From an optimization exercise on the open Yosys and OpenROAD flow, aimed at small area and a short achievable clock period; shortcuts taken in it are not production practice.
In this exercise RTL edits were held to simulation tests only and were not proved equivalent to the original.
Not every run is shown, and edits may drop behaviour that the tests do not exercise.

--- flow/design.v ---
`timescale 1ns/100ps
module booth_enc(
	input  [32:0] b,
	output [16:0] neg,
	output [16:0] one,
	output [16:0] two
);
	genvar i;
	generate
		for (i = 0; i < 16; i = i + 1) begin : g_digit
			wire hi = b[2*i+1];
			wire md = b[2*i];
			wire lo = (i == 0) ? 1'b0 : b[(i == 0) ? 0 : 2*i-1];
			assign neg[i] = hi;
			assign one[i] = md ^ lo;
			assign two[i] = (hi & ~md & ~lo) | (~hi & md & lo);
		end
	endgenerate
	assign neg[16] = 1'b0;
	assign one[16] = b[31] & ~b[32];
	assign two[16] = 1'b0;
endmodule
module mult(
	input  [32:0] a_q,
	input  [16:0] neg_q,
	input  [16:0] one_q,
	input  [16:0] two_q,
	input         hi_q,
	output [39:0] x_n,
	output [39:0] y_n,
	output        cin_n
);
	wire pp1 = ((one_q[0] & a_q[0])) ^ neg_q[0];
	wire pp2 = ((one_q[0] & a_q[1]) | (two_q[0] & a_q[0])) ^ neg_q[0];
	wire pp3 = ((one_q[0] & a_q[2]) | (two_q[0] & a_q[1])) ^ neg_q[0];
	wire pp4 = ((one_q[0] & a_q[3]) | (two_q[0] & a_q[2])) ^ neg_q[0];
	wire pp5 = ((one_q[0] & a_q[4]) | (two_q[0] & a_q[3])) ^ neg_q[0];
	wire pp6 = ((one_q[0] & a_q[5]) | (two_q[0] & a_q[4])) ^ neg_q[0];
	wire pp7 = ((one_q[0] & a_q[6]) | (two_q[0] & a_q[5])) ^ neg_q[0];
	wire pp8 = ((one_q[0] & a_q[7]) | (two_q[0] & a_q[6])) ^ neg_q[0];
	wire pp9 = ((one_q[0] & a_q[8]) | (two_q[0] & a_q[7])) ^ neg_q[0];
	wire pp10 = ((one_q[0] & a_q[9]) | (two_q[0] & a_q[8])) ^ neg_q[0];
	wire pp11 = ((one_q[0] & a_q[10]) | (two_q[0] & a_q[9])) ^ neg_q[0];
	wire pp12 = ((one_q[0] & a_q[11]) | (two_q[0] & a_q[10])) ^ neg_q[0];
	wire pp13 = ((one_q[0] & a_q[12]) | (two_q[0] & a_q[11])) ^ neg_q[0];
	wire pp14 = ((one_q[0] & a_q[13]) | (two_q[0] & a_q[12])) ^ neg_q[0];
	wire pp15 = ((one_q[0] & a_q[14]) | (two_q[0] & a_q[13])) ^ neg_q[0];
	wire pp16 = ((one_q[0] & a_q[15]) | (two_q[0] & a_q[14])) ^ neg_q[0];
	wire pp17 = ((one_q[0] & a_q[16]) | (two_q[0] & a_q[15])) ^ neg_q[0];
	wire pp18 = ((one_q[0] & a_q[17]) | (two_q[0] & a_q[16])) ^ neg_q[0];
	wire pp19 = ((one_q[0] & a_q[18]) | (two_q[0] & a_q[17])) ^ neg_q[0];
	wire pp20 = ((one_q[0] & a_q[19]) | (two_q[0] & a_q[18])) ^ neg_q[0];
	wire pp21 = ((one_q[0] & a_q[20]) | (two_q[0] & a_q[19])) ^ neg_q[0];
	wire pp22 = ((one_q[0] & a_q[21]) | (two_q[0] & a_q[20])) ^ neg_q[0];
	wire pp23 = ((one_q[0] & a_q[22]) | (two_q[0] & a_q[21])) ^ neg_q[0];
	wire pp24 = ((one_q[0] & a_q[23]) | (two_q[0] & a_q[22])) ^ neg_q[0];
	wire pp25 = ((one_q[0] & a_q[24]) | (two_q[0] & a_q[23])) ^ neg_q[0];
	wire pp26 = ((one_q[0] & a_q[25]) | (two_q[0] & a_q[24])) ^ neg_q[0];
	wire pp27 = ((one_q[0] & a_q[26]) | (two_q[0] & a_q[25])) ^ neg_q[0];
	wire pp28 = ((one_q[0] & a_q[27]) | (two_q[0] & a_q[26])) ^ neg_q[0];
	wire pp29 = ((one_q[0] & a_q[28]) | (two_q[0] & a_q[27])) ^ neg_q[0];
	wire pp30 = ((one_q[0] & a_q[29]) | (two_q[0] & a_q[28])) ^ neg_q[0];
	wire pp31 = ((one_q[0] & a_q[30]) | (two_q[0] & a_q[29])) ^ neg_q[0];
	wire pp32 = ((one_q[0] & a_q[31]) | (two_q[0] & a_q[30])) ^ neg_q[0];
	wire pp33 = ((one_q[0] & a_q[32]) | (two_q[0] & a_q[31])) ^ neg_q[0];
	wire pp34 = ~(((one_q[0] & a_q[32]) | (two_q[0] & a_q[32])) ^ neg_q[0]);
	wire pp35 = ((one_q[1] & a_q[0])) ^ neg_q[1];
	wire pp36 = ((one_q[1] & a_q[1]) | (two_q[1] & a_q[0])) ^ neg_q[1];
	wire pp37 = ((one_q[1] & a_q[2]) | (two_q[1] & a_q[1])) ^ neg_q[1];
	wire pp38 = ((one_q[1] & a_q[3]) | (two_q[1] & a_q[2])) ^ neg_q[1];
	wire pp39 = ((one_q[1] & a_q[4]) | (two_q[1] & a_q[3])) ^ neg_q[1];
	wire pp40 = ((one_q[1] & a_q[5]) | (two_q[1] & a_q[4])) ^ neg_q[1];
	wire pp41 = ((one_q[1] & a_q[6]) | (two_q[1] & a_q[5])) ^ neg_q[1];
	wire pp42 = ((one_q[1] & a_q[7]) | (two_q[1] & a_q[6])) ^ neg_q[1];
	wire pp43 = ((one_q[1] & a_q[8]) | (two_q[1] & a_q[7])) ^ neg_q[1];
	wire pp44 = ((one_q[1] & a_q[9]) | (two_q[1] & a_q[8])) ^ neg_q[1];
	wire pp45 = ((one_q[1] & a_q[10]) | (two_q[1] & a_q[9])) ^ neg_q[1];
	wire pp46 = ((one_q[1] & a_q[11]) | (two_q[1] & a_q[10])) ^ neg_q[1];
	wire pp47 = ((one_q[1] & a_q[12]) | (two_q[1] & a_q[11])) ^ neg_q[1];
	wire pp48 = ((one_q[1] & a_q[13]) | (two_q[1] & a_q[12])) ^ neg_q[1];
	wire pp49 = ((one_q[1] & a_q[14]) | (two_q[1] & a_q[13])) ^ neg_q[1];
	wire pp50 = ((one_q[1] & a_q[15]) | (two_q[1] & a_q[14])) ^ neg_q[1];
	wire pp51 = ((one_q[1] & a_q[16]) | (two_q[1] & a_q[15])) ^ neg_q[1];
	wire pp52 = ((one_q[1] & a_q[17]) | (two_q[1] & a_q[16])) ^ neg_q[1];
	wire pp53 = ((one_q[1] & a_q[18]) | (two_q[1] & a_q[17])) ^ neg_q[1];
	wire pp54 = ((one_q[1] & a_q[19]) | (two_q[1] & a_q[18])) ^ neg_q[1];
	wire pp55 = ((one_q[1] & a_q[20]) | (two_q[1] & a_q[19])) ^ neg_q[1];
	wire pp56 = ((one_q[1] & a_q[21]) | (two_q[1] & a_q[20])) ^ neg_q[1];
	wire pp57 = ((one_q[1] & a_q[22]) | (two_q[1] & a_q[21])) ^ neg_q[1];
	wire pp58 = ((one_q[1] & a_q[23]) | (two_q[1] & a_q[22])) ^ neg_q[1];
	wire pp59 = ((one_q[1] & a_q[24]) | (two_q[1] & a_q[23])) ^ neg_q[1];
	wire pp60 = ((one_q[1] & a_q[25]) | (two_q[1] & a_q[24])) ^ neg_q[1];
	wire pp61 = ((one_q[1] & a_q[26]) | (two_q[1] & a_q[25])) ^ neg_q[1];
	wire pp62 = ((one_q[1] & a_q[27]) | (two_q[1] & a_q[26])) ^ neg_q[1];
	wire pp63 = ((one_q[1] & a_q[28]) | (two_q[1] & a_q[27])) ^ neg_q[1];
	wire pp64 = ((one_q[1] & a_q[29]) | (two_q[1] & a_q[28])) ^ neg_q[1];
	wire pp65 = ((one_q[1] & a_q[30]) | (two_q[1] & a_q[29])) ^ neg_q[1];
	wire pp66 = ((one_q[1] & a_q[31]) | (two_q[1] & a_q[30])) ^ neg_q[1];
	wire pp67 = ((one_q[1] & a_q[32]) | (two_q[1] & a_q[31])) ^ neg_q[1];
	wire pp68 = ~(((one_q[1] & a_q[32]) | (two_q[1] & a_q[32])) ^ neg_q[1]);
	wire pp69 = ((one_q[2] & a_q[0])) ^ neg_q[2];
	wire pp70 = ((one_q[2] & a_q[1]) | (two_q[2] & a_q[0])) ^ neg_q[2];
	wire pp71 = ((one_q[2] & a_q[2]) | (two_q[2] & a_q[1])) ^ neg_q[2];
	wire pp72 = ((one_q[2] & a_q[3]) | (two_q[2] & a_q[2])) ^ neg_q[2];
	wire pp73 = ((one_q[2] & a_q[4]) | (two_q[2] & a_q[3])) ^ neg_q[2];
	wire pp74 = ((one_q[2] & a_q[5]) | (two_q[2] & a_q[4])) ^ neg_q[2];
	wire pp75 = ((one_q[2] & a_q[6]) | (two_q[2] & a_q[5])) ^ neg_q[2];
	wire pp76 = ((one_q[2] & a_q[7]) | (two_q[2] & a_q[6])) ^ neg_q[2];
	wire pp77 = ((one_q[2] & a_q[8]) | (two_q[2] & a_q[7])) ^ neg_q[2];
	wire pp78 = ((one_q[2] & a_q[9]) | (two_q[2] & a_q[8])) ^ neg_q[2];
	wire pp79 = ((one_q[2] & a_q[10]) | (two_q[2] & a_q[9])) ^ neg_q[2];
	wire pp80 = ((one_q[2] & a_q[11]) | (two_q[2] & a_q[10])) ^ neg_q[2];
	wire pp81 = ((one_q[2] & a_q[12]) | (two_q[2] & a_q[11])) ^ neg_q[2];
	wire pp82 = ((one_q[2] & a_q[13]) | (two_q[2] & a_q[12])) ^ neg_q[2];
	wire pp83 = ((one_q[2] & a_q[14]) | (two_q[2] & a_q[13])) ^ neg_q[2];
	wire pp84 = ((one_q[2] & a_q[15]) | (two_q[2] & a_q[14])) ^ neg_q[2];
	wire pp85 = ((one_q[2] & a_q[16]) | (two_q[2] & a_q[15])) ^ neg_q[2];
	wire pp86 = ((one_q[2] & a_q[17]) | (two_q[2] & a_q[16])) ^ neg_q[2];
	wire pp87 = ((one_q[2] & a_q[18]) | (two_q[2] & a_q[17])) ^ neg_q[2];
	wire pp88 = ((one_q[2] & a_q[19]) | (two_q[2] & a_q[18])) ^ neg_q[2];
	wire pp89 = ((one_q[2] & a_q[20]) | (two_q[2] & a_q[19])) ^ neg_q[2];
	wire pp90 = ((one_q[2] & a_q[21]) | (two_q[2] & a_q[20])) ^ neg_q[2];
	wire pp91 = ((one_q[2] & a_q[22]) | (two_q[2] & a_q[21])) ^ neg_q[2];
	wire pp92 = ((one_q[2] & a_q[23]) | (two_q[2] & a_q[22])) ^ neg_q[2];
	wire pp93 = ((one_q[2] & a_q[24]) | (two_q[2] & a_q[23])) ^ neg_q[2];
	wire pp94 = ((one_q[2] & a_q[25]) | (two_q[2] & a_q[24])) ^ neg_q[2];
	wire pp95 = ((one_q[2] & a_q[26]) | (two_q[2] & a_q[25])) ^ neg_q[2];
	wire pp96 = ((one_q[2] & a_q[27]) | (two_q[2] & a_q[26])) ^ neg_q[2];
	wire pp97 = ((one_q[2] & a_q[28]) | (two_q[2] & a_q[27])) ^ neg_q[2];
	wire pp98 = ((one_q[2] & a_q[29]) | (two_q[2] & a_q[28])) ^ neg_q[2];
	wire pp99 = ((one_q[2] & a_q[30]) | (two_q[2] & a_q[29])) ^ neg_q[2];
	wire pp100 = ((one_q[2] & a_q[31]) | (two_q[2] & a_q[30])) ^ neg_q[2];
	wire pp101 = ((one_q[2] & a_q[32]) | (two_q[2] & a_q[31])) ^ neg_q[2];
	wire pp102 = ~(((one_q[2] & a_q[32]) | (two_q[2] & a_q[32])) ^ neg_q[2]);
	wire pp103 = ((one_q[3] & a_q[0])) ^ neg_q[3];
	wire pp104 = ((one_q[3] & a_q[1]) | (two_q[3] & a_q[0])) ^ neg_q[3];
	wire pp105 = ((one_q[3] & a_q[2]) | (two_q[3] & a_q[1])) ^ neg_q[3];
	wire pp106 = ((one_q[3] & a_q[3]) | (two_q[3] & a_q[2])) ^ neg_q[3];
	wire pp107 = ((one_q[3] & a_q[4]) | (two_q[3] & a_q[3])) ^ neg_q[3];
	wire pp108 = ((one_q[3] & a_q[5]) | (two_q[3] & a_q[4])) ^ neg_q[3];
	wire pp109 = ((one_q[3] & a_q[6]) | (two_q[3] & a_q[5])) ^ neg_q[3];
	wire pp110 = ((one_q[3] & a_q[7]) | (two_q[3] & a_q[6])) ^ neg_q[3];
	wire pp111 = ((one_q[3] & a_q[8]) | (two_q[3] & a_q[7])) ^ neg_q[3];
	wire pp112 = ((one_q[3] & a_q[9]) | (two_q[3] & a_q[8])) ^ neg_q[3];
	wire pp113 = ((one_q[3] & a_q[10]) | (two_q[3] & a_q[9])) ^ neg_q[3];
	wire pp114 = ((one_q[3] & a_q[11]) | (two_q[3] & a_q[10])) ^ neg_q[3];
	wire pp115 = ((one_q[3] & a_q[12]) | (two_q[3] & a_q[11])) ^ neg_q[3];
	wire pp116 = ((one_q[3] & a_q[13]) | (two_q[3] & a_q[12])) ^ neg_q[3];
	wire pp117 = ((one_q[3] & a_q[14]) | (two_q[3] & a_q[13])) ^ neg_q[3];
	wire pp118 = ((one_q[3] & a_q[15]) | (two_q[3] & a_q[14])) ^ neg_q[3];
	wire pp119 = ((one_q[3] & a_q[16]) | (two_q[3] & a_q[15])) ^ neg_q[3];
	wire pp120 = ((one_q[3] & a_q[17]) | (two_q[3] & a_q[16])) ^ neg_q[3];
	wire pp121 = ((one_q[3] & a_q[18]) | (two_q[3] & a_q[17])) ^ neg_q[3];
	wire pp122 = ((one_q[3] & a_q[19]) | (two_q[3] & a_q[18])) ^ neg_q[3];
	wire pp123 = ((one_q[3] & a_q[20]) | (two_q[3] & a_q[19])) ^ neg_q[3];
	wire pp124 = ((one_q[3] & a_q[21]) | (two_q[3] & a_q[20])) ^ neg_q[3];
	wire pp125 = ((one_q[3] & a_q[22]) | (two_q[3] & a_q[21])) ^ neg_q[3];
	wire pp126 = ((one_q[3] & a_q[23]) | (two_q[3] & a_q[22])) ^ neg_q[3];
	wire pp127 = ((one_q[3] & a_q[24]) | (two_q[3] & a_q[23])) ^ neg_q[3];
	wire pp128 = ((one_q[3] & a_q[25]) | (two_q[3] & a_q[24])) ^ neg_q[3];
	wire pp129 = ((one_q[3] & a_q[26]) | (two_q[3] & a_q[25])) ^ neg_q[3];
	wire pp130 = ((one_q[3] & a_q[27]) | (two_q[3] & a_q[26])) ^ neg_q[3];
	wire pp131 = ((one_q[3] & a_q[28]) | (two_q[3] & a_q[27])) ^ neg_q[3];
	wire pp132 = ((one_q[3] & a_q[29]) | (two_q[3] & a_q[28])) ^ neg_q[3];
	wire pp133 = ((one_q[3] & a_q[30]) | (two_q[3] & a_q[29])) ^ neg_q[3];
	wire pp134 = ((one_q[3] & a_q[31]) | (two_q[3] & a_q[30])) ^ neg_q[3];
	wire pp135 = ((one_q[3] & a_q[32]) | (two_q[3] & a_q[31])) ^ neg_q[3];
	wire pp136 = ~(((one_q[3] & a_q[32]) | (two_q[3] & a_q[32])) ^ neg_q[3]);
	wire pp137 = ((one_q[4] & a_q[0])) ^ neg_q[4];
	wire pp138 = ((one_q[4] & a_q[1]) | (two_q[4] & a_q[0])) ^ neg_q[4];
	wire pp139 = ((one_q[4] & a_q[2]) | (two_q[4] & a_q[1])) ^ neg_q[4];
	wire pp140 = ((one_q[4] & a_q[3]) | (two_q[4] & a_q[2])) ^ neg_q[4];
	wire pp141 = ((one_q[4] & a_q[4]) | (two_q[4] & a_q[3])) ^ neg_q[4];
	wire pp142 = ((one_q[4] & a_q[5]) | (two_q[4] & a_q[4])) ^ neg_q[4];
	wire pp143 = ((one_q[4] & a_q[6]) | (two_q[4] & a_q[5])) ^ neg_q[4];
	wire pp144 = ((one_q[4] & a_q[7]) | (two_q[4] & a_q[6])) ^ neg_q[4];
	wire pp145 = ((one_q[4] & a_q[8]) | (two_q[4] & a_q[7])) ^ neg_q[4];
	wire pp146 = ((one_q[4] & a_q[9]) | (two_q[4] & a_q[8])) ^ neg_q[4];
	wire pp147 = ((one_q[4] & a_q[10]) | (two_q[4] & a_q[9])) ^ neg_q[4];
	wire pp148 = ((one_q[4] & a_q[11]) | (two_q[4] & a_q[10])) ^ neg_q[4];
	wire pp149 = ((one_q[4] & a_q[12]) | (two_q[4] & a_q[11])) ^ neg_q[4];
	wire pp150 = ((one_q[4] & a_q[13]) | (two_q[4] & a_q[12])) ^ neg_q[4];
	wire pp151 = ((one_q[4] & a_q[14]) | (two_q[4] & a_q[13])) ^ neg_q[4];
	wire pp152 = ((one_q[4] & a_q[15]) | (two_q[4] & a_q[14])) ^ neg_q[4];
	wire pp153 = ((one_q[4] & a_q[16]) | (two_q[4] & a_q[15])) ^ neg_q[4];
	wire pp154 = ((one_q[4] & a_q[17]) | (two_q[4] & a_q[16])) ^ neg_q[4];
	wire pp155 = ((one_q[4] & a_q[18]) | (two_q[4] & a_q[17])) ^ neg_q[4];
	wire pp156 = ((one_q[4] & a_q[19]) | (two_q[4] & a_q[18])) ^ neg_q[4];
	wire pp157 = ((one_q[4] & a_q[20]) | (two_q[4] & a_q[19])) ^ neg_q[4];
	wire pp158 = ((one_q[4] & a_q[21]) | (two_q[4] & a_q[20])) ^ neg_q[4];
	wire pp159 = ((one_q[4] & a_q[22]) | (two_q[4] & a_q[21])) ^ neg_q[4];
	wire pp160 = ((one_q[4] & a_q[23]) | (two_q[4] & a_q[22])) ^ neg_q[4];
	wire pp161 = ((one_q[4] & a_q[24]) | (two_q[4] & a_q[23])) ^ neg_q[4];
	wire pp162 = ((one_q[4] & a_q[25]) | (two_q[4] & a_q[24])) ^ neg_q[4];
	wire pp163 = ((one_q[4] & a_q[26]) | (two_q[4] & a_q[25])) ^ neg_q[4];
	wire pp164 = ((one_q[4] & a_q[27]) | (two_q[4] & a_q[26])) ^ neg_q[4];
	wire pp165 = ((one_q[4] & a_q[28]) | (two_q[4] & a_q[27])) ^ neg_q[4];
	wire pp166 = ((one_q[4] & a_q[29]) | (two_q[4] & a_q[28])) ^ neg_q[4];
	wire pp167 = ((one_q[4] & a_q[30]) | (two_q[4] & a_q[29])) ^ neg_q[4];
	wire pp168 = ((one_q[4] & a_q[31]) | (two_q[4] & a_q[30])) ^ neg_q[4];
	wire pp169 = ((one_q[4] & a_q[32]) | (two_q[4] & a_q[31])) ^ neg_q[4];
	wire pp170 = ~(((one_q[4] & a_q[32]) | (two_q[4] & a_q[32])) ^ neg_q[4]);
	wire pp171 = ((one_q[5] & a_q[0])) ^ neg_q[5];
	wire pp172 = ((one_q[5] & a_q[1]) | (two_q[5] & a_q[0])) ^ neg_q[5];
	wire pp173 = ((one_q[5] & a_q[2]) | (two_q[5] & a_q[1])) ^ neg_q[5];
	wire pp174 = ((one_q[5] & a_q[3]) | (two_q[5] & a_q[2])) ^ neg_q[5];
	wire pp175 = ((one_q[5] & a_q[4]) | (two_q[5] & a_q[3])) ^ neg_q[5];
	wire pp176 = ((one_q[5] & a_q[5]) | (two_q[5] & a_q[4])) ^ neg_q[5];
	wire pp177 = ((one_q[5] & a_q[6]) | (two_q[5] & a_q[5])) ^ neg_q[5];
	wire pp178 = ((one_q[5] & a_q[7]) | (two_q[5] & a_q[6])) ^ neg_q[5];
	wire pp179 = ((one_q[5] & a_q[8]) | (two_q[5] & a_q[7])) ^ neg_q[5];
	wire pp180 = ((one_q[5] & a_q[9]) | (two_q[5] & a_q[8])) ^ neg_q[5];
	wire pp181 = ((one_q[5] & a_q[10]) | (two_q[5] & a_q[9])) ^ neg_q[5];
	wire pp182 = ((one_q[5] & a_q[11]) | (two_q[5] & a_q[10])) ^ neg_q[5];
	wire pp183 = ((one_q[5] & a_q[12]) | (two_q[5] & a_q[11])) ^ neg_q[5];
	wire pp184 = ((one_q[5] & a_q[13]) | (two_q[5] & a_q[12])) ^ neg_q[5];
	wire pp185 = ((one_q[5] & a_q[14]) | (two_q[5] & a_q[13])) ^ neg_q[5];
	wire pp186 = ((one_q[5] & a_q[15]) | (two_q[5] & a_q[14])) ^ neg_q[5];
	wire pp187 = ((one_q[5] & a_q[16]) | (two_q[5] & a_q[15])) ^ neg_q[5];
	wire pp188 = ((one_q[5] & a_q[17]) | (two_q[5] & a_q[16])) ^ neg_q[5];
	wire pp189 = ((one_q[5] & a_q[18]) | (two_q[5] & a_q[17])) ^ neg_q[5];
	wire pp190 = ((one_q[5] & a_q[19]) | (two_q[5] & a_q[18])) ^ neg_q[5];
	wire pp191 = ((one_q[5] & a_q[20]) | (two_q[5] & a_q[19])) ^ neg_q[5];
	wire pp192 = ((one_q[5] & a_q[21]) | (two_q[5] & a_q[20])) ^ neg_q[5];
	wire pp193 = ((one_q[5] & a_q[22]) | (two_q[5] & a_q[21])) ^ neg_q[5];
	wire pp194 = ((one_q[5] & a_q[23]) | (two_q[5] & a_q[22])) ^ neg_q[5];
	wire pp195 = ((one_q[5] & a_q[24]) | (two_q[5] & a_q[23])) ^ neg_q[5];
	wire pp196 = ((one_q[5] & a_q[25]) | (two_q[5] & a_q[24])) ^ neg_q[5];
	wire pp197 = ((one_q[5] & a_q[26]) | (two_q[5] & a_q[25])) ^ neg_q[5];
	wire pp198 = ((one_q[5] & a_q[27]) | (two_q[5] & a_q[26])) ^ neg_q[5];
	wire pp199 = ((one_q[5] & a_q[28]) | (two_q[5] & a_q[27])) ^ neg_q[5];
	wire pp200 = ((one_q[5] & a_q[29]) | (two_q[5] & a_q[28])) ^ neg_q[5];
	wire pp201 = ((one_q[5] & a_q[30]) | (two_q[5] & a_q[29])) ^ neg_q[5];
	wire pp202 = ((one_q[5] & a_q[31]) | (two_q[5] & a_q[30])) ^ neg_q[5];
	wire pp203 = ((one_q[5] & a_q[32]) | (two_q[5] & a_q[31])) ^ neg_q[5];
	wire pp204 = ~(((one_q[5] & a_q[32]) | (two_q[5] & a_q[32])) ^ neg_q[5]);
	wire pp205 = ((one_q[6] & a_q[0])) ^ neg_q[6];
	wire pp206 = ((one_q[6] & a_q[1]) | (two_q[6] & a_q[0])) ^ neg_q[6];
	wire pp207 = ((one_q[6] & a_q[2]) | (two_q[6] & a_q[1])) ^ neg_q[6];
	wire pp208 = ((one_q[6] & a_q[3]) | (two_q[6] & a_q[2])) ^ neg_q[6];
	wire pp209 = ((one_q[6] & a_q[4]) | (two_q[6] & a_q[3])) ^ neg_q[6];
	wire pp210 = ((one_q[6] & a_q[5]) | (two_q[6] & a_q[4])) ^ neg_q[6];
	wire pp211 = ((one_q[6] & a_q[6]) | (two_q[6] & a_q[5])) ^ neg_q[6];
	wire pp212 = ((one_q[6] & a_q[7]) | (two_q[6] & a_q[6])) ^ neg_q[6];
	wire pp213 = ((one_q[6] & a_q[8]) | (two_q[6] & a_q[7])) ^ neg_q[6];
	wire pp214 = ((one_q[6] & a_q[9]) | (two_q[6] & a_q[8])) ^ neg_q[6];
	wire pp215 = ((one_q[6] & a_q[10]) | (two_q[6] & a_q[9])) ^ neg_q[6];
	wire pp216 = ((one_q[6] & a_q[11]) | (two_q[6] & a_q[10])) ^ neg_q[6];
	wire pp217 = ((one_q[6] & a_q[12]) | (two_q[6] & a_q[11])) ^ neg_q[6];
	wire pp218 = ((one_q[6] & a_q[13]) | (two_q[6] & a_q[12])) ^ neg_q[6];
	wire pp219 = ((one_q[6] & a_q[14]) | (two_q[6] & a_q[13])) ^ neg_q[6];
	wire pp220 = ((one_q[6] & a_q[15]) | (two_q[6] & a_q[14])) ^ neg_q[6];
	wire pp221 = ((one_q[6] & a_q[16]) | (two_q[6] & a_q[15])) ^ neg_q[6];
	wire pp222 = ((one_q[6] & a_q[17]) | (two_q[6] & a_q[16])) ^ neg_q[6];
	wire pp223 = ((one_q[6] & a_q[18]) | (two_q[6] & a_q[17])) ^ neg_q[6];
	wire pp224 = ((one_q[6] & a_q[19]) | (two_q[6] & a_q[18])) ^ neg_q[6];
	wire pp225 = ((one_q[6] & a_q[20]) | (two_q[6] & a_q[19])) ^ neg_q[6];
	wire pp226 = ((one_q[6] & a_q[21]) | (two_q[6] & a_q[20])) ^ neg_q[6];
	wire pp227 = ((one_q[6] & a_q[22]) | (two_q[6] & a_q[21])) ^ neg_q[6];
	wire pp228 = ((one_q[6] & a_q[23]) | (two_q[6] & a_q[22])) ^ neg_q[6];
	wire pp229 = ((one_q[6] & a_q[24]) | (two_q[6] & a_q[23])) ^ neg_q[6];
	wire pp230 = ((one_q[6] & a_q[25]) | (two_q[6] & a_q[24])) ^ neg_q[6];
	wire pp231 = ((one_q[6] & a_q[26]) | (two_q[6] & a_q[25])) ^ neg_q[6];
	wire pp232 = ((one_q[6] & a_q[27]) | (two_q[6] & a_q[26])) ^ neg_q[6];
	wire pp233 = ((one_q[6] & a_q[28]) | (two_q[6] & a_q[27])) ^ neg_q[6];
	wire pp234 = ((one_q[6] & a_q[29]) | (two_q[6] & a_q[28])) ^ neg_q[6];
	wire pp235 = ((one_q[6] & a_q[30]) | (two_q[6] & a_q[29])) ^ neg_q[6];
	wire pp236 = ((one_q[6] & a_q[31]) | (two_q[6] & a_q[30])) ^ neg_q[6];
	wire pp237 = ((one_q[6] & a_q[32]) | (two_q[6] & a_q[31])) ^ neg_q[6];
	wire pp238 = ~(((one_q[6] & a_q[32]) | (two_q[6] & a_q[32])) ^ neg_q[6]);
	wire pp239 = ((one_q[7] & a_q[0])) ^ neg_q[7];
	wire pp240 = ((one_q[7] & a_q[1]) | (two_q[7] & a_q[0])) ^ neg_q[7];
	wire pp241 = ((one_q[7] & a_q[2]) | (two_q[7] & a_q[1])) ^ neg_q[7];
	wire pp242 = ((one_q[7] & a_q[3]) | (two_q[7] & a_q[2])) ^ neg_q[7];
	wire pp243 = ((one_q[7] & a_q[4]) | (two_q[7] & a_q[3])) ^ neg_q[7];
	wire pp244 = ((one_q[7] & a_q[5]) | (two_q[7] & a_q[4])) ^ neg_q[7];
	wire pp245 = ((one_q[7] & a_q[6]) | (two_q[7] & a_q[5])) ^ neg_q[7];
	wire pp246 = ((one_q[7] & a_q[7]) | (two_q[7] & a_q[6])) ^ neg_q[7];
	wire pp247 = ((one_q[7] & a_q[8]) | (two_q[7] & a_q[7])) ^ neg_q[7];
	wire pp248 = ((one_q[7] & a_q[9]) | (two_q[7] & a_q[8])) ^ neg_q[7];
	wire pp249 = ((one_q[7] & a_q[10]) | (two_q[7] & a_q[9])) ^ neg_q[7];
	wire pp250 = ((one_q[7] & a_q[11]) | (two_q[7] & a_q[10])) ^ neg_q[7];
	wire pp251 = ((one_q[7] & a_q[12]) | (two_q[7] & a_q[11])) ^ neg_q[7];
	wire pp252 = ((one_q[7] & a_q[13]) | (two_q[7] & a_q[12])) ^ neg_q[7];
	wire pp253 = ((one_q[7] & a_q[14]) | (two_q[7] & a_q[13])) ^ neg_q[7];
	wire pp254 = ((one_q[7] & a_q[15]) | (two_q[7] & a_q[14])) ^ neg_q[7];
	wire pp255 = ((one_q[7] & a_q[16]) | (two_q[7] & a_q[15])) ^ neg_q[7];
	wire pp256 = ((one_q[7] & a_q[17]) | (two_q[7] & a_q[16])) ^ neg_q[7];
	wire pp257 = ((one_q[7] & a_q[18]) | (two_q[7] & a_q[17])) ^ neg_q[7];
	wire pp258 = ((one_q[7] & a_q[19]) | (two_q[7] & a_q[18])) ^ neg_q[7];
	wire pp259 = ((one_q[7] & a_q[20]) | (two_q[7] & a_q[19])) ^ neg_q[7];
	wire pp260 = ((one_q[7] & a_q[21]) | (two_q[7] & a_q[20])) ^ neg_q[7];
	wire pp261 = ((one_q[7] & a_q[22]) | (two_q[7] & a_q[21])) ^ neg_q[7];
	wire pp262 = ((one_q[7] & a_q[23]) | (two_q[7] & a_q[22])) ^ neg_q[7];
	wire pp263 = ((one_q[7] & a_q[24]) | (two_q[7] & a_q[23])) ^ neg_q[7];
	wire pp264 = ((one_q[7] & a_q[25]) | (two_q[7] & a_q[24])) ^ neg_q[7];
	wire pp265 = ((one_q[7] & a_q[26]) | (two_q[7] & a_q[25])) ^ neg_q[7];
	wire pp266 = ((one_q[7] & a_q[27]) | (two_q[7] & a_q[26])) ^ neg_q[7];
	wire pp267 = ((one_q[7] & a_q[28]) | (two_q[7] & a_q[27])) ^ neg_q[7];
	wire pp268 = ((one_q[7] & a_q[29]) | (two_q[7] & a_q[28])) ^ neg_q[7];
	wire pp269 = ((one_q[7] & a_q[30]) | (two_q[7] & a_q[29])) ^ neg_q[7];
	wire pp270 = ((one_q[7] & a_q[31]) | (two_q[7] & a_q[30])) ^ neg_q[7];
	wire pp271 = ((one_q[7] & a_q[32]) | (two_q[7] & a_q[31])) ^ neg_q[7];
	wire pp272 = ~(((one_q[7] & a_q[32]) | (two_q[7] & a_q[32])) ^ neg_q[7]);
	wire pp273 = ((one_q[8] & a_q[0])) ^ neg_q[8];
	wire pp274 = ((one_q[8] & a_q[1]) | (two_q[8] & a_q[0])) ^ neg_q[8];
	wire pp275 = ((one_q[8] & a_q[2]) | (two_q[8] & a_q[1])) ^ neg_q[8];
	wire pp276 = ((one_q[8] & a_q[3]) | (two_q[8] & a_q[2])) ^ neg_q[8];
	wire pp277 = ((one_q[8] & a_q[4]) | (two_q[8] & a_q[3])) ^ neg_q[8];
	wire pp278 = ((one_q[8] & a_q[5]) | (two_q[8] & a_q[4])) ^ neg_q[8];
	wire pp279 = ((one_q[8] & a_q[6]) | (two_q[8] & a_q[5])) ^ neg_q[8];
	wire pp280 = ((one_q[8] & a_q[7]) | (two_q[8] & a_q[6])) ^ neg_q[8];
	wire pp281 = ((one_q[8] & a_q[8]) | (two_q[8] & a_q[7])) ^ neg_q[8];
	wire pp282 = ((one_q[8] & a_q[9]) | (two_q[8] & a_q[8])) ^ neg_q[8];
	wire pp283 = ((one_q[8] & a_q[10]) | (two_q[8] & a_q[9])) ^ neg_q[8];
	wire pp284 = ((one_q[8] & a_q[11]) | (two_q[8] & a_q[10])) ^ neg_q[8];
	wire pp285 = ((one_q[8] & a_q[12]) | (two_q[8] & a_q[11])) ^ neg_q[8];
	wire pp286 = ((one_q[8] & a_q[13]) | (two_q[8] & a_q[12])) ^ neg_q[8];
	wire pp287 = ((one_q[8] & a_q[14]) | (two_q[8] & a_q[13])) ^ neg_q[8];
	wire pp288 = ((one_q[8] & a_q[15]) | (two_q[8] & a_q[14])) ^ neg_q[8];
	wire pp289 = ((one_q[8] & a_q[16]) | (two_q[8] & a_q[15])) ^ neg_q[8];
	wire pp290 = ((one_q[8] & a_q[17]) | (two_q[8] & a_q[16])) ^ neg_q[8];
	wire pp291 = ((one_q[8] & a_q[18]) | (two_q[8] & a_q[17])) ^ neg_q[8];
	wire pp292 = ((one_q[8] & a_q[19]) | (two_q[8] & a_q[18])) ^ neg_q[8];
	wire pp293 = ((one_q[8] & a_q[20]) | (two_q[8] & a_q[19])) ^ neg_q[8];
	wire pp294 = ((one_q[8] & a_q[21]) | (two_q[8] & a_q[20])) ^ neg_q[8];
	wire pp295 = ((one_q[8] & a_q[22]) | (two_q[8] & a_q[21])) ^ neg_q[8];
	wire pp296 = ((one_q[8] & a_q[23]) | (two_q[8] & a_q[22])) ^ neg_q[8];
	wire pp297 = ((one_q[8] & a_q[24]) | (two_q[8] & a_q[23])) ^ neg_q[8];
	wire pp298 = ((one_q[8] & a_q[25]) | (two_q[8] & a_q[24])) ^ neg_q[8];
	wire pp299 = ((one_q[8] & a_q[26]) | (two_q[8] & a_q[25])) ^ neg_q[8];
	wire pp300 = ((one_q[8] & a_q[27]) | (two_q[8] & a_q[26])) ^ neg_q[8];
	wire pp301 = ((one_q[8] & a_q[28]) | (two_q[8] & a_q[27])) ^ neg_q[8];
	wire pp302 = ((one_q[8] & a_q[29]) | (two_q[8] & a_q[28])) ^ neg_q[8];
	wire pp303 = ((one_q[8] & a_q[30]) | (two_q[8] & a_q[29])) ^ neg_q[8];
	wire pp304 = ((one_q[8] & a_q[31]) | (two_q[8] & a_q[30])) ^ neg_q[8];
	wire pp305 = ((one_q[8] & a_q[32]) | (two_q[8] & a_q[31])) ^ neg_q[8];
	wire pp306 = ~(((one_q[8] & a_q[32]) | (two_q[8] & a_q[32])) ^ neg_q[8]);
	wire pp307 = ((one_q[9] & a_q[0])) ^ neg_q[9];
	wire pp308 = ((one_q[9] & a_q[1]) | (two_q[9] & a_q[0])) ^ neg_q[9];
	wire pp309 = ((one_q[9] & a_q[2]) | (two_q[9] & a_q[1])) ^ neg_q[9];
	wire pp310 = ((one_q[9] & a_q[3]) | (two_q[9] & a_q[2])) ^ neg_q[9];
	wire pp311 = ((one_q[9] & a_q[4]) | (two_q[9] & a_q[3])) ^ neg_q[9];
	wire pp312 = ((one_q[9] & a_q[5]) | (two_q[9] & a_q[4])) ^ neg_q[9];
	wire pp313 = ((one_q[9] & a_q[6]) | (two_q[9] & a_q[5])) ^ neg_q[9];
	wire pp314 = ((one_q[9] & a_q[7]) | (two_q[9] & a_q[6])) ^ neg_q[9];
	wire pp315 = ((one_q[9] & a_q[8]) | (two_q[9] & a_q[7])) ^ neg_q[9];
	wire pp316 = ((one_q[9] & a_q[9]) | (two_q[9] & a_q[8])) ^ neg_q[9];
	wire pp317 = ((one_q[9] & a_q[10]) | (two_q[9] & a_q[9])) ^ neg_q[9];
	wire pp318 = ((one_q[9] & a_q[11]) | (two_q[9] & a_q[10])) ^ neg_q[9];
	wire pp319 = ((one_q[9] & a_q[12]) | (two_q[9] & a_q[11])) ^ neg_q[9];
	wire pp320 = ((one_q[9] & a_q[13]) | (two_q[9] & a_q[12])) ^ neg_q[9];
	wire pp321 = ((one_q[9] & a_q[14]) | (two_q[9] & a_q[13])) ^ neg_q[9];
	wire pp322 = ((one_q[9] & a_q[15]) | (two_q[9] & a_q[14])) ^ neg_q[9];
	wire pp323 = ((one_q[9] & a_q[16]) | (two_q[9] & a_q[15])) ^ neg_q[9];
	wire pp324 = ((one_q[9] & a_q[17]) | (two_q[9] & a_q[16])) ^ neg_q[9];
	wire pp325 = ((one_q[9] & a_q[18]) | (two_q[9] & a_q[17])) ^ neg_q[9];
	wire pp326 = ((one_q[9] & a_q[19]) | (two_q[9] & a_q[18])) ^ neg_q[9];
	wire pp327 = ((one_q[9] & a_q[20]) | (two_q[9] & a_q[19])) ^ neg_q[9];
	wire pp328 = ((one_q[9] & a_q[21]) | (two_q[9] & a_q[20])) ^ neg_q[9];
	wire pp329 = ((one_q[9] & a_q[22]) | (two_q[9] & a_q[21])) ^ neg_q[9];
	wire pp330 = ((one_q[9] & a_q[23]) | (two_q[9] & a_q[22])) ^ neg_q[9];
	wire pp331 = ((one_q[9] & a_q[24]) | (two_q[9] & a_q[23])) ^ neg_q[9];
	wire pp332 = ((one_q[9] & a_q[25]) | (two_q[9] & a_q[24])) ^ neg_q[9];
	wire pp333 = ((one_q[9] & a_q[26]) | (two_q[9] & a_q[25])) ^ neg_q[9];
	wire pp334 = ((one_q[9] & a_q[27]) | (two_q[9] & a_q[26])) ^ neg_q[9];
	wire pp335 = ((one_q[9] & a_q[28]) | (two_q[9] & a_q[27])) ^ neg_q[9];
	wire pp336 = ((one_q[9] & a_q[29]) | (two_q[9] & a_q[28])) ^ neg_q[9];
	wire pp337 = ((one_q[9] & a_q[30]) | (two_q[9] & a_q[29])) ^ neg_q[9];
	wire pp338 = ((one_q[9] & a_q[31]) | (two_q[9] & a_q[30])) ^ neg_q[9];
	wire pp339 = ((one_q[9] & a_q[32]) | (two_q[9] & a_q[31])) ^ neg_q[9];
	wire pp340 = ~(((one_q[9] & a_q[32]) | (two_q[9] & a_q[32])) ^ neg_q[9]);
	wire pp341 = ((one_q[10] & a_q[0])) ^ neg_q[10];
	wire pp342 = ((one_q[10] & a_q[1]) | (two_q[10] & a_q[0])) ^ neg_q[10];
	wire pp343 = ((one_q[10] & a_q[2]) | (two_q[10] & a_q[1])) ^ neg_q[10];
	wire pp344 = ((one_q[10] & a_q[3]) | (two_q[10] & a_q[2])) ^ neg_q[10];
	wire pp345 = ((one_q[10] & a_q[4]) | (two_q[10] & a_q[3])) ^ neg_q[10];
	wire pp346 = ((one_q[10] & a_q[5]) | (two_q[10] & a_q[4])) ^ neg_q[10];
	wire pp347 = ((one_q[10] & a_q[6]) | (two_q[10] & a_q[5])) ^ neg_q[10];
	wire pp348 = ((one_q[10] & a_q[7]) | (two_q[10] & a_q[6])) ^ neg_q[10];
	wire pp349 = ((one_q[10] & a_q[8]) | (two_q[10] & a_q[7])) ^ neg_q[10];
	wire pp350 = ((one_q[10] & a_q[9]) | (two_q[10] & a_q[8])) ^ neg_q[10];
	wire pp351 = ((one_q[10] & a_q[10]) | (two_q[10] & a_q[9])) ^ neg_q[10];
	wire pp352 = ((one_q[10] & a_q[11]) | (two_q[10] & a_q[10])) ^ neg_q[10];
	wire pp353 = ((one_q[10] & a_q[12]) | (two_q[10] & a_q[11])) ^ neg_q[10];
	wire pp354 = ((one_q[10] & a_q[13]) | (two_q[10] & a_q[12])) ^ neg_q[10];
	wire pp355 = ((one_q[10] & a_q[14]) | (two_q[10] & a_q[13])) ^ neg_q[10];
	wire pp356 = ((one_q[10] & a_q[15]) | (two_q[10] & a_q[14])) ^ neg_q[10];
	wire pp357 = ((one_q[10] & a_q[16]) | (two_q[10] & a_q[15])) ^ neg_q[10];
	wire pp358 = ((one_q[10] & a_q[17]) | (two_q[10] & a_q[16])) ^ neg_q[10];
	wire pp359 = ((one_q[10] & a_q[18]) | (two_q[10] & a_q[17])) ^ neg_q[10];
	wire pp360 = ((one_q[10] & a_q[19]) | (two_q[10] & a_q[18])) ^ neg_q[10];
	wire pp361 = ((one_q[10] & a_q[20]) | (two_q[10] & a_q[19])) ^ neg_q[10];
	wire pp362 = ((one_q[10] & a_q[21]) | (two_q[10] & a_q[20])) ^ neg_q[10];
	wire pp363 = ((one_q[10] & a_q[22]) | (two_q[10] & a_q[21])) ^ neg_q[10];
	wire pp364 = ((one_q[10] & a_q[23]) | (two_q[10] & a_q[22])) ^ neg_q[10];
	wire pp365 = ((one_q[10] & a_q[24]) | (two_q[10] & a_q[23])) ^ neg_q[10];
	wire pp366 = ((one_q[10] & a_q[25]) | (two_q[10] & a_q[24])) ^ neg_q[10];
	wire pp367 = ((one_q[10] & a_q[26]) | (two_q[10] & a_q[25])) ^ neg_q[10];
	wire pp368 = ((one_q[10] & a_q[27]) | (two_q[10] & a_q[26])) ^ neg_q[10];
	wire pp369 = ((one_q[10] & a_q[28]) | (two_q[10] & a_q[27])) ^ neg_q[10];
	wire pp370 = ((one_q[10] & a_q[29]) | (two_q[10] & a_q[28])) ^ neg_q[10];
	wire pp371 = ((one_q[10] & a_q[30]) | (two_q[10] & a_q[29])) ^ neg_q[10];
	wire pp372 = ((one_q[10] & a_q[31]) | (two_q[10] & a_q[30])) ^ neg_q[10];
	wire pp373 = ((one_q[10] & a_q[32]) | (two_q[10] & a_q[31])) ^ neg_q[10];
	wire pp374 = ~(((one_q[10] & a_q[32]) | (two_q[10] & a_q[32])) ^ neg_q[10]);
	wire pp375 = ((one_q[11] & a_q[0])) ^ neg_q[11];
	wire pp376 = ((one_q[11] & a_q[1]) | (two_q[11] & a_q[0])) ^ neg_q[11];
	wire pp377 = ((one_q[11] & a_q[2]) | (two_q[11] & a_q[1])) ^ neg_q[11];
	wire pp378 = ((one_q[11] & a_q[3]) | (two_q[11] & a_q[2])) ^ neg_q[11];
	wire pp379 = ((one_q[11] & a_q[4]) | (two_q[11] & a_q[3])) ^ neg_q[11];
	wire pp380 = ((one_q[11] & a_q[5]) | (two_q[11] & a_q[4])) ^ neg_q[11];
	wire pp381 = ((one_q[11] & a_q[6]) | (two_q[11] & a_q[5])) ^ neg_q[11];
	wire pp382 = ((one_q[11] & a_q[7]) | (two_q[11] & a_q[6])) ^ neg_q[11];
	wire pp383 = ((one_q[11] & a_q[8]) | (two_q[11] & a_q[7])) ^ neg_q[11];
	wire pp384 = ((one_q[11] & a_q[9]) | (two_q[11] & a_q[8])) ^ neg_q[11];
	wire pp385 = ((one_q[11] & a_q[10]) | (two_q[11] & a_q[9])) ^ neg_q[11];
	wire pp386 = ((one_q[11] & a_q[11]) | (two_q[11] & a_q[10])) ^ neg_q[11];
	wire pp387 = ((one_q[11] & a_q[12]) | (two_q[11] & a_q[11])) ^ neg_q[11];
	wire pp388 = ((one_q[11] & a_q[13]) | (two_q[11] & a_q[12])) ^ neg_q[11];
	wire pp389 = ((one_q[11] & a_q[14]) | (two_q[11] & a_q[13])) ^ neg_q[11];
	wire pp390 = ((one_q[11] & a_q[15]) | (two_q[11] & a_q[14])) ^ neg_q[11];
	wire pp391 = ((one_q[11] & a_q[16]) | (two_q[11] & a_q[15])) ^ neg_q[11];
	wire pp392 = ((one_q[11] & a_q[17]) | (two_q[11] & a_q[16])) ^ neg_q[11];
	wire pp393 = ((one_q[11] & a_q[18]) | (two_q[11] & a_q[17])) ^ neg_q[11];
	wire pp394 = ((one_q[11] & a_q[19]) | (two_q[11] & a_q[18])) ^ neg_q[11];
	wire pp395 = ((one_q[11] & a_q[20]) | (two_q[11] & a_q[19])) ^ neg_q[11];
	wire pp396 = ((one_q[11] & a_q[21]) | (two_q[11] & a_q[20])) ^ neg_q[11];
	wire pp397 = ((one_q[11] & a_q[22]) | (two_q[11] & a_q[21])) ^ neg_q[11];
	wire pp398 = ((one_q[11] & a_q[23]) | (two_q[11] & a_q[22])) ^ neg_q[11];
	wire pp399 = ((one_q[11] & a_q[24]) | (two_q[11] & a_q[23])) ^ neg_q[11];
	wire pp400 = ((one_q[11] & a_q[25]) | (two_q[11] & a_q[24])) ^ neg_q[11];
	wire pp401 = ((one_q[11] & a_q[26]) | (two_q[11] & a_q[25])) ^ neg_q[11];
	wire pp402 = ((one_q[11] & a_q[27]) | (two_q[11] & a_q[26])) ^ neg_q[11];
	wire pp403 = ((one_q[11] & a_q[28]) | (two_q[11] & a_q[27])) ^ neg_q[11];
	wire pp404 = ((one_q[11] & a_q[29]) | (two_q[11] & a_q[28])) ^ neg_q[11];
	wire pp405 = ((one_q[11] & a_q[30]) | (two_q[11] & a_q[29])) ^ neg_q[11];
	wire pp406 = ((one_q[11] & a_q[31]) | (two_q[11] & a_q[30])) ^ neg_q[11];
	wire pp407 = ((one_q[11] & a_q[32]) | (two_q[11] & a_q[31])) ^ neg_q[11];
	wire pp408 = ~(((one_q[11] & a_q[32]) | (two_q[11] & a_q[32])) ^ neg_q[11]);
	wire pp409 = ((one_q[12] & a_q[0])) ^ neg_q[12];
	wire pp410 = ((one_q[12] & a_q[1]) | (two_q[12] & a_q[0])) ^ neg_q[12];
	wire pp411 = ((one_q[12] & a_q[2]) | (two_q[12] & a_q[1])) ^ neg_q[12];
	wire pp412 = ((one_q[12] & a_q[3]) | (two_q[12] & a_q[2])) ^ neg_q[12];
	wire pp413 = ((one_q[12] & a_q[4]) | (two_q[12] & a_q[3])) ^ neg_q[12];
	wire pp414 = ((one_q[12] & a_q[5]) | (two_q[12] & a_q[4])) ^ neg_q[12];
	wire pp415 = ((one_q[12] & a_q[6]) | (two_q[12] & a_q[5])) ^ neg_q[12];
	wire pp416 = ((one_q[12] & a_q[7]) | (two_q[12] & a_q[6])) ^ neg_q[12];
	wire pp417 = ((one_q[12] & a_q[8]) | (two_q[12] & a_q[7])) ^ neg_q[12];
	wire pp418 = ((one_q[12] & a_q[9]) | (two_q[12] & a_q[8])) ^ neg_q[12];
	wire pp419 = ((one_q[12] & a_q[10]) | (two_q[12] & a_q[9])) ^ neg_q[12];
	wire pp420 = ((one_q[12] & a_q[11]) | (two_q[12] & a_q[10])) ^ neg_q[12];
	wire pp421 = ((one_q[12] & a_q[12]) | (two_q[12] & a_q[11])) ^ neg_q[12];
	wire pp422 = ((one_q[12] & a_q[13]) | (two_q[12] & a_q[12])) ^ neg_q[12];
	wire pp423 = ((one_q[12] & a_q[14]) | (two_q[12] & a_q[13])) ^ neg_q[12];
	wire pp424 = ((one_q[12] & a_q[15]) | (two_q[12] & a_q[14])) ^ neg_q[12];
	wire pp425 = ((one_q[12] & a_q[16]) | (two_q[12] & a_q[15])) ^ neg_q[12];
	wire pp426 = ((one_q[12] & a_q[17]) | (two_q[12] & a_q[16])) ^ neg_q[12];
	wire pp427 = ((one_q[12] & a_q[18]) | (two_q[12] & a_q[17])) ^ neg_q[12];
	wire pp428 = ((one_q[12] & a_q[19]) | (two_q[12] & a_q[18])) ^ neg_q[12];
	wire pp429 = ((one_q[12] & a_q[20]) | (two_q[12] & a_q[19])) ^ neg_q[12];
	wire pp430 = ((one_q[12] & a_q[21]) | (two_q[12] & a_q[20])) ^ neg_q[12];
	wire pp431 = ((one_q[12] & a_q[22]) | (two_q[12] & a_q[21])) ^ neg_q[12];
	wire pp432 = ((one_q[12] & a_q[23]) | (two_q[12] & a_q[22])) ^ neg_q[12];
	wire pp433 = ((one_q[12] & a_q[24]) | (two_q[12] & a_q[23])) ^ neg_q[12];
	wire pp434 = ((one_q[12] & a_q[25]) | (two_q[12] & a_q[24])) ^ neg_q[12];
	wire pp435 = ((one_q[12] & a_q[26]) | (two_q[12] & a_q[25])) ^ neg_q[12];
	wire pp436 = ((one_q[12] & a_q[27]) | (two_q[12] & a_q[26])) ^ neg_q[12];
	wire pp437 = ((one_q[12] & a_q[28]) | (two_q[12] & a_q[27])) ^ neg_q[12];
	wire pp438 = ((one_q[12] & a_q[29]) | (two_q[12] & a_q[28])) ^ neg_q[12];
	wire pp439 = ((one_q[12] & a_q[30]) | (two_q[12] & a_q[29])) ^ neg_q[12];
	wire pp440 = ((one_q[12] & a_q[31]) | (two_q[12] & a_q[30])) ^ neg_q[12];
	wire pp441 = ((one_q[12] & a_q[32]) | (two_q[12] & a_q[31])) ^ neg_q[12];
	wire pp442 = ~(((one_q[12] & a_q[32]) | (two_q[12] & a_q[32])) ^ neg_q[12]);
	wire pp443 = ((one_q[13] & a_q[0])) ^ neg_q[13];
	wire pp444 = ((one_q[13] & a_q[1]) | (two_q[13] & a_q[0])) ^ neg_q[13];
	wire pp445 = ((one_q[13] & a_q[2]) | (two_q[13] & a_q[1])) ^ neg_q[13];
	wire pp446 = ((one_q[13] & a_q[3]) | (two_q[13] & a_q[2])) ^ neg_q[13];
	wire pp447 = ((one_q[13] & a_q[4]) | (two_q[13] & a_q[3])) ^ neg_q[13];
	wire pp448 = ((one_q[13] & a_q[5]) | (two_q[13] & a_q[4])) ^ neg_q[13];
	wire pp449 = ((one_q[13] & a_q[6]) | (two_q[13] & a_q[5])) ^ neg_q[13];
	wire pp450 = ((one_q[13] & a_q[7]) | (two_q[13] & a_q[6])) ^ neg_q[13];
	wire pp451 = ((one_q[13] & a_q[8]) | (two_q[13] & a_q[7])) ^ neg_q[13];
	wire pp452 = ((one_q[13] & a_q[9]) | (two_q[13] & a_q[8])) ^ neg_q[13];
	wire pp453 = ((one_q[13] & a_q[10]) | (two_q[13] & a_q[9])) ^ neg_q[13];
	wire pp454 = ((one_q[13] & a_q[11]) | (two_q[13] & a_q[10])) ^ neg_q[13];
	wire pp455 = ((one_q[13] & a_q[12]) | (two_q[13] & a_q[11])) ^ neg_q[13];
	wire pp456 = ((one_q[13] & a_q[13]) | (two_q[13] & a_q[12])) ^ neg_q[13];
	wire pp457 = ((one_q[13] & a_q[14]) | (two_q[13] & a_q[13])) ^ neg_q[13];
	wire pp458 = ((one_q[13] & a_q[15]) | (two_q[13] & a_q[14])) ^ neg_q[13];
	wire pp459 = ((one_q[13] & a_q[16]) | (two_q[13] & a_q[15])) ^ neg_q[13];
	wire pp460 = ((one_q[13] & a_q[17]) | (two_q[13] & a_q[16])) ^ neg_q[13];
	wire pp461 = ((one_q[13] & a_q[18]) | (two_q[13] & a_q[17])) ^ neg_q[13];
	wire pp462 = ((one_q[13] & a_q[19]) | (two_q[13] & a_q[18])) ^ neg_q[13];
	wire pp463 = ((one_q[13] & a_q[20]) | (two_q[13] & a_q[19])) ^ neg_q[13];
	wire pp464 = ((one_q[13] & a_q[21]) | (two_q[13] & a_q[20])) ^ neg_q[13];
	wire pp465 = ((one_q[13] & a_q[22]) | (two_q[13] & a_q[21])) ^ neg_q[13];
	wire pp466 = ((one_q[13] & a_q[23]) | (two_q[13] & a_q[22])) ^ neg_q[13];
	wire pp467 = ((one_q[13] & a_q[24]) | (two_q[13] & a_q[23])) ^ neg_q[13];
	wire pp468 = ((one_q[13] & a_q[25]) | (two_q[13] & a_q[24])) ^ neg_q[13];
	wire pp469 = ((one_q[13] & a_q[26]) | (two_q[13] & a_q[25])) ^ neg_q[13];
	wire pp470 = ((one_q[13] & a_q[27]) | (two_q[13] & a_q[26])) ^ neg_q[13];
	wire pp471 = ((one_q[13] & a_q[28]) | (two_q[13] & a_q[27])) ^ neg_q[13];
	wire pp472 = ((one_q[13] & a_q[29]) | (two_q[13] & a_q[28])) ^ neg_q[13];
	wire pp473 = ((one_q[13] & a_q[30]) | (two_q[13] & a_q[29])) ^ neg_q[13];
	wire pp474 = ((one_q[13] & a_q[31]) | (two_q[13] & a_q[30])) ^ neg_q[13];
	wire pp475 = ((one_q[13] & a_q[32]) | (two_q[13] & a_q[31])) ^ neg_q[13];
	wire pp476 = ~(((one_q[13] & a_q[32]) | (two_q[13] & a_q[32])) ^ neg_q[13]);
	wire pp477 = ((one_q[14] & a_q[0])) ^ neg_q[14];
	wire pp478 = ((one_q[14] & a_q[1]) | (two_q[14] & a_q[0])) ^ neg_q[14];
	wire pp479 = ((one_q[14] & a_q[2]) | (two_q[14] & a_q[1])) ^ neg_q[14];
	wire pp480 = ((one_q[14] & a_q[3]) | (two_q[14] & a_q[2])) ^ neg_q[14];
	wire pp481 = ((one_q[14] & a_q[4]) | (two_q[14] & a_q[3])) ^ neg_q[14];
	wire pp482 = ((one_q[14] & a_q[5]) | (two_q[14] & a_q[4])) ^ neg_q[14];
	wire pp483 = ((one_q[14] & a_q[6]) | (two_q[14] & a_q[5])) ^ neg_q[14];
	wire pp484 = ((one_q[14] & a_q[7]) | (two_q[14] & a_q[6])) ^ neg_q[14];
	wire pp485 = ((one_q[14] & a_q[8]) | (two_q[14] & a_q[7])) ^ neg_q[14];
	wire pp486 = ((one_q[14] & a_q[9]) | (two_q[14] & a_q[8])) ^ neg_q[14];
	wire pp487 = ((one_q[14] & a_q[10]) | (two_q[14] & a_q[9])) ^ neg_q[14];
	wire pp488 = ((one_q[14] & a_q[11]) | (two_q[14] & a_q[10])) ^ neg_q[14];
	wire pp489 = ((one_q[14] & a_q[12]) | (two_q[14] & a_q[11])) ^ neg_q[14];
	wire pp490 = ((one_q[14] & a_q[13]) | (two_q[14] & a_q[12])) ^ neg_q[14];
	wire pp491 = ((one_q[14] & a_q[14]) | (two_q[14] & a_q[13])) ^ neg_q[14];
	wire pp492 = ((one_q[14] & a_q[15]) | (two_q[14] & a_q[14])) ^ neg_q[14];
	wire pp493 = ((one_q[14] & a_q[16]) | (two_q[14] & a_q[15])) ^ neg_q[14];
	wire pp494 = ((one_q[14] & a_q[17]) | (two_q[14] & a_q[16])) ^ neg_q[14];
	wire pp495 = ((one_q[14] & a_q[18]) | (two_q[14] & a_q[17])) ^ neg_q[14];
	wire pp496 = ((one_q[14] & a_q[19]) | (two_q[14] & a_q[18])) ^ neg_q[14];
	wire pp497 = ((one_q[14] & a_q[20]) | (two_q[14] & a_q[19])) ^ neg_q[14];
	wire pp498 = ((one_q[14] & a_q[21]) | (two_q[14] & a_q[20])) ^ neg_q[14];
	wire pp499 = ((one_q[14] & a_q[22]) | (two_q[14] & a_q[21])) ^ neg_q[14];
	wire pp500 = ((one_q[14] & a_q[23]) | (two_q[14] & a_q[22])) ^ neg_q[14];
	wire pp501 = ((one_q[14] & a_q[24]) | (two_q[14] & a_q[23])) ^ neg_q[14];
	wire pp502 = ((one_q[14] & a_q[25]) | (two_q[14] & a_q[24])) ^ neg_q[14];
	wire pp503 = ((one_q[14] & a_q[26]) | (two_q[14] & a_q[25])) ^ neg_q[14];
	wire pp504 = ((one_q[14] & a_q[27]) | (two_q[14] & a_q[26])) ^ neg_q[14];
	wire pp505 = ((one_q[14] & a_q[28]) | (two_q[14] & a_q[27])) ^ neg_q[14];
	wire pp506 = ((one_q[14] & a_q[29]) | (two_q[14] & a_q[28])) ^ neg_q[14];
	wire pp507 = ((one_q[14] & a_q[30]) | (two_q[14] & a_q[29])) ^ neg_q[14];
	wire pp508 = ((one_q[14] & a_q[31]) | (two_q[14] & a_q[30])) ^ neg_q[14];
	wire pp509 = ((one_q[14] & a_q[32]) | (two_q[14] & a_q[31])) ^ neg_q[14];
	wire pp510 = ~(((one_q[14] & a_q[32]) | (two_q[14] & a_q[32])) ^ neg_q[14]);
	wire pp511 = ((one_q[15] & a_q[0])) ^ neg_q[15];
	wire pp512 = ((one_q[15] & a_q[1]) | (two_q[15] & a_q[0])) ^ neg_q[15];
	wire pp513 = ((one_q[15] & a_q[2]) | (two_q[15] & a_q[1])) ^ neg_q[15];
	wire pp514 = ((one_q[15] & a_q[3]) | (two_q[15] & a_q[2])) ^ neg_q[15];
	wire pp515 = ((one_q[15] & a_q[4]) | (two_q[15] & a_q[3])) ^ neg_q[15];
	wire pp516 = ((one_q[15] & a_q[5]) | (two_q[15] & a_q[4])) ^ neg_q[15];
	wire pp517 = ((one_q[15] & a_q[6]) | (two_q[15] & a_q[5])) ^ neg_q[15];
	wire pp518 = ((one_q[15] & a_q[7]) | (two_q[15] & a_q[6])) ^ neg_q[15];
	wire pp519 = ((one_q[15] & a_q[8]) | (two_q[15] & a_q[7])) ^ neg_q[15];
	wire pp520 = ((one_q[15] & a_q[9]) | (two_q[15] & a_q[8])) ^ neg_q[15];
	wire pp521 = ((one_q[15] & a_q[10]) | (two_q[15] & a_q[9])) ^ neg_q[15];
	wire pp522 = ((one_q[15] & a_q[11]) | (two_q[15] & a_q[10])) ^ neg_q[15];
	wire pp523 = ((one_q[15] & a_q[12]) | (two_q[15] & a_q[11])) ^ neg_q[15];
	wire pp524 = ((one_q[15] & a_q[13]) | (two_q[15] & a_q[12])) ^ neg_q[15];
	wire pp525 = ((one_q[15] & a_q[14]) | (two_q[15] & a_q[13])) ^ neg_q[15];
	wire pp526 = ((one_q[15] & a_q[15]) | (two_q[15] & a_q[14])) ^ neg_q[15];
	wire pp527 = ((one_q[15] & a_q[16]) | (two_q[15] & a_q[15])) ^ neg_q[15];
	wire pp528 = ((one_q[15] & a_q[17]) | (two_q[15] & a_q[16])) ^ neg_q[15];
	wire pp529 = ((one_q[15] & a_q[18]) | (two_q[15] & a_q[17])) ^ neg_q[15];
	wire pp530 = ((one_q[15] & a_q[19]) | (two_q[15] & a_q[18])) ^ neg_q[15];
	wire pp531 = ((one_q[15] & a_q[20]) | (two_q[15] & a_q[19])) ^ neg_q[15];
	wire pp532 = ((one_q[15] & a_q[21]) | (two_q[15] & a_q[20])) ^ neg_q[15];
	wire pp533 = ((one_q[15] & a_q[22]) | (two_q[15] & a_q[21])) ^ neg_q[15];
	wire pp534 = ((one_q[15] & a_q[23]) | (two_q[15] & a_q[22])) ^ neg_q[15];
	wire pp535 = ((one_q[15] & a_q[24]) | (two_q[15] & a_q[23])) ^ neg_q[15];
	wire pp536 = ((one_q[15] & a_q[25]) | (two_q[15] & a_q[24])) ^ neg_q[15];
	wire pp537 = ((one_q[15] & a_q[26]) | (two_q[15] & a_q[25])) ^ neg_q[15];
	wire pp538 = ((one_q[15] & a_q[27]) | (two_q[15] & a_q[26])) ^ neg_q[15];
	wire pp539 = ((one_q[15] & a_q[28]) | (two_q[15] & a_q[27])) ^ neg_q[15];
	wire pp540 = ((one_q[15] & a_q[29]) | (two_q[15] & a_q[28])) ^ neg_q[15];
	wire pp541 = ((one_q[15] & a_q[30]) | (two_q[15] & a_q[29])) ^ neg_q[15];
	wire pp542 = ((one_q[15] & a_q[31]) | (two_q[15] & a_q[30])) ^ neg_q[15];
	wire pp543 = ((one_q[15] & a_q[32]) | (two_q[15] & a_q[31])) ^ neg_q[15];
	wire pp544 = ~(((one_q[15] & a_q[32]) | (two_q[15] & a_q[32])) ^ neg_q[15]);
	wire pp545 = one_q[16] & a_q[0];
	wire pp546 = one_q[16] & a_q[1];
	wire pp547 = one_q[16] & a_q[2];
	wire pp548 = one_q[16] & a_q[3];
	wire pp549 = one_q[16] & a_q[4];
	wire pp550 = one_q[16] & a_q[5];
	wire pp551 = one_q[16] & a_q[6];
	wire pp552 = one_q[16] & a_q[7];
	wire pp553 = one_q[16] & a_q[8];
	wire pp554 = one_q[16] & a_q[9];
	wire pp555 = one_q[16] & a_q[10];
	wire pp556 = one_q[16] & a_q[11];
	wire pp557 = one_q[16] & a_q[12];
	wire pp558 = one_q[16] & a_q[13];
	wire pp559 = one_q[16] & a_q[14];
	wire pp560 = one_q[16] & a_q[15];
	wire pp561 = one_q[16] & a_q[16];
	wire pp562 = one_q[16] & a_q[17];
	wire pp563 = one_q[16] & a_q[18];
	wire pp564 = one_q[16] & a_q[19];
	wire pp565 = one_q[16] & a_q[20];
	wire pp566 = one_q[16] & a_q[21];
	wire pp567 = one_q[16] & a_q[22];
	wire pp568 = one_q[16] & a_q[23];
	wire pp569 = one_q[16] & a_q[24];
	wire pp570 = one_q[16] & a_q[25];
	wire pp571 = one_q[16] & a_q[26];
	wire pp572 = one_q[16] & a_q[27];
	wire pp573 = one_q[16] & a_q[28];
	wire pp574 = one_q[16] & a_q[29];
	wire pp575 = one_q[16] & a_q[30];
	wire pp576 = one_q[16] & a_q[31];
	wire s577 = neg_q[1] ^ pp3 ^ pp35;
	wire c578 = (neg_q[1] & pp3) | (neg_q[1] & pp35) | (pp3 & pp35);
	wire s579 = pp4 ^ pp36 ^ c578;
	wire c580 = (pp4 & pp36) | (pp4 & c578) | (pp36 & c578);
	wire s581 = neg_q[2] ^ pp5 ^ pp37;
	wire c582 = (neg_q[2] & pp5) | (neg_q[2] & pp37) | (pp5 & pp37);
	wire s583 = pp69 ^ s581 ^ c580;
	wire c584 = (pp69 & s581) | (pp69 & c580) | (s581 & c580);
	wire s585 = pp6 ^ pp38 ^ pp70;
	wire c586 = (pp6 & pp38) | (pp6 & pp70) | (pp38 & pp70);
	wire s587 = c582 ^ s585 ^ c584;
	wire c588 = (c582 & s585) | (c582 & c584) | (s585 & c584);
	wire s589 = neg_q[3] ^ pp7 ^ pp39;
	wire c590 = (neg_q[3] & pp7) | (neg_q[3] & pp39) | (pp7 & pp39);
	wire s591 = pp71 ^ pp103 ^ c586;
	wire c592 = (pp71 & pp103) | (pp71 & c586) | (pp103 & c586);
	wire s593 = s589 ^ s591 ^ c588;
	wire c594 = (s589 & s591) | (s589 & c588) | (s591 & c588);
	wire s595 = pp8 ^ pp40 ^ pp72;
	wire c596 = (pp8 & pp40) | (pp8 & pp72) | (pp40 & pp72);
	wire s597 = pp104 ^ c590 ^ s595;
	wire c598 = (pp104 & c590) | (pp104 & s595) | (c590 & s595);
	wire s599 = c592 ^ s597;
	wire c600 = c592 & s597;
	wire s601 = neg_q[4] ^ pp9 ^ pp41;
	wire c602 = (neg_q[4] & pp9) | (neg_q[4] & pp41) | (pp9 & pp41);
	wire s603 = pp73 ^ pp105 ^ pp137;
	wire c604 = (pp73 & pp105) | (pp73 & pp137) | (pp105 & pp137);
	wire s605 = c596 ^ s601 ^ s603;
	wire c606 = (c596 & s601) | (c596 & s603) | (s601 & s603);
	wire s607 = c598 ^ s605 ^ c600;
	wire c608 = (c598 & s605) | (c598 & c600) | (s605 & c600);
	wire s609 = pp10 ^ pp42 ^ pp74;
	wire c610 = (pp10 & pp42) | (pp10 & pp74) | (pp42 & pp74);
	wire s611 = pp106 ^ pp138 ^ c602;
	wire c612 = (pp106 & pp138) | (pp106 & c602) | (pp138 & c602);
	wire s613 = c604 ^ s609 ^ c606;
	wire c614 = (c604 & s609) | (c604 & c606) | (s609 & c606);
	wire s615 = s611 ^ s613 ^ c608;
	wire c616 = (s611 & s613) | (s611 & c608) | (s613 & c608);
	wire s617 = neg_q[5] ^ pp11 ^ pp43;
	wire c618 = (neg_q[5] & pp11) | (neg_q[5] & pp43) | (pp11 & pp43);
	wire s619 = pp75 ^ pp107 ^ pp139;
	wire c620 = (pp75 & pp107) | (pp75 & pp139) | (pp107 & pp139);
	wire s621 = pp171 ^ c610 ^ s617;
	wire c622 = (pp171 & c610) | (pp171 & s617) | (c610 & s617);
	wire s623 = s619 ^ c612 ^ s621;
	wire c624 = (s619 & c612) | (s619 & s621) | (c612 & s621);
	wire s625 = c614 ^ s623;
	wire c626 = c614 & s623;
	wire s627 = pp12 ^ pp44 ^ pp76;
	wire c628 = (pp12 & pp44) | (pp12 & pp76) | (pp44 & pp76);
	wire s629 = pp108 ^ pp140 ^ pp172;
	wire c630 = (pp108 & pp140) | (pp108 & pp172) | (pp140 & pp172);
	wire s631 = c618 ^ c620 ^ s627;
	wire c632 = (c618 & c620) | (c618 & s627) | (c620 & s627);
	wire s633 = s629 ^ c622 ^ s631;
	wire c634 = (s629 & c622) | (s629 & s631) | (c622 & s631);
	wire s635 = c624 ^ s633 ^ c626;
	wire c636 = (c624 & s633) | (c624 & c626) | (s633 & c626);
	wire s637 = neg_q[6] ^ pp13 ^ pp45;
	wire c638 = (neg_q[6] & pp13) | (neg_q[6] & pp45) | (pp13 & pp45);
	wire s639 = pp77 ^ pp109 ^ pp141;
	wire c640 = (pp77 & pp109) | (pp77 & pp141) | (pp109 & pp141);
	wire s641 = pp173 ^ pp205 ^ c628;
	wire c642 = (pp173 & pp205) | (pp173 & c628) | (pp205 & c628);
	wire s643 = c630 ^ s637 ^ s639;
	wire c644 = (c630 & s637) | (c630 & s639) | (s637 & s639);
	wire s645 = c632 ^ s641 ^ s643;
	wire c646 = (c632 & s641) | (c632 & s643) | (s641 & s643);
	wire s647 = c634 ^ s645;
	wire c648 = c634 & s645;
	wire s649 = pp14 ^ pp46 ^ pp78;
	wire c650 = (pp14 & pp46) | (pp14 & pp78) | (pp46 & pp78);
	wire s651 = pp110 ^ pp142 ^ pp174;
	wire c652 = (pp110 & pp142) | (pp110 & pp174) | (pp142 & pp174);
	wire s653 = pp206 ^ c638 ^ c640;
	wire c654 = (pp206 & c638) | (pp206 & c640) | (c638 & c640);
	wire s655 = s649 ^ s651 ^ c642;
	wire c656 = (s649 & s651) | (s649 & c642) | (s651 & c642);
	wire s657 = c644 ^ s653 ^ s655;
	wire c658 = (c644 & s653) | (c644 & s655) | (s653 & s655);
	wire s659 = c646 ^ c648 ^ s657;
	wire c660 = (c646 & c648) | (c646 & s657) | (c648 & s657);
	wire s661 = neg_q[7] ^ pp15 ^ pp47;
	wire c662 = (neg_q[7] & pp15) | (neg_q[7] & pp47) | (pp15 & pp47);
	wire s663 = pp79 ^ pp111 ^ pp143;
	wire c664 = (pp79 & pp111) | (pp79 & pp143) | (pp111 & pp143);
	wire s665 = pp175 ^ pp207 ^ pp239;
	wire c666 = (pp175 & pp207) | (pp175 & pp239) | (pp207 & pp239);
	wire s667 = c650 ^ c652 ^ s661;
	wire c668 = (c650 & c652) | (c650 & s661) | (c652 & s661);
	wire s669 = s663 ^ s665 ^ c654;
	wire c670 = (s663 & s665) | (s663 & c654) | (s665 & c654);
	wire s671 = s667 ^ c656 ^ s669;
	wire c672 = (s667 & c656) | (s667 & s669) | (c656 & s669);
	wire s673 = c658 ^ s671;
	wire c674 = c658 & s671;
	wire s675 = pp16 ^ pp48 ^ pp80;
	wire c676 = (pp16 & pp48) | (pp16 & pp80) | (pp48 & pp80);
	wire s677 = pp112 ^ pp144 ^ pp176;
	wire c678 = (pp112 & pp144) | (pp112 & pp176) | (pp144 & pp176);
	wire s679 = pp208 ^ pp240 ^ c662;
	wire c680 = (pp208 & pp240) | (pp208 & c662) | (pp240 & c662);
	wire s681 = c664 ^ c666 ^ s675;
	wire c682 = (c664 & c666) | (c664 & s675) | (c666 & s675);
	wire s683 = s677 ^ c668 ^ s679;
	wire c684 = (s677 & c668) | (s677 & s679) | (c668 & s679);
	wire s685 = s681 ^ c670 ^ s683;
	wire c686 = (s681 & c670) | (s681 & s683) | (c670 & s683);
	wire s687 = c672 ^ s685;
	wire c688 = c672 & s685;
	wire s689 = neg_q[8] ^ pp17 ^ pp49;
	wire c690 = (neg_q[8] & pp17) | (neg_q[8] & pp49) | (pp17 & pp49);
	wire s691 = pp81 ^ pp113 ^ pp145;
	wire c692 = (pp81 & pp113) | (pp81 & pp145) | (pp113 & pp145);
	wire s693 = pp177 ^ pp209 ^ pp241;
	wire c694 = (pp177 & pp209) | (pp177 & pp241) | (pp209 & pp241);
	wire s695 = pp273 ^ c676 ^ c678;
	wire c696 = (pp273 & c676) | (pp273 & c678) | (c676 & c678);
	wire s697 = s689 ^ s691 ^ s693;
	wire c698 = (s689 & s691) | (s689 & s693) | (s691 & s693);
	wire s699 = c680 ^ c682 ^ s695;
	wire c700 = (c680 & c682) | (c680 & s695) | (c682 & s695);
	wire s701 = s697 ^ c684 ^ s699;
	wire c702 = (s697 & c684) | (s697 & s699) | (c684 & s699);
	wire s703 = c686 ^ s701;
	wire c704 = c686 & s701;
	wire s705 = pp18 ^ pp50 ^ pp82;
	wire c706 = (pp18 & pp50) | (pp18 & pp82) | (pp50 & pp82);
	wire s707 = pp114 ^ pp146 ^ pp178;
	wire c708 = (pp114 & pp146) | (pp114 & pp178) | (pp146 & pp178);
	wire s709 = pp210 ^ pp242 ^ pp274;
	wire c710 = (pp210 & pp242) | (pp210 & pp274) | (pp242 & pp274);
	wire s711 = c690 ^ c692 ^ c694;
	wire c712 = (c690 & c692) | (c690 & c694) | (c692 & c694);
	wire s713 = s705 ^ s707 ^ s709;
	wire c714 = (s705 & s707) | (s705 & s709) | (s707 & s709);
	wire s715 = c696 ^ c698 ^ s711;
	wire c716 = (c696 & c698) | (c696 & s711) | (c698 & s711);
	wire s717 = s713 ^ c700 ^ s715;
	wire c718 = (s713 & c700) | (s713 & s715) | (c700 & s715);
	wire s719 = c702 ^ s717;
	wire c720 = c702 & s717;
	wire s721 = neg_q[9] ^ pp19 ^ pp51;
	wire c722 = (neg_q[9] & pp19) | (neg_q[9] & pp51) | (pp19 & pp51);
	wire s723 = pp83 ^ pp115 ^ pp147;
	wire c724 = (pp83 & pp115) | (pp83 & pp147) | (pp115 & pp147);
	wire s725 = pp179 ^ pp211 ^ pp243;
	wire c726 = (pp179 & pp211) | (pp179 & pp243) | (pp211 & pp243);
	wire s727 = pp275 ^ pp307 ^ c706;
	wire c728 = (pp275 & pp307) | (pp275 & c706) | (pp307 & c706);
	wire s729 = c708 ^ c710 ^ s721;
	wire c730 = (c708 & c710) | (c708 & s721) | (c710 & s721);
	wire s731 = s723 ^ s725 ^ c712;
	wire c732 = (s723 & s725) | (s723 & c712) | (s725 & c712);
	wire s733 = c714 ^ s727 ^ s729;
	wire c734 = (c714 & s727) | (c714 & s729) | (s727 & s729);
	wire s735 = c716 ^ s731 ^ s733;
	wire c736 = (c716 & s731) | (c716 & s733) | (s731 & s733);
	wire s737 = c718 ^ s735;
	wire c738 = c718 & s735;
	wire s739 = pp20 ^ pp52 ^ pp84;
	wire c740 = (pp20 & pp52) | (pp20 & pp84) | (pp52 & pp84);
	wire s741 = pp116 ^ pp148 ^ pp180;
	wire c742 = (pp116 & pp148) | (pp116 & pp180) | (pp148 & pp180);
	wire s743 = pp212 ^ pp244 ^ pp276;
	wire c744 = (pp212 & pp244) | (pp212 & pp276) | (pp244 & pp276);
	wire s745 = pp308 ^ c722 ^ c724;
	wire c746 = (pp308 & c722) | (pp308 & c724) | (c722 & c724);
	wire s747 = c726 ^ s739 ^ s741;
	wire c748 = (c726 & s739) | (c726 & s741) | (s739 & s741);
	wire s749 = s743 ^ c728 ^ c730;
	wire c750 = (s743 & c728) | (s743 & c730) | (c728 & c730);
	wire s751 = s745 ^ s747 ^ c732;
	wire c752 = (s745 & s747) | (s745 & c732) | (s747 & c732);
	wire s753 = c734 ^ s749 ^ s751;
	wire c754 = (c734 & s749) | (c734 & s751) | (s749 & s751);
	wire s755 = c736 ^ c738;
	wire c756 = c736 & c738;
	wire s757 = neg_q[10] ^ pp21 ^ pp53;
	wire c758 = (neg_q[10] & pp21) | (neg_q[10] & pp53) | (pp21 & pp53);
	wire s759 = pp85 ^ pp117 ^ pp149;
	wire c760 = (pp85 & pp117) | (pp85 & pp149) | (pp117 & pp149);
	wire s761 = pp181 ^ pp213 ^ pp245;
	wire c762 = (pp181 & pp213) | (pp181 & pp245) | (pp213 & pp245);
	wire s763 = pp277 ^ pp309 ^ pp341;
	wire c764 = (pp277 & pp309) | (pp277 & pp341) | (pp309 & pp341);
	wire s765 = c740 ^ c742 ^ c744;
	wire c766 = (c740 & c742) | (c740 & c744) | (c742 & c744);
	wire s767 = s757 ^ s759 ^ s761;
	wire c768 = (s757 & s759) | (s757 & s761) | (s759 & s761);
	wire s769 = s763 ^ c746 ^ c748;
	wire c770 = (s763 & c746) | (s763 & c748) | (c746 & c748);
	wire s771 = s765 ^ s767 ^ c750;
	wire c772 = (s765 & s767) | (s765 & c750) | (s767 & c750);
	wire s773 = s769 ^ c752 ^ s771;
	wire c774 = (s769 & c752) | (s769 & s771) | (c752 & s771);
	wire s775 = c754 ^ s773;
	wire c776 = c754 & s773;
	wire s777 = pp22 ^ pp54 ^ pp86;
	wire c778 = (pp22 & pp54) | (pp22 & pp86) | (pp54 & pp86);
	wire s779 = pp118 ^ pp150 ^ pp182;
	wire c780 = (pp118 & pp150) | (pp118 & pp182) | (pp150 & pp182);
	wire s781 = pp214 ^ pp246 ^ pp278;
	wire c782 = (pp214 & pp246) | (pp214 & pp278) | (pp246 & pp278);
	wire s783 = pp310 ^ pp342 ^ c758;
	wire c784 = (pp310 & pp342) | (pp310 & c758) | (pp342 & c758);
	wire s785 = c760 ^ c762 ^ c764;
	wire c786 = (c760 & c762) | (c760 & c764) | (c762 & c764);
	wire s787 = s777 ^ s779 ^ s781;
	wire c788 = (s777 & s779) | (s777 & s781) | (s779 & s781);
	wire s789 = c766 ^ c768 ^ s783;
	wire c790 = (c766 & c768) | (c766 & s783) | (c768 & s783);
	wire s791 = s785 ^ s787 ^ c770;
	wire c792 = (s785 & s787) | (s785 & c770) | (s787 & c770);
	wire s793 = s789 ^ c772 ^ s791;
	wire c794 = (s789 & c772) | (s789 & s791) | (c772 & s791);
	wire s795 = c774 ^ s793;
	wire c796 = c774 & s793;
	wire s797 = neg_q[11] ^ pp23 ^ pp55;
	wire c798 = (neg_q[11] & pp23) | (neg_q[11] & pp55) | (pp23 & pp55);
	wire s799 = pp87 ^ pp119 ^ pp151;
	wire c800 = (pp87 & pp119) | (pp87 & pp151) | (pp119 & pp151);
	wire s801 = pp183 ^ pp215 ^ pp247;
	wire c802 = (pp183 & pp215) | (pp183 & pp247) | (pp215 & pp247);
	wire s803 = pp279 ^ pp311 ^ pp343;
	wire c804 = (pp279 & pp311) | (pp279 & pp343) | (pp311 & pp343);
	wire s805 = pp375 ^ c778 ^ c780;
	wire c806 = (pp375 & c778) | (pp375 & c780) | (c778 & c780);
	wire s807 = c782 ^ s797 ^ s799;
	wire c808 = (c782 & s797) | (c782 & s799) | (s797 & s799);
	wire s809 = s801 ^ s803 ^ c784;
	wire c810 = (s801 & s803) | (s801 & c784) | (s803 & c784);
	wire s811 = c786 ^ c788 ^ s805;
	wire c812 = (c786 & c788) | (c786 & s805) | (c788 & s805);
	wire s813 = s807 ^ c790 ^ s809;
	wire c814 = (s807 & c790) | (s807 & s809) | (c790 & s809);
	wire s815 = s811 ^ c792 ^ s813;
	wire c816 = (s811 & c792) | (s811 & s813) | (c792 & s813);
	wire s817 = c794 ^ s815;
	wire c818 = c794 & s815;
	wire s819 = pp24 ^ pp56 ^ pp88;
	wire c820 = (pp24 & pp56) | (pp24 & pp88) | (pp56 & pp88);
	wire s821 = pp120 ^ pp152 ^ pp184;
	wire c822 = (pp120 & pp152) | (pp120 & pp184) | (pp152 & pp184);
	wire s823 = pp216 ^ pp248 ^ pp280;
	wire c824 = (pp216 & pp248) | (pp216 & pp280) | (pp248 & pp280);
	wire s825 = pp312 ^ pp344 ^ pp376;
	wire c826 = (pp312 & pp344) | (pp312 & pp376) | (pp344 & pp376);
	wire s827 = c798 ^ c800 ^ c802;
	wire c828 = (c798 & c800) | (c798 & c802) | (c800 & c802);
	wire s829 = c804 ^ s819 ^ s821;
	wire c830 = (c804 & s819) | (c804 & s821) | (s819 & s821);
	wire s831 = s823 ^ s825 ^ c806;
	wire c832 = (s823 & s825) | (s823 & c806) | (s825 & c806);
	wire s833 = c808 ^ s827 ^ s829;
	wire c834 = (c808 & s827) | (c808 & s829) | (s827 & s829);
	wire s835 = c810 ^ c812 ^ s831;
	wire c836 = (c810 & c812) | (c810 & s831) | (c812 & s831);
	wire s837 = s833 ^ c814 ^ s835;
	wire c838 = (s833 & c814) | (s833 & s835) | (c814 & s835);
	wire s839 = c816 ^ s837;
	wire c840 = c816 & s837;
	wire s841 = neg_q[12] ^ pp25 ^ pp57;
	wire c842 = (neg_q[12] & pp25) | (neg_q[12] & pp57) | (pp25 & pp57);
	wire s843 = pp89 ^ pp121 ^ pp153;
	wire c844 = (pp89 & pp121) | (pp89 & pp153) | (pp121 & pp153);
	wire s845 = pp185 ^ pp217 ^ pp249;
	wire c846 = (pp185 & pp217) | (pp185 & pp249) | (pp217 & pp249);
	wire s847 = pp281 ^ pp313 ^ pp345;
	wire c848 = (pp281 & pp313) | (pp281 & pp345) | (pp313 & pp345);
	wire s849 = pp377 ^ pp409 ^ c820;
	wire c850 = (pp377 & pp409) | (pp377 & c820) | (pp409 & c820);
	wire s851 = c822 ^ c824 ^ c826;
	wire c852 = (c822 & c824) | (c822 & c826) | (c824 & c826);
	wire s853 = s841 ^ s843 ^ s845;
	wire c854 = (s841 & s843) | (s841 & s845) | (s843 & s845);
	wire s855 = s847 ^ c828 ^ c830;
	wire c856 = (s847 & c828) | (s847 & c830) | (c828 & c830);
	wire s857 = s849 ^ s851 ^ s853;
	wire c858 = (s849 & s851) | (s849 & s853) | (s851 & s853);
	wire s859 = c832 ^ c834 ^ s855;
	wire c860 = (c832 & c834) | (c832 & s855) | (c834 & s855);
	wire s861 = s857 ^ c836 ^ s859;
	wire c862 = (s857 & c836) | (s857 & s859) | (c836 & s859);
	wire s863 = c838 ^ s861;
	wire c864 = c838 & s861;
	wire s865 = pp26 ^ pp58 ^ pp90;
	wire c866 = (pp26 & pp58) | (pp26 & pp90) | (pp58 & pp90);
	wire s867 = pp122 ^ pp154 ^ pp186;
	wire c868 = (pp122 & pp154) | (pp122 & pp186) | (pp154 & pp186);
	wire s869 = pp218 ^ pp250 ^ pp282;
	wire c870 = (pp218 & pp250) | (pp218 & pp282) | (pp250 & pp282);
	wire s871 = pp314 ^ pp346 ^ pp378;
	wire c872 = (pp314 & pp346) | (pp314 & pp378) | (pp346 & pp378);
	wire s873 = pp410 ^ c842 ^ c844;
	wire c874 = (pp410 & c842) | (pp410 & c844) | (c842 & c844);
	wire s875 = c846 ^ c848 ^ s865;
	wire c876 = (c846 & c848) | (c846 & s865) | (c848 & s865);
	wire s877 = s867 ^ s869 ^ s871;
	wire c878 = (s867 & s869) | (s867 & s871) | (s869 & s871);
	wire s879 = c850 ^ c852 ^ c854;
	wire c880 = (c850 & c852) | (c850 & c854) | (c852 & c854);
	wire s881 = s873 ^ s875 ^ s877;
	wire c882 = (s873 & s875) | (s873 & s877) | (s875 & s877);
	wire s883 = c856 ^ c858 ^ s879;
	wire c884 = (c856 & c858) | (c856 & s879) | (c858 & s879);
	wire s885 = s881 ^ c860 ^ s883;
	wire c886 = (s881 & c860) | (s881 & s883) | (c860 & s883);
	wire s887 = c862 ^ s885;
	wire c888 = c862 & s885;
	wire s889 = neg_q[13] ^ pp27 ^ pp59;
	wire c890 = (neg_q[13] & pp27) | (neg_q[13] & pp59) | (pp27 & pp59);
	wire s891 = pp91 ^ pp123 ^ pp155;
	wire c892 = (pp91 & pp123) | (pp91 & pp155) | (pp123 & pp155);
	wire s893 = pp187 ^ pp219 ^ pp251;
	wire c894 = (pp187 & pp219) | (pp187 & pp251) | (pp219 & pp251);
	wire s895 = pp283 ^ pp315 ^ pp347;
	wire c896 = (pp283 & pp315) | (pp283 & pp347) | (pp315 & pp347);
	wire s897 = pp379 ^ pp411 ^ pp443;
	wire c898 = (pp379 & pp411) | (pp379 & pp443) | (pp411 & pp443);
	wire s899 = c866 ^ c868 ^ c870;
	wire c900 = (c866 & c868) | (c866 & c870) | (c868 & c870);
	wire s901 = c872 ^ s889 ^ s891;
	wire c902 = (c872 & s889) | (c872 & s891) | (s889 & s891);
	wire s903 = s893 ^ s895 ^ s897;
	wire c904 = (s893 & s895) | (s893 & s897) | (s895 & s897);
	wire s905 = c874 ^ c876 ^ c878;
	wire c906 = (c874 & c876) | (c874 & c878) | (c876 & c878);
	wire s907 = s899 ^ s901 ^ s903;
	wire c908 = (s899 & s901) | (s899 & s903) | (s901 & s903);
	wire s909 = c880 ^ c882 ^ s905;
	wire c910 = (c880 & c882) | (c880 & s905) | (c882 & s905);
	wire s911 = s907 ^ c884 ^ s909;
	wire c912 = (s907 & c884) | (s907 & s909) | (c884 & s909);
	wire s913 = c886 ^ s911;
	wire c914 = c886 & s911;
	wire s915 = pp28 ^ pp60 ^ pp92;
	wire c916 = (pp28 & pp60) | (pp28 & pp92) | (pp60 & pp92);
	wire s917 = pp124 ^ pp156 ^ pp188;
	wire c918 = (pp124 & pp156) | (pp124 & pp188) | (pp156 & pp188);
	wire s919 = pp220 ^ pp252 ^ pp284;
	wire c920 = (pp220 & pp252) | (pp220 & pp284) | (pp252 & pp284);
	wire s921 = pp316 ^ pp348 ^ pp380;
	wire c922 = (pp316 & pp348) | (pp316 & pp380) | (pp348 & pp380);
	wire s923 = pp412 ^ pp444 ^ c890;
	wire c924 = (pp412 & pp444) | (pp412 & c890) | (pp444 & c890);
	wire s925 = c892 ^ c894 ^ c896;
	wire c926 = (c892 & c894) | (c892 & c896) | (c894 & c896);
	wire s927 = c898 ^ s915 ^ s917;
	wire c928 = (c898 & s915) | (c898 & s917) | (s915 & s917);
	wire s929 = s919 ^ s921 ^ c900;
	wire c930 = (s919 & s921) | (s919 & c900) | (s921 & c900);
	wire s931 = c902 ^ c904 ^ s923;
	wire c932 = (c902 & c904) | (c902 & s923) | (c904 & s923);
	wire s933 = s925 ^ s927 ^ c906;
	wire c934 = (s925 & s927) | (s925 & c906) | (s927 & c906);
	wire s935 = s929 ^ c908 ^ s931;
	wire c936 = (s929 & c908) | (s929 & s931) | (c908 & s931);
	wire s937 = c910 ^ s933 ^ s935;
	wire c938 = (c910 & s933) | (c910 & s935) | (s933 & s935);
	wire s939 = c912 ^ s937;
	wire c940 = c912 & s937;
	wire s941 = neg_q[14] ^ pp29 ^ pp61;
	wire c942 = (neg_q[14] & pp29) | (neg_q[14] & pp61) | (pp29 & pp61);
	wire s943 = pp93 ^ pp125 ^ pp157;
	wire c944 = (pp93 & pp125) | (pp93 & pp157) | (pp125 & pp157);
	wire s945 = pp189 ^ pp221 ^ pp253;
	wire c946 = (pp189 & pp221) | (pp189 & pp253) | (pp221 & pp253);
	wire s947 = pp285 ^ pp317 ^ pp349;
	wire c948 = (pp285 & pp317) | (pp285 & pp349) | (pp317 & pp349);
	wire s949 = pp381 ^ pp413 ^ pp445;
	wire c950 = (pp381 & pp413) | (pp381 & pp445) | (pp413 & pp445);
	wire s951 = pp477 ^ c916 ^ c918;
	wire c952 = (pp477 & c916) | (pp477 & c918) | (c916 & c918);
	wire s953 = c920 ^ c922 ^ s941;
	wire c954 = (c920 & c922) | (c920 & s941) | (c922 & s941);
	wire s955 = s943 ^ s945 ^ s947;
	wire c956 = (s943 & s945) | (s943 & s947) | (s945 & s947);
	wire s957 = s949 ^ c924 ^ c926;
	wire c958 = (s949 & c924) | (s949 & c926) | (c924 & c926);
	wire s959 = c928 ^ s951 ^ s953;
	wire c960 = (c928 & s951) | (c928 & s953) | (s951 & s953);
	wire s961 = s955 ^ c930 ^ c932;
	wire c962 = (s955 & c930) | (s955 & c932) | (c930 & c932);
	wire s963 = s957 ^ s959 ^ c934;
	wire c964 = (s957 & s959) | (s957 & c934) | (s959 & c934);
	wire s965 = c936 ^ s961 ^ s963;
	wire c966 = (c936 & s961) | (c936 & s963) | (s961 & s963);
	wire s967 = c938 ^ c940;
	wire c968 = c938 & c940;
	wire s969 = pp30 ^ pp62 ^ pp94;
	wire c970 = (pp30 & pp62) | (pp30 & pp94) | (pp62 & pp94);
	wire s971 = pp126 ^ pp158 ^ pp190;
	wire c972 = (pp126 & pp158) | (pp126 & pp190) | (pp158 & pp190);
	wire s973 = pp222 ^ pp254 ^ pp286;
	wire c974 = (pp222 & pp254) | (pp222 & pp286) | (pp254 & pp286);
	wire s975 = pp318 ^ pp350 ^ pp382;
	wire c976 = (pp318 & pp350) | (pp318 & pp382) | (pp350 & pp382);
	wire s977 = pp414 ^ pp446 ^ pp478;
	wire c978 = (pp414 & pp446) | (pp414 & pp478) | (pp446 & pp478);
	wire s979 = c942 ^ c944 ^ c946;
	wire c980 = (c942 & c944) | (c942 & c946) | (c944 & c946);
	wire s981 = c948 ^ c950 ^ s969;
	wire c982 = (c948 & c950) | (c948 & s969) | (c950 & s969);
	wire s983 = s971 ^ s973 ^ s975;
	wire c984 = (s971 & s973) | (s971 & s975) | (s973 & s975);
	wire s985 = s977 ^ c952 ^ c954;
	wire c986 = (s977 & c952) | (s977 & c954) | (c952 & c954);
	wire s987 = c956 ^ s979 ^ s981;
	wire c988 = (c956 & s979) | (c956 & s981) | (s979 & s981);
	wire s989 = s983 ^ c958 ^ c960;
	wire c990 = (s983 & c958) | (s983 & c960) | (c958 & c960);
	wire s991 = s985 ^ s987 ^ c962;
	wire c992 = (s985 & s987) | (s985 & c962) | (s987 & c962);
	wire s993 = s989 ^ c964 ^ s991;
	wire c994 = (s989 & c964) | (s989 & s991) | (c964 & s991);
	wire s995 = c966 ^ s993;
	wire c996 = c966 & s993;
	wire s997 = neg_q[15] ^ pp31 ^ pp63;
	wire c998 = (neg_q[15] & pp31) | (neg_q[15] & pp63) | (pp31 & pp63);
	wire s999 = pp95 ^ pp127 ^ pp159;
	wire c1000 = (pp95 & pp127) | (pp95 & pp159) | (pp127 & pp159);
	wire s1001 = pp191 ^ pp223 ^ pp255;
	wire c1002 = (pp191 & pp223) | (pp191 & pp255) | (pp223 & pp255);
	wire s1003 = pp287 ^ pp319 ^ pp351;
	wire c1004 = (pp287 & pp319) | (pp287 & pp351) | (pp319 & pp351);
	wire s1005 = pp383 ^ pp415 ^ pp447;
	wire c1006 = (pp383 & pp415) | (pp383 & pp447) | (pp415 & pp447);
	wire s1007 = pp479 ^ pp511 ^ c970;
	wire c1008 = (pp479 & pp511) | (pp479 & c970) | (pp511 & c970);
	wire s1009 = c972 ^ c974 ^ c976;
	wire c1010 = (c972 & c974) | (c972 & c976) | (c974 & c976);
	wire s1011 = c978 ^ s997 ^ s999;
	wire c1012 = (c978 & s997) | (c978 & s999) | (s997 & s999);
	wire s1013 = s1001 ^ s1003 ^ s1005;
	wire c1014 = (s1001 & s1003) | (s1001 & s1005) | (s1003 & s1005);
	wire s1015 = c980 ^ c982 ^ c984;
	wire c1016 = (c980 & c982) | (c980 & c984) | (c982 & c984);
	wire s1017 = s1007 ^ s1009 ^ s1011;
	wire c1018 = (s1007 & s1009) | (s1007 & s1011) | (s1009 & s1011);
	wire s1019 = s1013 ^ c986 ^ c988;
	wire c1020 = (s1013 & c986) | (s1013 & c988) | (c986 & c988);
	wire s1021 = s1015 ^ s1017 ^ c990;
	wire c1022 = (s1015 & s1017) | (s1015 & c990) | (s1017 & c990);
	wire s1023 = s1019 ^ c992 ^ s1021;
	wire c1024 = (s1019 & c992) | (s1019 & s1021) | (c992 & s1021);
	wire s1025 = c994 ^ s1023;
	wire c1026 = c994 & s1023;
	wire s1027 = pp32 ^ pp64 ^ pp96;
	wire c1028 = (pp32 & pp64) | (pp32 & pp96) | (pp64 & pp96);
	wire s1029 = pp128 ^ pp160 ^ pp192;
	wire c1030 = (pp128 & pp160) | (pp128 & pp192) | (pp160 & pp192);
	wire s1031 = pp224 ^ pp256 ^ pp288;
	wire c1032 = (pp224 & pp256) | (pp224 & pp288) | (pp256 & pp288);
	wire s1033 = pp320 ^ pp352 ^ pp384;
	wire c1034 = (pp320 & pp352) | (pp320 & pp384) | (pp352 & pp384);
	wire s1035 = pp416 ^ pp448 ^ pp480;
	wire c1036 = (pp416 & pp448) | (pp416 & pp480) | (pp448 & pp480);
	wire s1037 = pp512 ^ c998 ^ c1000;
	wire c1038 = (pp512 & c998) | (pp512 & c1000) | (c998 & c1000);
	wire s1039 = c1002 ^ c1004 ^ c1006;
	wire c1040 = (c1002 & c1004) | (c1002 & c1006) | (c1004 & c1006);
	wire s1041 = s1027 ^ s1029 ^ s1031;
	wire c1042 = (s1027 & s1029) | (s1027 & s1031) | (s1029 & s1031);
	wire s1043 = s1033 ^ s1035 ^ c1008;
	wire c1044 = (s1033 & s1035) | (s1033 & c1008) | (s1035 & c1008);
	wire s1045 = c1010 ^ c1012 ^ c1014;
	wire c1046 = (c1010 & c1012) | (c1010 & c1014) | (c1012 & c1014);
	wire s1047 = s1037 ^ s1039 ^ s1041;
	wire c1048 = (s1037 & s1039) | (s1037 & s1041) | (s1039 & s1041);
	wire s1049 = c1016 ^ s1043 ^ c1018;
	wire c1050 = (c1016 & s1043) | (c1016 & c1018) | (s1043 & c1018);
	wire s1051 = s1045 ^ s1047 ^ c1020;
	wire c1052 = (s1045 & s1047) | (s1045 & c1020) | (s1047 & c1020);
	wire s1053 = s1049 ^ c1022 ^ s1051;
	wire c1054 = (s1049 & c1022) | (s1049 & s1051) | (c1022 & s1051);
	wire s1055 = c1024 ^ s1053;
	wire c1056 = c1024 & s1053;
	wire s1057 = pp33 ^ pp65 ^ pp97;
	wire c1058 = (pp33 & pp65) | (pp33 & pp97) | (pp65 & pp97);
	wire s1059 = pp129 ^ pp161 ^ pp193;
	wire c1060 = (pp129 & pp161) | (pp129 & pp193) | (pp161 & pp193);
	wire s1061 = pp225 ^ pp257 ^ pp289;
	wire c1062 = (pp225 & pp257) | (pp225 & pp289) | (pp257 & pp289);
	wire s1063 = pp321 ^ pp353 ^ pp385;
	wire c1064 = (pp321 & pp353) | (pp321 & pp385) | (pp353 & pp385);
	wire s1065 = pp417 ^ pp449 ^ pp481;
	wire c1066 = (pp417 & pp449) | (pp417 & pp481) | (pp449 & pp481);
	wire s1067 = pp513 ^ pp545 ^ c1028;
	wire c1068 = (pp513 & pp545) | (pp513 & c1028) | (pp545 & c1028);
	wire s1069 = c1030 ^ c1032 ^ c1034;
	wire c1070 = (c1030 & c1032) | (c1030 & c1034) | (c1032 & c1034);
	wire s1071 = c1036 ^ s1057 ^ s1059;
	wire c1072 = (c1036 & s1057) | (c1036 & s1059) | (s1057 & s1059);
	wire s1073 = s1061 ^ s1063 ^ s1065;
	wire c1074 = (s1061 & s1063) | (s1061 & s1065) | (s1063 & s1065);
	wire s1075 = c1038 ^ c1040 ^ c1042;
	wire c1076 = (c1038 & c1040) | (c1038 & c1042) | (c1040 & c1042);
	wire s1077 = s1067 ^ s1069 ^ s1071;
	wire c1078 = (s1067 & s1069) | (s1067 & s1071) | (s1069 & s1071);
	wire s1079 = s1073 ^ c1044 ^ c1046;
	wire c1080 = (s1073 & c1044) | (s1073 & c1046) | (c1044 & c1046);
	wire s1081 = c1048 ^ s1075 ^ s1077;
	wire c1082 = (c1048 & s1075) | (c1048 & s1077) | (s1075 & s1077);
	wire s1083 = c1050 ^ s1079 ^ s1081;
	wire c1084 = (c1050 & s1079) | (c1050 & s1081) | (s1079 & s1081);
	wire s1085 = c1052 ^ s1083 ^ c1054;
	wire c1086 = (c1052 & s1083) | (c1052 & c1054) | (s1083 & c1054);
	wire s1087 = 1'b1 ^ pp34 ^ pp66;
	wire c1088 = (1'b1 & pp34) | (1'b1 & pp66) | (pp34 & pp66);
	wire s1089 = pp98 ^ pp130 ^ pp162;
	wire c1090 = (pp98 & pp130) | (pp98 & pp162) | (pp130 & pp162);
	wire s1091 = pp194 ^ pp226 ^ pp258;
	wire c1092 = (pp194 & pp226) | (pp194 & pp258) | (pp226 & pp258);
	wire s1093 = pp290 ^ pp322 ^ pp354;
	wire c1094 = (pp290 & pp322) | (pp290 & pp354) | (pp322 & pp354);
	wire s1095 = pp386 ^ pp418 ^ pp450;
	wire c1096 = (pp386 & pp418) | (pp386 & pp450) | (pp418 & pp450);
	wire s1097 = pp482 ^ pp514 ^ pp546;
	wire c1098 = (pp482 & pp514) | (pp482 & pp546) | (pp514 & pp546);
	wire s1099 = c1058 ^ c1060 ^ c1062;
	wire c1100 = (c1058 & c1060) | (c1058 & c1062) | (c1060 & c1062);
	wire s1101 = c1064 ^ c1066 ^ s1087;
	wire c1102 = (c1064 & c1066) | (c1064 & s1087) | (c1066 & s1087);
	wire s1103 = s1089 ^ s1091 ^ s1093;
	wire c1104 = (s1089 & s1091) | (s1089 & s1093) | (s1091 & s1093);
	wire s1105 = s1095 ^ s1097 ^ c1068;
	wire c1106 = (s1095 & s1097) | (s1095 & c1068) | (s1097 & c1068);
	wire s1107 = c1070 ^ c1072 ^ c1074;
	wire c1108 = (c1070 & c1072) | (c1070 & c1074) | (c1072 & c1074);
	wire s1109 = s1099 ^ s1101 ^ s1103;
	wire c1110 = (s1099 & s1101) | (s1099 & s1103) | (s1101 & s1103);
	wire s1111 = c1076 ^ s1105 ^ c1078;
	wire c1112 = (c1076 & s1105) | (c1076 & c1078) | (s1105 & c1078);
	wire s1113 = s1107 ^ s1109 ^ c1080;
	wire c1114 = (s1107 & s1109) | (s1107 & c1080) | (s1109 & c1080);
	wire s1115 = c1082 ^ s1111 ^ s1113;
	wire c1116 = (c1082 & s1111) | (c1082 & s1113) | (s1111 & s1113);
	wire s1117 = c1084 ^ s1115;
	wire c1118 = c1084 & s1115;
	wire s1119 = 1'b1 ^ pp67 ^ pp99;
	wire c1120 = (1'b1 & pp67) | (1'b1 & pp99) | (pp67 & pp99);
	wire s1121 = pp131 ^ pp163 ^ pp195;
	wire c1122 = (pp131 & pp163) | (pp131 & pp195) | (pp163 & pp195);
	wire s1123 = pp227 ^ pp259 ^ pp291;
	wire c1124 = (pp227 & pp259) | (pp227 & pp291) | (pp259 & pp291);
	wire s1125 = pp323 ^ pp355 ^ pp387;
	wire c1126 = (pp323 & pp355) | (pp323 & pp387) | (pp355 & pp387);
	wire s1127 = pp419 ^ pp451 ^ pp483;
	wire c1128 = (pp419 & pp451) | (pp419 & pp483) | (pp451 & pp483);
	wire s1129 = pp515 ^ pp547 ^ c1088;
	wire c1130 = (pp515 & pp547) | (pp515 & c1088) | (pp547 & c1088);
	wire s1131 = c1090 ^ c1092 ^ c1094;
	wire c1132 = (c1090 & c1092) | (c1090 & c1094) | (c1092 & c1094);
	wire s1133 = c1096 ^ c1098 ^ s1119;
	wire c1134 = (c1096 & c1098) | (c1096 & s1119) | (c1098 & s1119);
	wire s1135 = s1121 ^ s1123 ^ s1125;
	wire c1136 = (s1121 & s1123) | (s1121 & s1125) | (s1123 & s1125);
	wire s1137 = s1127 ^ c1100 ^ c1102;
	wire c1138 = (s1127 & c1100) | (s1127 & c1102) | (c1100 & c1102);
	wire s1139 = c1104 ^ s1129 ^ s1131;
	wire c1140 = (c1104 & s1129) | (c1104 & s1131) | (s1129 & s1131);
	wire s1141 = s1133 ^ s1135 ^ c1106;
	wire c1142 = (s1133 & s1135) | (s1133 & c1106) | (s1135 & c1106);
	wire s1143 = c1108 ^ c1110 ^ s1137;
	wire c1144 = (c1108 & c1110) | (c1108 & s1137) | (c1110 & s1137);
	wire s1145 = s1139 ^ s1141 ^ c1112;
	wire c1146 = (s1139 & s1141) | (s1139 & c1112) | (s1141 & c1112);
	wire s1147 = s1143 ^ c1114 ^ s1145;
	wire c1148 = (s1143 & c1114) | (s1143 & s1145) | (c1114 & s1145);
	wire s1149 = c1116 ^ s1147;
	wire c1150 = c1116 & s1147;
	wire s1151 = pp68 ^ pp100 ^ pp132;
	wire c1152 = (pp68 & pp100) | (pp68 & pp132) | (pp100 & pp132);
	wire s1153 = pp164 ^ pp196 ^ pp228;
	wire c1154 = (pp164 & pp196) | (pp164 & pp228) | (pp196 & pp228);
	wire s1155 = pp260 ^ pp292 ^ pp324;
	wire c1156 = (pp260 & pp292) | (pp260 & pp324) | (pp292 & pp324);
	wire s1157 = pp356 ^ pp388 ^ pp420;
	wire c1158 = (pp356 & pp388) | (pp356 & pp420) | (pp388 & pp420);
	wire s1159 = pp452 ^ pp484 ^ pp516;
	wire c1160 = (pp452 & pp484) | (pp452 & pp516) | (pp484 & pp516);
	wire s1161 = pp548 ^ c1120 ^ c1122;
	wire c1162 = (pp548 & c1120) | (pp548 & c1122) | (c1120 & c1122);
	wire s1163 = c1124 ^ c1126 ^ c1128;
	wire c1164 = (c1124 & c1126) | (c1124 & c1128) | (c1126 & c1128);
	wire s1165 = s1151 ^ s1153 ^ s1155;
	wire c1166 = (s1151 & s1153) | (s1151 & s1155) | (s1153 & s1155);
	wire s1167 = s1157 ^ s1159 ^ c1130;
	wire c1168 = (s1157 & s1159) | (s1157 & c1130) | (s1159 & c1130);
	wire s1169 = c1132 ^ c1134 ^ c1136;
	wire c1170 = (c1132 & c1134) | (c1132 & c1136) | (c1134 & c1136);
	wire s1171 = s1161 ^ s1163 ^ s1165;
	wire c1172 = (s1161 & s1163) | (s1161 & s1165) | (s1163 & s1165);
	wire s1173 = c1138 ^ c1140 ^ s1167;
	wire c1174 = (c1138 & c1140) | (c1138 & s1167) | (c1140 & s1167);
	wire s1175 = s1169 ^ s1171 ^ c1142;
	wire c1176 = (s1169 & s1171) | (s1169 & c1142) | (s1171 & c1142);
	wire s1177 = c1144 ^ s1173 ^ s1175;
	wire c1178 = (c1144 & s1173) | (c1144 & s1175) | (s1173 & s1175);
	wire s1179 = c1146 ^ s1177 ^ c1148;
	wire c1180 = (c1146 & s1177) | (c1146 & c1148) | (s1177 & c1148);
	wire s1181 = 1'b1 ^ pp101 ^ pp133;
	wire c1182 = (1'b1 & pp101) | (1'b1 & pp133) | (pp101 & pp133);
	wire s1183 = pp165 ^ pp197 ^ pp229;
	wire c1184 = (pp165 & pp197) | (pp165 & pp229) | (pp197 & pp229);
	wire s1185 = pp261 ^ pp293 ^ pp325;
	wire c1186 = (pp261 & pp293) | (pp261 & pp325) | (pp293 & pp325);
	wire s1187 = pp357 ^ pp389 ^ pp421;
	wire c1188 = (pp357 & pp389) | (pp357 & pp421) | (pp389 & pp421);
	wire s1189 = pp453 ^ pp485 ^ pp517;
	wire c1190 = (pp453 & pp485) | (pp453 & pp517) | (pp485 & pp517);
	wire s1191 = pp549 ^ c1152 ^ c1154;
	wire c1192 = (pp549 & c1152) | (pp549 & c1154) | (c1152 & c1154);
	wire s1193 = c1156 ^ c1158 ^ c1160;
	wire c1194 = (c1156 & c1158) | (c1156 & c1160) | (c1158 & c1160);
	wire s1195 = s1181 ^ s1183 ^ s1185;
	wire c1196 = (s1181 & s1183) | (s1181 & s1185) | (s1183 & s1185);
	wire s1197 = s1187 ^ s1189 ^ c1162;
	wire c1198 = (s1187 & s1189) | (s1187 & c1162) | (s1189 & c1162);
	wire s1199 = c1164 ^ c1166 ^ s1191;
	wire c1200 = (c1164 & c1166) | (c1164 & s1191) | (c1166 & s1191);
	wire s1201 = s1193 ^ s1195 ^ c1168;
	wire c1202 = (s1193 & s1195) | (s1193 & c1168) | (s1195 & c1168);
	wire s1203 = c1170 ^ s1197 ^ c1172;
	wire c1204 = (c1170 & s1197) | (c1170 & c1172) | (s1197 & c1172);
	wire s1205 = s1199 ^ c1174 ^ s1201;
	wire c1206 = (s1199 & c1174) | (s1199 & s1201) | (c1174 & s1201);
	wire s1207 = s1203 ^ c1176 ^ s1205;
	wire c1208 = (s1203 & c1176) | (s1203 & s1205) | (c1176 & s1205);
	wire s1209 = c1178 ^ s1207;
	wire c1210 = c1178 & s1207;
	wire s1211 = pp102 ^ pp134 ^ pp166;
	wire c1212 = (pp102 & pp134) | (pp102 & pp166) | (pp134 & pp166);
	wire s1213 = pp198 ^ pp230 ^ pp262;
	wire c1214 = (pp198 & pp230) | (pp198 & pp262) | (pp230 & pp262);
	wire s1215 = pp294 ^ pp326 ^ pp358;
	wire c1216 = (pp294 & pp326) | (pp294 & pp358) | (pp326 & pp358);
	wire s1217 = pp390 ^ pp422 ^ pp454;
	wire c1218 = (pp390 & pp422) | (pp390 & pp454) | (pp422 & pp454);
	wire s1219 = pp486 ^ pp518 ^ pp550;
	wire c1220 = (pp486 & pp518) | (pp486 & pp550) | (pp518 & pp550);
	wire s1221 = c1182 ^ c1184 ^ c1186;
	wire c1222 = (c1182 & c1184) | (c1182 & c1186) | (c1184 & c1186);
	wire s1223 = c1188 ^ c1190 ^ s1211;
	wire c1224 = (c1188 & c1190) | (c1188 & s1211) | (c1190 & s1211);
	wire s1225 = s1213 ^ s1215 ^ s1217;
	wire c1226 = (s1213 & s1215) | (s1213 & s1217) | (s1215 & s1217);
	wire s1227 = s1219 ^ c1192 ^ c1194;
	wire c1228 = (s1219 & c1192) | (s1219 & c1194) | (c1192 & c1194);
	wire s1229 = c1196 ^ s1221 ^ s1223;
	wire c1230 = (c1196 & s1221) | (c1196 & s1223) | (s1221 & s1223);
	wire s1231 = s1225 ^ c1198 ^ c1200;
	wire c1232 = (s1225 & c1198) | (s1225 & c1200) | (c1198 & c1200);
	wire s1233 = s1227 ^ s1229 ^ c1202;
	wire c1234 = (s1227 & s1229) | (s1227 & c1202) | (s1229 & c1202);
	wire s1235 = c1204 ^ s1231 ^ c1206;
	wire c1236 = (c1204 & s1231) | (c1204 & c1206) | (s1231 & c1206);
	wire s1237 = s1233 ^ c1208 ^ s1235;
	wire c1238 = (s1233 & c1208) | (s1233 & s1235) | (c1208 & s1235);
	wire s1239 = 1'b1 ^ pp135 ^ pp167;
	wire c1240 = (1'b1 & pp135) | (1'b1 & pp167) | (pp135 & pp167);
	wire s1241 = pp199 ^ pp231 ^ pp263;
	wire c1242 = (pp199 & pp231) | (pp199 & pp263) | (pp231 & pp263);
	wire s1243 = pp295 ^ pp327 ^ pp359;
	wire c1244 = (pp295 & pp327) | (pp295 & pp359) | (pp327 & pp359);
	wire s1245 = pp391 ^ pp423 ^ pp455;
	wire c1246 = (pp391 & pp423) | (pp391 & pp455) | (pp423 & pp455);
	wire s1247 = pp487 ^ pp519 ^ pp551;
	wire c1248 = (pp487 & pp519) | (pp487 & pp551) | (pp519 & pp551);
	wire s1249 = c1212 ^ c1214 ^ c1216;
	wire c1250 = (c1212 & c1214) | (c1212 & c1216) | (c1214 & c1216);
	wire s1251 = c1218 ^ c1220 ^ s1239;
	wire c1252 = (c1218 & c1220) | (c1218 & s1239) | (c1220 & s1239);
	wire s1253 = s1241 ^ s1243 ^ s1245;
	wire c1254 = (s1241 & s1243) | (s1241 & s1245) | (s1243 & s1245);
	wire s1255 = s1247 ^ c1222 ^ c1224;
	wire c1256 = (s1247 & c1222) | (s1247 & c1224) | (c1222 & c1224);
	wire s1257 = c1226 ^ s1249 ^ s1251;
	wire c1258 = (c1226 & s1249) | (c1226 & s1251) | (s1249 & s1251);
	wire s1259 = s1253 ^ c1228 ^ c1230;
	wire c1260 = (s1253 & c1228) | (s1253 & c1230) | (c1228 & c1230);
	wire s1261 = s1255 ^ s1257 ^ c1232;
	wire c1262 = (s1255 & s1257) | (s1255 & c1232) | (s1257 & c1232);
	wire s1263 = s1259 ^ c1234 ^ s1261;
	wire c1264 = (s1259 & c1234) | (s1259 & s1261) | (c1234 & s1261);
	wire s1265 = c1236 ^ s1263;
	wire c1266 = c1236 & s1263;
	wire s1267 = pp136 ^ pp168 ^ pp200;
	wire c1268 = (pp136 & pp168) | (pp136 & pp200) | (pp168 & pp200);
	wire s1269 = pp232 ^ pp264 ^ pp296;
	wire c1270 = (pp232 & pp264) | (pp232 & pp296) | (pp264 & pp296);
	wire s1271 = pp328 ^ pp360 ^ pp392;
	wire c1272 = (pp328 & pp360) | (pp328 & pp392) | (pp360 & pp392);
	wire s1273 = pp424 ^ pp456 ^ pp488;
	wire c1274 = (pp424 & pp456) | (pp424 & pp488) | (pp456 & pp488);
	wire s1275 = pp520 ^ pp552 ^ c1240;
	wire c1276 = (pp520 & pp552) | (pp520 & c1240) | (pp552 & c1240);
	wire s1277 = c1242 ^ c1244 ^ c1246;
	wire c1278 = (c1242 & c1244) | (c1242 & c1246) | (c1244 & c1246);
	wire s1279 = c1248 ^ s1267 ^ s1269;
	wire c1280 = (c1248 & s1267) | (c1248 & s1269) | (s1267 & s1269);
	wire s1281 = s1271 ^ s1273 ^ c1250;
	wire c1282 = (s1271 & s1273) | (s1271 & c1250) | (s1273 & c1250);
	wire s1283 = c1252 ^ c1254 ^ s1275;
	wire c1284 = (c1252 & c1254) | (c1252 & s1275) | (c1254 & s1275);
	wire s1285 = s1277 ^ s1279 ^ c1256;
	wire c1286 = (s1277 & s1279) | (s1277 & c1256) | (s1279 & c1256);
	wire s1287 = s1281 ^ c1258 ^ s1283;
	wire c1288 = (s1281 & c1258) | (s1281 & s1283) | (c1258 & s1283);
	wire s1289 = c1260 ^ s1285 ^ s1287;
	wire c1290 = (c1260 & s1285) | (c1260 & s1287) | (s1285 & s1287);
	wire s1291 = c1262 ^ s1289 ^ c1264;
	wire c1292 = (c1262 & s1289) | (c1262 & c1264) | (s1289 & c1264);
	wire s1293 = 1'b1 ^ pp169 ^ pp201;
	wire c1294 = (1'b1 & pp169) | (1'b1 & pp201) | (pp169 & pp201);
	wire s1295 = pp233 ^ pp265 ^ pp297;
	wire c1296 = (pp233 & pp265) | (pp233 & pp297) | (pp265 & pp297);
	wire s1297 = pp329 ^ pp361 ^ pp393;
	wire c1298 = (pp329 & pp361) | (pp329 & pp393) | (pp361 & pp393);
	wire s1299 = pp425 ^ pp457 ^ pp489;
	wire c1300 = (pp425 & pp457) | (pp425 & pp489) | (pp457 & pp489);
	wire s1301 = pp521 ^ pp553 ^ c1268;
	wire c1302 = (pp521 & pp553) | (pp521 & c1268) | (pp553 & c1268);
	wire s1303 = c1270 ^ c1272 ^ c1274;
	wire c1304 = (c1270 & c1272) | (c1270 & c1274) | (c1272 & c1274);
	wire s1305 = s1293 ^ s1295 ^ s1297;
	wire c1306 = (s1293 & s1295) | (s1293 & s1297) | (s1295 & s1297);
	wire s1307 = s1299 ^ c1276 ^ c1278;
	wire c1308 = (s1299 & c1276) | (s1299 & c1278) | (c1276 & c1278);
	wire s1309 = c1280 ^ s1301 ^ s1303;
	wire c1310 = (c1280 & s1301) | (c1280 & s1303) | (s1301 & s1303);
	wire s1311 = s1305 ^ c1282 ^ c1284;
	wire c1312 = (s1305 & c1282) | (s1305 & c1284) | (c1282 & c1284);
	wire s1313 = s1307 ^ s1309 ^ c1286;
	wire c1314 = (s1307 & s1309) | (s1307 & c1286) | (s1309 & c1286);
	wire s1315 = c1288 ^ s1311 ^ s1313;
	wire c1316 = (c1288 & s1311) | (c1288 & s1313) | (s1311 & s1313);
	wire s1317 = c1290 ^ s1315;
	wire c1318 = c1290 & s1315;
	wire s1319 = pp170 ^ pp202 ^ pp234;
	wire c1320 = (pp170 & pp202) | (pp170 & pp234) | (pp202 & pp234);
	wire s1321 = pp266 ^ pp298 ^ pp330;
	wire c1322 = (pp266 & pp298) | (pp266 & pp330) | (pp298 & pp330);
	wire s1323 = pp362 ^ pp394 ^ pp426;
	wire c1324 = (pp362 & pp394) | (pp362 & pp426) | (pp394 & pp426);
	wire s1325 = pp458 ^ pp490 ^ pp522;
	wire c1326 = (pp458 & pp490) | (pp458 & pp522) | (pp490 & pp522);
	wire s1327 = pp554 ^ c1294 ^ c1296;
	wire c1328 = (pp554 & c1294) | (pp554 & c1296) | (c1294 & c1296);
	wire s1329 = c1298 ^ c1300 ^ s1319;
	wire c1330 = (c1298 & c1300) | (c1298 & s1319) | (c1300 & s1319);
	wire s1331 = s1321 ^ s1323 ^ s1325;
	wire c1332 = (s1321 & s1323) | (s1321 & s1325) | (s1323 & s1325);
	wire s1333 = c1302 ^ c1304 ^ c1306;
	wire c1334 = (c1302 & c1304) | (c1302 & c1306) | (c1304 & c1306);
	wire s1335 = s1327 ^ s1329 ^ s1331;
	wire c1336 = (s1327 & s1329) | (s1327 & s1331) | (s1329 & s1331);
	wire s1337 = c1308 ^ c1310 ^ s1333;
	wire c1338 = (c1308 & c1310) | (c1308 & s1333) | (c1310 & s1333);
	wire s1339 = s1335 ^ c1312 ^ s1337;
	wire c1340 = (s1335 & c1312) | (s1335 & s1337) | (c1312 & s1337);
	wire s1341 = c1314 ^ s1339 ^ c1316;
	wire c1342 = (c1314 & s1339) | (c1314 & c1316) | (s1339 & c1316);
	wire s1343 = 1'b1 ^ pp203 ^ pp235;
	wire c1344 = (1'b1 & pp203) | (1'b1 & pp235) | (pp203 & pp235);
	wire s1345 = pp267 ^ pp299 ^ pp331;
	wire c1346 = (pp267 & pp299) | (pp267 & pp331) | (pp299 & pp331);
	wire s1347 = pp363 ^ pp395 ^ pp427;
	wire c1348 = (pp363 & pp395) | (pp363 & pp427) | (pp395 & pp427);
	wire s1349 = pp459 ^ pp491 ^ pp523;
	wire c1350 = (pp459 & pp491) | (pp459 & pp523) | (pp491 & pp523);
	wire s1351 = pp555 ^ c1320 ^ c1322;
	wire c1352 = (pp555 & c1320) | (pp555 & c1322) | (c1320 & c1322);
	wire s1353 = c1324 ^ c1326 ^ s1343;
	wire c1354 = (c1324 & c1326) | (c1324 & s1343) | (c1326 & s1343);
	wire s1355 = s1345 ^ s1347 ^ s1349;
	wire c1356 = (s1345 & s1347) | (s1345 & s1349) | (s1347 & s1349);
	wire s1357 = c1328 ^ c1330 ^ c1332;
	wire c1358 = (c1328 & c1330) | (c1328 & c1332) | (c1330 & c1332);
	wire s1359 = s1351 ^ s1353 ^ s1355;
	wire c1360 = (s1351 & s1353) | (s1351 & s1355) | (s1353 & s1355);
	wire s1361 = c1334 ^ c1336 ^ s1357;
	wire c1362 = (c1334 & c1336) | (c1334 & s1357) | (c1336 & s1357);
	wire s1363 = s1359 ^ c1338 ^ s1361;
	wire c1364 = (s1359 & c1338) | (s1359 & s1361) | (c1338 & s1361);
	wire s1365 = c1340 ^ s1363;
	wire c1366 = c1340 & s1363;
	wire s1367 = pp204 ^ pp236 ^ pp268;
	wire c1368 = (pp204 & pp236) | (pp204 & pp268) | (pp236 & pp268);
	wire s1369 = pp300 ^ pp332 ^ pp364;
	wire c1370 = (pp300 & pp332) | (pp300 & pp364) | (pp332 & pp364);
	wire s1371 = pp396 ^ pp428 ^ pp460;
	wire c1372 = (pp396 & pp428) | (pp396 & pp460) | (pp428 & pp460);
	wire s1373 = pp492 ^ pp524 ^ pp556;
	wire c1374 = (pp492 & pp524) | (pp492 & pp556) | (pp524 & pp556);
	wire s1375 = c1344 ^ c1346 ^ c1348;
	wire c1376 = (c1344 & c1346) | (c1344 & c1348) | (c1346 & c1348);
	wire s1377 = c1350 ^ s1367 ^ s1369;
	wire c1378 = (c1350 & s1367) | (c1350 & s1369) | (s1367 & s1369);
	wire s1379 = s1371 ^ s1373 ^ c1352;
	wire c1380 = (s1371 & s1373) | (s1371 & c1352) | (s1373 & c1352);
	wire s1381 = c1354 ^ c1356 ^ s1375;
	wire c1382 = (c1354 & c1356) | (c1354 & s1375) | (c1356 & s1375);
	wire s1383 = s1377 ^ c1358 ^ s1379;
	wire c1384 = (s1377 & c1358) | (s1377 & s1379) | (c1358 & s1379);
	wire s1385 = c1360 ^ s1381 ^ c1362;
	wire c1386 = (c1360 & s1381) | (c1360 & c1362) | (s1381 & c1362);
	wire s1387 = s1383 ^ c1364 ^ s1385;
	wire c1388 = (s1383 & c1364) | (s1383 & s1385) | (c1364 & s1385);
	wire s1389 = 1'b1 ^ pp237 ^ pp269;
	wire c1390 = (1'b1 & pp237) | (1'b1 & pp269) | (pp237 & pp269);
	wire s1391 = pp301 ^ pp333 ^ pp365;
	wire c1392 = (pp301 & pp333) | (pp301 & pp365) | (pp333 & pp365);
	wire s1393 = pp397 ^ pp429 ^ pp461;
	wire c1394 = (pp397 & pp429) | (pp397 & pp461) | (pp429 & pp461);
	wire s1395 = pp493 ^ pp525 ^ pp557;
	wire c1396 = (pp493 & pp525) | (pp493 & pp557) | (pp525 & pp557);
	wire s1397 = c1368 ^ c1370 ^ c1372;
	wire c1398 = (c1368 & c1370) | (c1368 & c1372) | (c1370 & c1372);
	wire s1399 = c1374 ^ s1389 ^ s1391;
	wire c1400 = (c1374 & s1389) | (c1374 & s1391) | (s1389 & s1391);
	wire s1401 = s1393 ^ s1395 ^ c1376;
	wire c1402 = (s1393 & s1395) | (s1393 & c1376) | (s1395 & c1376);
	wire s1403 = c1378 ^ s1397 ^ s1399;
	wire c1404 = (c1378 & s1397) | (c1378 & s1399) | (s1397 & s1399);
	wire s1405 = c1380 ^ c1382 ^ s1401;
	wire c1406 = (c1380 & c1382) | (c1380 & s1401) | (c1382 & s1401);
	wire s1407 = s1403 ^ c1384 ^ s1405;
	wire c1408 = (s1403 & c1384) | (s1403 & s1405) | (c1384 & s1405);
	wire s1409 = c1386 ^ s1407;
	wire c1410 = c1386 & s1407;
	wire s1411 = pp238 ^ pp270 ^ pp302;
	wire c1412 = (pp238 & pp270) | (pp238 & pp302) | (pp270 & pp302);
	wire s1413 = pp334 ^ pp366 ^ pp398;
	wire c1414 = (pp334 & pp366) | (pp334 & pp398) | (pp366 & pp398);
	wire s1415 = pp430 ^ pp462 ^ pp494;
	wire c1416 = (pp430 & pp462) | (pp430 & pp494) | (pp462 & pp494);
	wire s1417 = pp526 ^ pp558 ^ c1390;
	wire c1418 = (pp526 & pp558) | (pp526 & c1390) | (pp558 & c1390);
	wire s1419 = c1392 ^ c1394 ^ c1396;
	wire c1420 = (c1392 & c1394) | (c1392 & c1396) | (c1394 & c1396);
	wire s1421 = s1411 ^ s1413 ^ s1415;
	wire c1422 = (s1411 & s1413) | (s1411 & s1415) | (s1413 & s1415);
	wire s1423 = c1398 ^ c1400 ^ s1417;
	wire c1424 = (c1398 & c1400) | (c1398 & s1417) | (c1400 & s1417);
	wire s1425 = s1419 ^ s1421 ^ c1402;
	wire c1426 = (s1419 & s1421) | (s1419 & c1402) | (s1421 & c1402);
	wire s1427 = c1404 ^ s1423 ^ c1406;
	wire c1428 = (c1404 & s1423) | (c1404 & c1406) | (s1423 & c1406);
	wire s1429 = s1425 ^ c1408 ^ s1427;
	wire c1430 = (s1425 & c1408) | (s1425 & s1427) | (c1408 & s1427);
	wire s1431 = 1'b1 ^ pp271 ^ pp303;
	wire c1432 = (1'b1 & pp271) | (1'b1 & pp303) | (pp271 & pp303);
	wire s1433 = pp335 ^ pp367 ^ pp399;
	wire c1434 = (pp335 & pp367) | (pp335 & pp399) | (pp367 & pp399);
	wire s1435 = pp431 ^ pp463 ^ pp495;
	wire c1436 = (pp431 & pp463) | (pp431 & pp495) | (pp463 & pp495);
	wire s1437 = pp527 ^ pp559 ^ c1412;
	wire c1438 = (pp527 & pp559) | (pp527 & c1412) | (pp559 & c1412);
	wire s1439 = c1414 ^ c1416 ^ s1431;
	wire c1440 = (c1414 & c1416) | (c1414 & s1431) | (c1416 & s1431);
	wire s1441 = s1433 ^ s1435 ^ c1418;
	wire c1442 = (s1433 & s1435) | (s1433 & c1418) | (s1435 & c1418);
	wire s1443 = c1420 ^ c1422 ^ s1437;
	wire c1444 = (c1420 & c1422) | (c1420 & s1437) | (c1422 & s1437);
	wire s1445 = s1439 ^ c1424 ^ s1441;
	wire c1446 = (s1439 & c1424) | (s1439 & s1441) | (c1424 & s1441);
	wire s1447 = s1443 ^ c1426 ^ s1445;
	wire c1448 = (s1443 & c1426) | (s1443 & s1445) | (c1426 & s1445);
	wire s1449 = c1428 ^ s1447;
	wire c1450 = c1428 & s1447;
	wire s1451 = pp272 ^ pp304 ^ pp336;
	wire c1452 = (pp272 & pp304) | (pp272 & pp336) | (pp304 & pp336);
	wire s1453 = pp368 ^ pp400 ^ pp432;
	wire c1454 = (pp368 & pp400) | (pp368 & pp432) | (pp400 & pp432);
	wire s1455 = pp464 ^ pp496 ^ pp528;
	wire c1456 = (pp464 & pp496) | (pp464 & pp528) | (pp496 & pp528);
	wire s1457 = pp560 ^ c1432 ^ c1434;
	wire c1458 = (pp560 & c1432) | (pp560 & c1434) | (c1432 & c1434);
	wire s1459 = c1436 ^ s1451 ^ s1453;
	wire c1460 = (c1436 & s1451) | (c1436 & s1453) | (s1451 & s1453);
	wire s1461 = s1455 ^ c1438 ^ c1440;
	wire c1462 = (s1455 & c1438) | (s1455 & c1440) | (c1438 & c1440);
	wire s1463 = s1457 ^ s1459 ^ c1442;
	wire c1464 = (s1457 & s1459) | (s1457 & c1442) | (s1459 & c1442);
	wire s1465 = c1444 ^ s1461 ^ c1446;
	wire c1466 = (c1444 & s1461) | (c1444 & c1446) | (s1461 & c1446);
	wire s1467 = s1463 ^ c1448 ^ s1465;
	wire c1468 = (s1463 & c1448) | (s1463 & s1465) | (c1448 & s1465);
	wire s1469 = 1'b1 ^ pp305 ^ pp337;
	wire c1470 = (1'b1 & pp305) | (1'b1 & pp337) | (pp305 & pp337);
	wire s1471 = pp369 ^ pp401 ^ pp433;
	wire c1472 = (pp369 & pp401) | (pp369 & pp433) | (pp401 & pp433);
	wire s1473 = pp465 ^ pp497 ^ pp529;
	wire c1474 = (pp465 & pp497) | (pp465 & pp529) | (pp497 & pp529);
	wire s1475 = pp561 ^ c1452 ^ c1454;
	wire c1476 = (pp561 & c1452) | (pp561 & c1454) | (c1452 & c1454);
	wire s1477 = c1456 ^ s1469 ^ s1471;
	wire c1478 = (c1456 & s1469) | (c1456 & s1471) | (s1469 & s1471);
	wire s1479 = s1473 ^ c1458 ^ c1460;
	wire c1480 = (s1473 & c1458) | (s1473 & c1460) | (c1458 & c1460);
	wire s1481 = s1475 ^ s1477 ^ c1462;
	wire c1482 = (s1475 & s1477) | (s1475 & c1462) | (s1477 & c1462);
	wire s1483 = s1479 ^ c1464 ^ s1481;
	wire c1484 = (s1479 & c1464) | (s1479 & s1481) | (c1464 & s1481);
	wire s1485 = c1466 ^ s1483;
	wire c1486 = c1466 & s1483;
	wire s1487 = pp306 ^ pp338 ^ pp370;
	wire c1488 = (pp306 & pp338) | (pp306 & pp370) | (pp338 & pp370);
	wire s1489 = pp402 ^ pp434 ^ pp466;
	wire c1490 = (pp402 & pp434) | (pp402 & pp466) | (pp434 & pp466);
	wire s1491 = pp498 ^ pp530 ^ pp562;
	wire c1492 = (pp498 & pp530) | (pp498 & pp562) | (pp530 & pp562);
	wire s1493 = c1470 ^ c1472 ^ c1474;
	wire c1494 = (c1470 & c1472) | (c1470 & c1474) | (c1472 & c1474);
	wire s1495 = s1487 ^ s1489 ^ s1491;
	wire c1496 = (s1487 & s1489) | (s1487 & s1491) | (s1489 & s1491);
	wire s1497 = c1476 ^ c1478 ^ s1493;
	wire c1498 = (c1476 & c1478) | (c1476 & s1493) | (c1478 & s1493);
	wire s1499 = s1495 ^ c1480 ^ s1497;
	wire c1500 = (s1495 & c1480) | (s1495 & s1497) | (c1480 & s1497);
	wire s1501 = c1482 ^ s1499 ^ c1484;
	wire c1502 = (c1482 & s1499) | (c1482 & c1484) | (s1499 & c1484);
	wire s1503 = 1'b1 ^ pp339 ^ pp371;
	wire c1504 = (1'b1 & pp339) | (1'b1 & pp371) | (pp339 & pp371);
	wire s1505 = pp403 ^ pp435 ^ pp467;
	wire c1506 = (pp403 & pp435) | (pp403 & pp467) | (pp435 & pp467);
	wire s1507 = pp499 ^ pp531 ^ pp563;
	wire c1508 = (pp499 & pp531) | (pp499 & pp563) | (pp531 & pp563);
	wire s1509 = c1488 ^ c1490 ^ c1492;
	wire c1510 = (c1488 & c1490) | (c1488 & c1492) | (c1490 & c1492);
	wire s1511 = s1503 ^ s1505 ^ s1507;
	wire c1512 = (s1503 & s1505) | (s1503 & s1507) | (s1505 & s1507);
	wire s1513 = c1494 ^ c1496 ^ s1509;
	wire c1514 = (c1494 & c1496) | (c1494 & s1509) | (c1496 & s1509);
	wire s1515 = s1511 ^ c1498 ^ s1513;
	wire c1516 = (s1511 & c1498) | (s1511 & s1513) | (c1498 & s1513);
	wire s1517 = c1500 ^ s1515;
	wire c1518 = c1500 & s1515;
	wire s1519 = pp340 ^ pp372 ^ pp404;
	wire c1520 = (pp340 & pp372) | (pp340 & pp404) | (pp372 & pp404);
	wire s1521 = pp436 ^ pp468 ^ pp500;
	wire c1522 = (pp436 & pp468) | (pp436 & pp500) | (pp468 & pp500);
	wire s1523 = pp532 ^ pp564 ^ c1504;
	wire c1524 = (pp532 & pp564) | (pp532 & c1504) | (pp564 & c1504);
	wire s1525 = c1506 ^ c1508 ^ s1519;
	wire c1526 = (c1506 & c1508) | (c1506 & s1519) | (c1508 & s1519);
	wire s1527 = s1521 ^ c1510 ^ c1512;
	wire c1528 = (s1521 & c1510) | (s1521 & c1512) | (c1510 & c1512);
	wire s1529 = s1523 ^ s1525 ^ c1514;
	wire c1530 = (s1523 & s1525) | (s1523 & c1514) | (s1525 & c1514);
	wire s1531 = s1527 ^ c1516 ^ s1529;
	wire c1532 = (s1527 & c1516) | (s1527 & s1529) | (c1516 & s1529);
	wire s1533 = 1'b1 ^ pp373 ^ pp405;
	wire c1534 = (1'b1 & pp373) | (1'b1 & pp405) | (pp373 & pp405);
	wire s1535 = pp437 ^ pp469 ^ pp501;
	wire c1536 = (pp437 & pp469) | (pp437 & pp501) | (pp469 & pp501);
	wire s1537 = pp533 ^ pp565 ^ c1520;
	wire c1538 = (pp533 & pp565) | (pp533 & c1520) | (pp565 & c1520);
	wire s1539 = c1522 ^ s1533 ^ s1535;
	wire c1540 = (c1522 & s1533) | (c1522 & s1535) | (s1533 & s1535);
	wire s1541 = c1524 ^ c1526 ^ s1537;
	wire c1542 = (c1524 & c1526) | (c1524 & s1537) | (c1526 & s1537);
	wire s1543 = s1539 ^ c1528 ^ s1541;
	wire c1544 = (s1539 & c1528) | (s1539 & s1541) | (c1528 & s1541);
	wire s1545 = c1530 ^ s1543;
	wire c1546 = c1530 & s1543;
	wire s1547 = pp374 ^ pp406 ^ pp438;
	wire c1548 = (pp374 & pp406) | (pp374 & pp438) | (pp406 & pp438);
	wire s1549 = pp470 ^ pp502 ^ pp534;
	wire c1550 = (pp470 & pp502) | (pp470 & pp534) | (pp502 & pp534);
	wire s1551 = pp566 ^ c1534 ^ c1536;
	wire c1552 = (pp566 & c1534) | (pp566 & c1536) | (c1534 & c1536);
	wire s1553 = s1547 ^ s1549 ^ c1538;
	wire c1554 = (s1547 & s1549) | (s1547 & c1538) | (s1549 & c1538);
	wire s1555 = c1540 ^ s1551 ^ c1542;
	wire c1556 = (c1540 & s1551) | (c1540 & c1542) | (s1551 & c1542);
	wire s1557 = s1553 ^ c1544 ^ s1555;
	wire c1558 = (s1553 & c1544) | (s1553 & s1555) | (c1544 & s1555);
	wire s1559 = 1'b1 ^ pp407 ^ pp439;
	wire c1560 = (1'b1 & pp407) | (1'b1 & pp439) | (pp407 & pp439);
	wire s1561 = pp471 ^ pp503 ^ pp535;
	wire c1562 = (pp471 & pp503) | (pp471 & pp535) | (pp503 & pp535);
	wire s1563 = pp567 ^ c1548 ^ c1550;
	wire c1564 = (pp567 & c1548) | (pp567 & c1550) | (c1548 & c1550);
	wire s1565 = s1559 ^ s1561 ^ c1552;
	wire c1566 = (s1559 & s1561) | (s1559 & c1552) | (s1561 & c1552);
	wire s1567 = s1563 ^ c1554 ^ s1565;
	wire c1568 = (s1563 & c1554) | (s1563 & s1565) | (c1554 & s1565);
	wire s1569 = c1556 ^ s1567;
	wire c1570 = c1556 & s1567;
	wire s1571 = pp408 ^ pp440 ^ pp472;
	wire c1572 = (pp408 & pp440) | (pp408 & pp472) | (pp440 & pp472);
	wire s1573 = pp504 ^ pp536 ^ pp568;
	wire c1574 = (pp504 & pp536) | (pp504 & pp568) | (pp536 & pp568);
	wire s1575 = c1560 ^ c1562 ^ s1571;
	wire c1576 = (c1560 & c1562) | (c1560 & s1571) | (c1562 & s1571);
	wire s1577 = s1573 ^ c1564 ^ s1575;
	wire c1578 = (s1573 & c1564) | (s1573 & s1575) | (c1564 & s1575);
	wire s1579 = c1566 ^ s1577 ^ c1568;
	wire c1580 = (c1566 & s1577) | (c1566 & c1568) | (s1577 & c1568);
	wire s1581 = 1'b1 ^ pp441 ^ pp473;
	wire c1582 = (1'b1 & pp441) | (1'b1 & pp473) | (pp441 & pp473);
	wire s1583 = pp505 ^ pp537 ^ pp569;
	wire c1584 = (pp505 & pp537) | (pp505 & pp569) | (pp537 & pp569);
	wire s1585 = c1572 ^ c1574 ^ s1581;
	wire c1586 = (c1572 & c1574) | (c1572 & s1581) | (c1574 & s1581);
	wire s1587 = s1583 ^ c1576 ^ s1585;
	wire c1588 = (s1583 & c1576) | (s1583 & s1585) | (c1576 & s1585);
	wire s1589 = c1578 ^ s1587;
	wire c1590 = c1578 & s1587;
	wire s1591 = pp442 ^ pp474 ^ pp506;
	wire c1592 = (pp442 & pp474) | (pp442 & pp506) | (pp474 & pp506);
	wire s1593 = pp538 ^ pp570 ^ c1582;
	wire c1594 = (pp538 & pp570) | (pp538 & c1582) | (pp570 & c1582);
	wire s1595 = c1584 ^ s1591 ^ c1586;
	wire c1596 = (c1584 & s1591) | (c1584 & c1586) | (s1591 & c1586);
	wire s1597 = s1593 ^ c1588 ^ s1595;
	wire c1598 = (s1593 & c1588) | (s1593 & s1595) | (c1588 & s1595);
	wire s1599 = 1'b1 ^ pp475 ^ pp507;
	wire c1600 = (1'b1 & pp475) | (1'b1 & pp507) | (pp475 & pp507);
	wire s1601 = pp539 ^ pp571 ^ c1592;
	wire c1602 = (pp539 & pp571) | (pp539 & c1592) | (pp571 & c1592);
	wire s1603 = s1599 ^ c1594 ^ s1601;
	wire c1604 = (s1599 & c1594) | (s1599 & s1601) | (c1594 & s1601);
	wire s1605 = c1596 ^ s1603 ^ c1598;
	wire c1606 = (c1596 & s1603) | (c1596 & c1598) | (s1603 & c1598);
	wire s1607 = pp476 ^ pp508 ^ pp540;
	wire c1608 = (pp476 & pp508) | (pp476 & pp540) | (pp508 & pp540);
	wire s1609 = pp572 ^ c1600 ^ s1607;
	wire c1610 = (pp572 & c1600) | (pp572 & s1607) | (c1600 & s1607);
	wire s1611 = c1602 ^ s1609 ^ c1604;
	wire c1612 = (c1602 & s1609) | (c1602 & c1604) | (s1609 & c1604);
	wire s1613 = 1'b1 ^ pp509 ^ pp541;
	wire c1614 = (1'b1 & pp509) | (1'b1 & pp541) | (pp509 & pp541);
	wire s1615 = pp573 ^ c1608 ^ s1613;
	wire c1616 = (pp573 & c1608) | (pp573 & s1613) | (c1608 & s1613);
	wire s1617 = c1610 ^ s1615 ^ c1612;
	wire c1618 = (c1610 & s1615) | (c1610 & c1612) | (s1615 & c1612);
	wire s1619 = pp510 ^ pp542 ^ pp574;
	wire c1620 = (pp510 & pp542) | (pp510 & pp574) | (pp542 & pp574);
	wire s1621 = c1614 ^ s1619 ^ c1616;
	wire c1622 = (c1614 & s1619) | (c1614 & c1616) | (s1619 & c1616);
	wire s1623 = 1'b1 ^ pp543 ^ pp575;
	wire c1624 = (1'b1 & pp543) | (1'b1 & pp575) | (pp543 & pp575);
	wire s1625 = c1620 ^ s1623 ^ c1622;
	wire c1626 = (c1620 & s1623) | (c1620 & c1622) | (s1623 & c1622);
	wire s1627 = pp544 ^ pp576 ^ c1624;
	wire c1628 = (pp544 & pp576) | (pp544 & c1624) | (pp576 & c1624);
	wire [63:0] px = {c1626, s1625, c1618, s1617, c1606, s1605, c1590, c1580, c1570, c1558, c1546, c1532, c1518, c1502, c1486, c1468, c1450, c1430, c1410, c1388, c1366, c1342, c1318, c1292, c1266, c1238, c1210, c1180, c1150, c1118, c1086, c1056, c1026, c996, c968, s965, c914, c888, c864, c840, c818, c796, c776, c756, s753, c720, c704, c688, c674, c660, s659, c636, s635, c616, s615, s607, c594, s593, s587, s583, s579, s577, pp2, pp1};
	wire [63:0] py = {s1627, 1'b0, s1621, 1'b0, s1611, 1'b0, s1597, s1589, s1579, s1569, s1557, s1545, s1531, s1517, s1501, s1485, s1467, s1449, s1429, s1409, s1387, s1365, s1341, s1317, s1291, s1265, s1237, s1209, s1179, s1149, s1117, s1085, s1055, s1025, s995, s967, s939, s913, s887, s863, s839, s817, s795, s775, s755, s737, s719, s703, s687, s673, 1'b0, s647, 1'b0, s625, 1'b0, 1'b0, s599, 1'b0, 1'b0, 1'b0, 1'b0, 1'b0, 1'b0, neg_q[0]};
	wire [24:0] low_sum = {1'b0, px[23:0]} + {1'b0, py[23:0]};
	assign cin_n = hi_q & low_sum[24];
	assign x_n = hi_q ? px[63:24] : {px[31:0], 8'b0};
	assign y_n = hi_q ? py[63:24] : {py[31:0], 8'b0};
endmodule
`timescale 1ns/100ps
module mult_top(
	input 							clk,
	input							rst_n,
	input							pipe_flush,
	input 			[32-1:0] 	mcand,
	input 			[32-1:0] 	mplier,
	input 			[4:0]	 		func,
	output logic 	[32-1:0] 	result
);
	localparam [4:0] ALU_MUL    = 5'h0a;
	localparam [4:0] ALU_MULH   = 5'h0b;
	localparam [4:0] ALU_MULHSU = 5'h0c;
	localparam [4:0] ALU_MULHU  = 5'h0d;
	wire is_mul   = (func == ALU_MUL) | (func == ALU_MULH) | (func == ALU_MULHSU) | (func == ALU_MULHU);
	wire a_signed = (func != ALU_MULHU);
	wire b_signed = (func == ALU_MUL) | (func == ALU_MULH);
	wire want_hi  = (func != ALU_MUL);
	wire [32:0] a_ext = {mcand[31] & a_signed, mcand};
	wire [32:0] b_ext = {mplier[31] & b_signed, mplier};
	wire [16:0] neg, one, two;
	booth_enc u_booth(.b(b_ext), .neg(neg), .one(one), .two(two));
	logic        valid_d0, hi_d0;
	logic [32:0] a_d0;
	logic [16:0] neg_d0, one_d0, two_d0;
	wire [39:0] x_n, y_n;
	wire        cin_n;
	mult u_mult(.a_q(a_d0), .neg_q(neg_d0), .one_q(one_d0), .two_q(two_d0), .hi_q(hi_d0),
		.x_n(x_n), .y_n(y_n), .cin_n(cin_n));
	logic        valid_d1;
	logic [39:0] x_d1, y_d1;
	logic        cin_d1;
	always @(posedge clk or negedge rst_n) begin
		if (~rst_n) begin
			valid_d0 <= 1'b0;
			valid_d1 <= 1'b0;
		end else if (pipe_flush) begin
			valid_d0 <= 1'b0;
			valid_d1 <= 1'b0;
		end else begin
			valid_d0 <= is_mul;
			valid_d1 <= valid_d0;
		end
	end
	always @(posedge clk) begin
		a_d0   <= a_ext;
		neg_d0 <= neg;
		one_d0 <= one;
		two_d0 <= two;
		hi_d0  <= want_hi;
		x_d1   <= x_n;
		y_d1   <= y_n;
		cin_d1 <= cin_n;
	end
	wire [39:0] sum = x_d1 + y_d1 + {39'b0, cin_d1};
	assign result = valid_d1 ? sum[39:8] : 32'hfacebeec;
endmodule
--- flow/run.sh ---
#!/bin/bash
# synth_recipe.tcl (not shown) runs the flow's synth.tcl, then flattens the netlist and writes it again
# the make line also repeats each setting of config.mk as NAME=value (left out here)
make -C /OpenROAD-flow-scripts/flow DESIGN_CONFIG=/design/flow/config.mk WORK_HOME=/design/flow/orfs CLKGATE_MAP_FILE= SYNTH_SCRIPT=/design/flow/synth_recipe.tcl finish
--- flow/config.mk ---
export PLATFORM = sky130hd
export DESIGN_NAME = mult_top
export DESIGN_NICKNAME = mult_top
export VERILOG_FILES = /design/flow/design.v
export SDC_FILE = /design/flow/constraint.sdc
export NUM_CORES = 4
export LEC_CHECK = 0
export ABC_AREA = 1
export CAP_MARGIN = 20
export CORE_MARGIN = 2
export CORE_UTILIZATION = 40
export SLEW_MARGIN = 20
--- flow/constraint.sdc ---
create_clock -name core_clock -period 13.0 [get_ports {clk}]
set_input_delay 2.6000 -clock core_clock [delete_from_list [all_inputs] [get_ports {clk}]]
set_output_delay 2.6000 -clock core_clock [all_outputs]
set_load 0.01 [all_outputs]
Figure 1. A small window of the routed layout (run 1).
Window x 124 to 149, y 70 to 95 um. Cells in grey, sequential cells in the stronger grey; small squares are vias.
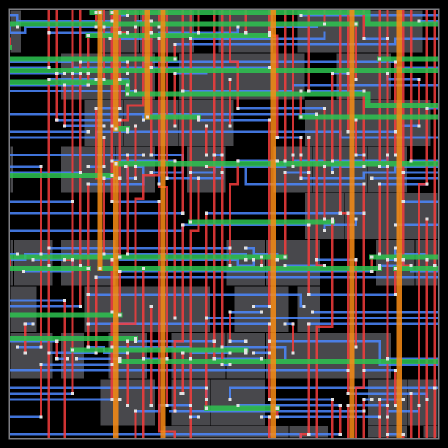
Key: M1 = blue; M3 = green; M4 = orange; M2 = red
Most frequent: xor2_1 (16), o22ai_1 (15), fa_1 (5). 38 logic cells have their middle in the window. Sequential cells in the window: 0.

Figure 2. Local utilization (run 1).
27 x 27 tiles, from dark blue (low) to red (high), 0 to 100% covered.
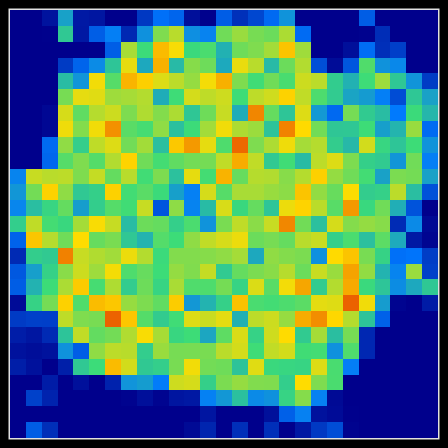
19% of the tiles are nearly empty. The fullest tile reaches 89%. 6.2% of the tiles are over 75% full. The mean over all tiles is 40%. The emptiest ninth of the die: lower right.
post-layout util: 0.438
Core Region: 71900 sq um

Figure 3. Placed standard cells (run 1).
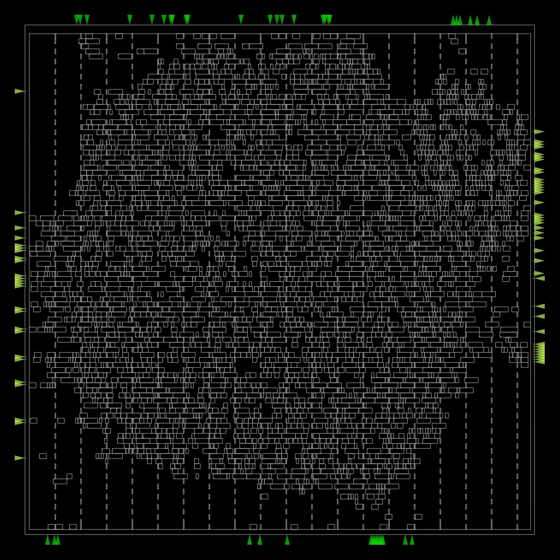
Core Rows: 98
# Taps: 950
Fillers: 7202

[run 1: critical path: stages, from the launching register on]
cell      delay, ns
dfxtp_1        0.83
clkinv_1       0.72
buf_4          0.44
xor2_1         0.29
fa_1           0.48
fa_1           0.43
fa_1           0.42
fa_1           0.48
fa_1           0.48
inv_1          0.05
ha_1           0.30
ha_1           0.32
nand2_1        0.06
inv_1          0.06
nand3_1        0.08
nor3_1         0.18
and3_1         0.18
nand2_1        0.05
a21oi_1        0.13
[run 1: flip-flops by register name, indices dropped and copies added, names as in the netlist]
register  cells
x_d1         40
y_d1         40
a_d0         33
one_d0       17
neg_d0       16
two_d0       16
cin_d1        1
hi_d0         1
valid_d0      1
valid_d1      1
[run 1: layer usage]
metal  share of wire  global-route usage  routed length [um]
met1            0.37               0.391               43400
met2            0.42               0.462               48400
met3            0.14               0.105               15900
met4           0.072               0.194                8380
met5               0                   0                   0
[run 1: cell type report]
cell class,count,area share
tap,950,0.0377
sequential,166,0.106
inverter,673,0.0802
timing repair buffer,190,0.0535
multi-input combinational,2385,0.704
antenna,2,0.000159
clock buffer,21,0.0146
clock inverter,11,0.00373
==> summary.txt, run 1 <==
Setup path
  – Setup crit end: cin_d1$_DFF_P_
  – Critical Path AT: 6.50 ns
  – Worst R2R Start: neg_d0[3]$_DFF_P_
  – Startpoint types: register
  – Critical R2R Capture: cin_d1$_DFF_P_
  – WS Path Type: register to register
  – Crit path launch: neg_d0[3]$_DFF_P_
  – Reg2Reg Depth: 18
  – Required time of the critical path: 13.44 ns
  – CP endpoint kind: register
  – Worst-path fanout max: 14
  – Worst reg-to-reg setup slack: 6.93 ns

Synth
  – Syn_area_per_cell: 8.34 sq um
  – Seq/Total Area, Yosys: 0.114
  – Area share of the largest cell type after synthesis: 0.326
  – Post-Synth Adder-Cell Area: 0.370
  – Most frequent cell after synthesis: inv_1
  – EDFF count, synth: 0
  – Synthesized Nets: 4145
  – XOR/XNOR Fraction of Synth Area: 0.165
  – Area share of and/or/nand/nor cells after synthesis: 0.0783
  – Yosys cell types: 42
  – Synth Area in Compound Gates: 0.142
  – Yosys warns: 1
  – Synth Flop Type: dfxtp_1
  – Mapped Cells: 3496
  – Yosys reg bits: 166
  – Post-synth top cells: 656 x inv_1, 545 x xor2_1, 512 x o22ai_1
  – Largest family of logic cells by synthesized area: adder cells
  – Area contributors post-synth: fa_1 33%, xor2_1 16%, dfxtp_1 11%
  – Cell Area, Synth: 29100 sq um
  – FFs w/ async S/R, synth: 0.0120
  – Post-synth top area cell: fa_1
  – Proportion of synthesized area in mux cells: 0.00541

Clock network
  – Clk Latency, worst-skew pair: 0.52 ns
  – Num CTS Buffers: 17
  – Htree depth: 4
  – Hold-fix buffers at CTS: 0
  – Clock sink count: 166
  – Clock buffer depth: 2
  – Post-CTS Setup Inserts: 0
  – Reg clk slew, reported paths: 0.09 ns
  – PostCTS Resize Cnt: 0
  – CTS root buf: clkbuf_16
  – CTS tree: yes

Finish
  – Layout area overhead: 8.09%
  – Post-route cell area: 31500 sq um
  – Share of post-route cells with drive strength above 1: 0.0525
  – Most frequent cells in the layout: 642 x inv_1, 545 x xor2_1, 512 x o22ai_1
  – Commonest non-fill, non-tap cell in the layout: inv_1
  – Register area: 3340 sq um
  – Layout net count: 4082
  – Footprint of the multi-input gates: 22200 sq um
  – Post-Layout Cell Count: 4398

Timing
  – RSZ-0062 raised after global routing: false
  – Slew Limit Fails: 0
  – FMAX: 165 MHz
  – Setup Skew: 0.0241 ns
  – Minimum clock period: 6.07 ns
  – Setup ws final: 6.93 ns
  – Worst-Margin Slew: 1.02 ns
  – Final setup violation count: 0
  – Total negative slack: 0 ns
  – Tcrit/Tclk final: 0.467
  – Final hold vios: 0
  – Max-slew headroom: 0.319
  – Hold slack: 0.471 ns

Die
  – DIE HEIGHT: 274 um
  – Die width: 274 um
  – Initial Utilization: 0.406
  – Ports: 104
  – Die area: 75000 sq um

GRT
  – Pin count of the biggest net entering global routing: 95
  – Initial antenna violation count: 2
  – Total gr overflow: 0
  – Vias in the first global route: 26.1k
  – Wire length of the first global-routing pass: 171000 um
  – Tot GR Track Use: 0.312

Route
  – Via Count: 25.7k
  – Vias per cell: 5.84
  – DRC violations left: 0
  – DRT Pass-1 Iters: 8
  – WL/cell: 26.4 um
  – Final WL: 116000 um
  – ANT nets after route: 0
  – DRT iter0 DRCs: 3148

Placed design
  – Pre-CTS WS: 7.01 ns
  – RD Place Congestion: 0.987
  – Placed cells: 4364
  – Post-DP HPWL: 79400 um
  – Post-DP Area: 30900 sq um
  – # port buffers: 103

Min path
  – Hold path start: valid_d0$_DFF_PN0_
  – WHS Endpoint: valid_d1$_DFF_PN0_
  – Min-Delay Path Class: register to register
  – Hold depth: 2

Flow run
  – Max-Cap Viols: 0

Status
  – Status: complete, no violations
--- run 2: outline of the changes from run 1 ---
flow/design.v: 1724 -> 1176 lines; modules unchanged: 0
  booth_enc: edited, 21 -> 28 lines
  mult: edited, 1645 -> 1084 lines
  mult_top: edited, 56 -> 62 lines
==> module mult_top as of run 2 <==
module mult_top(
	input 							clk,
	input							rst_n,
	input							pipe_flush,
	input 			[32-1:0] 	mcand,
	input 			[32-1:0] 	mplier,
	input 			[4:0]	 		func,
	output logic 	[32-1:0] 	result
);
	localparam [4:0] ALU_MUL    = 5'h0a;
	localparam [4:0] ALU_MULH   = 5'h0b;
	localparam [4:0] ALU_MULHSU = 5'h0c;
	localparam [4:0] ALU_MULHU  = 5'h0d;
	wire is_mul   = (func == ALU_MUL) | (func == ALU_MULH) | (func == ALU_MULHSU) | (func == ALU_MULHU);
	wire a_signed = (func != ALU_MULHU);
	wire b_signed = (func == ALU_MUL) | (func == ALU_MULH);
	wire want_hi  = (func != ALU_MUL);
	wire [32:0] a_ext = {mcand[31] & a_signed, mcand};
	wire [32:0] b_ext = {mplier[31] & b_signed, mplier};
	wire [34:1] a3;
	wire [10:0] neg, s1, s2, s3, s4;
	booth_enc u_booth(.a(a_ext), .b(b_ext), .t(a3), .neg(neg), .s1(s1), .s2(s2), .s3(s3), .s4(s4));
	logic        valid_d0, hi_d0;
	logic [32:0] a_d0;
	logic [34:1] a3_d0;
	logic [10:0] neg_d0, s1_d0, s2_d0, s3_d0, s4_d0;
	wire [43:0] x_n, y_n;
	wire        cin_n;
	mult u_mult(.a_q(a_d0), .t_q(a3_d0), .neg_q(neg_d0),
		.s1_q(s1_d0), .s2_q(s2_d0), .s3_q(s3_d0), .s4_q(s4_d0), .hi_q(hi_d0),
		.x_n(x_n), .y_n(y_n), .cin_n(cin_n));
	logic        valid_d1;
	logic [43:0] x_d1, y_d1;
	logic        cin_d1;
	always @(posedge clk or negedge rst_n) begin
		if (~rst_n) begin
			valid_d0 <= 1'b0;
			valid_d1 <= 1'b0;
		end else if (pipe_flush) begin
			valid_d0 <= 1'b0;
			valid_d1 <= 1'b0;
		end else begin
			valid_d0 <= is_mul;
			valid_d1 <= valid_d0;
		end
	end
	always @(posedge clk) begin
		a_d0   <= a_ext;
		a3_d0  <= a3;
		neg_d0 <= neg;
		s1_d0  <= s1;
		s2_d0  <= s2;
		s3_d0  <= s3;
		s4_d0  <= s4;
		hi_d0  <= want_hi;
		x_d1   <= x_n;
		y_d1   <= y_n;
		cin_d1 <= cin_n;
	end
	wire [43:0] sum = x_d1 + y_d1 + {43'b0, cin_d1};
	assign result = valid_d1 ? sum[43:12] : 32'hfacebeec;
endmodule
==> module booth_enc as of run 2 <==
module booth_enc(
	input  [32:0] a,
	input  [32:0] b,
	output [34:1] t,
	output [10:0] neg,
	output [10:0] s1,
	output [10:0] s2,
	output [10:0] s3,
	output [10:0] s4
);
	wire [34:0] a3 = {{2{a[32]}}, a} + {a[32], a, 1'b0};
	assign t = a3[34:1];
	wire [33:0] bx = {b, 1'b0};    
	genvar i;
	generate
		for (i = 0; i < 11; i = i + 1) begin : g_digit
			wire x  = bx[3*i+3];
			wire y2 = bx[3*i+2] ^ x;
			wire y1 = bx[3*i+1] ^ x;
			wire y0 = bx[3*i]   ^ x;
			assign neg[i] = x;
			assign s1[i] = ~y2 & (y1 ^ y0);
			assign s2[i] = (~y2 & y1 & y0) | (y2 & ~y1 & ~y0);
			assign s3[i] = y2 & (y1 ^ y0);
			assign s4[i] = y2 & y1 & y0;
		end
	endgenerate
endmodule
Figure 4. A small window of the routed layout (run 2).
Window x 125 to 150, y 70 to 95 um. Cells in grey, sequential cells in the stronger grey; small squares are vias.
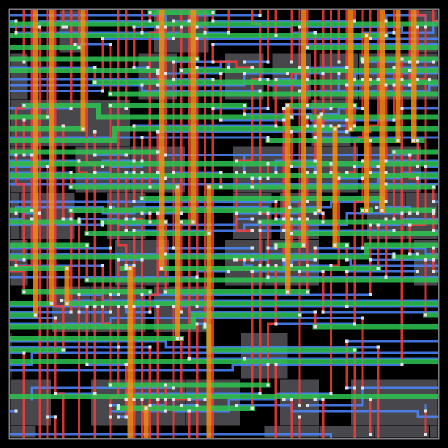
Key: M4 = orange; M1 = blue; M2 = red; M3 = green
Most frequent: o22ai_1 (15), a221oi_1 (9), xor2_1 (6). Sequential cells in the window: 0. 34 logic cells have their middle in the window.

Figure 5. Top view of the die (run 2).
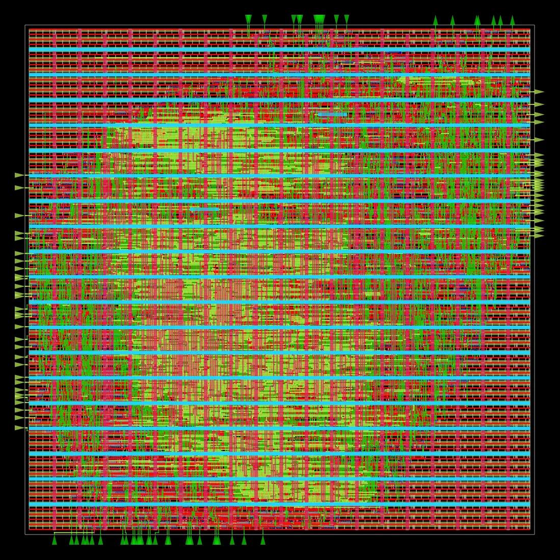
Core Rows: 99
post-route cell area: 31500 sq um

Figure 6. Local utilization (run 2).
27 x 27 tiles, from dark blue (low) to red (high), 0 to 100% covered.
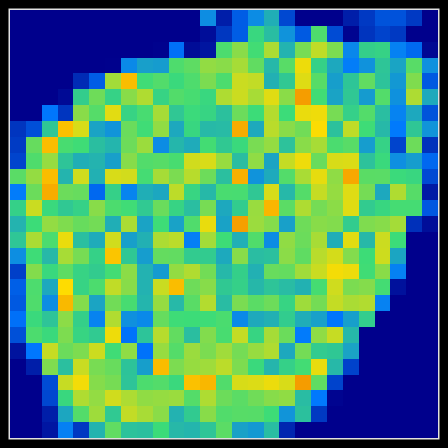
17% of the tiles are nearly empty. The fullest tile reaches 82%. The emptiest ninth of the die: lower right. 2.5% of the tiles are over 75% full. The mean over all tiles is 40%.
Core Region: 72600 sq um
post-layout util: 0.434
Initial Utilization: 0.403

==> run 2 against run 1 <==
Compared with the run above:
- critical path depth down 5
- non-clock buffer count is 1 higher
- global-route usage rose by 4.0 points
- via count is 14% higher
- sequential share of layout area up 3.0 points
- critical endpoint is now x_d1[31]$_DFF_P_
- largest cell class unchanged
==> summary.txt, run 2 <==
GRT
  – Vias in the first global route: 28.8k (was 26.1k)
  – Total gr overflow: 0 (unchanged)
  – Met1 Use GR: 0.428 (was 0.391)
  – Initial antenna violation count: 3 (was 2)

Min path
  – WHS Endpoint: valid_d1$_DFF_PN0_ (unchanged)
  – Hold depth: 2 (unchanged)
  – Hold path start: valid_d0$_DFF_PN0_ (unchanged)

Timing
  – Setup ws final: 7.18 ns (was 6.93 ns)
  – Minimum clock period: 5.82 ns (was 6.07 ns)
  – Hold slack: 0.473 ns (was 0.471 ns)
  – Worst-Margin Slew: 1.17 ns (was 1.02 ns)
  – Setup Skew: 0.0280 ns (was 0.0241 ns)
  – Final hold vios: 0 (unchanged)
  – Max-slew headroom: 0.219 (was 0.319)
  – Final setup violation count: 0 (unchanged)
  – FMAX: 172 MHz (was 165 MHz)
  – Total negative slack: 0 ns (unchanged)
  – Tcrit/Tclk final: 0.448 (was 0.467)

Finish
  – Most frequent cells in the layout: 567 x inv_1, 413 x nand2_1, 400 x xor2_1 (was 642 x inv_1, 545 x xor2_1, 512 x o22ai_1)
  – Register area: 4280 sq um (was 3340 sq um)
  – Non-Clock Inverter Count: 587 (was 673)
  – Largest regs: x_d1 x44, y_d1 x44 (was x_d1 x40, y_d1 x40, a_d0 x33)
  – Multi-input gate share of the layout cell area: 0.676 (was 0.704)
  – Plain + repair buffers: 191 (was 190)
  – Layout net count: 4092 (was 4082)
  – Layout area overhead: 7.67% (was 8.09%)
  – NonClk Buf Share: 0.0536 (was 0.0535)
  – Multi-input gate count: 2584 (was 2385)
  – Footprint of the multi-input gates: 21300 sq um (was 22200 sq um)
  – Share of post-route cells with drive strength above 1: 0.0561 (was 0.0525)
  – Post-Layout Cell Count: 4578 (was 4398)
  – N_diodes: 0 (was 2)
  – Clock buffer cells: 36 (was 21)

Clock network
  – Hold-fix buffers at CTS: 0 (unchanged)
  – PostCTS Resize Cnt: 0 (unchanged)
  – Reg clk slew, reported paths: 0.06 ns (was 0.09 ns)
  – CTS root buf: clkbuf_16 (unchanged)
  – Htree depth: 1 (was 4)
  – Clock sink count: 213 (was 166)
  – Num CTS Buffers: 24 (was 17)
  – CTS tree: yes (unchanged)
  – Clock buffer depth: 3 (was 2)
  – Clk Latency, worst-skew pair: 0.59 ns (was 0.52 ns)

Route
  – Uppermost layer routed: met5 (was met4)
  – Final WL: 134000 um (was 116000 um)
  – WL/cell: 29.3 um (was 26.4 um)
  – Met3 routed WL: 20100 um (was 15900 um)
  – Via Count: 29.3k (was 25.7k)
  – WL met1: 48900 um (was 43400 um)
  – DRC violations left: 0 (unchanged)

Placed design
  – Post-DP Area: 30600 sq um (was 30900 sq um)
  – # port buffers: 103 (unchanged)
  – Post-DP HPWL: 95200 um (was 79400 um)
  – Placed cells: 4532 (was 4364)

Setup path
  – Worst-path cell chain: buf_4 -> inv_1 -> xor2_1 -> fa_1 -> inv_1 -> fa_1 -> inv_1 -> fa_1 -> inv_1 -> ha_1 -> fa_1 -> nand2_1 -> o21ai_0 (was clkinv_1 -> buf_4 -> xor2_1 -> fa_1 -> fa_1 -> fa_1 -> fa_1 -> fa_1 -> inv_1 -> ha_1 -> ha_1 -> nand2_1 -> inv_1 -> nand3_1 -> nor3_1 -> and3_1 -> nand2_1 -> a21oi_1)
  – Required time of the critical path: 13.30 ns (was 13.44 ns)
  – Startpoint types: register (unchanged)
  – WS Path Type: register to register (unchanged)
  – Critical Path AT: 6.12 ns (was 6.50 ns)
  – Worst-path fanout max: 26 (was 14)
  – CP peak stage delay: 1.07 ns (was 0.83 ns)
  – Worst reg-to-reg setup slack: 7.18 ns (was 6.93 ns)
  – Reg2Reg Depth: 13 (was 18)
  – Top cell family by delay on the critical path: adder cells (unchanged)

Synth
  – Cell Area, Synth: 29200 sq um (was 29100 sq um)
  – Synth Flop Type: dfxtp_1 (unchanged)
  – Syn_area_per_cell: 7.85 sq um (was 8.34 sq um)
  – Area share of the largest cell type after synthesis: 0.197 (was 0.326)
  – Yosys warns: 1 (unchanged)
  – Seq/Total Area, Yosys: 0.146 (was 0.114)
  – Post-synth top area cell: fa_1 (unchanged)
  – Area contributors post-synth: fa_1 20%, dfxtp_1 14%, xor2_1 12% (was fa_1 33%, xor2_1 16%, dfxtp_1 11%)
  – Most frequent cell after synthesis: inv_1 (unchanged)
  – Yosys cell types: 49 (was 42)

Status
  – Status: complete, no violations (unchanged)

Die
  – # Taps: 959 (was 950)
  – Die area: 75200 sq um (was 75000 sq um)
run 2: cell types whose count changed after synthesis, sizes merged, moves of 47 or more:
cell	delta
buf	+96
o22ai	-171
nand2	+61
xor2	-145
dfxtp	+47
a21oi	+47
nor2	+64
a221oi	+349
fa	-187
inv	-90
run 2: cells by family after synthesis:
| logic type | after synthesis | share of synthesized area |
|---|---|---|
| AO/OA/AOI/OAI | 983 | 0.235 |
| adder cells (fa/ha/maj) | 419 | 0.253 |
| XOR/XNOR | 436 | 0.131 |
| flip-flops | 213 | 0.146 |
| AND/OR/NAND/NOR | 746 | 0.109 |
| buffers and inverters | 927 | 0.126 |
run 2: worst max path at each step:
stage,start,to,slack (ns),depth (start not counted)
after CTS,x_d1[18]$_DFF_P_,result[19],7.27,9
final,neg_d0[5]$_DFF_P_,x_d1[31]$_DFF_P_,7.18,13
after detailed placement,a_d0[15]$_DFF_P_,cin_d1$_DFF_P_,7.58,22
after global placement,a_d0[15]$_DFF_P_,cin_d1$_DFF_P_,7.61,22
after global routing,a_d0[15]$_DFF_P_,cin_d1$_DFF_P_,7.02,23
after floorplan,x_d1[13]$_DFF_P_,result[26],8.84,12
## Run 3: what changed since run 2
--- a/flow/config.mk
+++ b/flow/config.mk
@@ -8,5 +8,6 @@
 export ABC_AREA = 1
 export CAP_MARGIN = 20
 export CORE_MARGIN = 2
-export CORE_UTILIZATION = 40
+export CORE_UTILIZATION = 30
+export PLACE_DENSITY = 0.45
 export SLEW_MARGIN = 20
Figure 7. Signal wires on met2 (run 3).
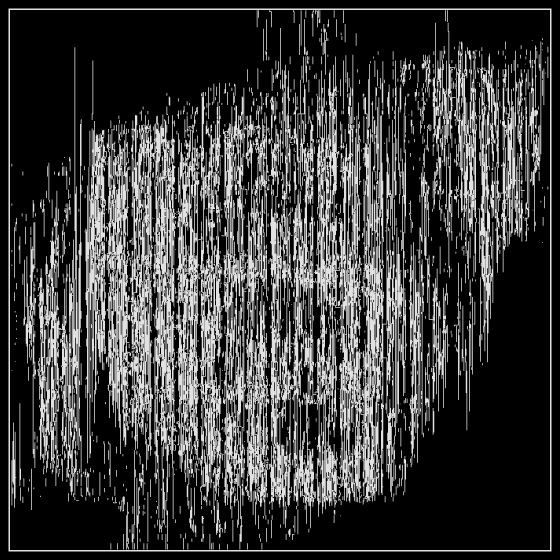
3213 nets have wire on it. The wires run mostly vertical. The layer holds 42% of the routed length.
GR met2 Demand/Resource: 0.442
Via Count: 29.1k
final WL: 148000 um

Figure 8. Placed standard cells (run 3).
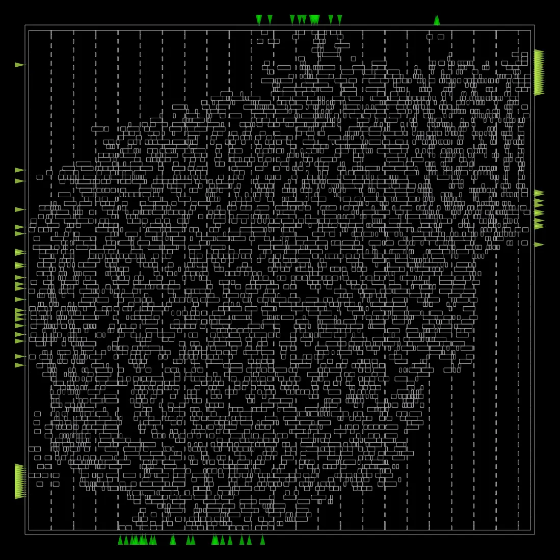
sequential cells: 213
Post-Layout Cell Count: 4902

Figure 9. A small window of the routed layout (run 3).
Window x 146 to 171, y 82 to 107 um. Cells in grey, sequential cells in the stronger grey; small squares are vias.
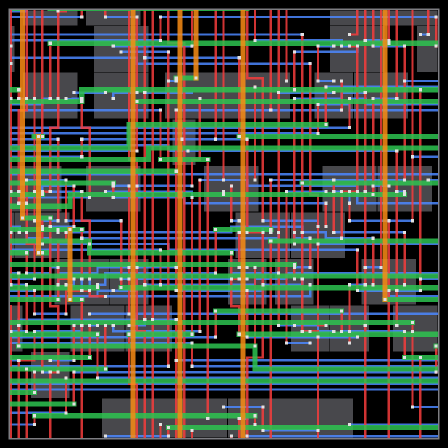
Key: M1 = blue; M2 = red; M3 = green; M4 = orange
Sequential cells in the window: 0. 29 logic cells have their middle in the window. Most frequent: a221oi_1 (10), o22ai_1 (7), xor2_1 (6).

==> run 3 against run 2 <==
Compared with the run above:
- die area increased by 33%
- global-route usage down 6.1 points
- sequential cell count stayed put
- sequential share of layout area fell by 0.19 points
- critical path type is now register to output port
- still clean on timing, DRC and antenna
- critical endpoint is now result[27]
- largest cell class unchanged
==> summary.txt, run 3 <==
Status
  – Status: complete, no violations (unchanged)

Setup path
  – Worst R2R Start: a_d0[12]$_DFF_P_ (was neg_d0[5]$_DFF_P_)
  – Crit path launch: x_d1[20]$_DFF_P_ (was neg_d0[5]$_DFF_P_)
  – Startpoint types: register (unchanged)
  – Top cell family by delay on the critical path: compound AO/OA/AOI/OAI gates (was adder cells)
  – WS Path Type: register to output port (was register to register)
  – Worst reg-to-reg setup slack: 7.43 ns (was 7.18 ns)
  – Critical R2R Capture: cin_d1$_DFF_P_ (was x_d1[31]$_DFF_P_)
  – CP endpoint kind: output port (was register)
  – Required time of the critical path: 10.40 ns (was 13.30 ns)
  – Reg2Reg Depth: 22 (was 13)
  – Critical Path AT: 3.24 ns (was 6.12 ns)

Clock network
  – CTS root buf: clkbuf_16 (unchanged)
  – Hold-fix buffers at CTS: 0 (unchanged)
  – Clock buffer depth: 3 (unchanged)
  – Num CTS Buffers: 26 (was 24)
  – Clk Latency, worst-skew pair: 0.60 ns (was 0.59 ns)
  – Htree depth: 1 (unchanged)
  – CTS tree: yes (unchanged)
  – Reg clk slew, reported paths: 0.06 ns (about the same)
  – PostCTS Resize Cnt: 0 (unchanged)

Route
  – DRT Pass-1 Iters: 8 (was 14)
  – WL/cell: 30.2 um (was 29.3 um)

Timing
  – Total negative slack: 0 ns (unchanged)
  – Minimum clock period: 5.84 ns (was 5.82 ns)
  – Final setup violation count: 0 (unchanged)
  – Final hold vios: 0 (unchanged)
  – Tcrit/Tclk final: 0.449 (was 0.448)
  – Setup Skew: 0.0312 ns (was 0.0280 ns)
  – RSZ-0062 raised after global routing: false (unchanged)

GRT
  – Wire length of the first global-routing pass: 211000 um (was 195000 um)
  – Vias in the first global route: 28.7k (was 28.8k)
  – Tot GR Track Use: 0.292 (was 0.353)
  – Pin count of the biggest net entering global routing: 76 (was 55)

Finish
  – Clock buf/inv share: 0.0267 (was 0.0259)
  – N_diodes: 0 (unchanged)
  – Multi-input gate share of the layout cell area: 0.666 (was 0.676)
  – Most frequent cells in the layout: 564 x inv_1, 413 x nand2_1, 400 x xor2_1 (was 567 x inv_1, 413 x nand2_1, 400 x xor2_1)
  – Clock buffer cells: 33 (was 36)
  – Sequential cell area share: 0.134 (was 0.136)
  – Multi-input gate count: 2584 (unchanged)
  – Cell class ranked first by area: multi-input combinational cells (unchanged)
  – Footprint of the multi-input gates: 21300 sq um (about the same)
  – Layout net count: 4098 (was 4092)
  – Largest regs: x_d1 x44, y_d1 x44 (unchanged)
  – Post-layout util: 0.331 (was 0.434)
  – Register area: 4290 sq um (was 4280 sq um)
  – Non-Clock Inverter Count: 587 (unchanged)
  – Commonest non-fill, non-tap cell in the layout: inv_1 (unchanged)
  – Layout area overhead: 9.26% (was 7.67%)

Synth
  – Area share of the largest cell type after synthesis: 0.197 (unchanged)
  – Largest family of logic cells by synthesized area: adder cells (unchanged)
  – Yosys cell types: 49 (unchanged)
  – Synthesized Nets: 4215 (unchanged)
  – Post-synth top cells: 567 x inv_1, 413 x nand2_1, 400 x xor2_1 (unchanged)
  – Syn_area_per_cell: 7.85 sq um (unchanged)
  – Yosys reg bits: 213 (unchanged)
  – EDFF count, synth: 0 (unchanged)
  – Seq/Total Area, Yosys: 0.146 (unchanged)
  – Proportion of synthesized area in mux cells: 0 (unchanged)
  – Synth Flop Type: dfxtp_1 (unchanged)
  – Post-synth top area cell: fa_1 (unchanged)
  – FFs w/ async S/R, synth: 0.00939 (unchanged)
  – Mapped Cells: 3724 (unchanged)

Die
  – # Taps: 1276 (was 959)
  – Core Rows: 114 (was 99)
  – Core Region: 96600 sq um (was 72600 sq um)
  – Die area: 99900 sq um (was 75200 sq um)
  – DIE HEIGHT: 316 um (was 274 um)
  – Ports: 104 (unchanged)
  – Initial Utilization: 0.303 (was 0.403)

Flow run
  – Max-Cap Viols: 0 (unchanged)

Min path
  – Hold depth: 2 (unchanged)
  – WHS Endpoint: valid_d1$_DFF_PN0_ (unchanged)
  – Min-Delay Path Class: register to register (unchanged)

Placed design
  – # port buffers: 103 (unchanged)
  – Post-DP HPWL: 106000 um (was 95200 um)
  – Post-DP Area: 31100 sq um (was 30600 sq um)
  – RD Place Congestion: 0.995 (was 1.03)
  – Placed cells: 4855 (was 4532)
run 3: cell counts after synthesis:
No cell type changed its count.
run 3: metal layers:
metal  global-route usage  vias up  share of wire
met5                    0        -        0.00047
met4                0.150       10          0.066
met3               0.0916      514           0.12
met2                0.442     2177           0.42
met1                0.372    13900           0.40
li1                     -    12400              -
run 3: through the flow:
| step | setup WS, ns | hold slack, ns |
|---|---|---|
| 2_1_floorplan | 8.84 | 0.434 |
| 3_3_place_gp | 7.61 | 0.442 |
| 3_5_place_dp | 7.61 | 0.449 |
| 4_1_cts | 7.13 | 0.461 |
| 5_1_grt | 7.00 | 0.492 |
| 6_report | 7.16 | 0.455 |
run 3: worst min-delay path: cells and delay by family (launching register included):
family / cells / cell delay [ns]
flip-flops: 1 / 0.32
buffers and inverters: 1 / 0.03
AND/OR/NAND/NOR: 1 / 0.07
## Run 4: what changed since run 3
==> flow/flow/run.sh (new file) <==
#!/bin/bash
# Layout flow: the standard ORFS flow (standard.sh, standard synthesis
# unchanged), with two changes made through ORFS's own variables:
#  - input and output ports are buffered with buf_2 (BUFFER_PORTS_ARGS);
#  - after the placement resize step, the drivers of high-fanout nets are
#    given a stronger drive strength of the same cell (flow/upsize.tcl,
#    run as ORFS's POST_RESIZE_TCL hook).
# Each make run's full output goes to a log file in the work folder; ORFS's
# per-step logs are under orfs/logs/.
set -euo pipefail
W=$(pwd)
bash standard.sh synth > "$W/log_synth.txt" 2>&1
bash standard.sh "BUFFER_PORTS_ARGS=-buffer_cell sky130_fd_sc_hd__buf_2" \
  POST_RESIZE_TCL="$W/flow/upsize.tcl" finish > "$W/log_layout.txt" 2>&1
==> flow/flow/upsize.tcl (new file) <==
# Upsize the drivers of high-fanout nets (drive strength only; same cell function).
set lib_cells {}
foreach lc [get_lib_cells */*] { dict set lib_cells [get_name $lc] 1 }
set n 0
foreach inst [get_cells *] {
  set master [get_property $inst ref_name]
  if {![regexp {^(sky130_fd_sc_hd__[a-z0-9]+)_([0-9]+)$} $master -> base drv]} { continue }
  if {[string match "*tapvpwrvgnd*" $master] || [string match "*clkbuf*" $master] && 0} { continue }
  set fo 0
  foreach pin [get_pins -of_objects $inst -filter "direction == output"] {
    set net [get_nets -quiet -of_objects $pin]
    if {$net eq ""} { continue }
    set c [llength [get_pins -quiet -of_objects $net -filter "direction == input"]]
    if {$c > $fo} { set fo $c }
  }
  set want ""
  if {$fo >= 14} { set want 4 } elseif {$fo >= 6} { set want 2 }
  if {$want ne "" && $drv < $want && [dict exists $lib_cells ${base}_$want]} {
    replace_cell $inst ${base}_$want
    incr n
  }
}
puts "upsize.tcl: resized $n instances"
==> flow/standard.sh (new file) <==
#!/bin/bash
# synth_recipe.tcl (not shown) runs the flow's synth.tcl, then flattens the netlist and writes it again
# the make line also repeats each setting of config.mk as NAME=value (left out here)
make -C /OpenROAD-flow-scripts/flow DESIGN_CONFIG=/design/flow/config.mk WORK_HOME=/design/flow/orfs CLKGATE_MAP_FILE= SYNTH_SCRIPT=/design/flow/synth_recipe.tcl "${@:-finish}"
removed: flow/run.sh
Figure 10. Signal wires on met2 (run 4).
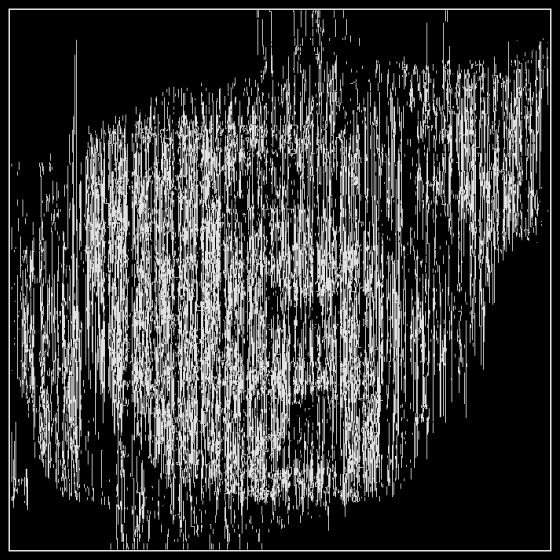
3180 nets have wire on it. The wires run mostly vertical.
final WL: 146000 um
GR met2 Demand/Resource: 0.427
Via Count: 28.9k

Figure 11. Local utilization (run 4).
32 x 32 tiles, from dark blue (low) to red (high), 0 to 100% covered.
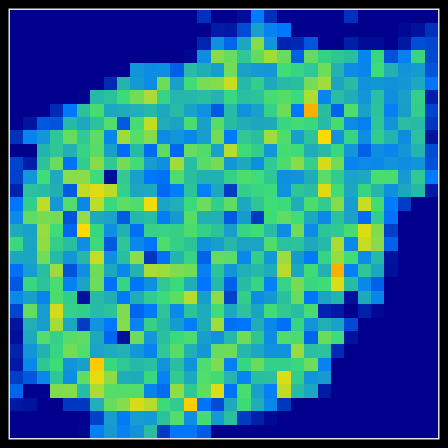
The emptiest ninth of the die: lower right. 24% of the tiles are nearly empty. The fullest tile reaches 80%. The mean over all tiles is 30%. 0.50% of the tiles are over 75% full.
Initial Utilization: 0.303
post-layout util: 0.326
Core Region: 96600 sq um

Figure 12. Top view of the die (run 4).
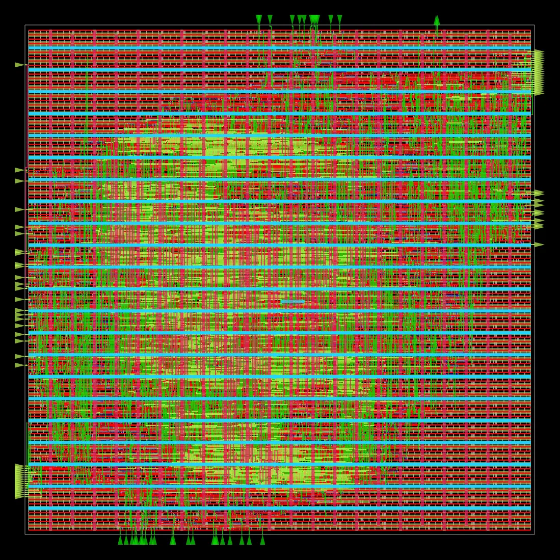
post-route cell area: 31500 sq um
die area: 99900 sq um

==> run 4 against run 3 <==
Compared with the run above:
- via count down 0.84%
- die area is the same
- global-route usage fell by 0.36 points
- cell count barely moved
- hold slack improved by 0.0024 ns
- highest routed layer unchanged
==> summary.txt, run 4 <==
Status
  – Status: complete, no violations (unchanged)

Timing
  – Slew Limit Fails: 0 (unchanged)
  – Max-slew headroom: 0.370 (was 0.266)
  – Setup ws final: 7.38 ns (was 7.16 ns)
  – Setup Skew: 0.0191 ns (was 0.0312 ns)
  – Total negative slack: 0 ns (unchanged)
  – FMAX: 178 MHz (was 171 MHz)
  – Minimum clock period: 5.62 ns (was 5.84 ns)
  – Hold slack: 0.458 ns (was 0.455 ns)
  – RSZ-0062 raised after global routing: false (unchanged)
  – Final hold vios: 0 (unchanged)
  – Final setup violation count: 0 (unchanged)

Synth
  – Seq/Total Area, Yosys: 0.146 (unchanged)
  – Cell Area, Synth: 29200 sq um (unchanged)
  – Area share of the largest cell type after synthesis: 0.197 (unchanged)
  – Yosys cell types: 49 (unchanged)
  – Syn_area_per_cell: 7.85 sq um (unchanged)
  – FFs w/ async S/R, synth: 0.00939 (unchanged)
  – Area contributors post-synth: fa_1 20%, dfxtp_1 14%, xor2_1 12% (unchanged)
  – Post-synth top area cell: fa_1 (unchanged)
  – Synth Flop Type: dfxtp_1 (unchanged)
  – Yosys warns: 1 (unchanged)
  – Mapped Cells: 3724 (unchanged)
  – Most frequent cell after synthesis: inv_1 (unchanged)
  – EDFF count, synth: 0 (unchanged)

Setup path
  – Setup crit end: result[23] (was result[27])
  – Reg2Reg Depth: 22 (unchanged)
  – Worst reg-to-reg setup slack: 7.79 ns (was 7.43 ns)
  – WS Path Type: register to output port (unchanged)
  – Required time of the critical path: 10.40 ns (about the same)
  – Startpoint types: register (unchanged)
  – CP endpoint kind: output port (unchanged)
  – Critical R2R Capture: cin_d1$_DFF_P_ (unchanged)
  – Crit path launch: x_d1[18]$_DFF_P_ (was x_d1[20]$_DFF_P_)
  – Worst-path fanout max: 4 (was 5)

GRT
  – Met1 Use GR: 0.370 (was 0.372)
  – Most used routing layer: met2 (unchanged)
  – Global routing usage on met3: 0.0958 (was 0.0916)
  – Wire length of the first global-routing pass: 209000 um (was 211000 um)
  – Vias in the first global route: 28.5k (was 28.7k)
  – Tot GR Track Use: 0.288 (was 0.292)
  – Initial antenna violation count: 4 (was 5)

Clock network
  – Hold-fix buffers at CTS: 0 (unchanged)
  – Num CTS Buffers: 27 (was 26)
  – Clock buffer depth: 3 (unchanged)
  – Reg clk slew, reported paths: 0.06 ns (about the same)
  – Clock sink count: 213 (unchanged)
  – Htree depth: 1 (unchanged)
  – Post-CTS Setup Inserts: 0 (unchanged)

Finish
  – Share of post-route cells with drive strength above 1: 0.113 (was 0.0596)
  – Most frequent cells in the layout: 492 x inv_1, 413 x nand2_1, 400 x xor2_1 (was 564 x inv_1, 413 x nand2_1, 400 x xor2_1)
  – Post-Layout Cell Count: 4900 (was 4902)
  – Fillers: 10.4k (about the same)
  – Largest regs: x_d1 x44, y_d1 x44 (unchanged)
  – Layout net count: 4093 (was 4098)
  – Layout area overhead: 7.69% (was 9.26%)

Placed design
  – Post-DP Area: 30600 sq um (was 31100 sq um)
  – Placed cells: 4848 (was 4855)
  – RD Place Congestion: 0.998 (was 0.995)
  – # port buffers: 103 (unchanged)
  – Post-DP HPWL: 105000 um (was 106000 um)
  – Pre-CTS WS: 7.97 ns (was 7.61 ns)

Die
  – DIE HEIGHT: 316 um (unchanged)
  – Core Rows: 114 (unchanged)
  – Die width: 316 um (unchanged)

Route
  – WL/cell: 29.8 um (was 30.2 um)
  – Met3 routed WL: 18500 um (was 17900 um)
  – DRT iter0 DRCs: 3957 (was 4181)
  – DRC violations left: 0 (unchanged)
  – WL met1: 57500 um (was 58600 um)
  – DRT Pass-1 Iters: 9 (was 8)
  – Vias per cell: 5.89 (was 5.94)

Min path
  – Hold depth: 2 (unchanged)
  – WHS Endpoint: valid_d1$_DFF_PN0_ (unchanged)
  – Min-Delay Path Class: register to register (unchanged)
-- run 4: cell families after synthesis --
| group | share of synthesized area |
|---|---|
| XOR/XNOR | 0.131 |
| AO/OA/AOI/OAI | 0.235 |
| AND/OR/NAND/NOR | 0.109 |
| adder cells (fa/ha/maj) | 0.253 |
| buffers and inverters | 0.126 |
| flip-flops | 0.146 |
-- run 4: final cells by class --
| type | instances | area, sq um | area share |
|---|---|---|---|
| Tap cell | 1276 | 1600 | 0.0507 |
| Inverter | 587 | 2220 | 0.0706 |
| Antenna cell | 1 | 2.50 | 0.0000795 |
| Clock inverter | 13 | 148 | 0.00469 |
| Timing Repair Buffer | 189 | 1160 | 0.0368 |
| Clock buffer | 37 | 723 | 0.0230 |
| Sequential cell | 213 | 4330 | 0.138 |
| Multi-Input combinational cell | 2584 | 21300 | 0.677 |
-- run 4: worst max-delay path, cell delays in order (launching register included) --
cell      delay (ns)
dfxtp_1         0.31
ha_1            0.37
a21oi_1         0.36
o21ai_0         0.30
inv_1           0.11
nand2_1         0.09
nand3b_1        0.28
nand2_1         0.19
nand2_1         0.06
nand2_1         0.06
nand3_1         0.10
buf_2           0.18
## Run 5: what changed since run 4
--- a/flow/design.v
+++ b/flow/design.v
@@ -36,9 +36,9 @@
 	input  [10:0] s3_q,
 	input  [10:0] s4_q,
 	input         hi_q,
-	output [43:0] x_n,
-	output [43:0] y_n,
-	output        cin_n
+	output [31:0] s0_n,
+	output [15:0] g_n,
+	output [2:0] c_n
 );
 	wire pp1 = ((s1_q[0] & a_q[0]) | (s3_q[0] & a_q[0])) ^ neg_q[0];
 	wire pp2 = ((s1_q[0] & a_q[1]) | (s3_q[0] & t_q[1]) | (s2_q[0] & a_q[0])) ^ neg_q[0];
@@ -1106,10 +1106,182 @@
 	wire c1064 = (1'b1 & pp384) | (1'b1 & c1062) | (pp384 & c1062);
 	wire [63:0] px = {s1063, s1061, c1058, s1057, s1053, c1046, c1040, s1039, c1028, c1020, s1019, c1004, s1003, c984, c974, c962, c950, c938, c924, c910, c896, c880, c864, c848, c830, c812, c794, c774, c754, c734, c714, c694, c674, c654, c636, s633, c600, c584, c568, c552, c538, c524, c510, c498, c486, s485, c464, s463, c444, s443, s435, c420, s419, s413, s407, c398, s397, s393, s389, s387, s385, pp3, pp2, pp1};
 	wire [63:0] py = {1'b0, 1'b0, s1059, 1'b0, 1'b0, s1049, s1045, 1'b0, s1033, s1027, 1'b0, s1011, 1'b0, s993, s983, s973, s961, s949, s937, s923, s909, s895, s879, s863, s847, s829, s811, s793, s773, s753, s733, s713, s693, s673, s653, s635, s617, s599, s583, s567, s551, s537, s523, s509, s497, 1'b0, s473, 1'b0, s453, 1'b0, 1'b0, s427, 1'b0, 1'b0, 1'b0, s401, 1'b0, 1'b0, 1'b0, 1'b0, 1'b0, 1'b0, 1'b0, neg_q[0]};
+	wire [31:0] xs = hi_q ? px[63:32] : px[31:0];
+	wire [31:0] ys = hi_q ? py[63:32] : py[31:0];
 	wire [20:0] low_sum = {1'b0, px[19:0]} + {1'b0, py[19:0]};
-	assign cin_n = hi_q & low_sum[20];
-	assign x_n = hi_q ? px[63:20] : {px[31:0], 12'b0};
-	assign y_n = hi_q ? py[63:20] : {py[31:0], 12'b0};
+	wire [12:0] mid_sum = {1'b0, px[31:20]} + {1'b0, py[31:20]};
+	wire mid_p = &(px[31:20] ^ py[31:20]);
+	assign c_n = {hi_q & mid_sum[12], hi_q & mid_p, low_sum[20]};
+	wire [2:0] bs0 = {1'b0, xs[1:0]} + {1'b0, ys[1:0]};
+	assign s0_n[1:0] = bs0[1:0];
+	assign g_n[0] = bs0[2];
+	wire [2:0] bs1 = {1'b0, xs[3:2]} + {1'b0, ys[3:2]};
+	assign s0_n[3:2] = bs1[1:0];
+	assign g_n[1] = bs1[2];
+	wire [2:0] bs2 = {1'b0, xs[5:4]} + {1'b0, ys[5:4]};
+	assign s0_n[5:4] = bs2[1:0];
+	assign g_n[2] = bs2[2];
+	wire [2:0] bs3 = {1'b0, xs[7:6]} + {1'b0, ys[7:6]};
+	assign s0_n[7:6] = bs3[1:0];
+	assign g_n[3] = bs3[2];
+	wire [2:0] bs4 = {1'b0, xs[9:8]} + {1'b0, ys[9:8]};
+	assign s0_n[9:8] = bs4[1:0];
+	assign g_n[4] = bs4[2];
+	wire [2:0] bs5 = {1'b0, xs[11:10]} + {1'b0, ys[11:10]};
+	assign s0_n[11:10] = bs5[1:0];
+	assign g_n[5] = bs5[2];
+	wire [2:0] bs6 = {1'b0, xs[13:12]} + {1'b0, ys[13:12]};
+	assign s0_n[13:12] = bs6[1:0];
+	assign g_n[6] = bs6[2];
+	wire [2:0] bs7 = {1'b0, xs[15:14]} + {1'b0, ys[15:14]};
+	assign s0_n[15:14] = bs7[1:0];
+	assign g_n[7] = bs7[2];
+	wire [2:0] bs8 = {1'b0, xs[17:16]} + {1'b0, ys[17:16]};
+	assign s0_n[17:16] = bs8[1:0];
+	assign g_n[8] = bs8[2];
+	wire [2:0] bs9 = {1'b0, xs[19:18]} + {1'b0, ys[19:18]};
+	assign s0_n[19:18] = bs9[1:0];
+	assign g_n[9] = bs9[2];
+	wire [2:0] bs10 = {1'b0, xs[21:20]} + {1'b0, ys[21:20]};
+	assign s0_n[21:20] = bs10[1:0];
+	assign g_n[10] = bs10[2];
+	wire [2:0] bs11 = {1'b0, xs[23:22]} + {1'b0, ys[23:22]};
+	assign s0_n[23:22] = bs11[1:0];
+	assign g_n[11] = bs11[2];
+	wire [2:0] bs12 = {1'b0, xs[25:24]} + {1'b0, ys[25:24]};
+	assign s0_n[25:24] = bs12[1:0];
+	assign g_n[12] = bs12[2];
+	wire [2:0] bs13 = {1'b0, xs[27:26]} + {1'b0, ys[27:26]};
+	assign s0_n[27:26] = bs13[1:0];
+	assign g_n[13] = bs13[2];
+	wire [2:0] bs14 = {1'b0, xs[29:28]} + {1'b0, ys[29:28]};
+	assign s0_n[29:28] = bs14[1:0];
+	assign g_n[14] = bs14[2];
+	wire [2:0] bs15 = {1'b0, xs[31:30]} + {1'b0, ys[31:30]};
+	assign s0_n[31:30] = bs15[1:0];
+	assign g_n[15] = bs15[2];
+endmodule
+module mult_res(
+	input  [31:0] s0_q,
+	input  [15:0] g_q,
+	input  [2:0] c_q,
+	output [31:0] sum
+);
+	wire c_in = c_q[2] | (c_q[1] & c_q[0]);
+	wire p0 = &s0_q[1:0];
+	wire p1 = &s0_q[3:2];
+	wire p2 = &s0_q[5:4];
+	wire p3 = &s0_q[7:6];
+	wire p4 = &s0_q[9:8];
+	wire p5 = &s0_q[11:10];
+	wire p6 = &s0_q[13:12];
+	wire p7 = &s0_q[15:14];
+	wire p8 = &s0_q[17:16];
+	wire p9 = &s0_q[19:18];
+	wire p10 = &s0_q[21:20];
+	wire p11 = &s0_q[23:22];
+	wire p12 = &s0_q[25:24];
+	wire p13 = &s0_q[27:26];
+	wire p14 = &s0_q[29:28];
+	wire p15 = &s0_q[31:30];
+	wire pg0_1 = g_q[0] | (p0 & c_in);
+	wire pg0_3 = g_q[2] | (p2 & g_q[1]);
+	wire pp0_3 = p2 & p1;
+	wire pg0_5 = g_q[4] | (p4 & g_q[3]);
+	wire pp0_5 = p4 & p3;
+	wire pg0_7 = g_q[6] | (p6 & g_q[5]);
+	wire pp0_7 = p6 & p5;
+	wire pg0_9 = g_q[8] | (p8 & g_q[7]);
+	wire pp0_9 = p8 & p7;
+	wire pg0_11 = g_q[10] | (p10 & g_q[9]);
+	wire pp0_11 = p10 & p9;
+	wire pg0_13 = g_q[12] | (p12 & g_q[11]);
+	wire pp0_13 = p12 & p11;
+	wire pg0_15 = g_q[14] | (p14 & g_q[13]);
+	wire pp0_15 = p14 & p13;
+	wire pg1_2 = g_q[1] | (p1 & pg0_1);
+	wire pg1_3 = pg0_3 | (pp0_3 & pg0_1);
+	wire pg1_6 = g_q[5] | (p5 & pg0_5);
+	wire pp1_6 = p5 & pp0_5;
+	wire pg1_7 = pg0_7 | (pp0_7 & pg0_5);
+	wire pp1_7 = pp0_7 & pp0_5;
+	wire pg1_10 = g_q[9] | (p9 & pg0_9);
+	wire pp1_10 = p9 & pp0_9;
+	wire pg1_11 = pg0_11 | (pp0_11 & pg0_9);
+	wire pp1_11 = pp0_11 & pp0_9;
+	wire pg1_14 = g_q[13] | (p13 & pg0_13);
+	wire pp1_14 = p13 & pp0_13;
+	wire pg1_15 = pg0_15 | (pp0_15 & pg0_13);
+	wire pp1_15 = pp0_15 & pp0_13;
+	wire pg2_4 = g_q[3] | (p3 & pg1_3);
+	wire pg2_5 = pg0_5 | (pp0_5 & pg1_3);
+	wire pg2_6 = pg1_6 | (pp1_6 & pg1_3);
+	wire pg2_7 = pg1_7 | (pp1_7 & pg1_3);
+	wire pg2_12 = g_q[11] | (p11 & pg1_11);
+	wire pp2_12 = p11 & pp1_11;
+	wire pg2_13 = pg0_13 | (pp0_13 & pg1_11);
+	wire pp2_13 = pp0_13 & pp1_11;
+	wire pg2_14 = pg1_14 | (pp1_14 & pg1_11);
+	wire pp2_14 = pp1_14 & pp1_11;
+	wire pg2_15 = pg1_15 | (pp1_15 & pg1_11);
+	wire pp2_15 = pp1_15 & pp1_11;
+	wire pg3_8 = g_q[7] | (p7 & pg2_7);
+	wire pg3_9 = pg0_9 | (pp0_9 & pg2_7);
+	wire pg3_10 = pg1_10 | (pp1_10 & pg2_7);
+	wire pg3_11 = pg1_11 | (pp1_11 & pg2_7);
+	wire pg3_12 = pg2_12 | (pp2_12 & pg2_7);
+	wire pg3_13 = pg2_13 | (pp2_13 & pg2_7);
+	wire pg3_14 = pg2_14 | (pp2_14 & pg2_7);
+	wire pg3_15 = pg2_15 | (pp2_15 & pg2_7);
+	wire pg4_16 = g_q[15] | (p15 & pg3_15);
+	wire cb0 = c_in;
+	wire cb1 = pg0_1;
+	wire cb2 = pg1_2;
+	wire cb3 = pg1_3;
+	wire cb4 = pg2_4;
+	wire cb5 = pg2_5;
+	wire cb6 = pg2_6;
+	wire cb7 = pg2_7;
+	wire cb8 = pg3_8;
+	wire cb9 = pg3_9;
+	wire cb10 = pg3_10;
+	wire cb11 = pg3_11;
+	wire cb12 = pg3_12;
+	wire cb13 = pg3_13;
+	wire cb14 = pg3_14;
+	wire cb15 = pg3_15;
+	assign sum[0] = s0_q[0] ^ cb0;
+	assign sum[1] = s0_q[1] ^ (cb0 & (&s0_q[0:0]));
+	assign sum[2] = s0_q[2] ^ cb1;
+	assign sum[3] = s0_q[3] ^ (cb1 & (&s0_q[2:2]));
+	assign sum[4] = s0_q[4] ^ cb2;
+	assign sum[5] = s0_q[5] ^ (cb2 & (&s0_q[4:4]));
+	assign sum[6] = s0_q[6] ^ cb3;
+	assign sum[7] = s0_q[7] ^ (cb3 & (&s0_q[6:6]));
+	assign sum[8] = s0_q[8] ^ cb4;
+	assign sum[9] = s0_q[9] ^ (cb4 & (&s0_q[8:8]));
+	assign sum[10] = s0_q[10] ^ cb5;
+	assign sum[11] = s0_q[11] ^ (cb5 & (&s0_q[10:10]));
+	assign sum[12] = s0_q[12] ^ cb6;
+	assign sum[13] = s0_q[13] ^ (cb6 & (&s0_q[12:12]));
+	assign sum[14] = s0_q[14] ^ cb7;
+	assign sum[15] = s0_q[15] ^ (cb7 & (&s0_q[14:14]));
+	assign sum[16] = s0_q[16] ^ cb8;
+	assign sum[17] = s0_q[17] ^ (cb8 & (&s0_q[16:16]));
+	assign sum[18] = s0_q[18] ^ cb9;
+	assign sum[19] = s0_q[19] ^ (cb9 & (&s0_q[18:18]));
+	assign sum[20] = s0_q[20] ^ cb10;
+	assign sum[21] = s0_q[21] ^ (cb10 & (&s0_q[20:20]));
+	assign sum[22] = s0_q[22] ^ cb11;
+	assign sum[23] = s0_q[23] ^ (cb11 & (&s0_q[22:22]));
+	assign sum[24] = s0_q[24] ^ cb12;
+	assign sum[25] = s0_q[25] ^ (cb12 & (&s0_q[24:24]));
+	assign sum[26] = s0_q[26] ^ cb13;
+	assign sum[27] = s0_q[27] ^ (cb13 & (&s0_q[26:26]));
+	assign sum[28] = s0_q[28] ^ cb14;
+	assign sum[29] = s0_q[29] ^ (cb14 & (&s0_q[28:28]));
+	assign sum[30] = s0_q[30] ^ cb15;
+	assign sum[31] = s0_q[31] ^ (cb15 & (&s0_q[30:30]));
 endmodule
 `timescale 1ns/100ps
 module mult_top(
@@ -1138,14 +1310,16 @@
 	logic [32:0] a_d0;
 	logic [34:1] a3_d0;
 	logic [10:0] neg_d0, s1_d0, s2_d0, s3_d0, s4_d0;
-	wire [43:0] x_n, y_n;
-	wire        cin_n;
+	wire [31:0] s0_n;
+	wire [15:0] g_n;
+	wire [2:0] c_n;
 	mult u_mult(.a_q(a_d0), .t_q(a3_d0), .neg_q(neg_d0),
 		.s1_q(s1_d0), .s2_q(s2_d0), .s3_q(s3_d0), .s4_q(s4_d0), .hi_q(hi_d0),
-		.x_n(x_n), .y_n(y_n), .cin_n(cin_n));
+		.s0_n(s0_n), .g_n(g_n), .c_n(c_n));
 	logic        valid_d1;
-	logic [43:0] x_d1, y_d1;
-	logic        cin_d1;
+	logic [31:0] s0_d1;
+	logic [15:0] g_d1;
+	logic [2:0] c_d1;
 	always @(posedge clk or negedge rst_n) begin
 		if (~rst_n) begin
 			valid_d0 <= 1'b0;
@@ -1167,10 +1341,11 @@
 		s3_d0  <= s3;
 		s4_d0  <= s4;
 		hi_d0  <= want_hi;
-		x_d1   <= x_n;
-		y_d1   <= y_n;
-		cin_d1 <= cin_n;
+		s0_d1  <= s0_n;
+		g_d1   <= g_n;
+		c_d1   <= c_n;
 	end
-	wire [43:0] sum = x_d1 + y_d1 + {43'b0, cin_d1};
-	assign result = valid_d1 ? sum[43:12] : 32'hfacebeec;
+	wire [31:0] sum;
+	mult_res u_res(.s0_q(s0_d1), .g_q(g_d1), .c_q(c_d1), .sum(sum));
+	assign result = valid_d1 ? sum : 32'hfacebeec;
 endmodule
--- a/flow/flow/run.sh
+++ b/flow/flow/run.sh
@@ -3,7 +3,8 @@
 # unchanged), with two changes made through ORFS's own variables:
 #  - input and output ports are buffered with buf_2 (BUFFER_PORTS_ARGS);
 #  - after the placement resize step, the drivers of high-fanout nets are
-#    given a stronger drive strength of the same cell (flow/upsize.tcl,
+#    and of nets whose slew is over 0.45 ns are given a stronger drive
+#    strength of the same cell (flow/upsize.tcl,
 #    run as ORFS's POST_RESIZE_TCL hook).
 # Each make run's full output goes to a log file in the work folder; ORFS's
 # per-step logs are under orfs/logs/.
==> flow/flow/upsize.tcl (replaced) <==
# Upsize (drive strength only, same function and footprint family) the drivers
# of high-fanout or slow-slewing nets.
set lib_cells {}
foreach lc [get_lib_cells */*] { dict set lib_cells [get_name $lc] 1 }
proc next_size {master lib_cells} {
  if {![regexp {^(sky130_fd_sc_hd__[a-z0-9]+)_([0-9]+)$} $master -> base drv]} { return "" }
  foreach d {1 2 4} {
    if {$d > $drv && [dict exists $lib_cells ${base}_$d]} { return ${base}_$d }
  }
  return ""
}
set total 0
for {set pass 0} {$pass < 3} {incr pass} {
  set n 0
  foreach inst [get_cells *] {
    set master [get_property $inst ref_name]
    if {[string match "*tap*" $master] || [string match "*fill*" $master] || [string match "*clkbuf*" $master] || [string match "*conb*" $master]} { continue }
    set worst 0.0
    set fo 0
    foreach pin [get_pins -of_objects $inst -filter "direction == output"] {
      set s [get_property $pin slew_max]
      if {$s > $worst} { set worst $s }
      set net [get_nets -quiet -of_objects $pin]
      if {$net ne ""} {
        set c [llength [get_pins -quiet -of_objects $net -filter "direction == input"]]
        if {$c > $fo} { set fo $c }
      }
    }
    set want 0
    if {$fo >= 14} { set want 4 } elseif {$fo >= 6} { set want 2 }
    regexp {_([0-9]+)$} $master -> drv
    if {$drv < $want || $worst > 0.45} {
      set nm [next_size $master $lib_cells]
      if {$nm ne ""} { replace_cell $inst $nm; incr n }
    }
  }
  incr total $n
  puts "upsize pass $pass: resized $n instances"
  if {$n == 0} { break }
}
puts "upsize: resized $total instances in all"
Figure 13. Placed standard cells (run 5).
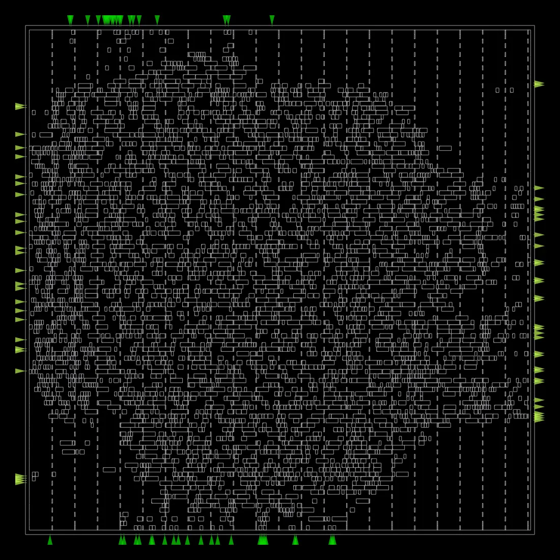
Core Region: 93000 sq um
# Taps: 1254
post-layout util: 0.325
sequential cell area share: 0.116
sequential cells: 174

Figure 14. A small window of the routed layout (run 5).
Window x 143 to 168, y 81 to 106 um. Cells in grey, sequential cells in the stronger grey; small squares are vias.
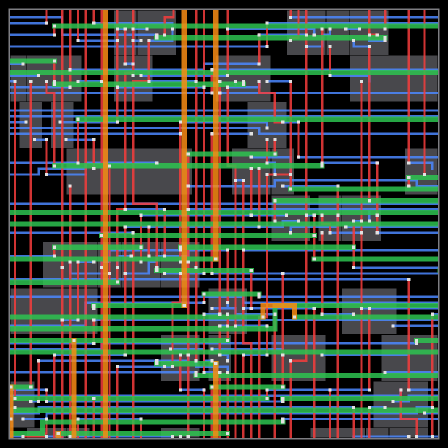
Key: M4 = orange; M1 = blue; M3 = green; M2 = red
Most frequent: o22ai_1 (13), nor2_1 (6), xor2_1 (4). 30 logic cells have their middle in the window. Sequential cells in the window: 0.

Figure 15. Pin placement (run 5).
Pins as bars across the die edge, other pins in grey.
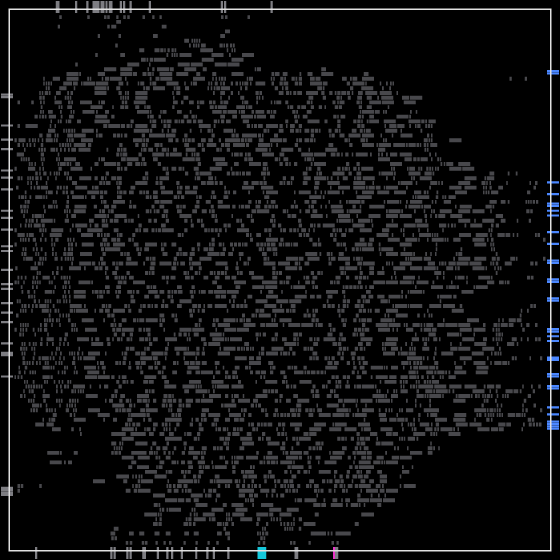
Key: pipe_flush = magenta [pins 1, direction input, edge bottom]; result = blue [pins 32, direction output, edge right]; func = cyan [pins 5, direction input, edge bottom]
# port buffers: 103
DIE HEIGHT: 310 um
die width: 310 um

==> run 5 against run 4 <==
Compared with the run above:
- still clean on timing, DRC and antenna
- synthesized cell count rose by 2.7%
- critical endpoint is now s0_d1[3]$_DFF_P_
- core utilization is 0.11 points lower
- clock skew down 0.00064 ns
- largest cell class unchanged
==> summary.txt, run 5 <==
Finish
  – Fillers: 10.2k (was 10.4k)
  – Share of post-route cells with drive strength above 1: 0.0976 (was 0.113)
  – Multi-input gate count: 2719 (was 2584)
  – Layout net count: 4224 (was 4093)
  – Multi-input gate share of the layout cell area: 0.694 (was 0.677)
  – Commonest non-fill, non-tap cell in the layout: o22ai_1 (was inv_1)
  – N_diodes: 1 (unchanged)
  – Register area: 3500 sq um (was 4330 sq um)
  – Non-Clock Inverter Count: 608 (was 587)
  – Layout area overhead: 7.55% (was 7.69%)
  – Post-Layout Cell Count: 4985 (was 4900)
  – Plain + repair buffers: 197 (was 189)
  – Clock buf/inv share: 0.0203 (was 0.0277)
  – Most frequent cells in the layout: 659 x o22ai_1, 545 x inv_1, 468 x nand2_1 (was 492 x inv_1, 413 x nand2_1, 400 x xor2_1)

Synth
  – Yosys warns: 1 (unchanged)
  – Post-synth top area cell: fa_1 (unchanged)
  – Mapped Cells: 3825 (was 3724)
  – EDFF count, synth: 0 (unchanged)
  – FFs w/ async S/R, synth: 0.0115 (was 0.00939)
  – Synthesized Nets: 4332 (was 4215)
  – Synth Area in Compound Gates: 0.179 (was 0.235)
  – Area share of and/or/nand/nor cells after synthesis: 0.146 (was 0.109)
  – Seq/Total Area, Yosys: 0.124 (was 0.146)
  – Largest family of logic cells by synthesized area: adder cells (unchanged)
  – Post-Synth Adder-Cell Area: 0.274 (was 0.253)
  – Syn_area_per_cell: 7.35 sq um (was 7.85 sq um)
  – Synth Flop Type: dfxtp_1 (unchanged)
  – Most frequent cell after synthesis: o22ai_1 (was inv_1)
  – Proportion of synthesized area in mux cells: 0.00142 (was 0)

Route
  – DRT Pass-1 Iters: 7 (was 9)
  – DRT iter0 DRCs: 3491 (was 3957)
  – ANT nets after route: 0 (unchanged)
  – Via Count: 27.4k (was 28.9k)
  – Vias per cell: 5.50 (was 5.89)
  – Final WL: 133000 um (was 146000 um)
  – DRC violations left: 0 (unchanged)
  – WL/cell: 26.7 um (was 29.8 um)

Timing
  – RSZ-0062 raised after global routing: false (unchanged)
  – Worst-Margin Slew: 0.664 ns (was 0.946 ns)
  – Final hold vios: 0 (unchanged)
  – Final setup violation count: 0 (unchanged)
  – Setup Skew: 0.0185 ns (was 0.0191 ns)
  – Max-slew headroom: 0.557 (was 0.370)
  – Slew Limit Fails: 0 (unchanged)
  – Hold slack: 0.466 ns (was 0.458 ns)
  – Tcrit/Tclk final: 0.406 (was 0.432)
  – Minimum clock period: 5.27 ns (was 5.62 ns)

GRT
  – Most used routing layer: met2 (unchanged)
  – Vias in the first global route: 26.3k (was 28.5k)
  – Met1 Use GR: 0.370 (about the same)
  – Wire length of the first global-routing pass: 191000 um (was 209000 um)
  – Total gr overflow: 0 (unchanged)
  – GR met2 Demand/Resource: 0.393 (was 0.427)

Setup path
  – Required time of the critical path: 13.40 ns (was 10.40 ns)
  – Worst-path cell chain: buf_4 -> clkinv_2 -> xor2_1 -> fa_1 -> inv_1 -> fa_1 -> fa_1 -> fa_1 -> fa_1 -> inv_1 -> fa_1 -> nand2_1 -> inv_1 -> ha_1 -> fa_1 (was ha_1 -> a21oi_1 -> o21ai_0 -> inv_1 -> nand2_1 -> nand3b_1 -> nand2_1 -> nand2_1 -> nand2_1 -> nand3_1 -> buf_2)
  – Reg2Reg Depth: 15 (was 22)
  – WP depth: 15 (was 11)
  – CP endpoint kind: register (was output port)
  – Crit path buffers/inverters: 5 (was 2)
  – Setup crit end: s0_d1[3]$_DFF_P_ (was result[23])
  – Worst reg-to-reg setup slack: 7.73 ns (was 7.79 ns)
  – Critical Path Slowest Stage Cell: xor2_1 (was ha_1)
  – Most used cell, CP: fa_1 (was nand2_1)
  – CP peak stage delay: 0.51 ns (was 0.37 ns)

Min path
  – Hold path start: valid_d0$_DFF_PN0_ (unchanged)
  – Hold depth: 2 (unchanged)
  – Min-Delay Path Class: register to register (unchanged)

Die
  – Core Rows: 112 (was 114)
  – Die area: 96200 sq um (was 99900 sq um)

Placed design
  – Post-DP HPWL: 94700 um (was 105000 um)

Clock network
  – Htree depth: 4 (was 1)
  – Clk Latency, worst-skew pair: 0.52 ns (was 0.60 ns)
  – Hold-fix buffers at CTS: 0 (unchanged)
  – Post-CTS Setup Inserts: 0 (unchanged)
  – PostCTS Resize Cnt: 0 (unchanged)

Status
  – Status: complete, no violations (unchanged)

Flow run
  – Max-Cap Viols: 0 (unchanged)
[run 5: cell count changes in the layout (fill, tap and decap cells not counted), moves of 15 or more]
cell / delta
nor2_1: +282
a21oi_1: -85
inv_2: -46
xor2_1: -21
inv_1: +53
or2_2: +17
nand2_1: +55
a221oi_1: -339
o21ai_0: -28
dfxtp_1: -23
o22ai_1: +318
nand3_1: -27
fa_1: +15
[run 5: through the flow]
| step | worst slack [ns] | area [sq um] |
|---|---|---|
| after floorplan | 8.46 | 28100 |
| after global placement | 7.49 | 29300 |
| after detailed placement | 7.83 | 29600 |
| after CTS | 7.65 | 30200 |
| after global routing | 7.57 | 30200 |
| final | 7.73 | 30200 |
[run 5: logic make-up after synthesis]
logic type	count (synthesis)
buf+inv	932
fa+ha+maj	435
compound gates	810
simple gates	1029
mux	4
flops	174
xor+xnor	441
[run 5: layer usage]
layer | wire [um] | vias to the layer above
li1 | - | 12200
met2 | 54100 | 1746
met3 | 16200 | 337
met4 | 7790 | 6
met1 | 55200 | 13200
met5 | 47 | -
## Run 6: what changed since run 5
--- a/flow/design.v
+++ b/flow/design.v
@@ -1108,10 +1108,10 @@
 	wire [63:0] py = {1'b0, 1'b0, s1059, 1'b0, 1'b0, s1049, s1045, 1'b0, s1033, s1027, 1'b0, s1011, 1'b0, s993, s983, s973, s961, s949, s937, s923, s909, s895, s879, s863, s847, s829, s811, s793, s773, s753, s733, s713, s693, s673, s653, s635, s617, s599, s583, s567, s551, s537, s523, s509, s497, 1'b0, s473, 1'b0, s453, 1'b0, 1'b0, s427, 1'b0, 1'b0, 1'b0, s401, 1'b0, 1'b0, 1'b0, 1'b0, 1'b0, 1'b0, 1'b0, neg_q[0]};
 	wire [31:0] xs = hi_q ? px[63:32] : px[31:0];
 	wire [31:0] ys = hi_q ? py[63:32] : py[31:0];
-	wire [20:0] low_sum = {1'b0, px[19:0]} + {1'b0, py[19:0]};
-	wire [12:0] mid_sum = {1'b0, px[31:20]} + {1'b0, py[31:20]};
-	wire mid_p = &(px[31:20] ^ py[31:20]);
-	assign c_n = {hi_q & mid_sum[12], hi_q & mid_p, low_sum[20]};
+	wire [16:0] low_sum = {1'b0, px[15:0]} + {1'b0, py[15:0]};
+	wire [16:0] mid_sum = {1'b0, px[31:16]} + {1'b0, py[31:16]};
+	wire mid_p = &(px[31:16] ^ py[31:16]);
+	assign c_n = {hi_q & mid_sum[16], hi_q & mid_p, low_sum[16]};
 	wire [2:0] bs0 = {1'b0, xs[1:0]} + {1'b0, ys[1:0]};
 	assign s0_n[1:0] = bs0[1:0];
 	assign g_n[0] = bs0[2];
==> flow/flow/run.sh (replaced) <==
#!/bin/bash
set -euo pipefail
W=$(pwd)
bash standard.sh synth > "$W/log_synth.txt" 2>&1
bash standard.sh "BUFFER_PORTS_ARGS=-buffer_cell sky130_fd_sc_hd__buf_2" \
  POST_RESIZE_TCL="$W/flow/upsize.tcl" SETUP_SLACK_MARGIN=7.75 finish > "$W/log_layout.txt" 2>&1
Figure 16. Signal wires on met2 (run 6).
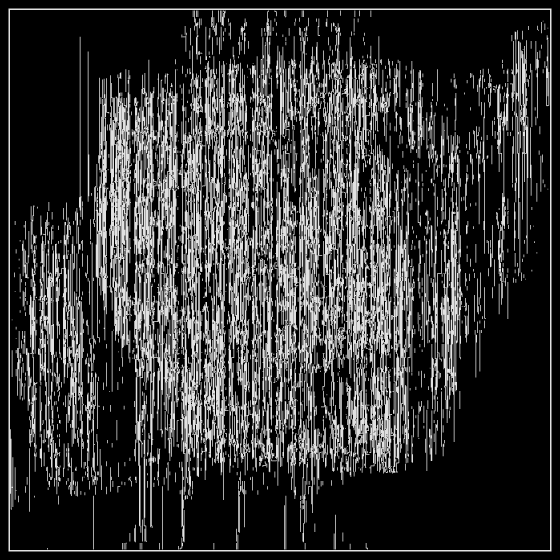
The layer carries 55.0 mm of wire. The layer holds 41% of the routed length. The longest straight run is 101 um. The wires run mostly vertical.
GR met2 Demand/Resource: 0.405
Via Count: 27.6k
final WL: 134000 um

Figure 17. Top view of the die (run 6).
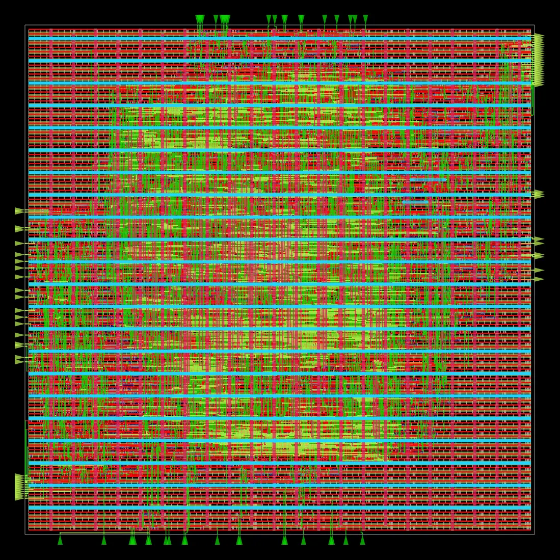
Core Rows: 112
post-route cell area: 30200 sq um
die area: 96100 sq um
Post-Layout Cell Count: 4973

Figure 18. Placed standard cells (run 6).
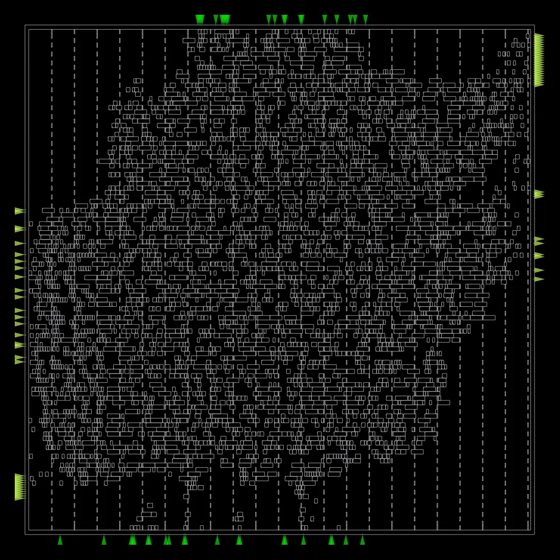
sequential cell area share: 0.116
post-layout util: 0.325
Fillers: 10.2k

==> run 6 against run 5 <==
Compared with the run above:
- clock skew is 0.0037 ns higher
- critical endpoint is now s0_d1[9]$_DFF_P_
- area after synthesis about the same
- cell count is 0.24% lower
- die area about the same
- count of clock-buffer cells in the layout is 1 lower
- largest cell class unchanged
==> summary.txt, run 6 <==
Synth
  – Seq/Total Area, Yosys: 0.124 (about the same)
  – Synth Flop Type: dfxtp_1 (unchanged)
  – Area contributors post-synth: fa_1 22%, o22ai_1 15%, xor2_1 12% (was fa_1 22%, o22ai_1 15%, dfxtp_1 12%)
  – Yosys warns: 1 (unchanged)
  – FFs w/ async S/R, synth: 0.0115 (unchanged)
  – Post-synth top area cell: fa_1 (unchanged)
  – Synthesized Nets: 4316 (was 4332)
  – EDFF count, synth: 0 (unchanged)
  – Mapped Cells: 3809 (was 3825)
  – Area share of the largest cell type after synthesis: 0.215 (about the same)
  – Cell Area, Synth: 28100 sq um (about the same)
  – Yosys cell types: 48 (was 44)
  – Post-synth top cells: 662 x o22ai_1, 575 x inv_1, 446 x nand2_1 (was 659 x o22ai_1, 592 x inv_1, 468 x nand2_1)
  – Most frequent cell after synthesis: o22ai_1 (unchanged)
  – Yosys reg bits: 174 (unchanged)
  – Syn_area_per_cell: 7.38 sq um (was 7.35 sq um)

Timing
  – FMAX: 192 MHz (was 190 MHz)
  – RSZ-0062 raised after global routing: true (was false)
  – Final hold vios: 0 (unchanged)
  – Setup Skew: 0.0222 ns (was 0.0185 ns)
  – Final setup violation count: 0 (unchanged)
  – Hold slack: 0.466 ns (about the same)
  – Max-slew headroom: 0.560 (was 0.557)
  – Minimum clock period: 5.20 ns (was 5.27 ns)
  – Worst-Margin Slew: 0.660 ns (was 0.664 ns)
  – Tcrit/Tclk final: 0.400 (was 0.406)
  – Slew Limit Fails: 0 (unchanged)
  – Total negative slack: 0 ns (unchanged)

Finish
  – Sequential cells: 174 (unchanged)
  – Footprint of the multi-input gates: 20900 sq um (was 21000 sq um)
  – Non-Clock Inverter Count: 594 (was 608)
  – N_diodes: 0 (was 1)
  – Multi-input gate count: 2718 (was 2719)
  – Layout net count: 4213 (was 4224)
  – Most frequent cells in the layout: 662 x o22ai_1, 530 x inv_1, 446 x nand2_1 (was 659 x o22ai_1, 545 x inv_1, 468 x nand2_1)
  – Plain + repair buffers: 201 (was 197)
  – Share of post-route cells with drive strength above 1: 0.0984 (was 0.0976)
  – Cell class ranked first by area: multi-input combinational cells (unchanged)
  – NonClk Buf Share: 0.0430 (was 0.0404)
  – Register area: 3510 sq um (was 3500 sq um)
  – Clock buffer cells: 17 (was 18)
  – Clock buf/inv share: 0.0211 (was 0.0203)
  – Multi-input gate share of the layout cell area: 0.692 (was 0.694)
  – Commonest non-fill, non-tap cell in the layout: o22ai_1 (unchanged)
  – Layout area overhead: 7.61% (was 7.55%)
  – Largest regs: a3_d0 x33, a_d0 x33, s0_d1 x32 (unchanged)

Setup path
  – Reg2Reg Depth: 18 (was 15)
  – CP endpoint kind: register (unchanged)
  – Worst-path fanout max: 32 (was 24)
  – WS Path Type: register to register (unchanged)
  – CP peak stage delay: 0.56 ns (was 0.51 ns)
  – Top cell family by delay on the critical path: adder cells (unchanged)
  – Worst reg-to-reg setup slack: 7.80 ns (was 7.73 ns)
  – Required time of the critical path: 13.38 ns (was 13.40 ns)
  – Crit path launch: s2_d0[4]$_DFF_P_ (was neg_d0[4]$_DFF_P_)
  – Crit path buffers/inverters: 5 (unchanged)
  – Worst-path cell chain: inv_1 -> buf_4 -> o22ai_1 -> nor2_1 -> xor2_1 -> fa_1 -> inv_1 -> fa_1 -> fa_1 -> fa_1 -> inv_1 -> fa_1 -> inv_1 -> fa_1 -> nand2_1 -> nand2_1 -> ha_1 -> fa_1 (was buf_4 -> clkinv_2 -> xor2_1 -> fa_1 -> inv_1 -> fa_1 -> fa_1 -> fa_1 -> fa_1 -> inv_1 -> fa_1 -> nand2_1 -> inv_1 -> ha_1 -> fa_1)
  – Worst R2R Start: s2_d0[4]$_DFF_P_ (was neg_d0[4]$_DFF_P_)
  – Critical Path Slowest Stage Cell: fa_1 (was xor2_1)
  – Critical Path AT: 5.58 ns (was 5.67 ns)
  – Critical R2R Capture: s0_d1[9]$_DFF_P_ (was s0_d1[3]$_DFF_P_)
  – WP depth: 18 (was 15)
  – Setup crit end: s0_d1[9]$_DFF_P_ (was s0_d1[3]$_DFF_P_)
  – Most used cell, CP: fa_1 (unchanged)
  – Startpoint types: register (unchanged)

Route
  – DRT iter0 DRCs: 3436 (was 3491)
  – WL/cell: 27.0 um (was 26.7 um)
  – DRC violations left: 0 (unchanged)
  – DRT Pass-1 Iters: 6 (was 7)
  – Vias per cell: 5.55 (was 5.50)
  – ANT nets after route: 0 (unchanged)

Flow run
  – Max-Cap Viols: 0 (unchanged)

Clock network
  – CTS root buf: clkbuf_16 (unchanged)
  – Clock sink count: 174 (unchanged)
  – Clk Latency, worst-skew pair: 0.52 ns (about the same)
  – Reg clk slew, reported paths: 0.09 ns (was 0.08 ns)
  – Num CTS Buffers: 17 (unchanged)
  – CTS tree: yes (unchanged)
  – Post-CTS Setup Inserts: 0 (unchanged)
  – Clock buffer depth: 2 (unchanged)
  – Htree depth: 4 (unchanged)

Min path
  – Min-Delay Path Class: register to register (unchanged)
  – WHS Endpoint: valid_d1$_DFF_PN0_ (unchanged)
  – Hold depth: 2 (unchanged)
  – Hold path start: valid_d0$_DFF_PN0_ (unchanged)

Die
  – # Taps: 1254 (unchanged)
  – Core Region: 93000 sq um (unchanged)
  – Die width: 310 um (about the same)
  – Initial Utilization: 0.302 (about the same)
  – Ports: 104 (unchanged)
  – DIE HEIGHT: 310 um (about the same)

Placed design
  – RD Place Congestion: 0.980 (was 0.962)
  – Post-DP HPWL: 95000 um (was 94700 um)
  – # port buffers: 103 (unchanged)
  – Post-DP Area: 29500 sq um (was 29600 sq um)

GRT
  – Tot GR Track Use: 0.278 (was 0.275)
  – Pin count of the biggest net entering global routing: 63 (was 61)
  – Vias in the first global route: 27.1k (was 26.3k)
  – Initial antenna violation count: 2 (was 4)
  – Wire length of the first global-routing pass: 194000 um (was 191000 um)
  – Total gr overflow: 0 (unchanged)

Status
  – Status: complete, no violations (unchanged)
## run 6: cell types whose count changed after synthesis, sizes merged, moves of 4 or more
| cell | delta |
|---|---|
| a21oi | +8 |
| clkinv | +4 |
| inv | -18 |
| nand2 | -18 |
## run 6: timing repair
item,CTS,global route
gates resized for setup,2,15
endpoints found under the hold margin,0,0
endpoints found under the setup margin,8,9
hold buffers,0,0
## run 6: stage by stage
step	cells	setup WS (ns)
after floorplan	3809	8.43
after global placement	4940	7.65
after detailed placement	4941	7.77
after CTS	4973	7.75
after global routing	4973	7.70
final	4973	7.80
## run 6: kinds of logic (layout without fill, tap and decap cells)
group / after synthesis / in the layout / synth area share
XOR/XNOR: 442 / 442 / 0.138
adder cells (fa/ha/maj): 435 / 435 / 0.274
multiplexers: 4 / 4 / 0.00142
flip-flops: 174 / 174 / 0.124
AO/OA/AOI/OAI: 821 / 821 / 0.181
AND/OR/NAND/NOR: 1016 / 1016 / 0.145
buffers and inverters: 917 / 827 / 0.135
## run 6: layer usage
metal  part of all wire  GRT usage
met3               0.12     0.0864
met2               0.41      0.405
met1               0.40      0.360
met4              0.067      0.166
met5            0.00025          0
## Run 7: what changed since run 6
==> flow/flow/run.sh (replaced) <==
#!/bin/bash
# Layout flow: the standard ORFS flow (standard.sh, standard synthesis
# unchanged), with these changes made through ORFS's own variables and step
# hooks:
#  - after floorplan, full adders whose polarity leaves inverters between
#    them are flipped (a full adder inverted at all three inputs gives both
#    outputs inverted), which removes those inverters without changing the
#    logic (flow/faflip.tcl, ORFS's POST_FLOORPLAN_TCL hook);
#  - input and output ports are buffered with buf_2 (BUFFER_PORTS_ARGS);
#  - after the placement resize step, the drivers of high-fanout nets and of
#    nets whose slew is over 0.45 ns get a stronger drive strength of the
#    same cell (flow/upsize.tcl, ORFS's POST_RESIZE_TCL hook);
set -euo pipefail
W=$(pwd)
bash standard.sh synth > "$W/log_synth.txt" 2>&1
bash standard.sh "BUFFER_PORTS_ARGS=-buffer_cell sky130_fd_sc_hd__buf_2" \
  POST_FLOORPLAN_TCL="$W/flow/faflip.tcl" \
  POST_RESIZE_TCL="$W/flow/upsize.tcl" SETUP_SLACK_MARGIN=7.9 finish > "$W/log_layout.txt" 2>&1
==> flow/flow/faflip.tcl (new file) <==
# Full-adder polarity: a full adder is self-dual (inverting its three inputs
# inverts both outputs). Synthesis leaves many inverters between full adders;
# flipping a full adder's polarity where that removes more inverters than it
# adds keeps the logic the same and saves those inverters.
set db [ord::get_db]
set block [ord::get_db_block]
set ::inv_master [$db findMaster sky130_fd_sc_hd__inv_1]
set ::faflip_n 0

proc is_inv {inst} {
  set m [[$inst getMaster] getName]
  return [regexp {^sky130_fd_sc_hd__(clk)?inv_[0-9]+$} $m]
}
proc is_fa {inst} {
  return [regexp {^sky130_fd_sc_hd__fa_[0-9]+$} [[$inst getMaster] getName]]
}
proc out_iterm {inst} {
  foreach it [$inst getITerms] { if {[$it isOutputSignal]} { return $it } }
  return ""
}
proc in_iterm {inst} {
  foreach it [$inst getITerms] { if {[$it isInputSignal]} { return $it } }
  return ""
}
proc net_driver {net} {
  foreach it [$net getITerms] { if {[$it isOutputSignal]} { return [$it getInst] } }
  return ""
}
proc net_loads {net} {
  set l {}
  foreach it [$net getITerms] { if {[$it isInputSignal]} { lappend l $it } }
  return $l
}
proc has_bterm {net} { return [expr {[llength [$net getBTerms]] > 0}] }

# gain of flipping fa: inverters removed minus inverters added
proc flip_gain {fa} {
  set g 0
  foreach p {A B CIN} {
    set net [[$fa findITerm $p] getNet]
    set d [net_driver $net]
    if {$d ne "" && [is_inv $d]} {
      set in [[in_iterm $d] getNet]
      # inverter removable if the fa is its only load
      if {[llength [net_loads $net]] == 1 && ![has_bterm $net]} { incr g } 
      # else no inverter added or removed
    } else { incr g -1 }
  }
  foreach p {SUM COUT} {
    set net [[$fa findITerm $p] getNet]
    if {$net eq "NULL" || $net eq ""} { continue }
    if {[has_bterm $net]} { incr g -1; continue }
    set ninv 0; set nother 0
    foreach l [net_loads $net] {
      set li [$l getInst]
      if {[is_inv $li] && ![has_bterm [[out_iterm $li] getNet]]} { incr ninv } else { incr nother }
    }
    incr g $ninv
    if {$nother > 0} { incr g -1 }
  }
  return $g
}

proc new_inv {block src_net} {

  incr ::faflip_n
  set name "faflip_inv_$::faflip_n"
  set inst [odb::dbInst_create $block $::inv_master $name]
  set net [odb::dbNet_create $block "faflip_net_$::faflip_n"]
  [$inst findITerm A] connect $src_net
  [$inst findITerm Y] connect $net
  return $net
}

proc do_flip {block fa} {
  # inputs
  foreach p {A B CIN} {
    set it [$fa findITerm $p]
    set net [$it getNet]
    set d [net_driver $net]
    if {$d ne "" && [is_inv $d]} {
      set src [[in_iterm $d] getNet]
      $it disconnect
      $it connect $src
      if {[llength [net_loads $net]] == 0 && ![has_bterm $net]} {
        odb::dbInst_destroy $d
        odb::dbNet_destroy $net
      }
    } else {
      set nn [new_inv $block $net]
      $it disconnect
      $it connect $nn
    }
  }
  # outputs: the pin now carries the complement
  foreach p {SUM COUT} {
    set it [$fa findITerm $p]
    set net [$it getNet]
    if {$net eq "NULL" || $net eq ""} { continue }
    set others {}
    set invs {}
    foreach l [net_loads $net] {
      set li [$l getInst]
      if {[is_inv $li] && ![has_bterm [[out_iterm $li] getNet]]} { lappend invs $li } else { lappend others $l }
    }
    if {[has_bterm $net]} {
      # keep the port net carrying the old value: move the fa output to a new net
      set nn [odb::dbNet_create $block "faflip_onet_[incr ::faflip_n]"]
      $it disconnect
      $it connect $nn
      set inst [odb::dbInst_create $block $::inv_master "faflip_inv_[incr ::faflip_n]"]
      [$inst findITerm A] connect $nn
      [$inst findITerm Y] connect $net
      continue
    }
    # loads that were inverters now read the fa output directly
    foreach li $invs {
      set onet [[out_iterm $li] getNet]
      foreach l [net_loads $onet] { $l disconnect; $l connect $net }
      odb::dbInst_destroy $li
      odb::dbNet_destroy $onet
    }
    if {[llength $others] > 0} {
      set nn [new_inv $block $net]
      foreach l $others { $l disconnect; $l connect $nn }
    }
  }
}

set before 0
foreach inst [$block getInsts] { if {[is_inv $inst]} { incr before } }
set total 0
for {set pass 0} {$pass < 6} {incr pass} {
  set n 0
  foreach inst [$block getInsts] {
    if {![is_fa $inst]} { continue }
    if {[flip_gain $inst] > 0} { do_flip $block $inst; incr n }
  }
  incr total $n
  if {$n == 0} { break }
}
set after 0
foreach inst [$block getInsts] { if {[is_inv $inst]} { incr after } }
puts "faflip: flipped $total full adders; inverters $before -> $after"
Figure 19. Top view of the die (run 7).
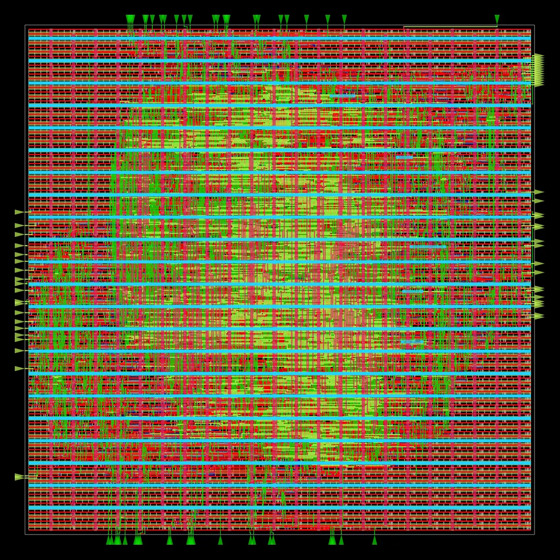
Post-Layout Cell Count: 4882
post-layout util: 0.327

Figure 20. Local utilization (run 7).
31 x 31 tiles, from dark blue (low) to red (high), 0 to 100% covered.
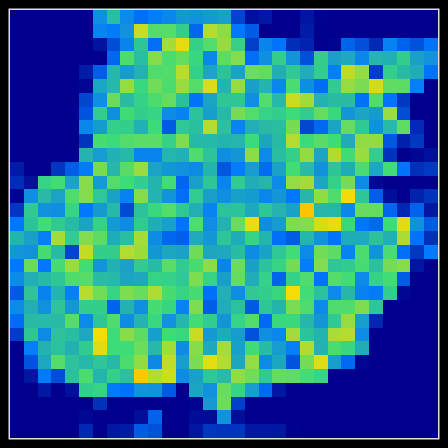
The emptiest ninth of the die: lower right. The mean over all tiles is 30%. The fullest tile reaches 78%. 24% of the tiles are nearly empty. 0.20% of the tiles are over 75% full.
Initial Utilization: 0.302

Figure 21. Placed standard cells (run 7).
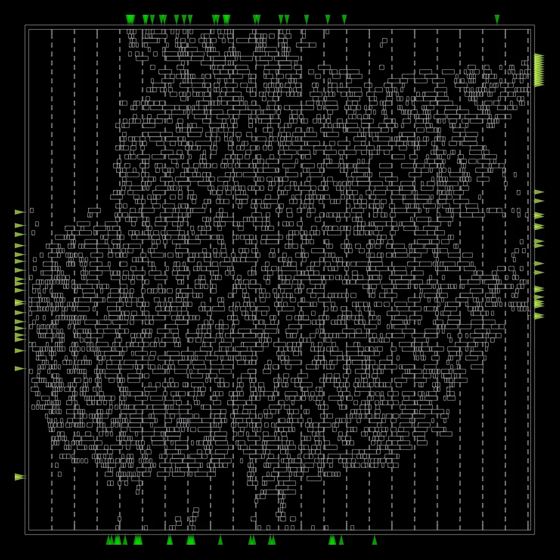
Fillers: 10.1k
sequential cell area share: 0.116

==> run 7 against run 6 <==
Compared with the run above:
- still clean
- critical path depth is 2 lower
- area after synthesis unchanged
- hold slack gained 0.024 ns
- design area grew 0.65%
- via count is 0.46% lower
- die area unchanged
- setup slack improved by 0.20 ns
- largest cell class unchanged
==> summary.txt, run 7 <==
Status
  – Status: complete, no violations (unchanged)

Synth
  – FFs w/ async S/R, synth: 0.0115 (unchanged)
  – Yosys reg bits: 174 (unchanged)
  – Most frequent cell after synthesis: o22ai_1 (unchanged)
  – Post-synth top area cell: fa_1 (unchanged)
  – Area contributors post-synth: fa_1 22%, o22ai_1 15%, xor2_1 12% (unchanged)
  – Area share of the largest cell type after synthesis: 0.215 (unchanged)
  – Syn_area_per_cell: 7.38 sq um (unchanged)
  – Mapped Cells: 3809 (unchanged)
  – Yosys cell types: 48 (unchanged)
  – Post-synth top cells: 662 x o22ai_1, 575 x inv_1, 446 x nand2_1 (unchanged)
  – EDFF count, synth: 0 (unchanged)
  – Yosys warns: 1 (unchanged)
  – Post-Synth Adder-Cell Area: 0.274 (unchanged)
  – Synthesized Nets: 4316 (unchanged)
  – Area share of and/or/nand/nor cells after synthesis: 0.145 (unchanged)
  – Seq/Total Area, Yosys: 0.124 (unchanged)
  – Largest family of logic cells by synthesized area: adder cells (unchanged)
  – Synth Flop Type: dfxtp_1 (unchanged)
  – Proportion of synthesized area in mux cells: 0.00142 (unchanged)
  – Synth Area in Compound Gates: 0.181 (unchanged)
  – Cell Area, Synth: 28100 sq um (unchanged)
  – XOR/XNOR Fraction of Synth Area: 0.138 (unchanged)

Setup path
  – Critical Path Slowest Stage Cell: fa_1 (unchanged)
  – Required time of the critical path: 13.38 ns (about the same)
  – Worst-path cell chain: buf_12 -> inv_1 -> buf_4 -> xor2_1 -> fa_1 -> inv_1 -> fa_1 -> fa_1 -> fa_1 -> fa_1 -> inv_1 -> ha_1 -> nand2_1 -> o21ai_0 -> ha_1 -> fa_1 (was inv_1 -> buf_4 -> o22ai_1 -> nor2_1 -> xor2_1 -> fa_1 -> inv_1 -> fa_1 -> fa_1 -> fa_1 -> inv_1 -> fa_1 -> inv_1 -> fa_1 -> nand2_1 -> nand2_1 -> ha_1 -> fa_1)
  – WS Path Type: register to register (unchanged)
  – Worst R2R Start: neg_d0[4]$_DFF_P_ (was s2_d0[4]$_DFF_P_)
  – Crit path buffers/inverters: 5 (unchanged)
  – Top cell family by delay on the critical path: adder cells (unchanged)
  – Setup crit end: s0_d1[1]$_DFF_P_ (was s0_d1[9]$_DFF_P_)
  – Worst-path fanout max: 13 (was 32)
  – Critical R2R Capture: s0_d1[1]$_DFF_P_ (was s0_d1[9]$_DFF_P_)
  – WP depth: 16 (was 18)
  – CP peak stage delay: 0.50 ns (was 0.56 ns)
  – Critical Path AT: 5.38 ns (was 5.58 ns)
  – Most used cell, CP: fa_1 (unchanged)
  – Crit path launch: neg_d0[4]$_DFF_P_ (was s2_d0[4]$_DFF_P_)
  – Worst reg-to-reg setup slack: 8.00 ns (was 7.80 ns)
  – CP endpoint kind: register (unchanged)
  – Startpoint types: register (unchanged)
  – Reg2Reg Depth: 16 (was 18)

Clock network
  – CTS tree: yes (unchanged)
  – Clk Latency, worst-skew pair: 0.52 ns (about the same)
  – Clock buffer depth: 2 (unchanged)
  – Reg clk slew, reported paths: 0.10 ns (was 0.09 ns)
  – Htree depth: 4 (unchanged)
  – CTS root buf: clkbuf_16 (unchanged)
  – Num CTS Buffers: 17 (unchanged)
  – Clock sink count: 174 (unchanged)
  – PostCTS Resize Cnt: 12 (was 2)
  – Post-CTS Setup Inserts: 0 (unchanged)
  – Hold-fix buffers at CTS: 0 (unchanged)

Route
  – Via Count: 27.5k (was 27.6k)
  – Final WL: 135000 um (was 134000 um)
  – DRT iter0 DRCs: 3750 (was 3436)
  – DRC violations left: 0 (unchanged)
  – DRT Pass-1 Iters: 8 (was 6)
  – Vias per cell: 5.63 (was 5.55)
  – WL/cell: 27.6 um (was 27.0 um)
  – ANT nets after route: 0 (unchanged)

Flow run
  – Max-Cap Viols: 0 (unchanged)

Timing
  – Slew Limit Fails: 0 (unchanged)
  – Setup Skew: 0.0289 ns (was 0.0222 ns)
  – FMAX: 200 MHz (was 192 MHz)
  – Max-slew headroom: 0.531 (was 0.560)
  – Worst-Margin Slew: 0.703 ns (was 0.660 ns)
  – Final hold vios: 0 (unchanged)
  – Minimum clock period: 5.00 ns (was 5.20 ns)
  – Total negative slack: 0 ns (unchanged)
  – Tcrit/Tclk final: 0.385 (was 0.400)
  – Hold slack: 0.489 ns (was 0.466 ns)
  – RSZ-0062 raised after global routing: true (unchanged)
  – Final setup violation count: 0 (unchanged)

GRT
  – Vias in the first global route: 26.7k (was 27.1k)
  – Tot GR Track Use: 0.278 (about the same)
  – Pin count of the biggest net entering global routing: 63 (unchanged)
  – Wire length of the first global-routing pass: 193000 um (was 194000 um)
  – Total gr overflow: 0 (unchanged)
  – Initial antenna violation count: 8 (was 2)

Min path
  – Min-Delay Path Class: register to register (unchanged)
  – Hold depth: 2 (unchanged)
  – Hold path start: valid_d0$_DFF_PN0_ (unchanged)
  – WHS Endpoint: valid_d1$_DFF_PN0_ (unchanged)

Placed design
  – Post-DP HPWL: 91800 um (was 95000 um)
  – # port buffers: 103 (unchanged)
  – RD Place Congestion: 0.975 (was 0.980)
  – Placed cells: 4833 (was 4941)

Die
  – Die width: 310 um (unchanged)
  – Core Region: 93000 sq um (unchanged)
  – Ports: 104 (unchanged)
  – DIE HEIGHT: 310 um (unchanged)
  – Die area: 96100 sq um (unchanged)
  – Core Rows: 112 (unchanged)

Finish
  – Largest regs: a3_d0 x33, a_d0 x33, s0_d1 x32 (unchanged)
  – Share of post-route cells with drive strength above 1: 0.112 (was 0.0984)
  – Layout area overhead: 8.32% (was 7.61%)
  – Layout net count: 4115 (was 4213)
  – Most frequent cells in the layout: 662 x o22ai_1, 445 x nand2_1, 440 x nor2_1 (was 662 x o22ai_1, 530 x inv_1, 446 x nand2_1)
  – Commonest non-fill, non-tap cell in the layout: o22ai_1 (unchanged)
## run 7: cell counts after synthesis
No cell type changed its count.
## run 7: through the flow
step	util	area [sq um]	setup WS, ns
floorplan	-	28100	8.43
CTS	0.321	29800	7.90
detailed placement	0.314	29200	7.72
global placement	0.312	29000	7.51
global route	0.327	30400	7.87
finish	0.327	30400	8.00
## run 7: final cells by class
type | instances | area (sq um) | area share
inverter | 476 | 1880 | 0.0616
antenna | 7 | 17.5 | 0.000575
sequential | 174 | 3520 | 0.116
timing repair buffer | 221 | 1850 | 0.0606
tap | 1254 | 1570 | 0.0515
clock inverter | 15 | 185 | 0.00608
multi-input combinational | 2718 | 21000 | 0.690
clock buffer | 17 | 425 | 0.0140
## run 7: routing by layer
metal | vias up | GRT usage | share of wire
met3 | 468 | 0.115 | 0.14
met2 | 1891 | 0.397 | 0.41
met1 | 13100 | 0.351 | 0.39
li1 | 12000 | - | -
met4 | 10 | 0.158 | 0.064
met5 | - | 0 | 0.00048
## Run 8: what changed since run 7
--- a/flow/config.mk
+++ b/flow/config.mk
@@ -9,5 +9,5 @@
 export CAP_MARGIN = 20
 export CORE_MARGIN = 2
 export CORE_UTILIZATION = 30
-export PLACE_DENSITY = 0.45
+export PLACE_DENSITY = 0.6
 export SLEW_MARGIN = 20
Figure 22. Top view of the die (run 8).
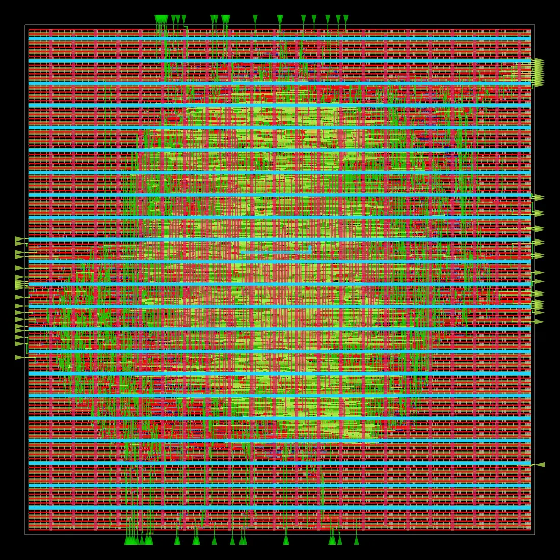
post-layout util: 0.324
die width: 310 um
post-route cell area: 30200 sq um

Figure 23. Placed standard cells (run 8).
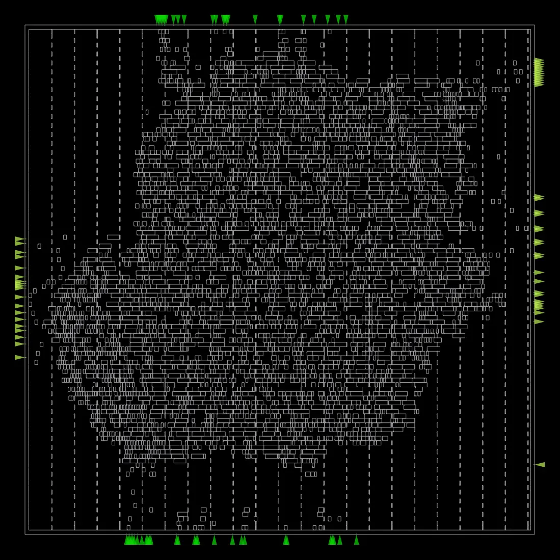
Fillers: 9992
sequential cell area share: 0.117
Post-Layout Cell Count: 4863

Figure 24. Local utilization (run 8).
31 x 31 tiles, from dark blue (low) to red (high), 0 to 100% covered.
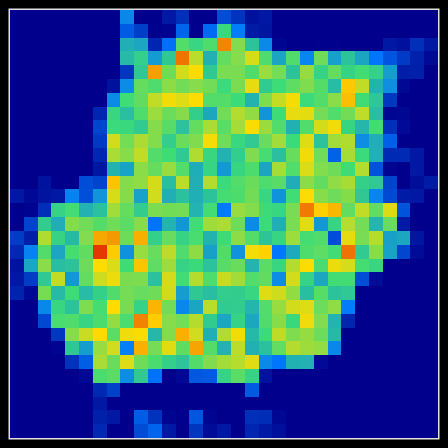
The fullest tile reaches 94%. The emptiest ninth of the die: lower right. The densest ninth of the die: centre.

==> run 8 against run 7 <==
Compared with the run above:
- still clean on timing, DRC and antenna
- die area did not move
- setup slack got worse by 0.016 ns
- sequential cell count did not move
- cell count fell by 0.39%
- global-route usage fell by 2.2 points
- synthesized cell count did not move
- clock skew fell by 0.0077 ns
- via count rose by 1.2%
- non-clock buffer count fell by 14
- highest routed layer unchanged
==> summary.txt, run 8 <==
Setup path
  – Critical Path Slowest Stage Cell: fa_1 (unchanged)
  – WS Path Type: register to register (unchanged)
  – Worst-path fanout max: 23 (was 13)
  – Most used cell, CP: fa_1 (unchanged)
  – Worst-path cell chain: buf_6 -> clkinv_2 -> buf_4 -> xor2_1 -> fa_1 -> inv_1 -> fa_1 -> fa_1 -> fa_1 -> fa_1 -> inv_1 -> fa_1 -> nand2_1 -> inv_1 -> ha_1 -> fa_1 (was buf_12 -> inv_1 -> buf_4 -> xor2_1 -> fa_1 -> inv_1 -> fa_1 -> fa_1 -> fa_1 -> fa_1 -> inv_1 -> ha_1 -> nand2_1 -> o21ai_0 -> ha_1 -> fa_1)
  – Critical Path AT: 5.39 ns (was 5.38 ns)
  – Top cell family by delay on the critical path: adder cells (unchanged)
  – CP peak stage delay: 0.49 ns (was 0.50 ns)
  – Required time of the critical path: 13.38 ns (about the same)
  – Startpoint types: register (unchanged)
  – Crit path buffers/inverters: 6 (was 5)
  – CP endpoint kind: register (unchanged)

Timing
  – RSZ-0062 raised after global routing: true (unchanged)
  – Final hold vios: 0 (unchanged)
  – Final setup violation count: 0 (unchanged)
  – Total negative slack: 0 ns (unchanged)
  – Max-slew headroom: 0.479 (was 0.531)
  – Minimum clock period: 5.02 ns (was 5.00 ns)
  – FMAX: 199 MHz (was 200 MHz)
  – Slew Limit Fails: 0 (unchanged)
  – Tcrit/Tclk final: 0.386 (was 0.385)
  – Setup Skew: 0.0212 ns (was 0.0289 ns)
  – Hold slack: 0.465 ns (was 0.489 ns)
  – Setup ws final: 7.98 ns (was 8.00 ns)
  – Worst-Margin Slew: 0.779 ns (was 0.703 ns)

GRT
  – GR met2 Demand/Resource: 0.371 (was 0.397)
  – Tot GR Track Use: 0.256 (was 0.278)
  – Vias in the first global route: 26.7k (about the same)
  – Pin count of the biggest net entering global routing: 64 (was 63)
  – Most used routing layer: met2 (unchanged)
  – Initial antenna violation count: 1 (was 8)
  – Met1 Use GR: 0.307 (was 0.351)
  – Total gr overflow: 0 (unchanged)
  – Global routing usage on met3: 0.124 (was 0.115)
  – Wire length of the first global-routing pass: 181000 um (was 193000 um)

Finish
  – Sequential cells: 174 (unchanged)
  – Plain + repair buffers: 207 (was 221)
  – Commonest non-fill, non-tap cell in the layout: o22ai_1 (unchanged)
  – Cell class ranked first by area: multi-input combinational cells (unchanged)
  – Clock buffer cells: 19 (was 17)
  – Largest regs: a3_d0 x33, a_d0 x33, s0_d1 x32 (unchanged)
  – Layout area overhead: 7.30% (was 8.32%)
  – Layout net count: 4102 (was 4115)
  – NonClk Buf Share: 0.0527 (was 0.0606)
  – N_diodes: 1 (was 7)
  – Clock buf/inv share: 0.0211 (was 0.0201)
  – Share of post-route cells with drive strength above 1: 0.105 (was 0.112)
  – Footprint of the multi-input gates: 21000 sq um (about the same)
  – Multi-input gate share of the layout cell area: 0.696 (was 0.690)
  – Most frequent cells in the layout: 662 x o22ai_1, 444 x nand2_1, 440 x nor2_1 (was 662 x o22ai_1, 445 x nand2_1, 440 x nor2_1)
  – Non-Clock Inverter Count: 476 (unchanged)
  – Register area: 3510 sq um (was 3520 sq um)
  – Multi-input gate count: 2719 (was 2718)

Synth
  – Synth Area in Compound Gates: 0.181 (unchanged)
  – Most frequent cell after synthesis: o22ai_1 (unchanged)
  – Seq/Total Area, Yosys: 0.124 (unchanged)
  – Yosys cell types: 48 (unchanged)
  – FFs w/ async S/R, synth: 0.0115 (unchanged)
  – Area share of and/or/nand/nor cells after synthesis: 0.145 (unchanged)
  – Proportion of synthesized area in mux cells: 0.00142 (unchanged)
  – Area contributors post-synth: fa_1 22%, o22ai_1 15%, xor2_1 12% (unchanged)
  – Post-synth top area cell: fa_1 (unchanged)
  – Yosys warns: 1 (unchanged)
  – Post-Synth Adder-Cell Area: 0.274 (unchanged)
  – Cell Area, Synth: 28100 sq um (unchanged)
  – Synthesized Nets: 4316 (unchanged)
  – Yosys reg bits: 174 (unchanged)
  – Largest family of logic cells by synthesized area: adder cells (unchanged)
  – Syn_area_per_cell: 7.38 sq um (unchanged)
  – Synth Flop Type: dfxtp_1 (unchanged)
  – EDFF count, synth: 0 (unchanged)
  – XOR/XNOR Fraction of Synth Area: 0.138 (unchanged)
  – Mapped Cells: 3809 (unchanged)
  – Area share of the largest cell type after synthesis: 0.215 (unchanged)
  – Post-synth top cells: 662 x o22ai_1, 575 x inv_1, 446 x nand2_1 (unchanged)

Route
  – Final WL: 124000 um (was 135000 um)
  – DRT Pass-1 Iters: 10 (was 8)
  – DRC violations left: 0 (unchanged)
  – Vias per cell: 5.72 (was 5.63)
  – ANT nets after route: 0 (unchanged)
  – Via Count: 27.8k (was 27.5k)
  – DRT iter0 DRCs: 4420 (was 3750)
  – WL/cell: 25.5 um (was 27.6 um)

Placed design
  – Post-DP Area: 29100 sq um (was 29200 sq um)
  – Pre-CTS WS: 7.92 ns (was 7.72 ns)
  – # port buffers: 103 (unchanged)
  – Placed cells: 4826 (was 4833)
  – RD Place Congestion: 1.04 (was 0.975)
  – Post-DP HPWL: 84800 um (was 91800 um)

Clock network
  – Htree depth: 4 (unchanged)
  – Clock buffer depth: 2 (unchanged)
  – CTS tree: yes (unchanged)
  – Clock sink count: 174 (unchanged)
  – Reg clk slew, reported paths: 0.07 ns (was 0.10 ns)
  – Num CTS Buffers: 17 (unchanged)
  – CTS root buf: clkbuf_16 (unchanged)
  – Post-CTS Setup Inserts: 0 (unchanged)
  – Clk Latency, worst-skew pair: 0.51 ns (was 0.52 ns)
  – Hold-fix buffers at CTS: 0 (unchanged)
  – PostCTS Resize Cnt: 5 (was 12)

Die
  – Ports: 104 (unchanged)
  – Initial Utilization: 0.302 (unchanged)
  – Core Region: 93000 sq um (unchanged)
  – Die area: 96100 sq um (unchanged)
  – Core Rows: 112 (unchanged)
  – # Taps: 1254 (unchanged)

Flow run
  – Max-Cap Viols: 0 (unchanged)

Min path
  – Min-Delay Path Class: register to register (unchanged)

Status
  – Status: complete, no violations (unchanged)
run 8: cell types whose count changed in the layout (fill, tap and decap cells not counted), moves of 5 or more:
cell,before,now
buf_4,52,46
clkinv_1,13,6
buf_6,32,43
dfxtp_1,154,162
inv_1,409,414
diode_2,7,1
dfxtp_2,16,7
buf_12,15,5
run 8: worst paths after layout:
kind                               startpoint            endpoint  slack (ns)  depth (start not counted)
setup reg to reg           neg_d0[10]$_DFF_P_    s0_d1[3]$_DFF_P_        7.98                         16
hold reg to reg            valid_d0$_DFF_PN0_  valid_d1$_DFF_PN0_        0.46                          2
hold / removal             valid_d0$_DFF_PN0_  valid_d1$_DFF_PN0_        0.46                          2
max in group asynchronous               rst_n  valid_d1$_DFF_PN0_       11.03                          1
setup / recovery           neg_d0[10]$_DFF_P_    s0_d1[3]$_DFF_P_        7.98                         16
min in group asynchronous               rst_n  valid_d0$_DFF_PN0_        1.88                          1
run 8: layer usage:
metal	routed length, um	share of wire
met5	44	0.00035
met4	9320	0.075
met3	19800	0.16
met2	50200	0.40
met1	44800	0.36

==> gallery <==
Signal wires on met2.
(a)
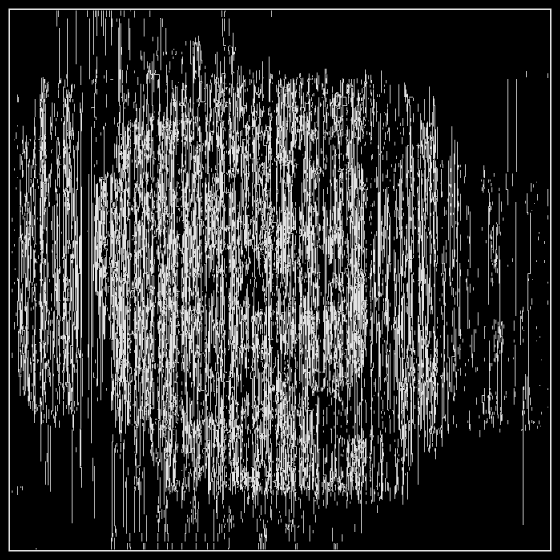
(b)
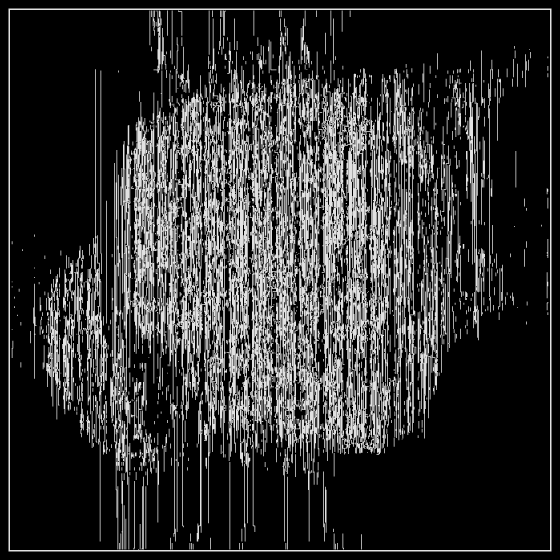
(c)
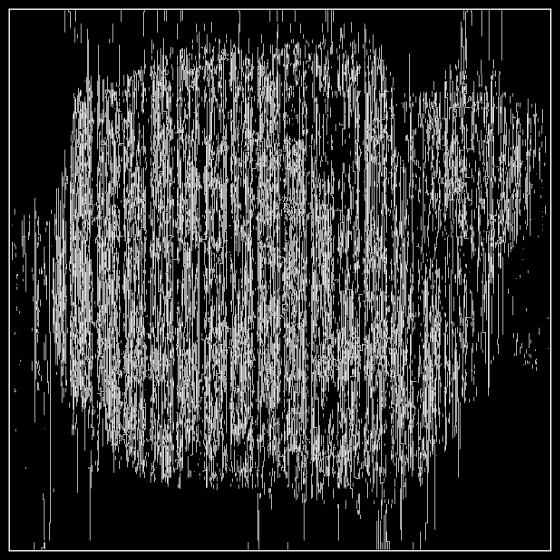
Run 8 is (b).
Run 1 is (c).
Run 5 is (a).

Key to (b):
The wires run mostly vertical. 3070 nets have wire on it. The longest straight run is 122 um. The layer carries 50.2 mm of wire. The layer holds 40% of the routed length.


==> gallery <==
Top view of the die.
panel A
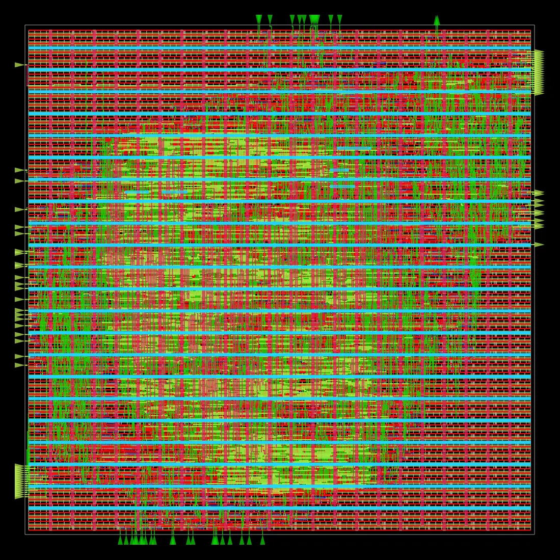
panel B
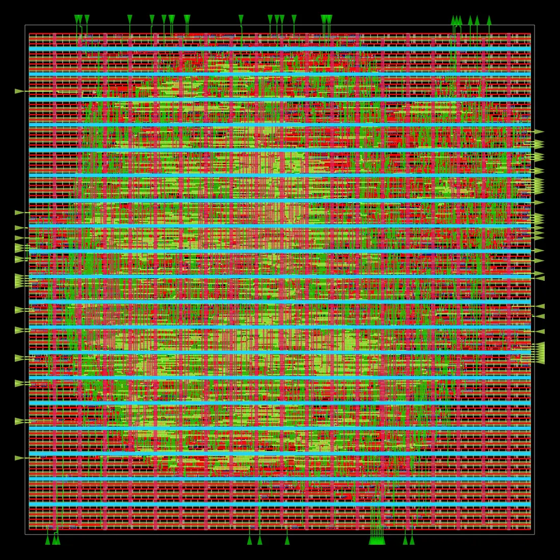
panel C
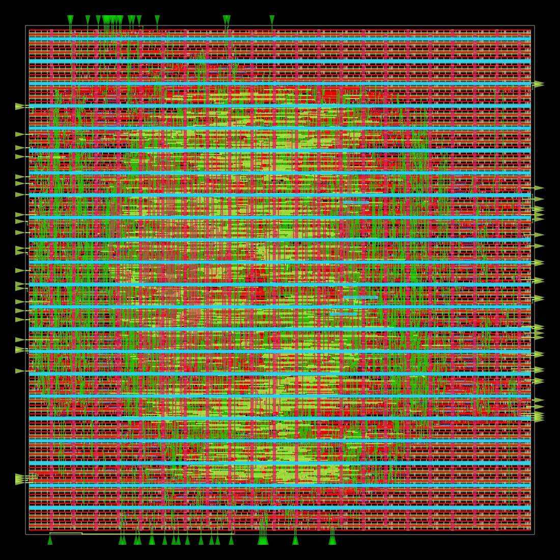
Of these, smallest die: panel B
Of these, highest utilization: panel B
- panel B = run 1
- panel A = run 3
- panel C = run 5

re-timing with driven ports:
The flow's constraints put no driver on any port. The routed layouts listed below were extracted and timed again, unchanged, in two steps. Step 1, drivers: a clkbuf_16 drives clk and a buf_2 each remaining input, both assumed. Step 2 moves the port delays by t, midway between the first and last clock arrival at a register: inputs arrive t later, outputs are due t later. That takes back most of the time a late clock gives input paths. Slacks: ideal / step 1 / step 2; pairs: ideal / step 1.
run | shift t [ns] | setup WS [ns] | hold slack, ns | worst data-port slew with drivers (ns)
run 1 | 0.568 | 6.935 / 6.935 / 6.935 | 0.471 / 0.471 / 0.471 | 0.04
run 2 | 0.650 | 7.175 / 7.175 / 7.175 | 0.473 / 0.473 / 0.473 | 0.04
run 3 | 0.653 | 7.165 / 7.100 / 7.426 | 0.455 / 0.455 / 0.455 | 0.05
run 4 | 0.661 | 7.383 / 7.316 / 7.786 | 0.458 / 0.458 / 0.458 | 0.04
run 5 | 0.577 | 7.728 / 7.728 / 7.728 | 0.466 / 0.466 / 0.466 | 0.04
run 6 | 0.573 | 7.804 / 7.804 / 7.804 | 0.466 / 0.466 / 0.466 | 0.05
run 7 | 0.577 | 7.999 / 7.978 / 7.999 | 0.489 / 0.489 / 0.489 | 0.05
run 8 | 0.563 | 7.984 / 7.984 / 7.984 | 0.465 / 0.465 / 0.465 | 0.06
After both steps setup and hold are still met in every run listed.
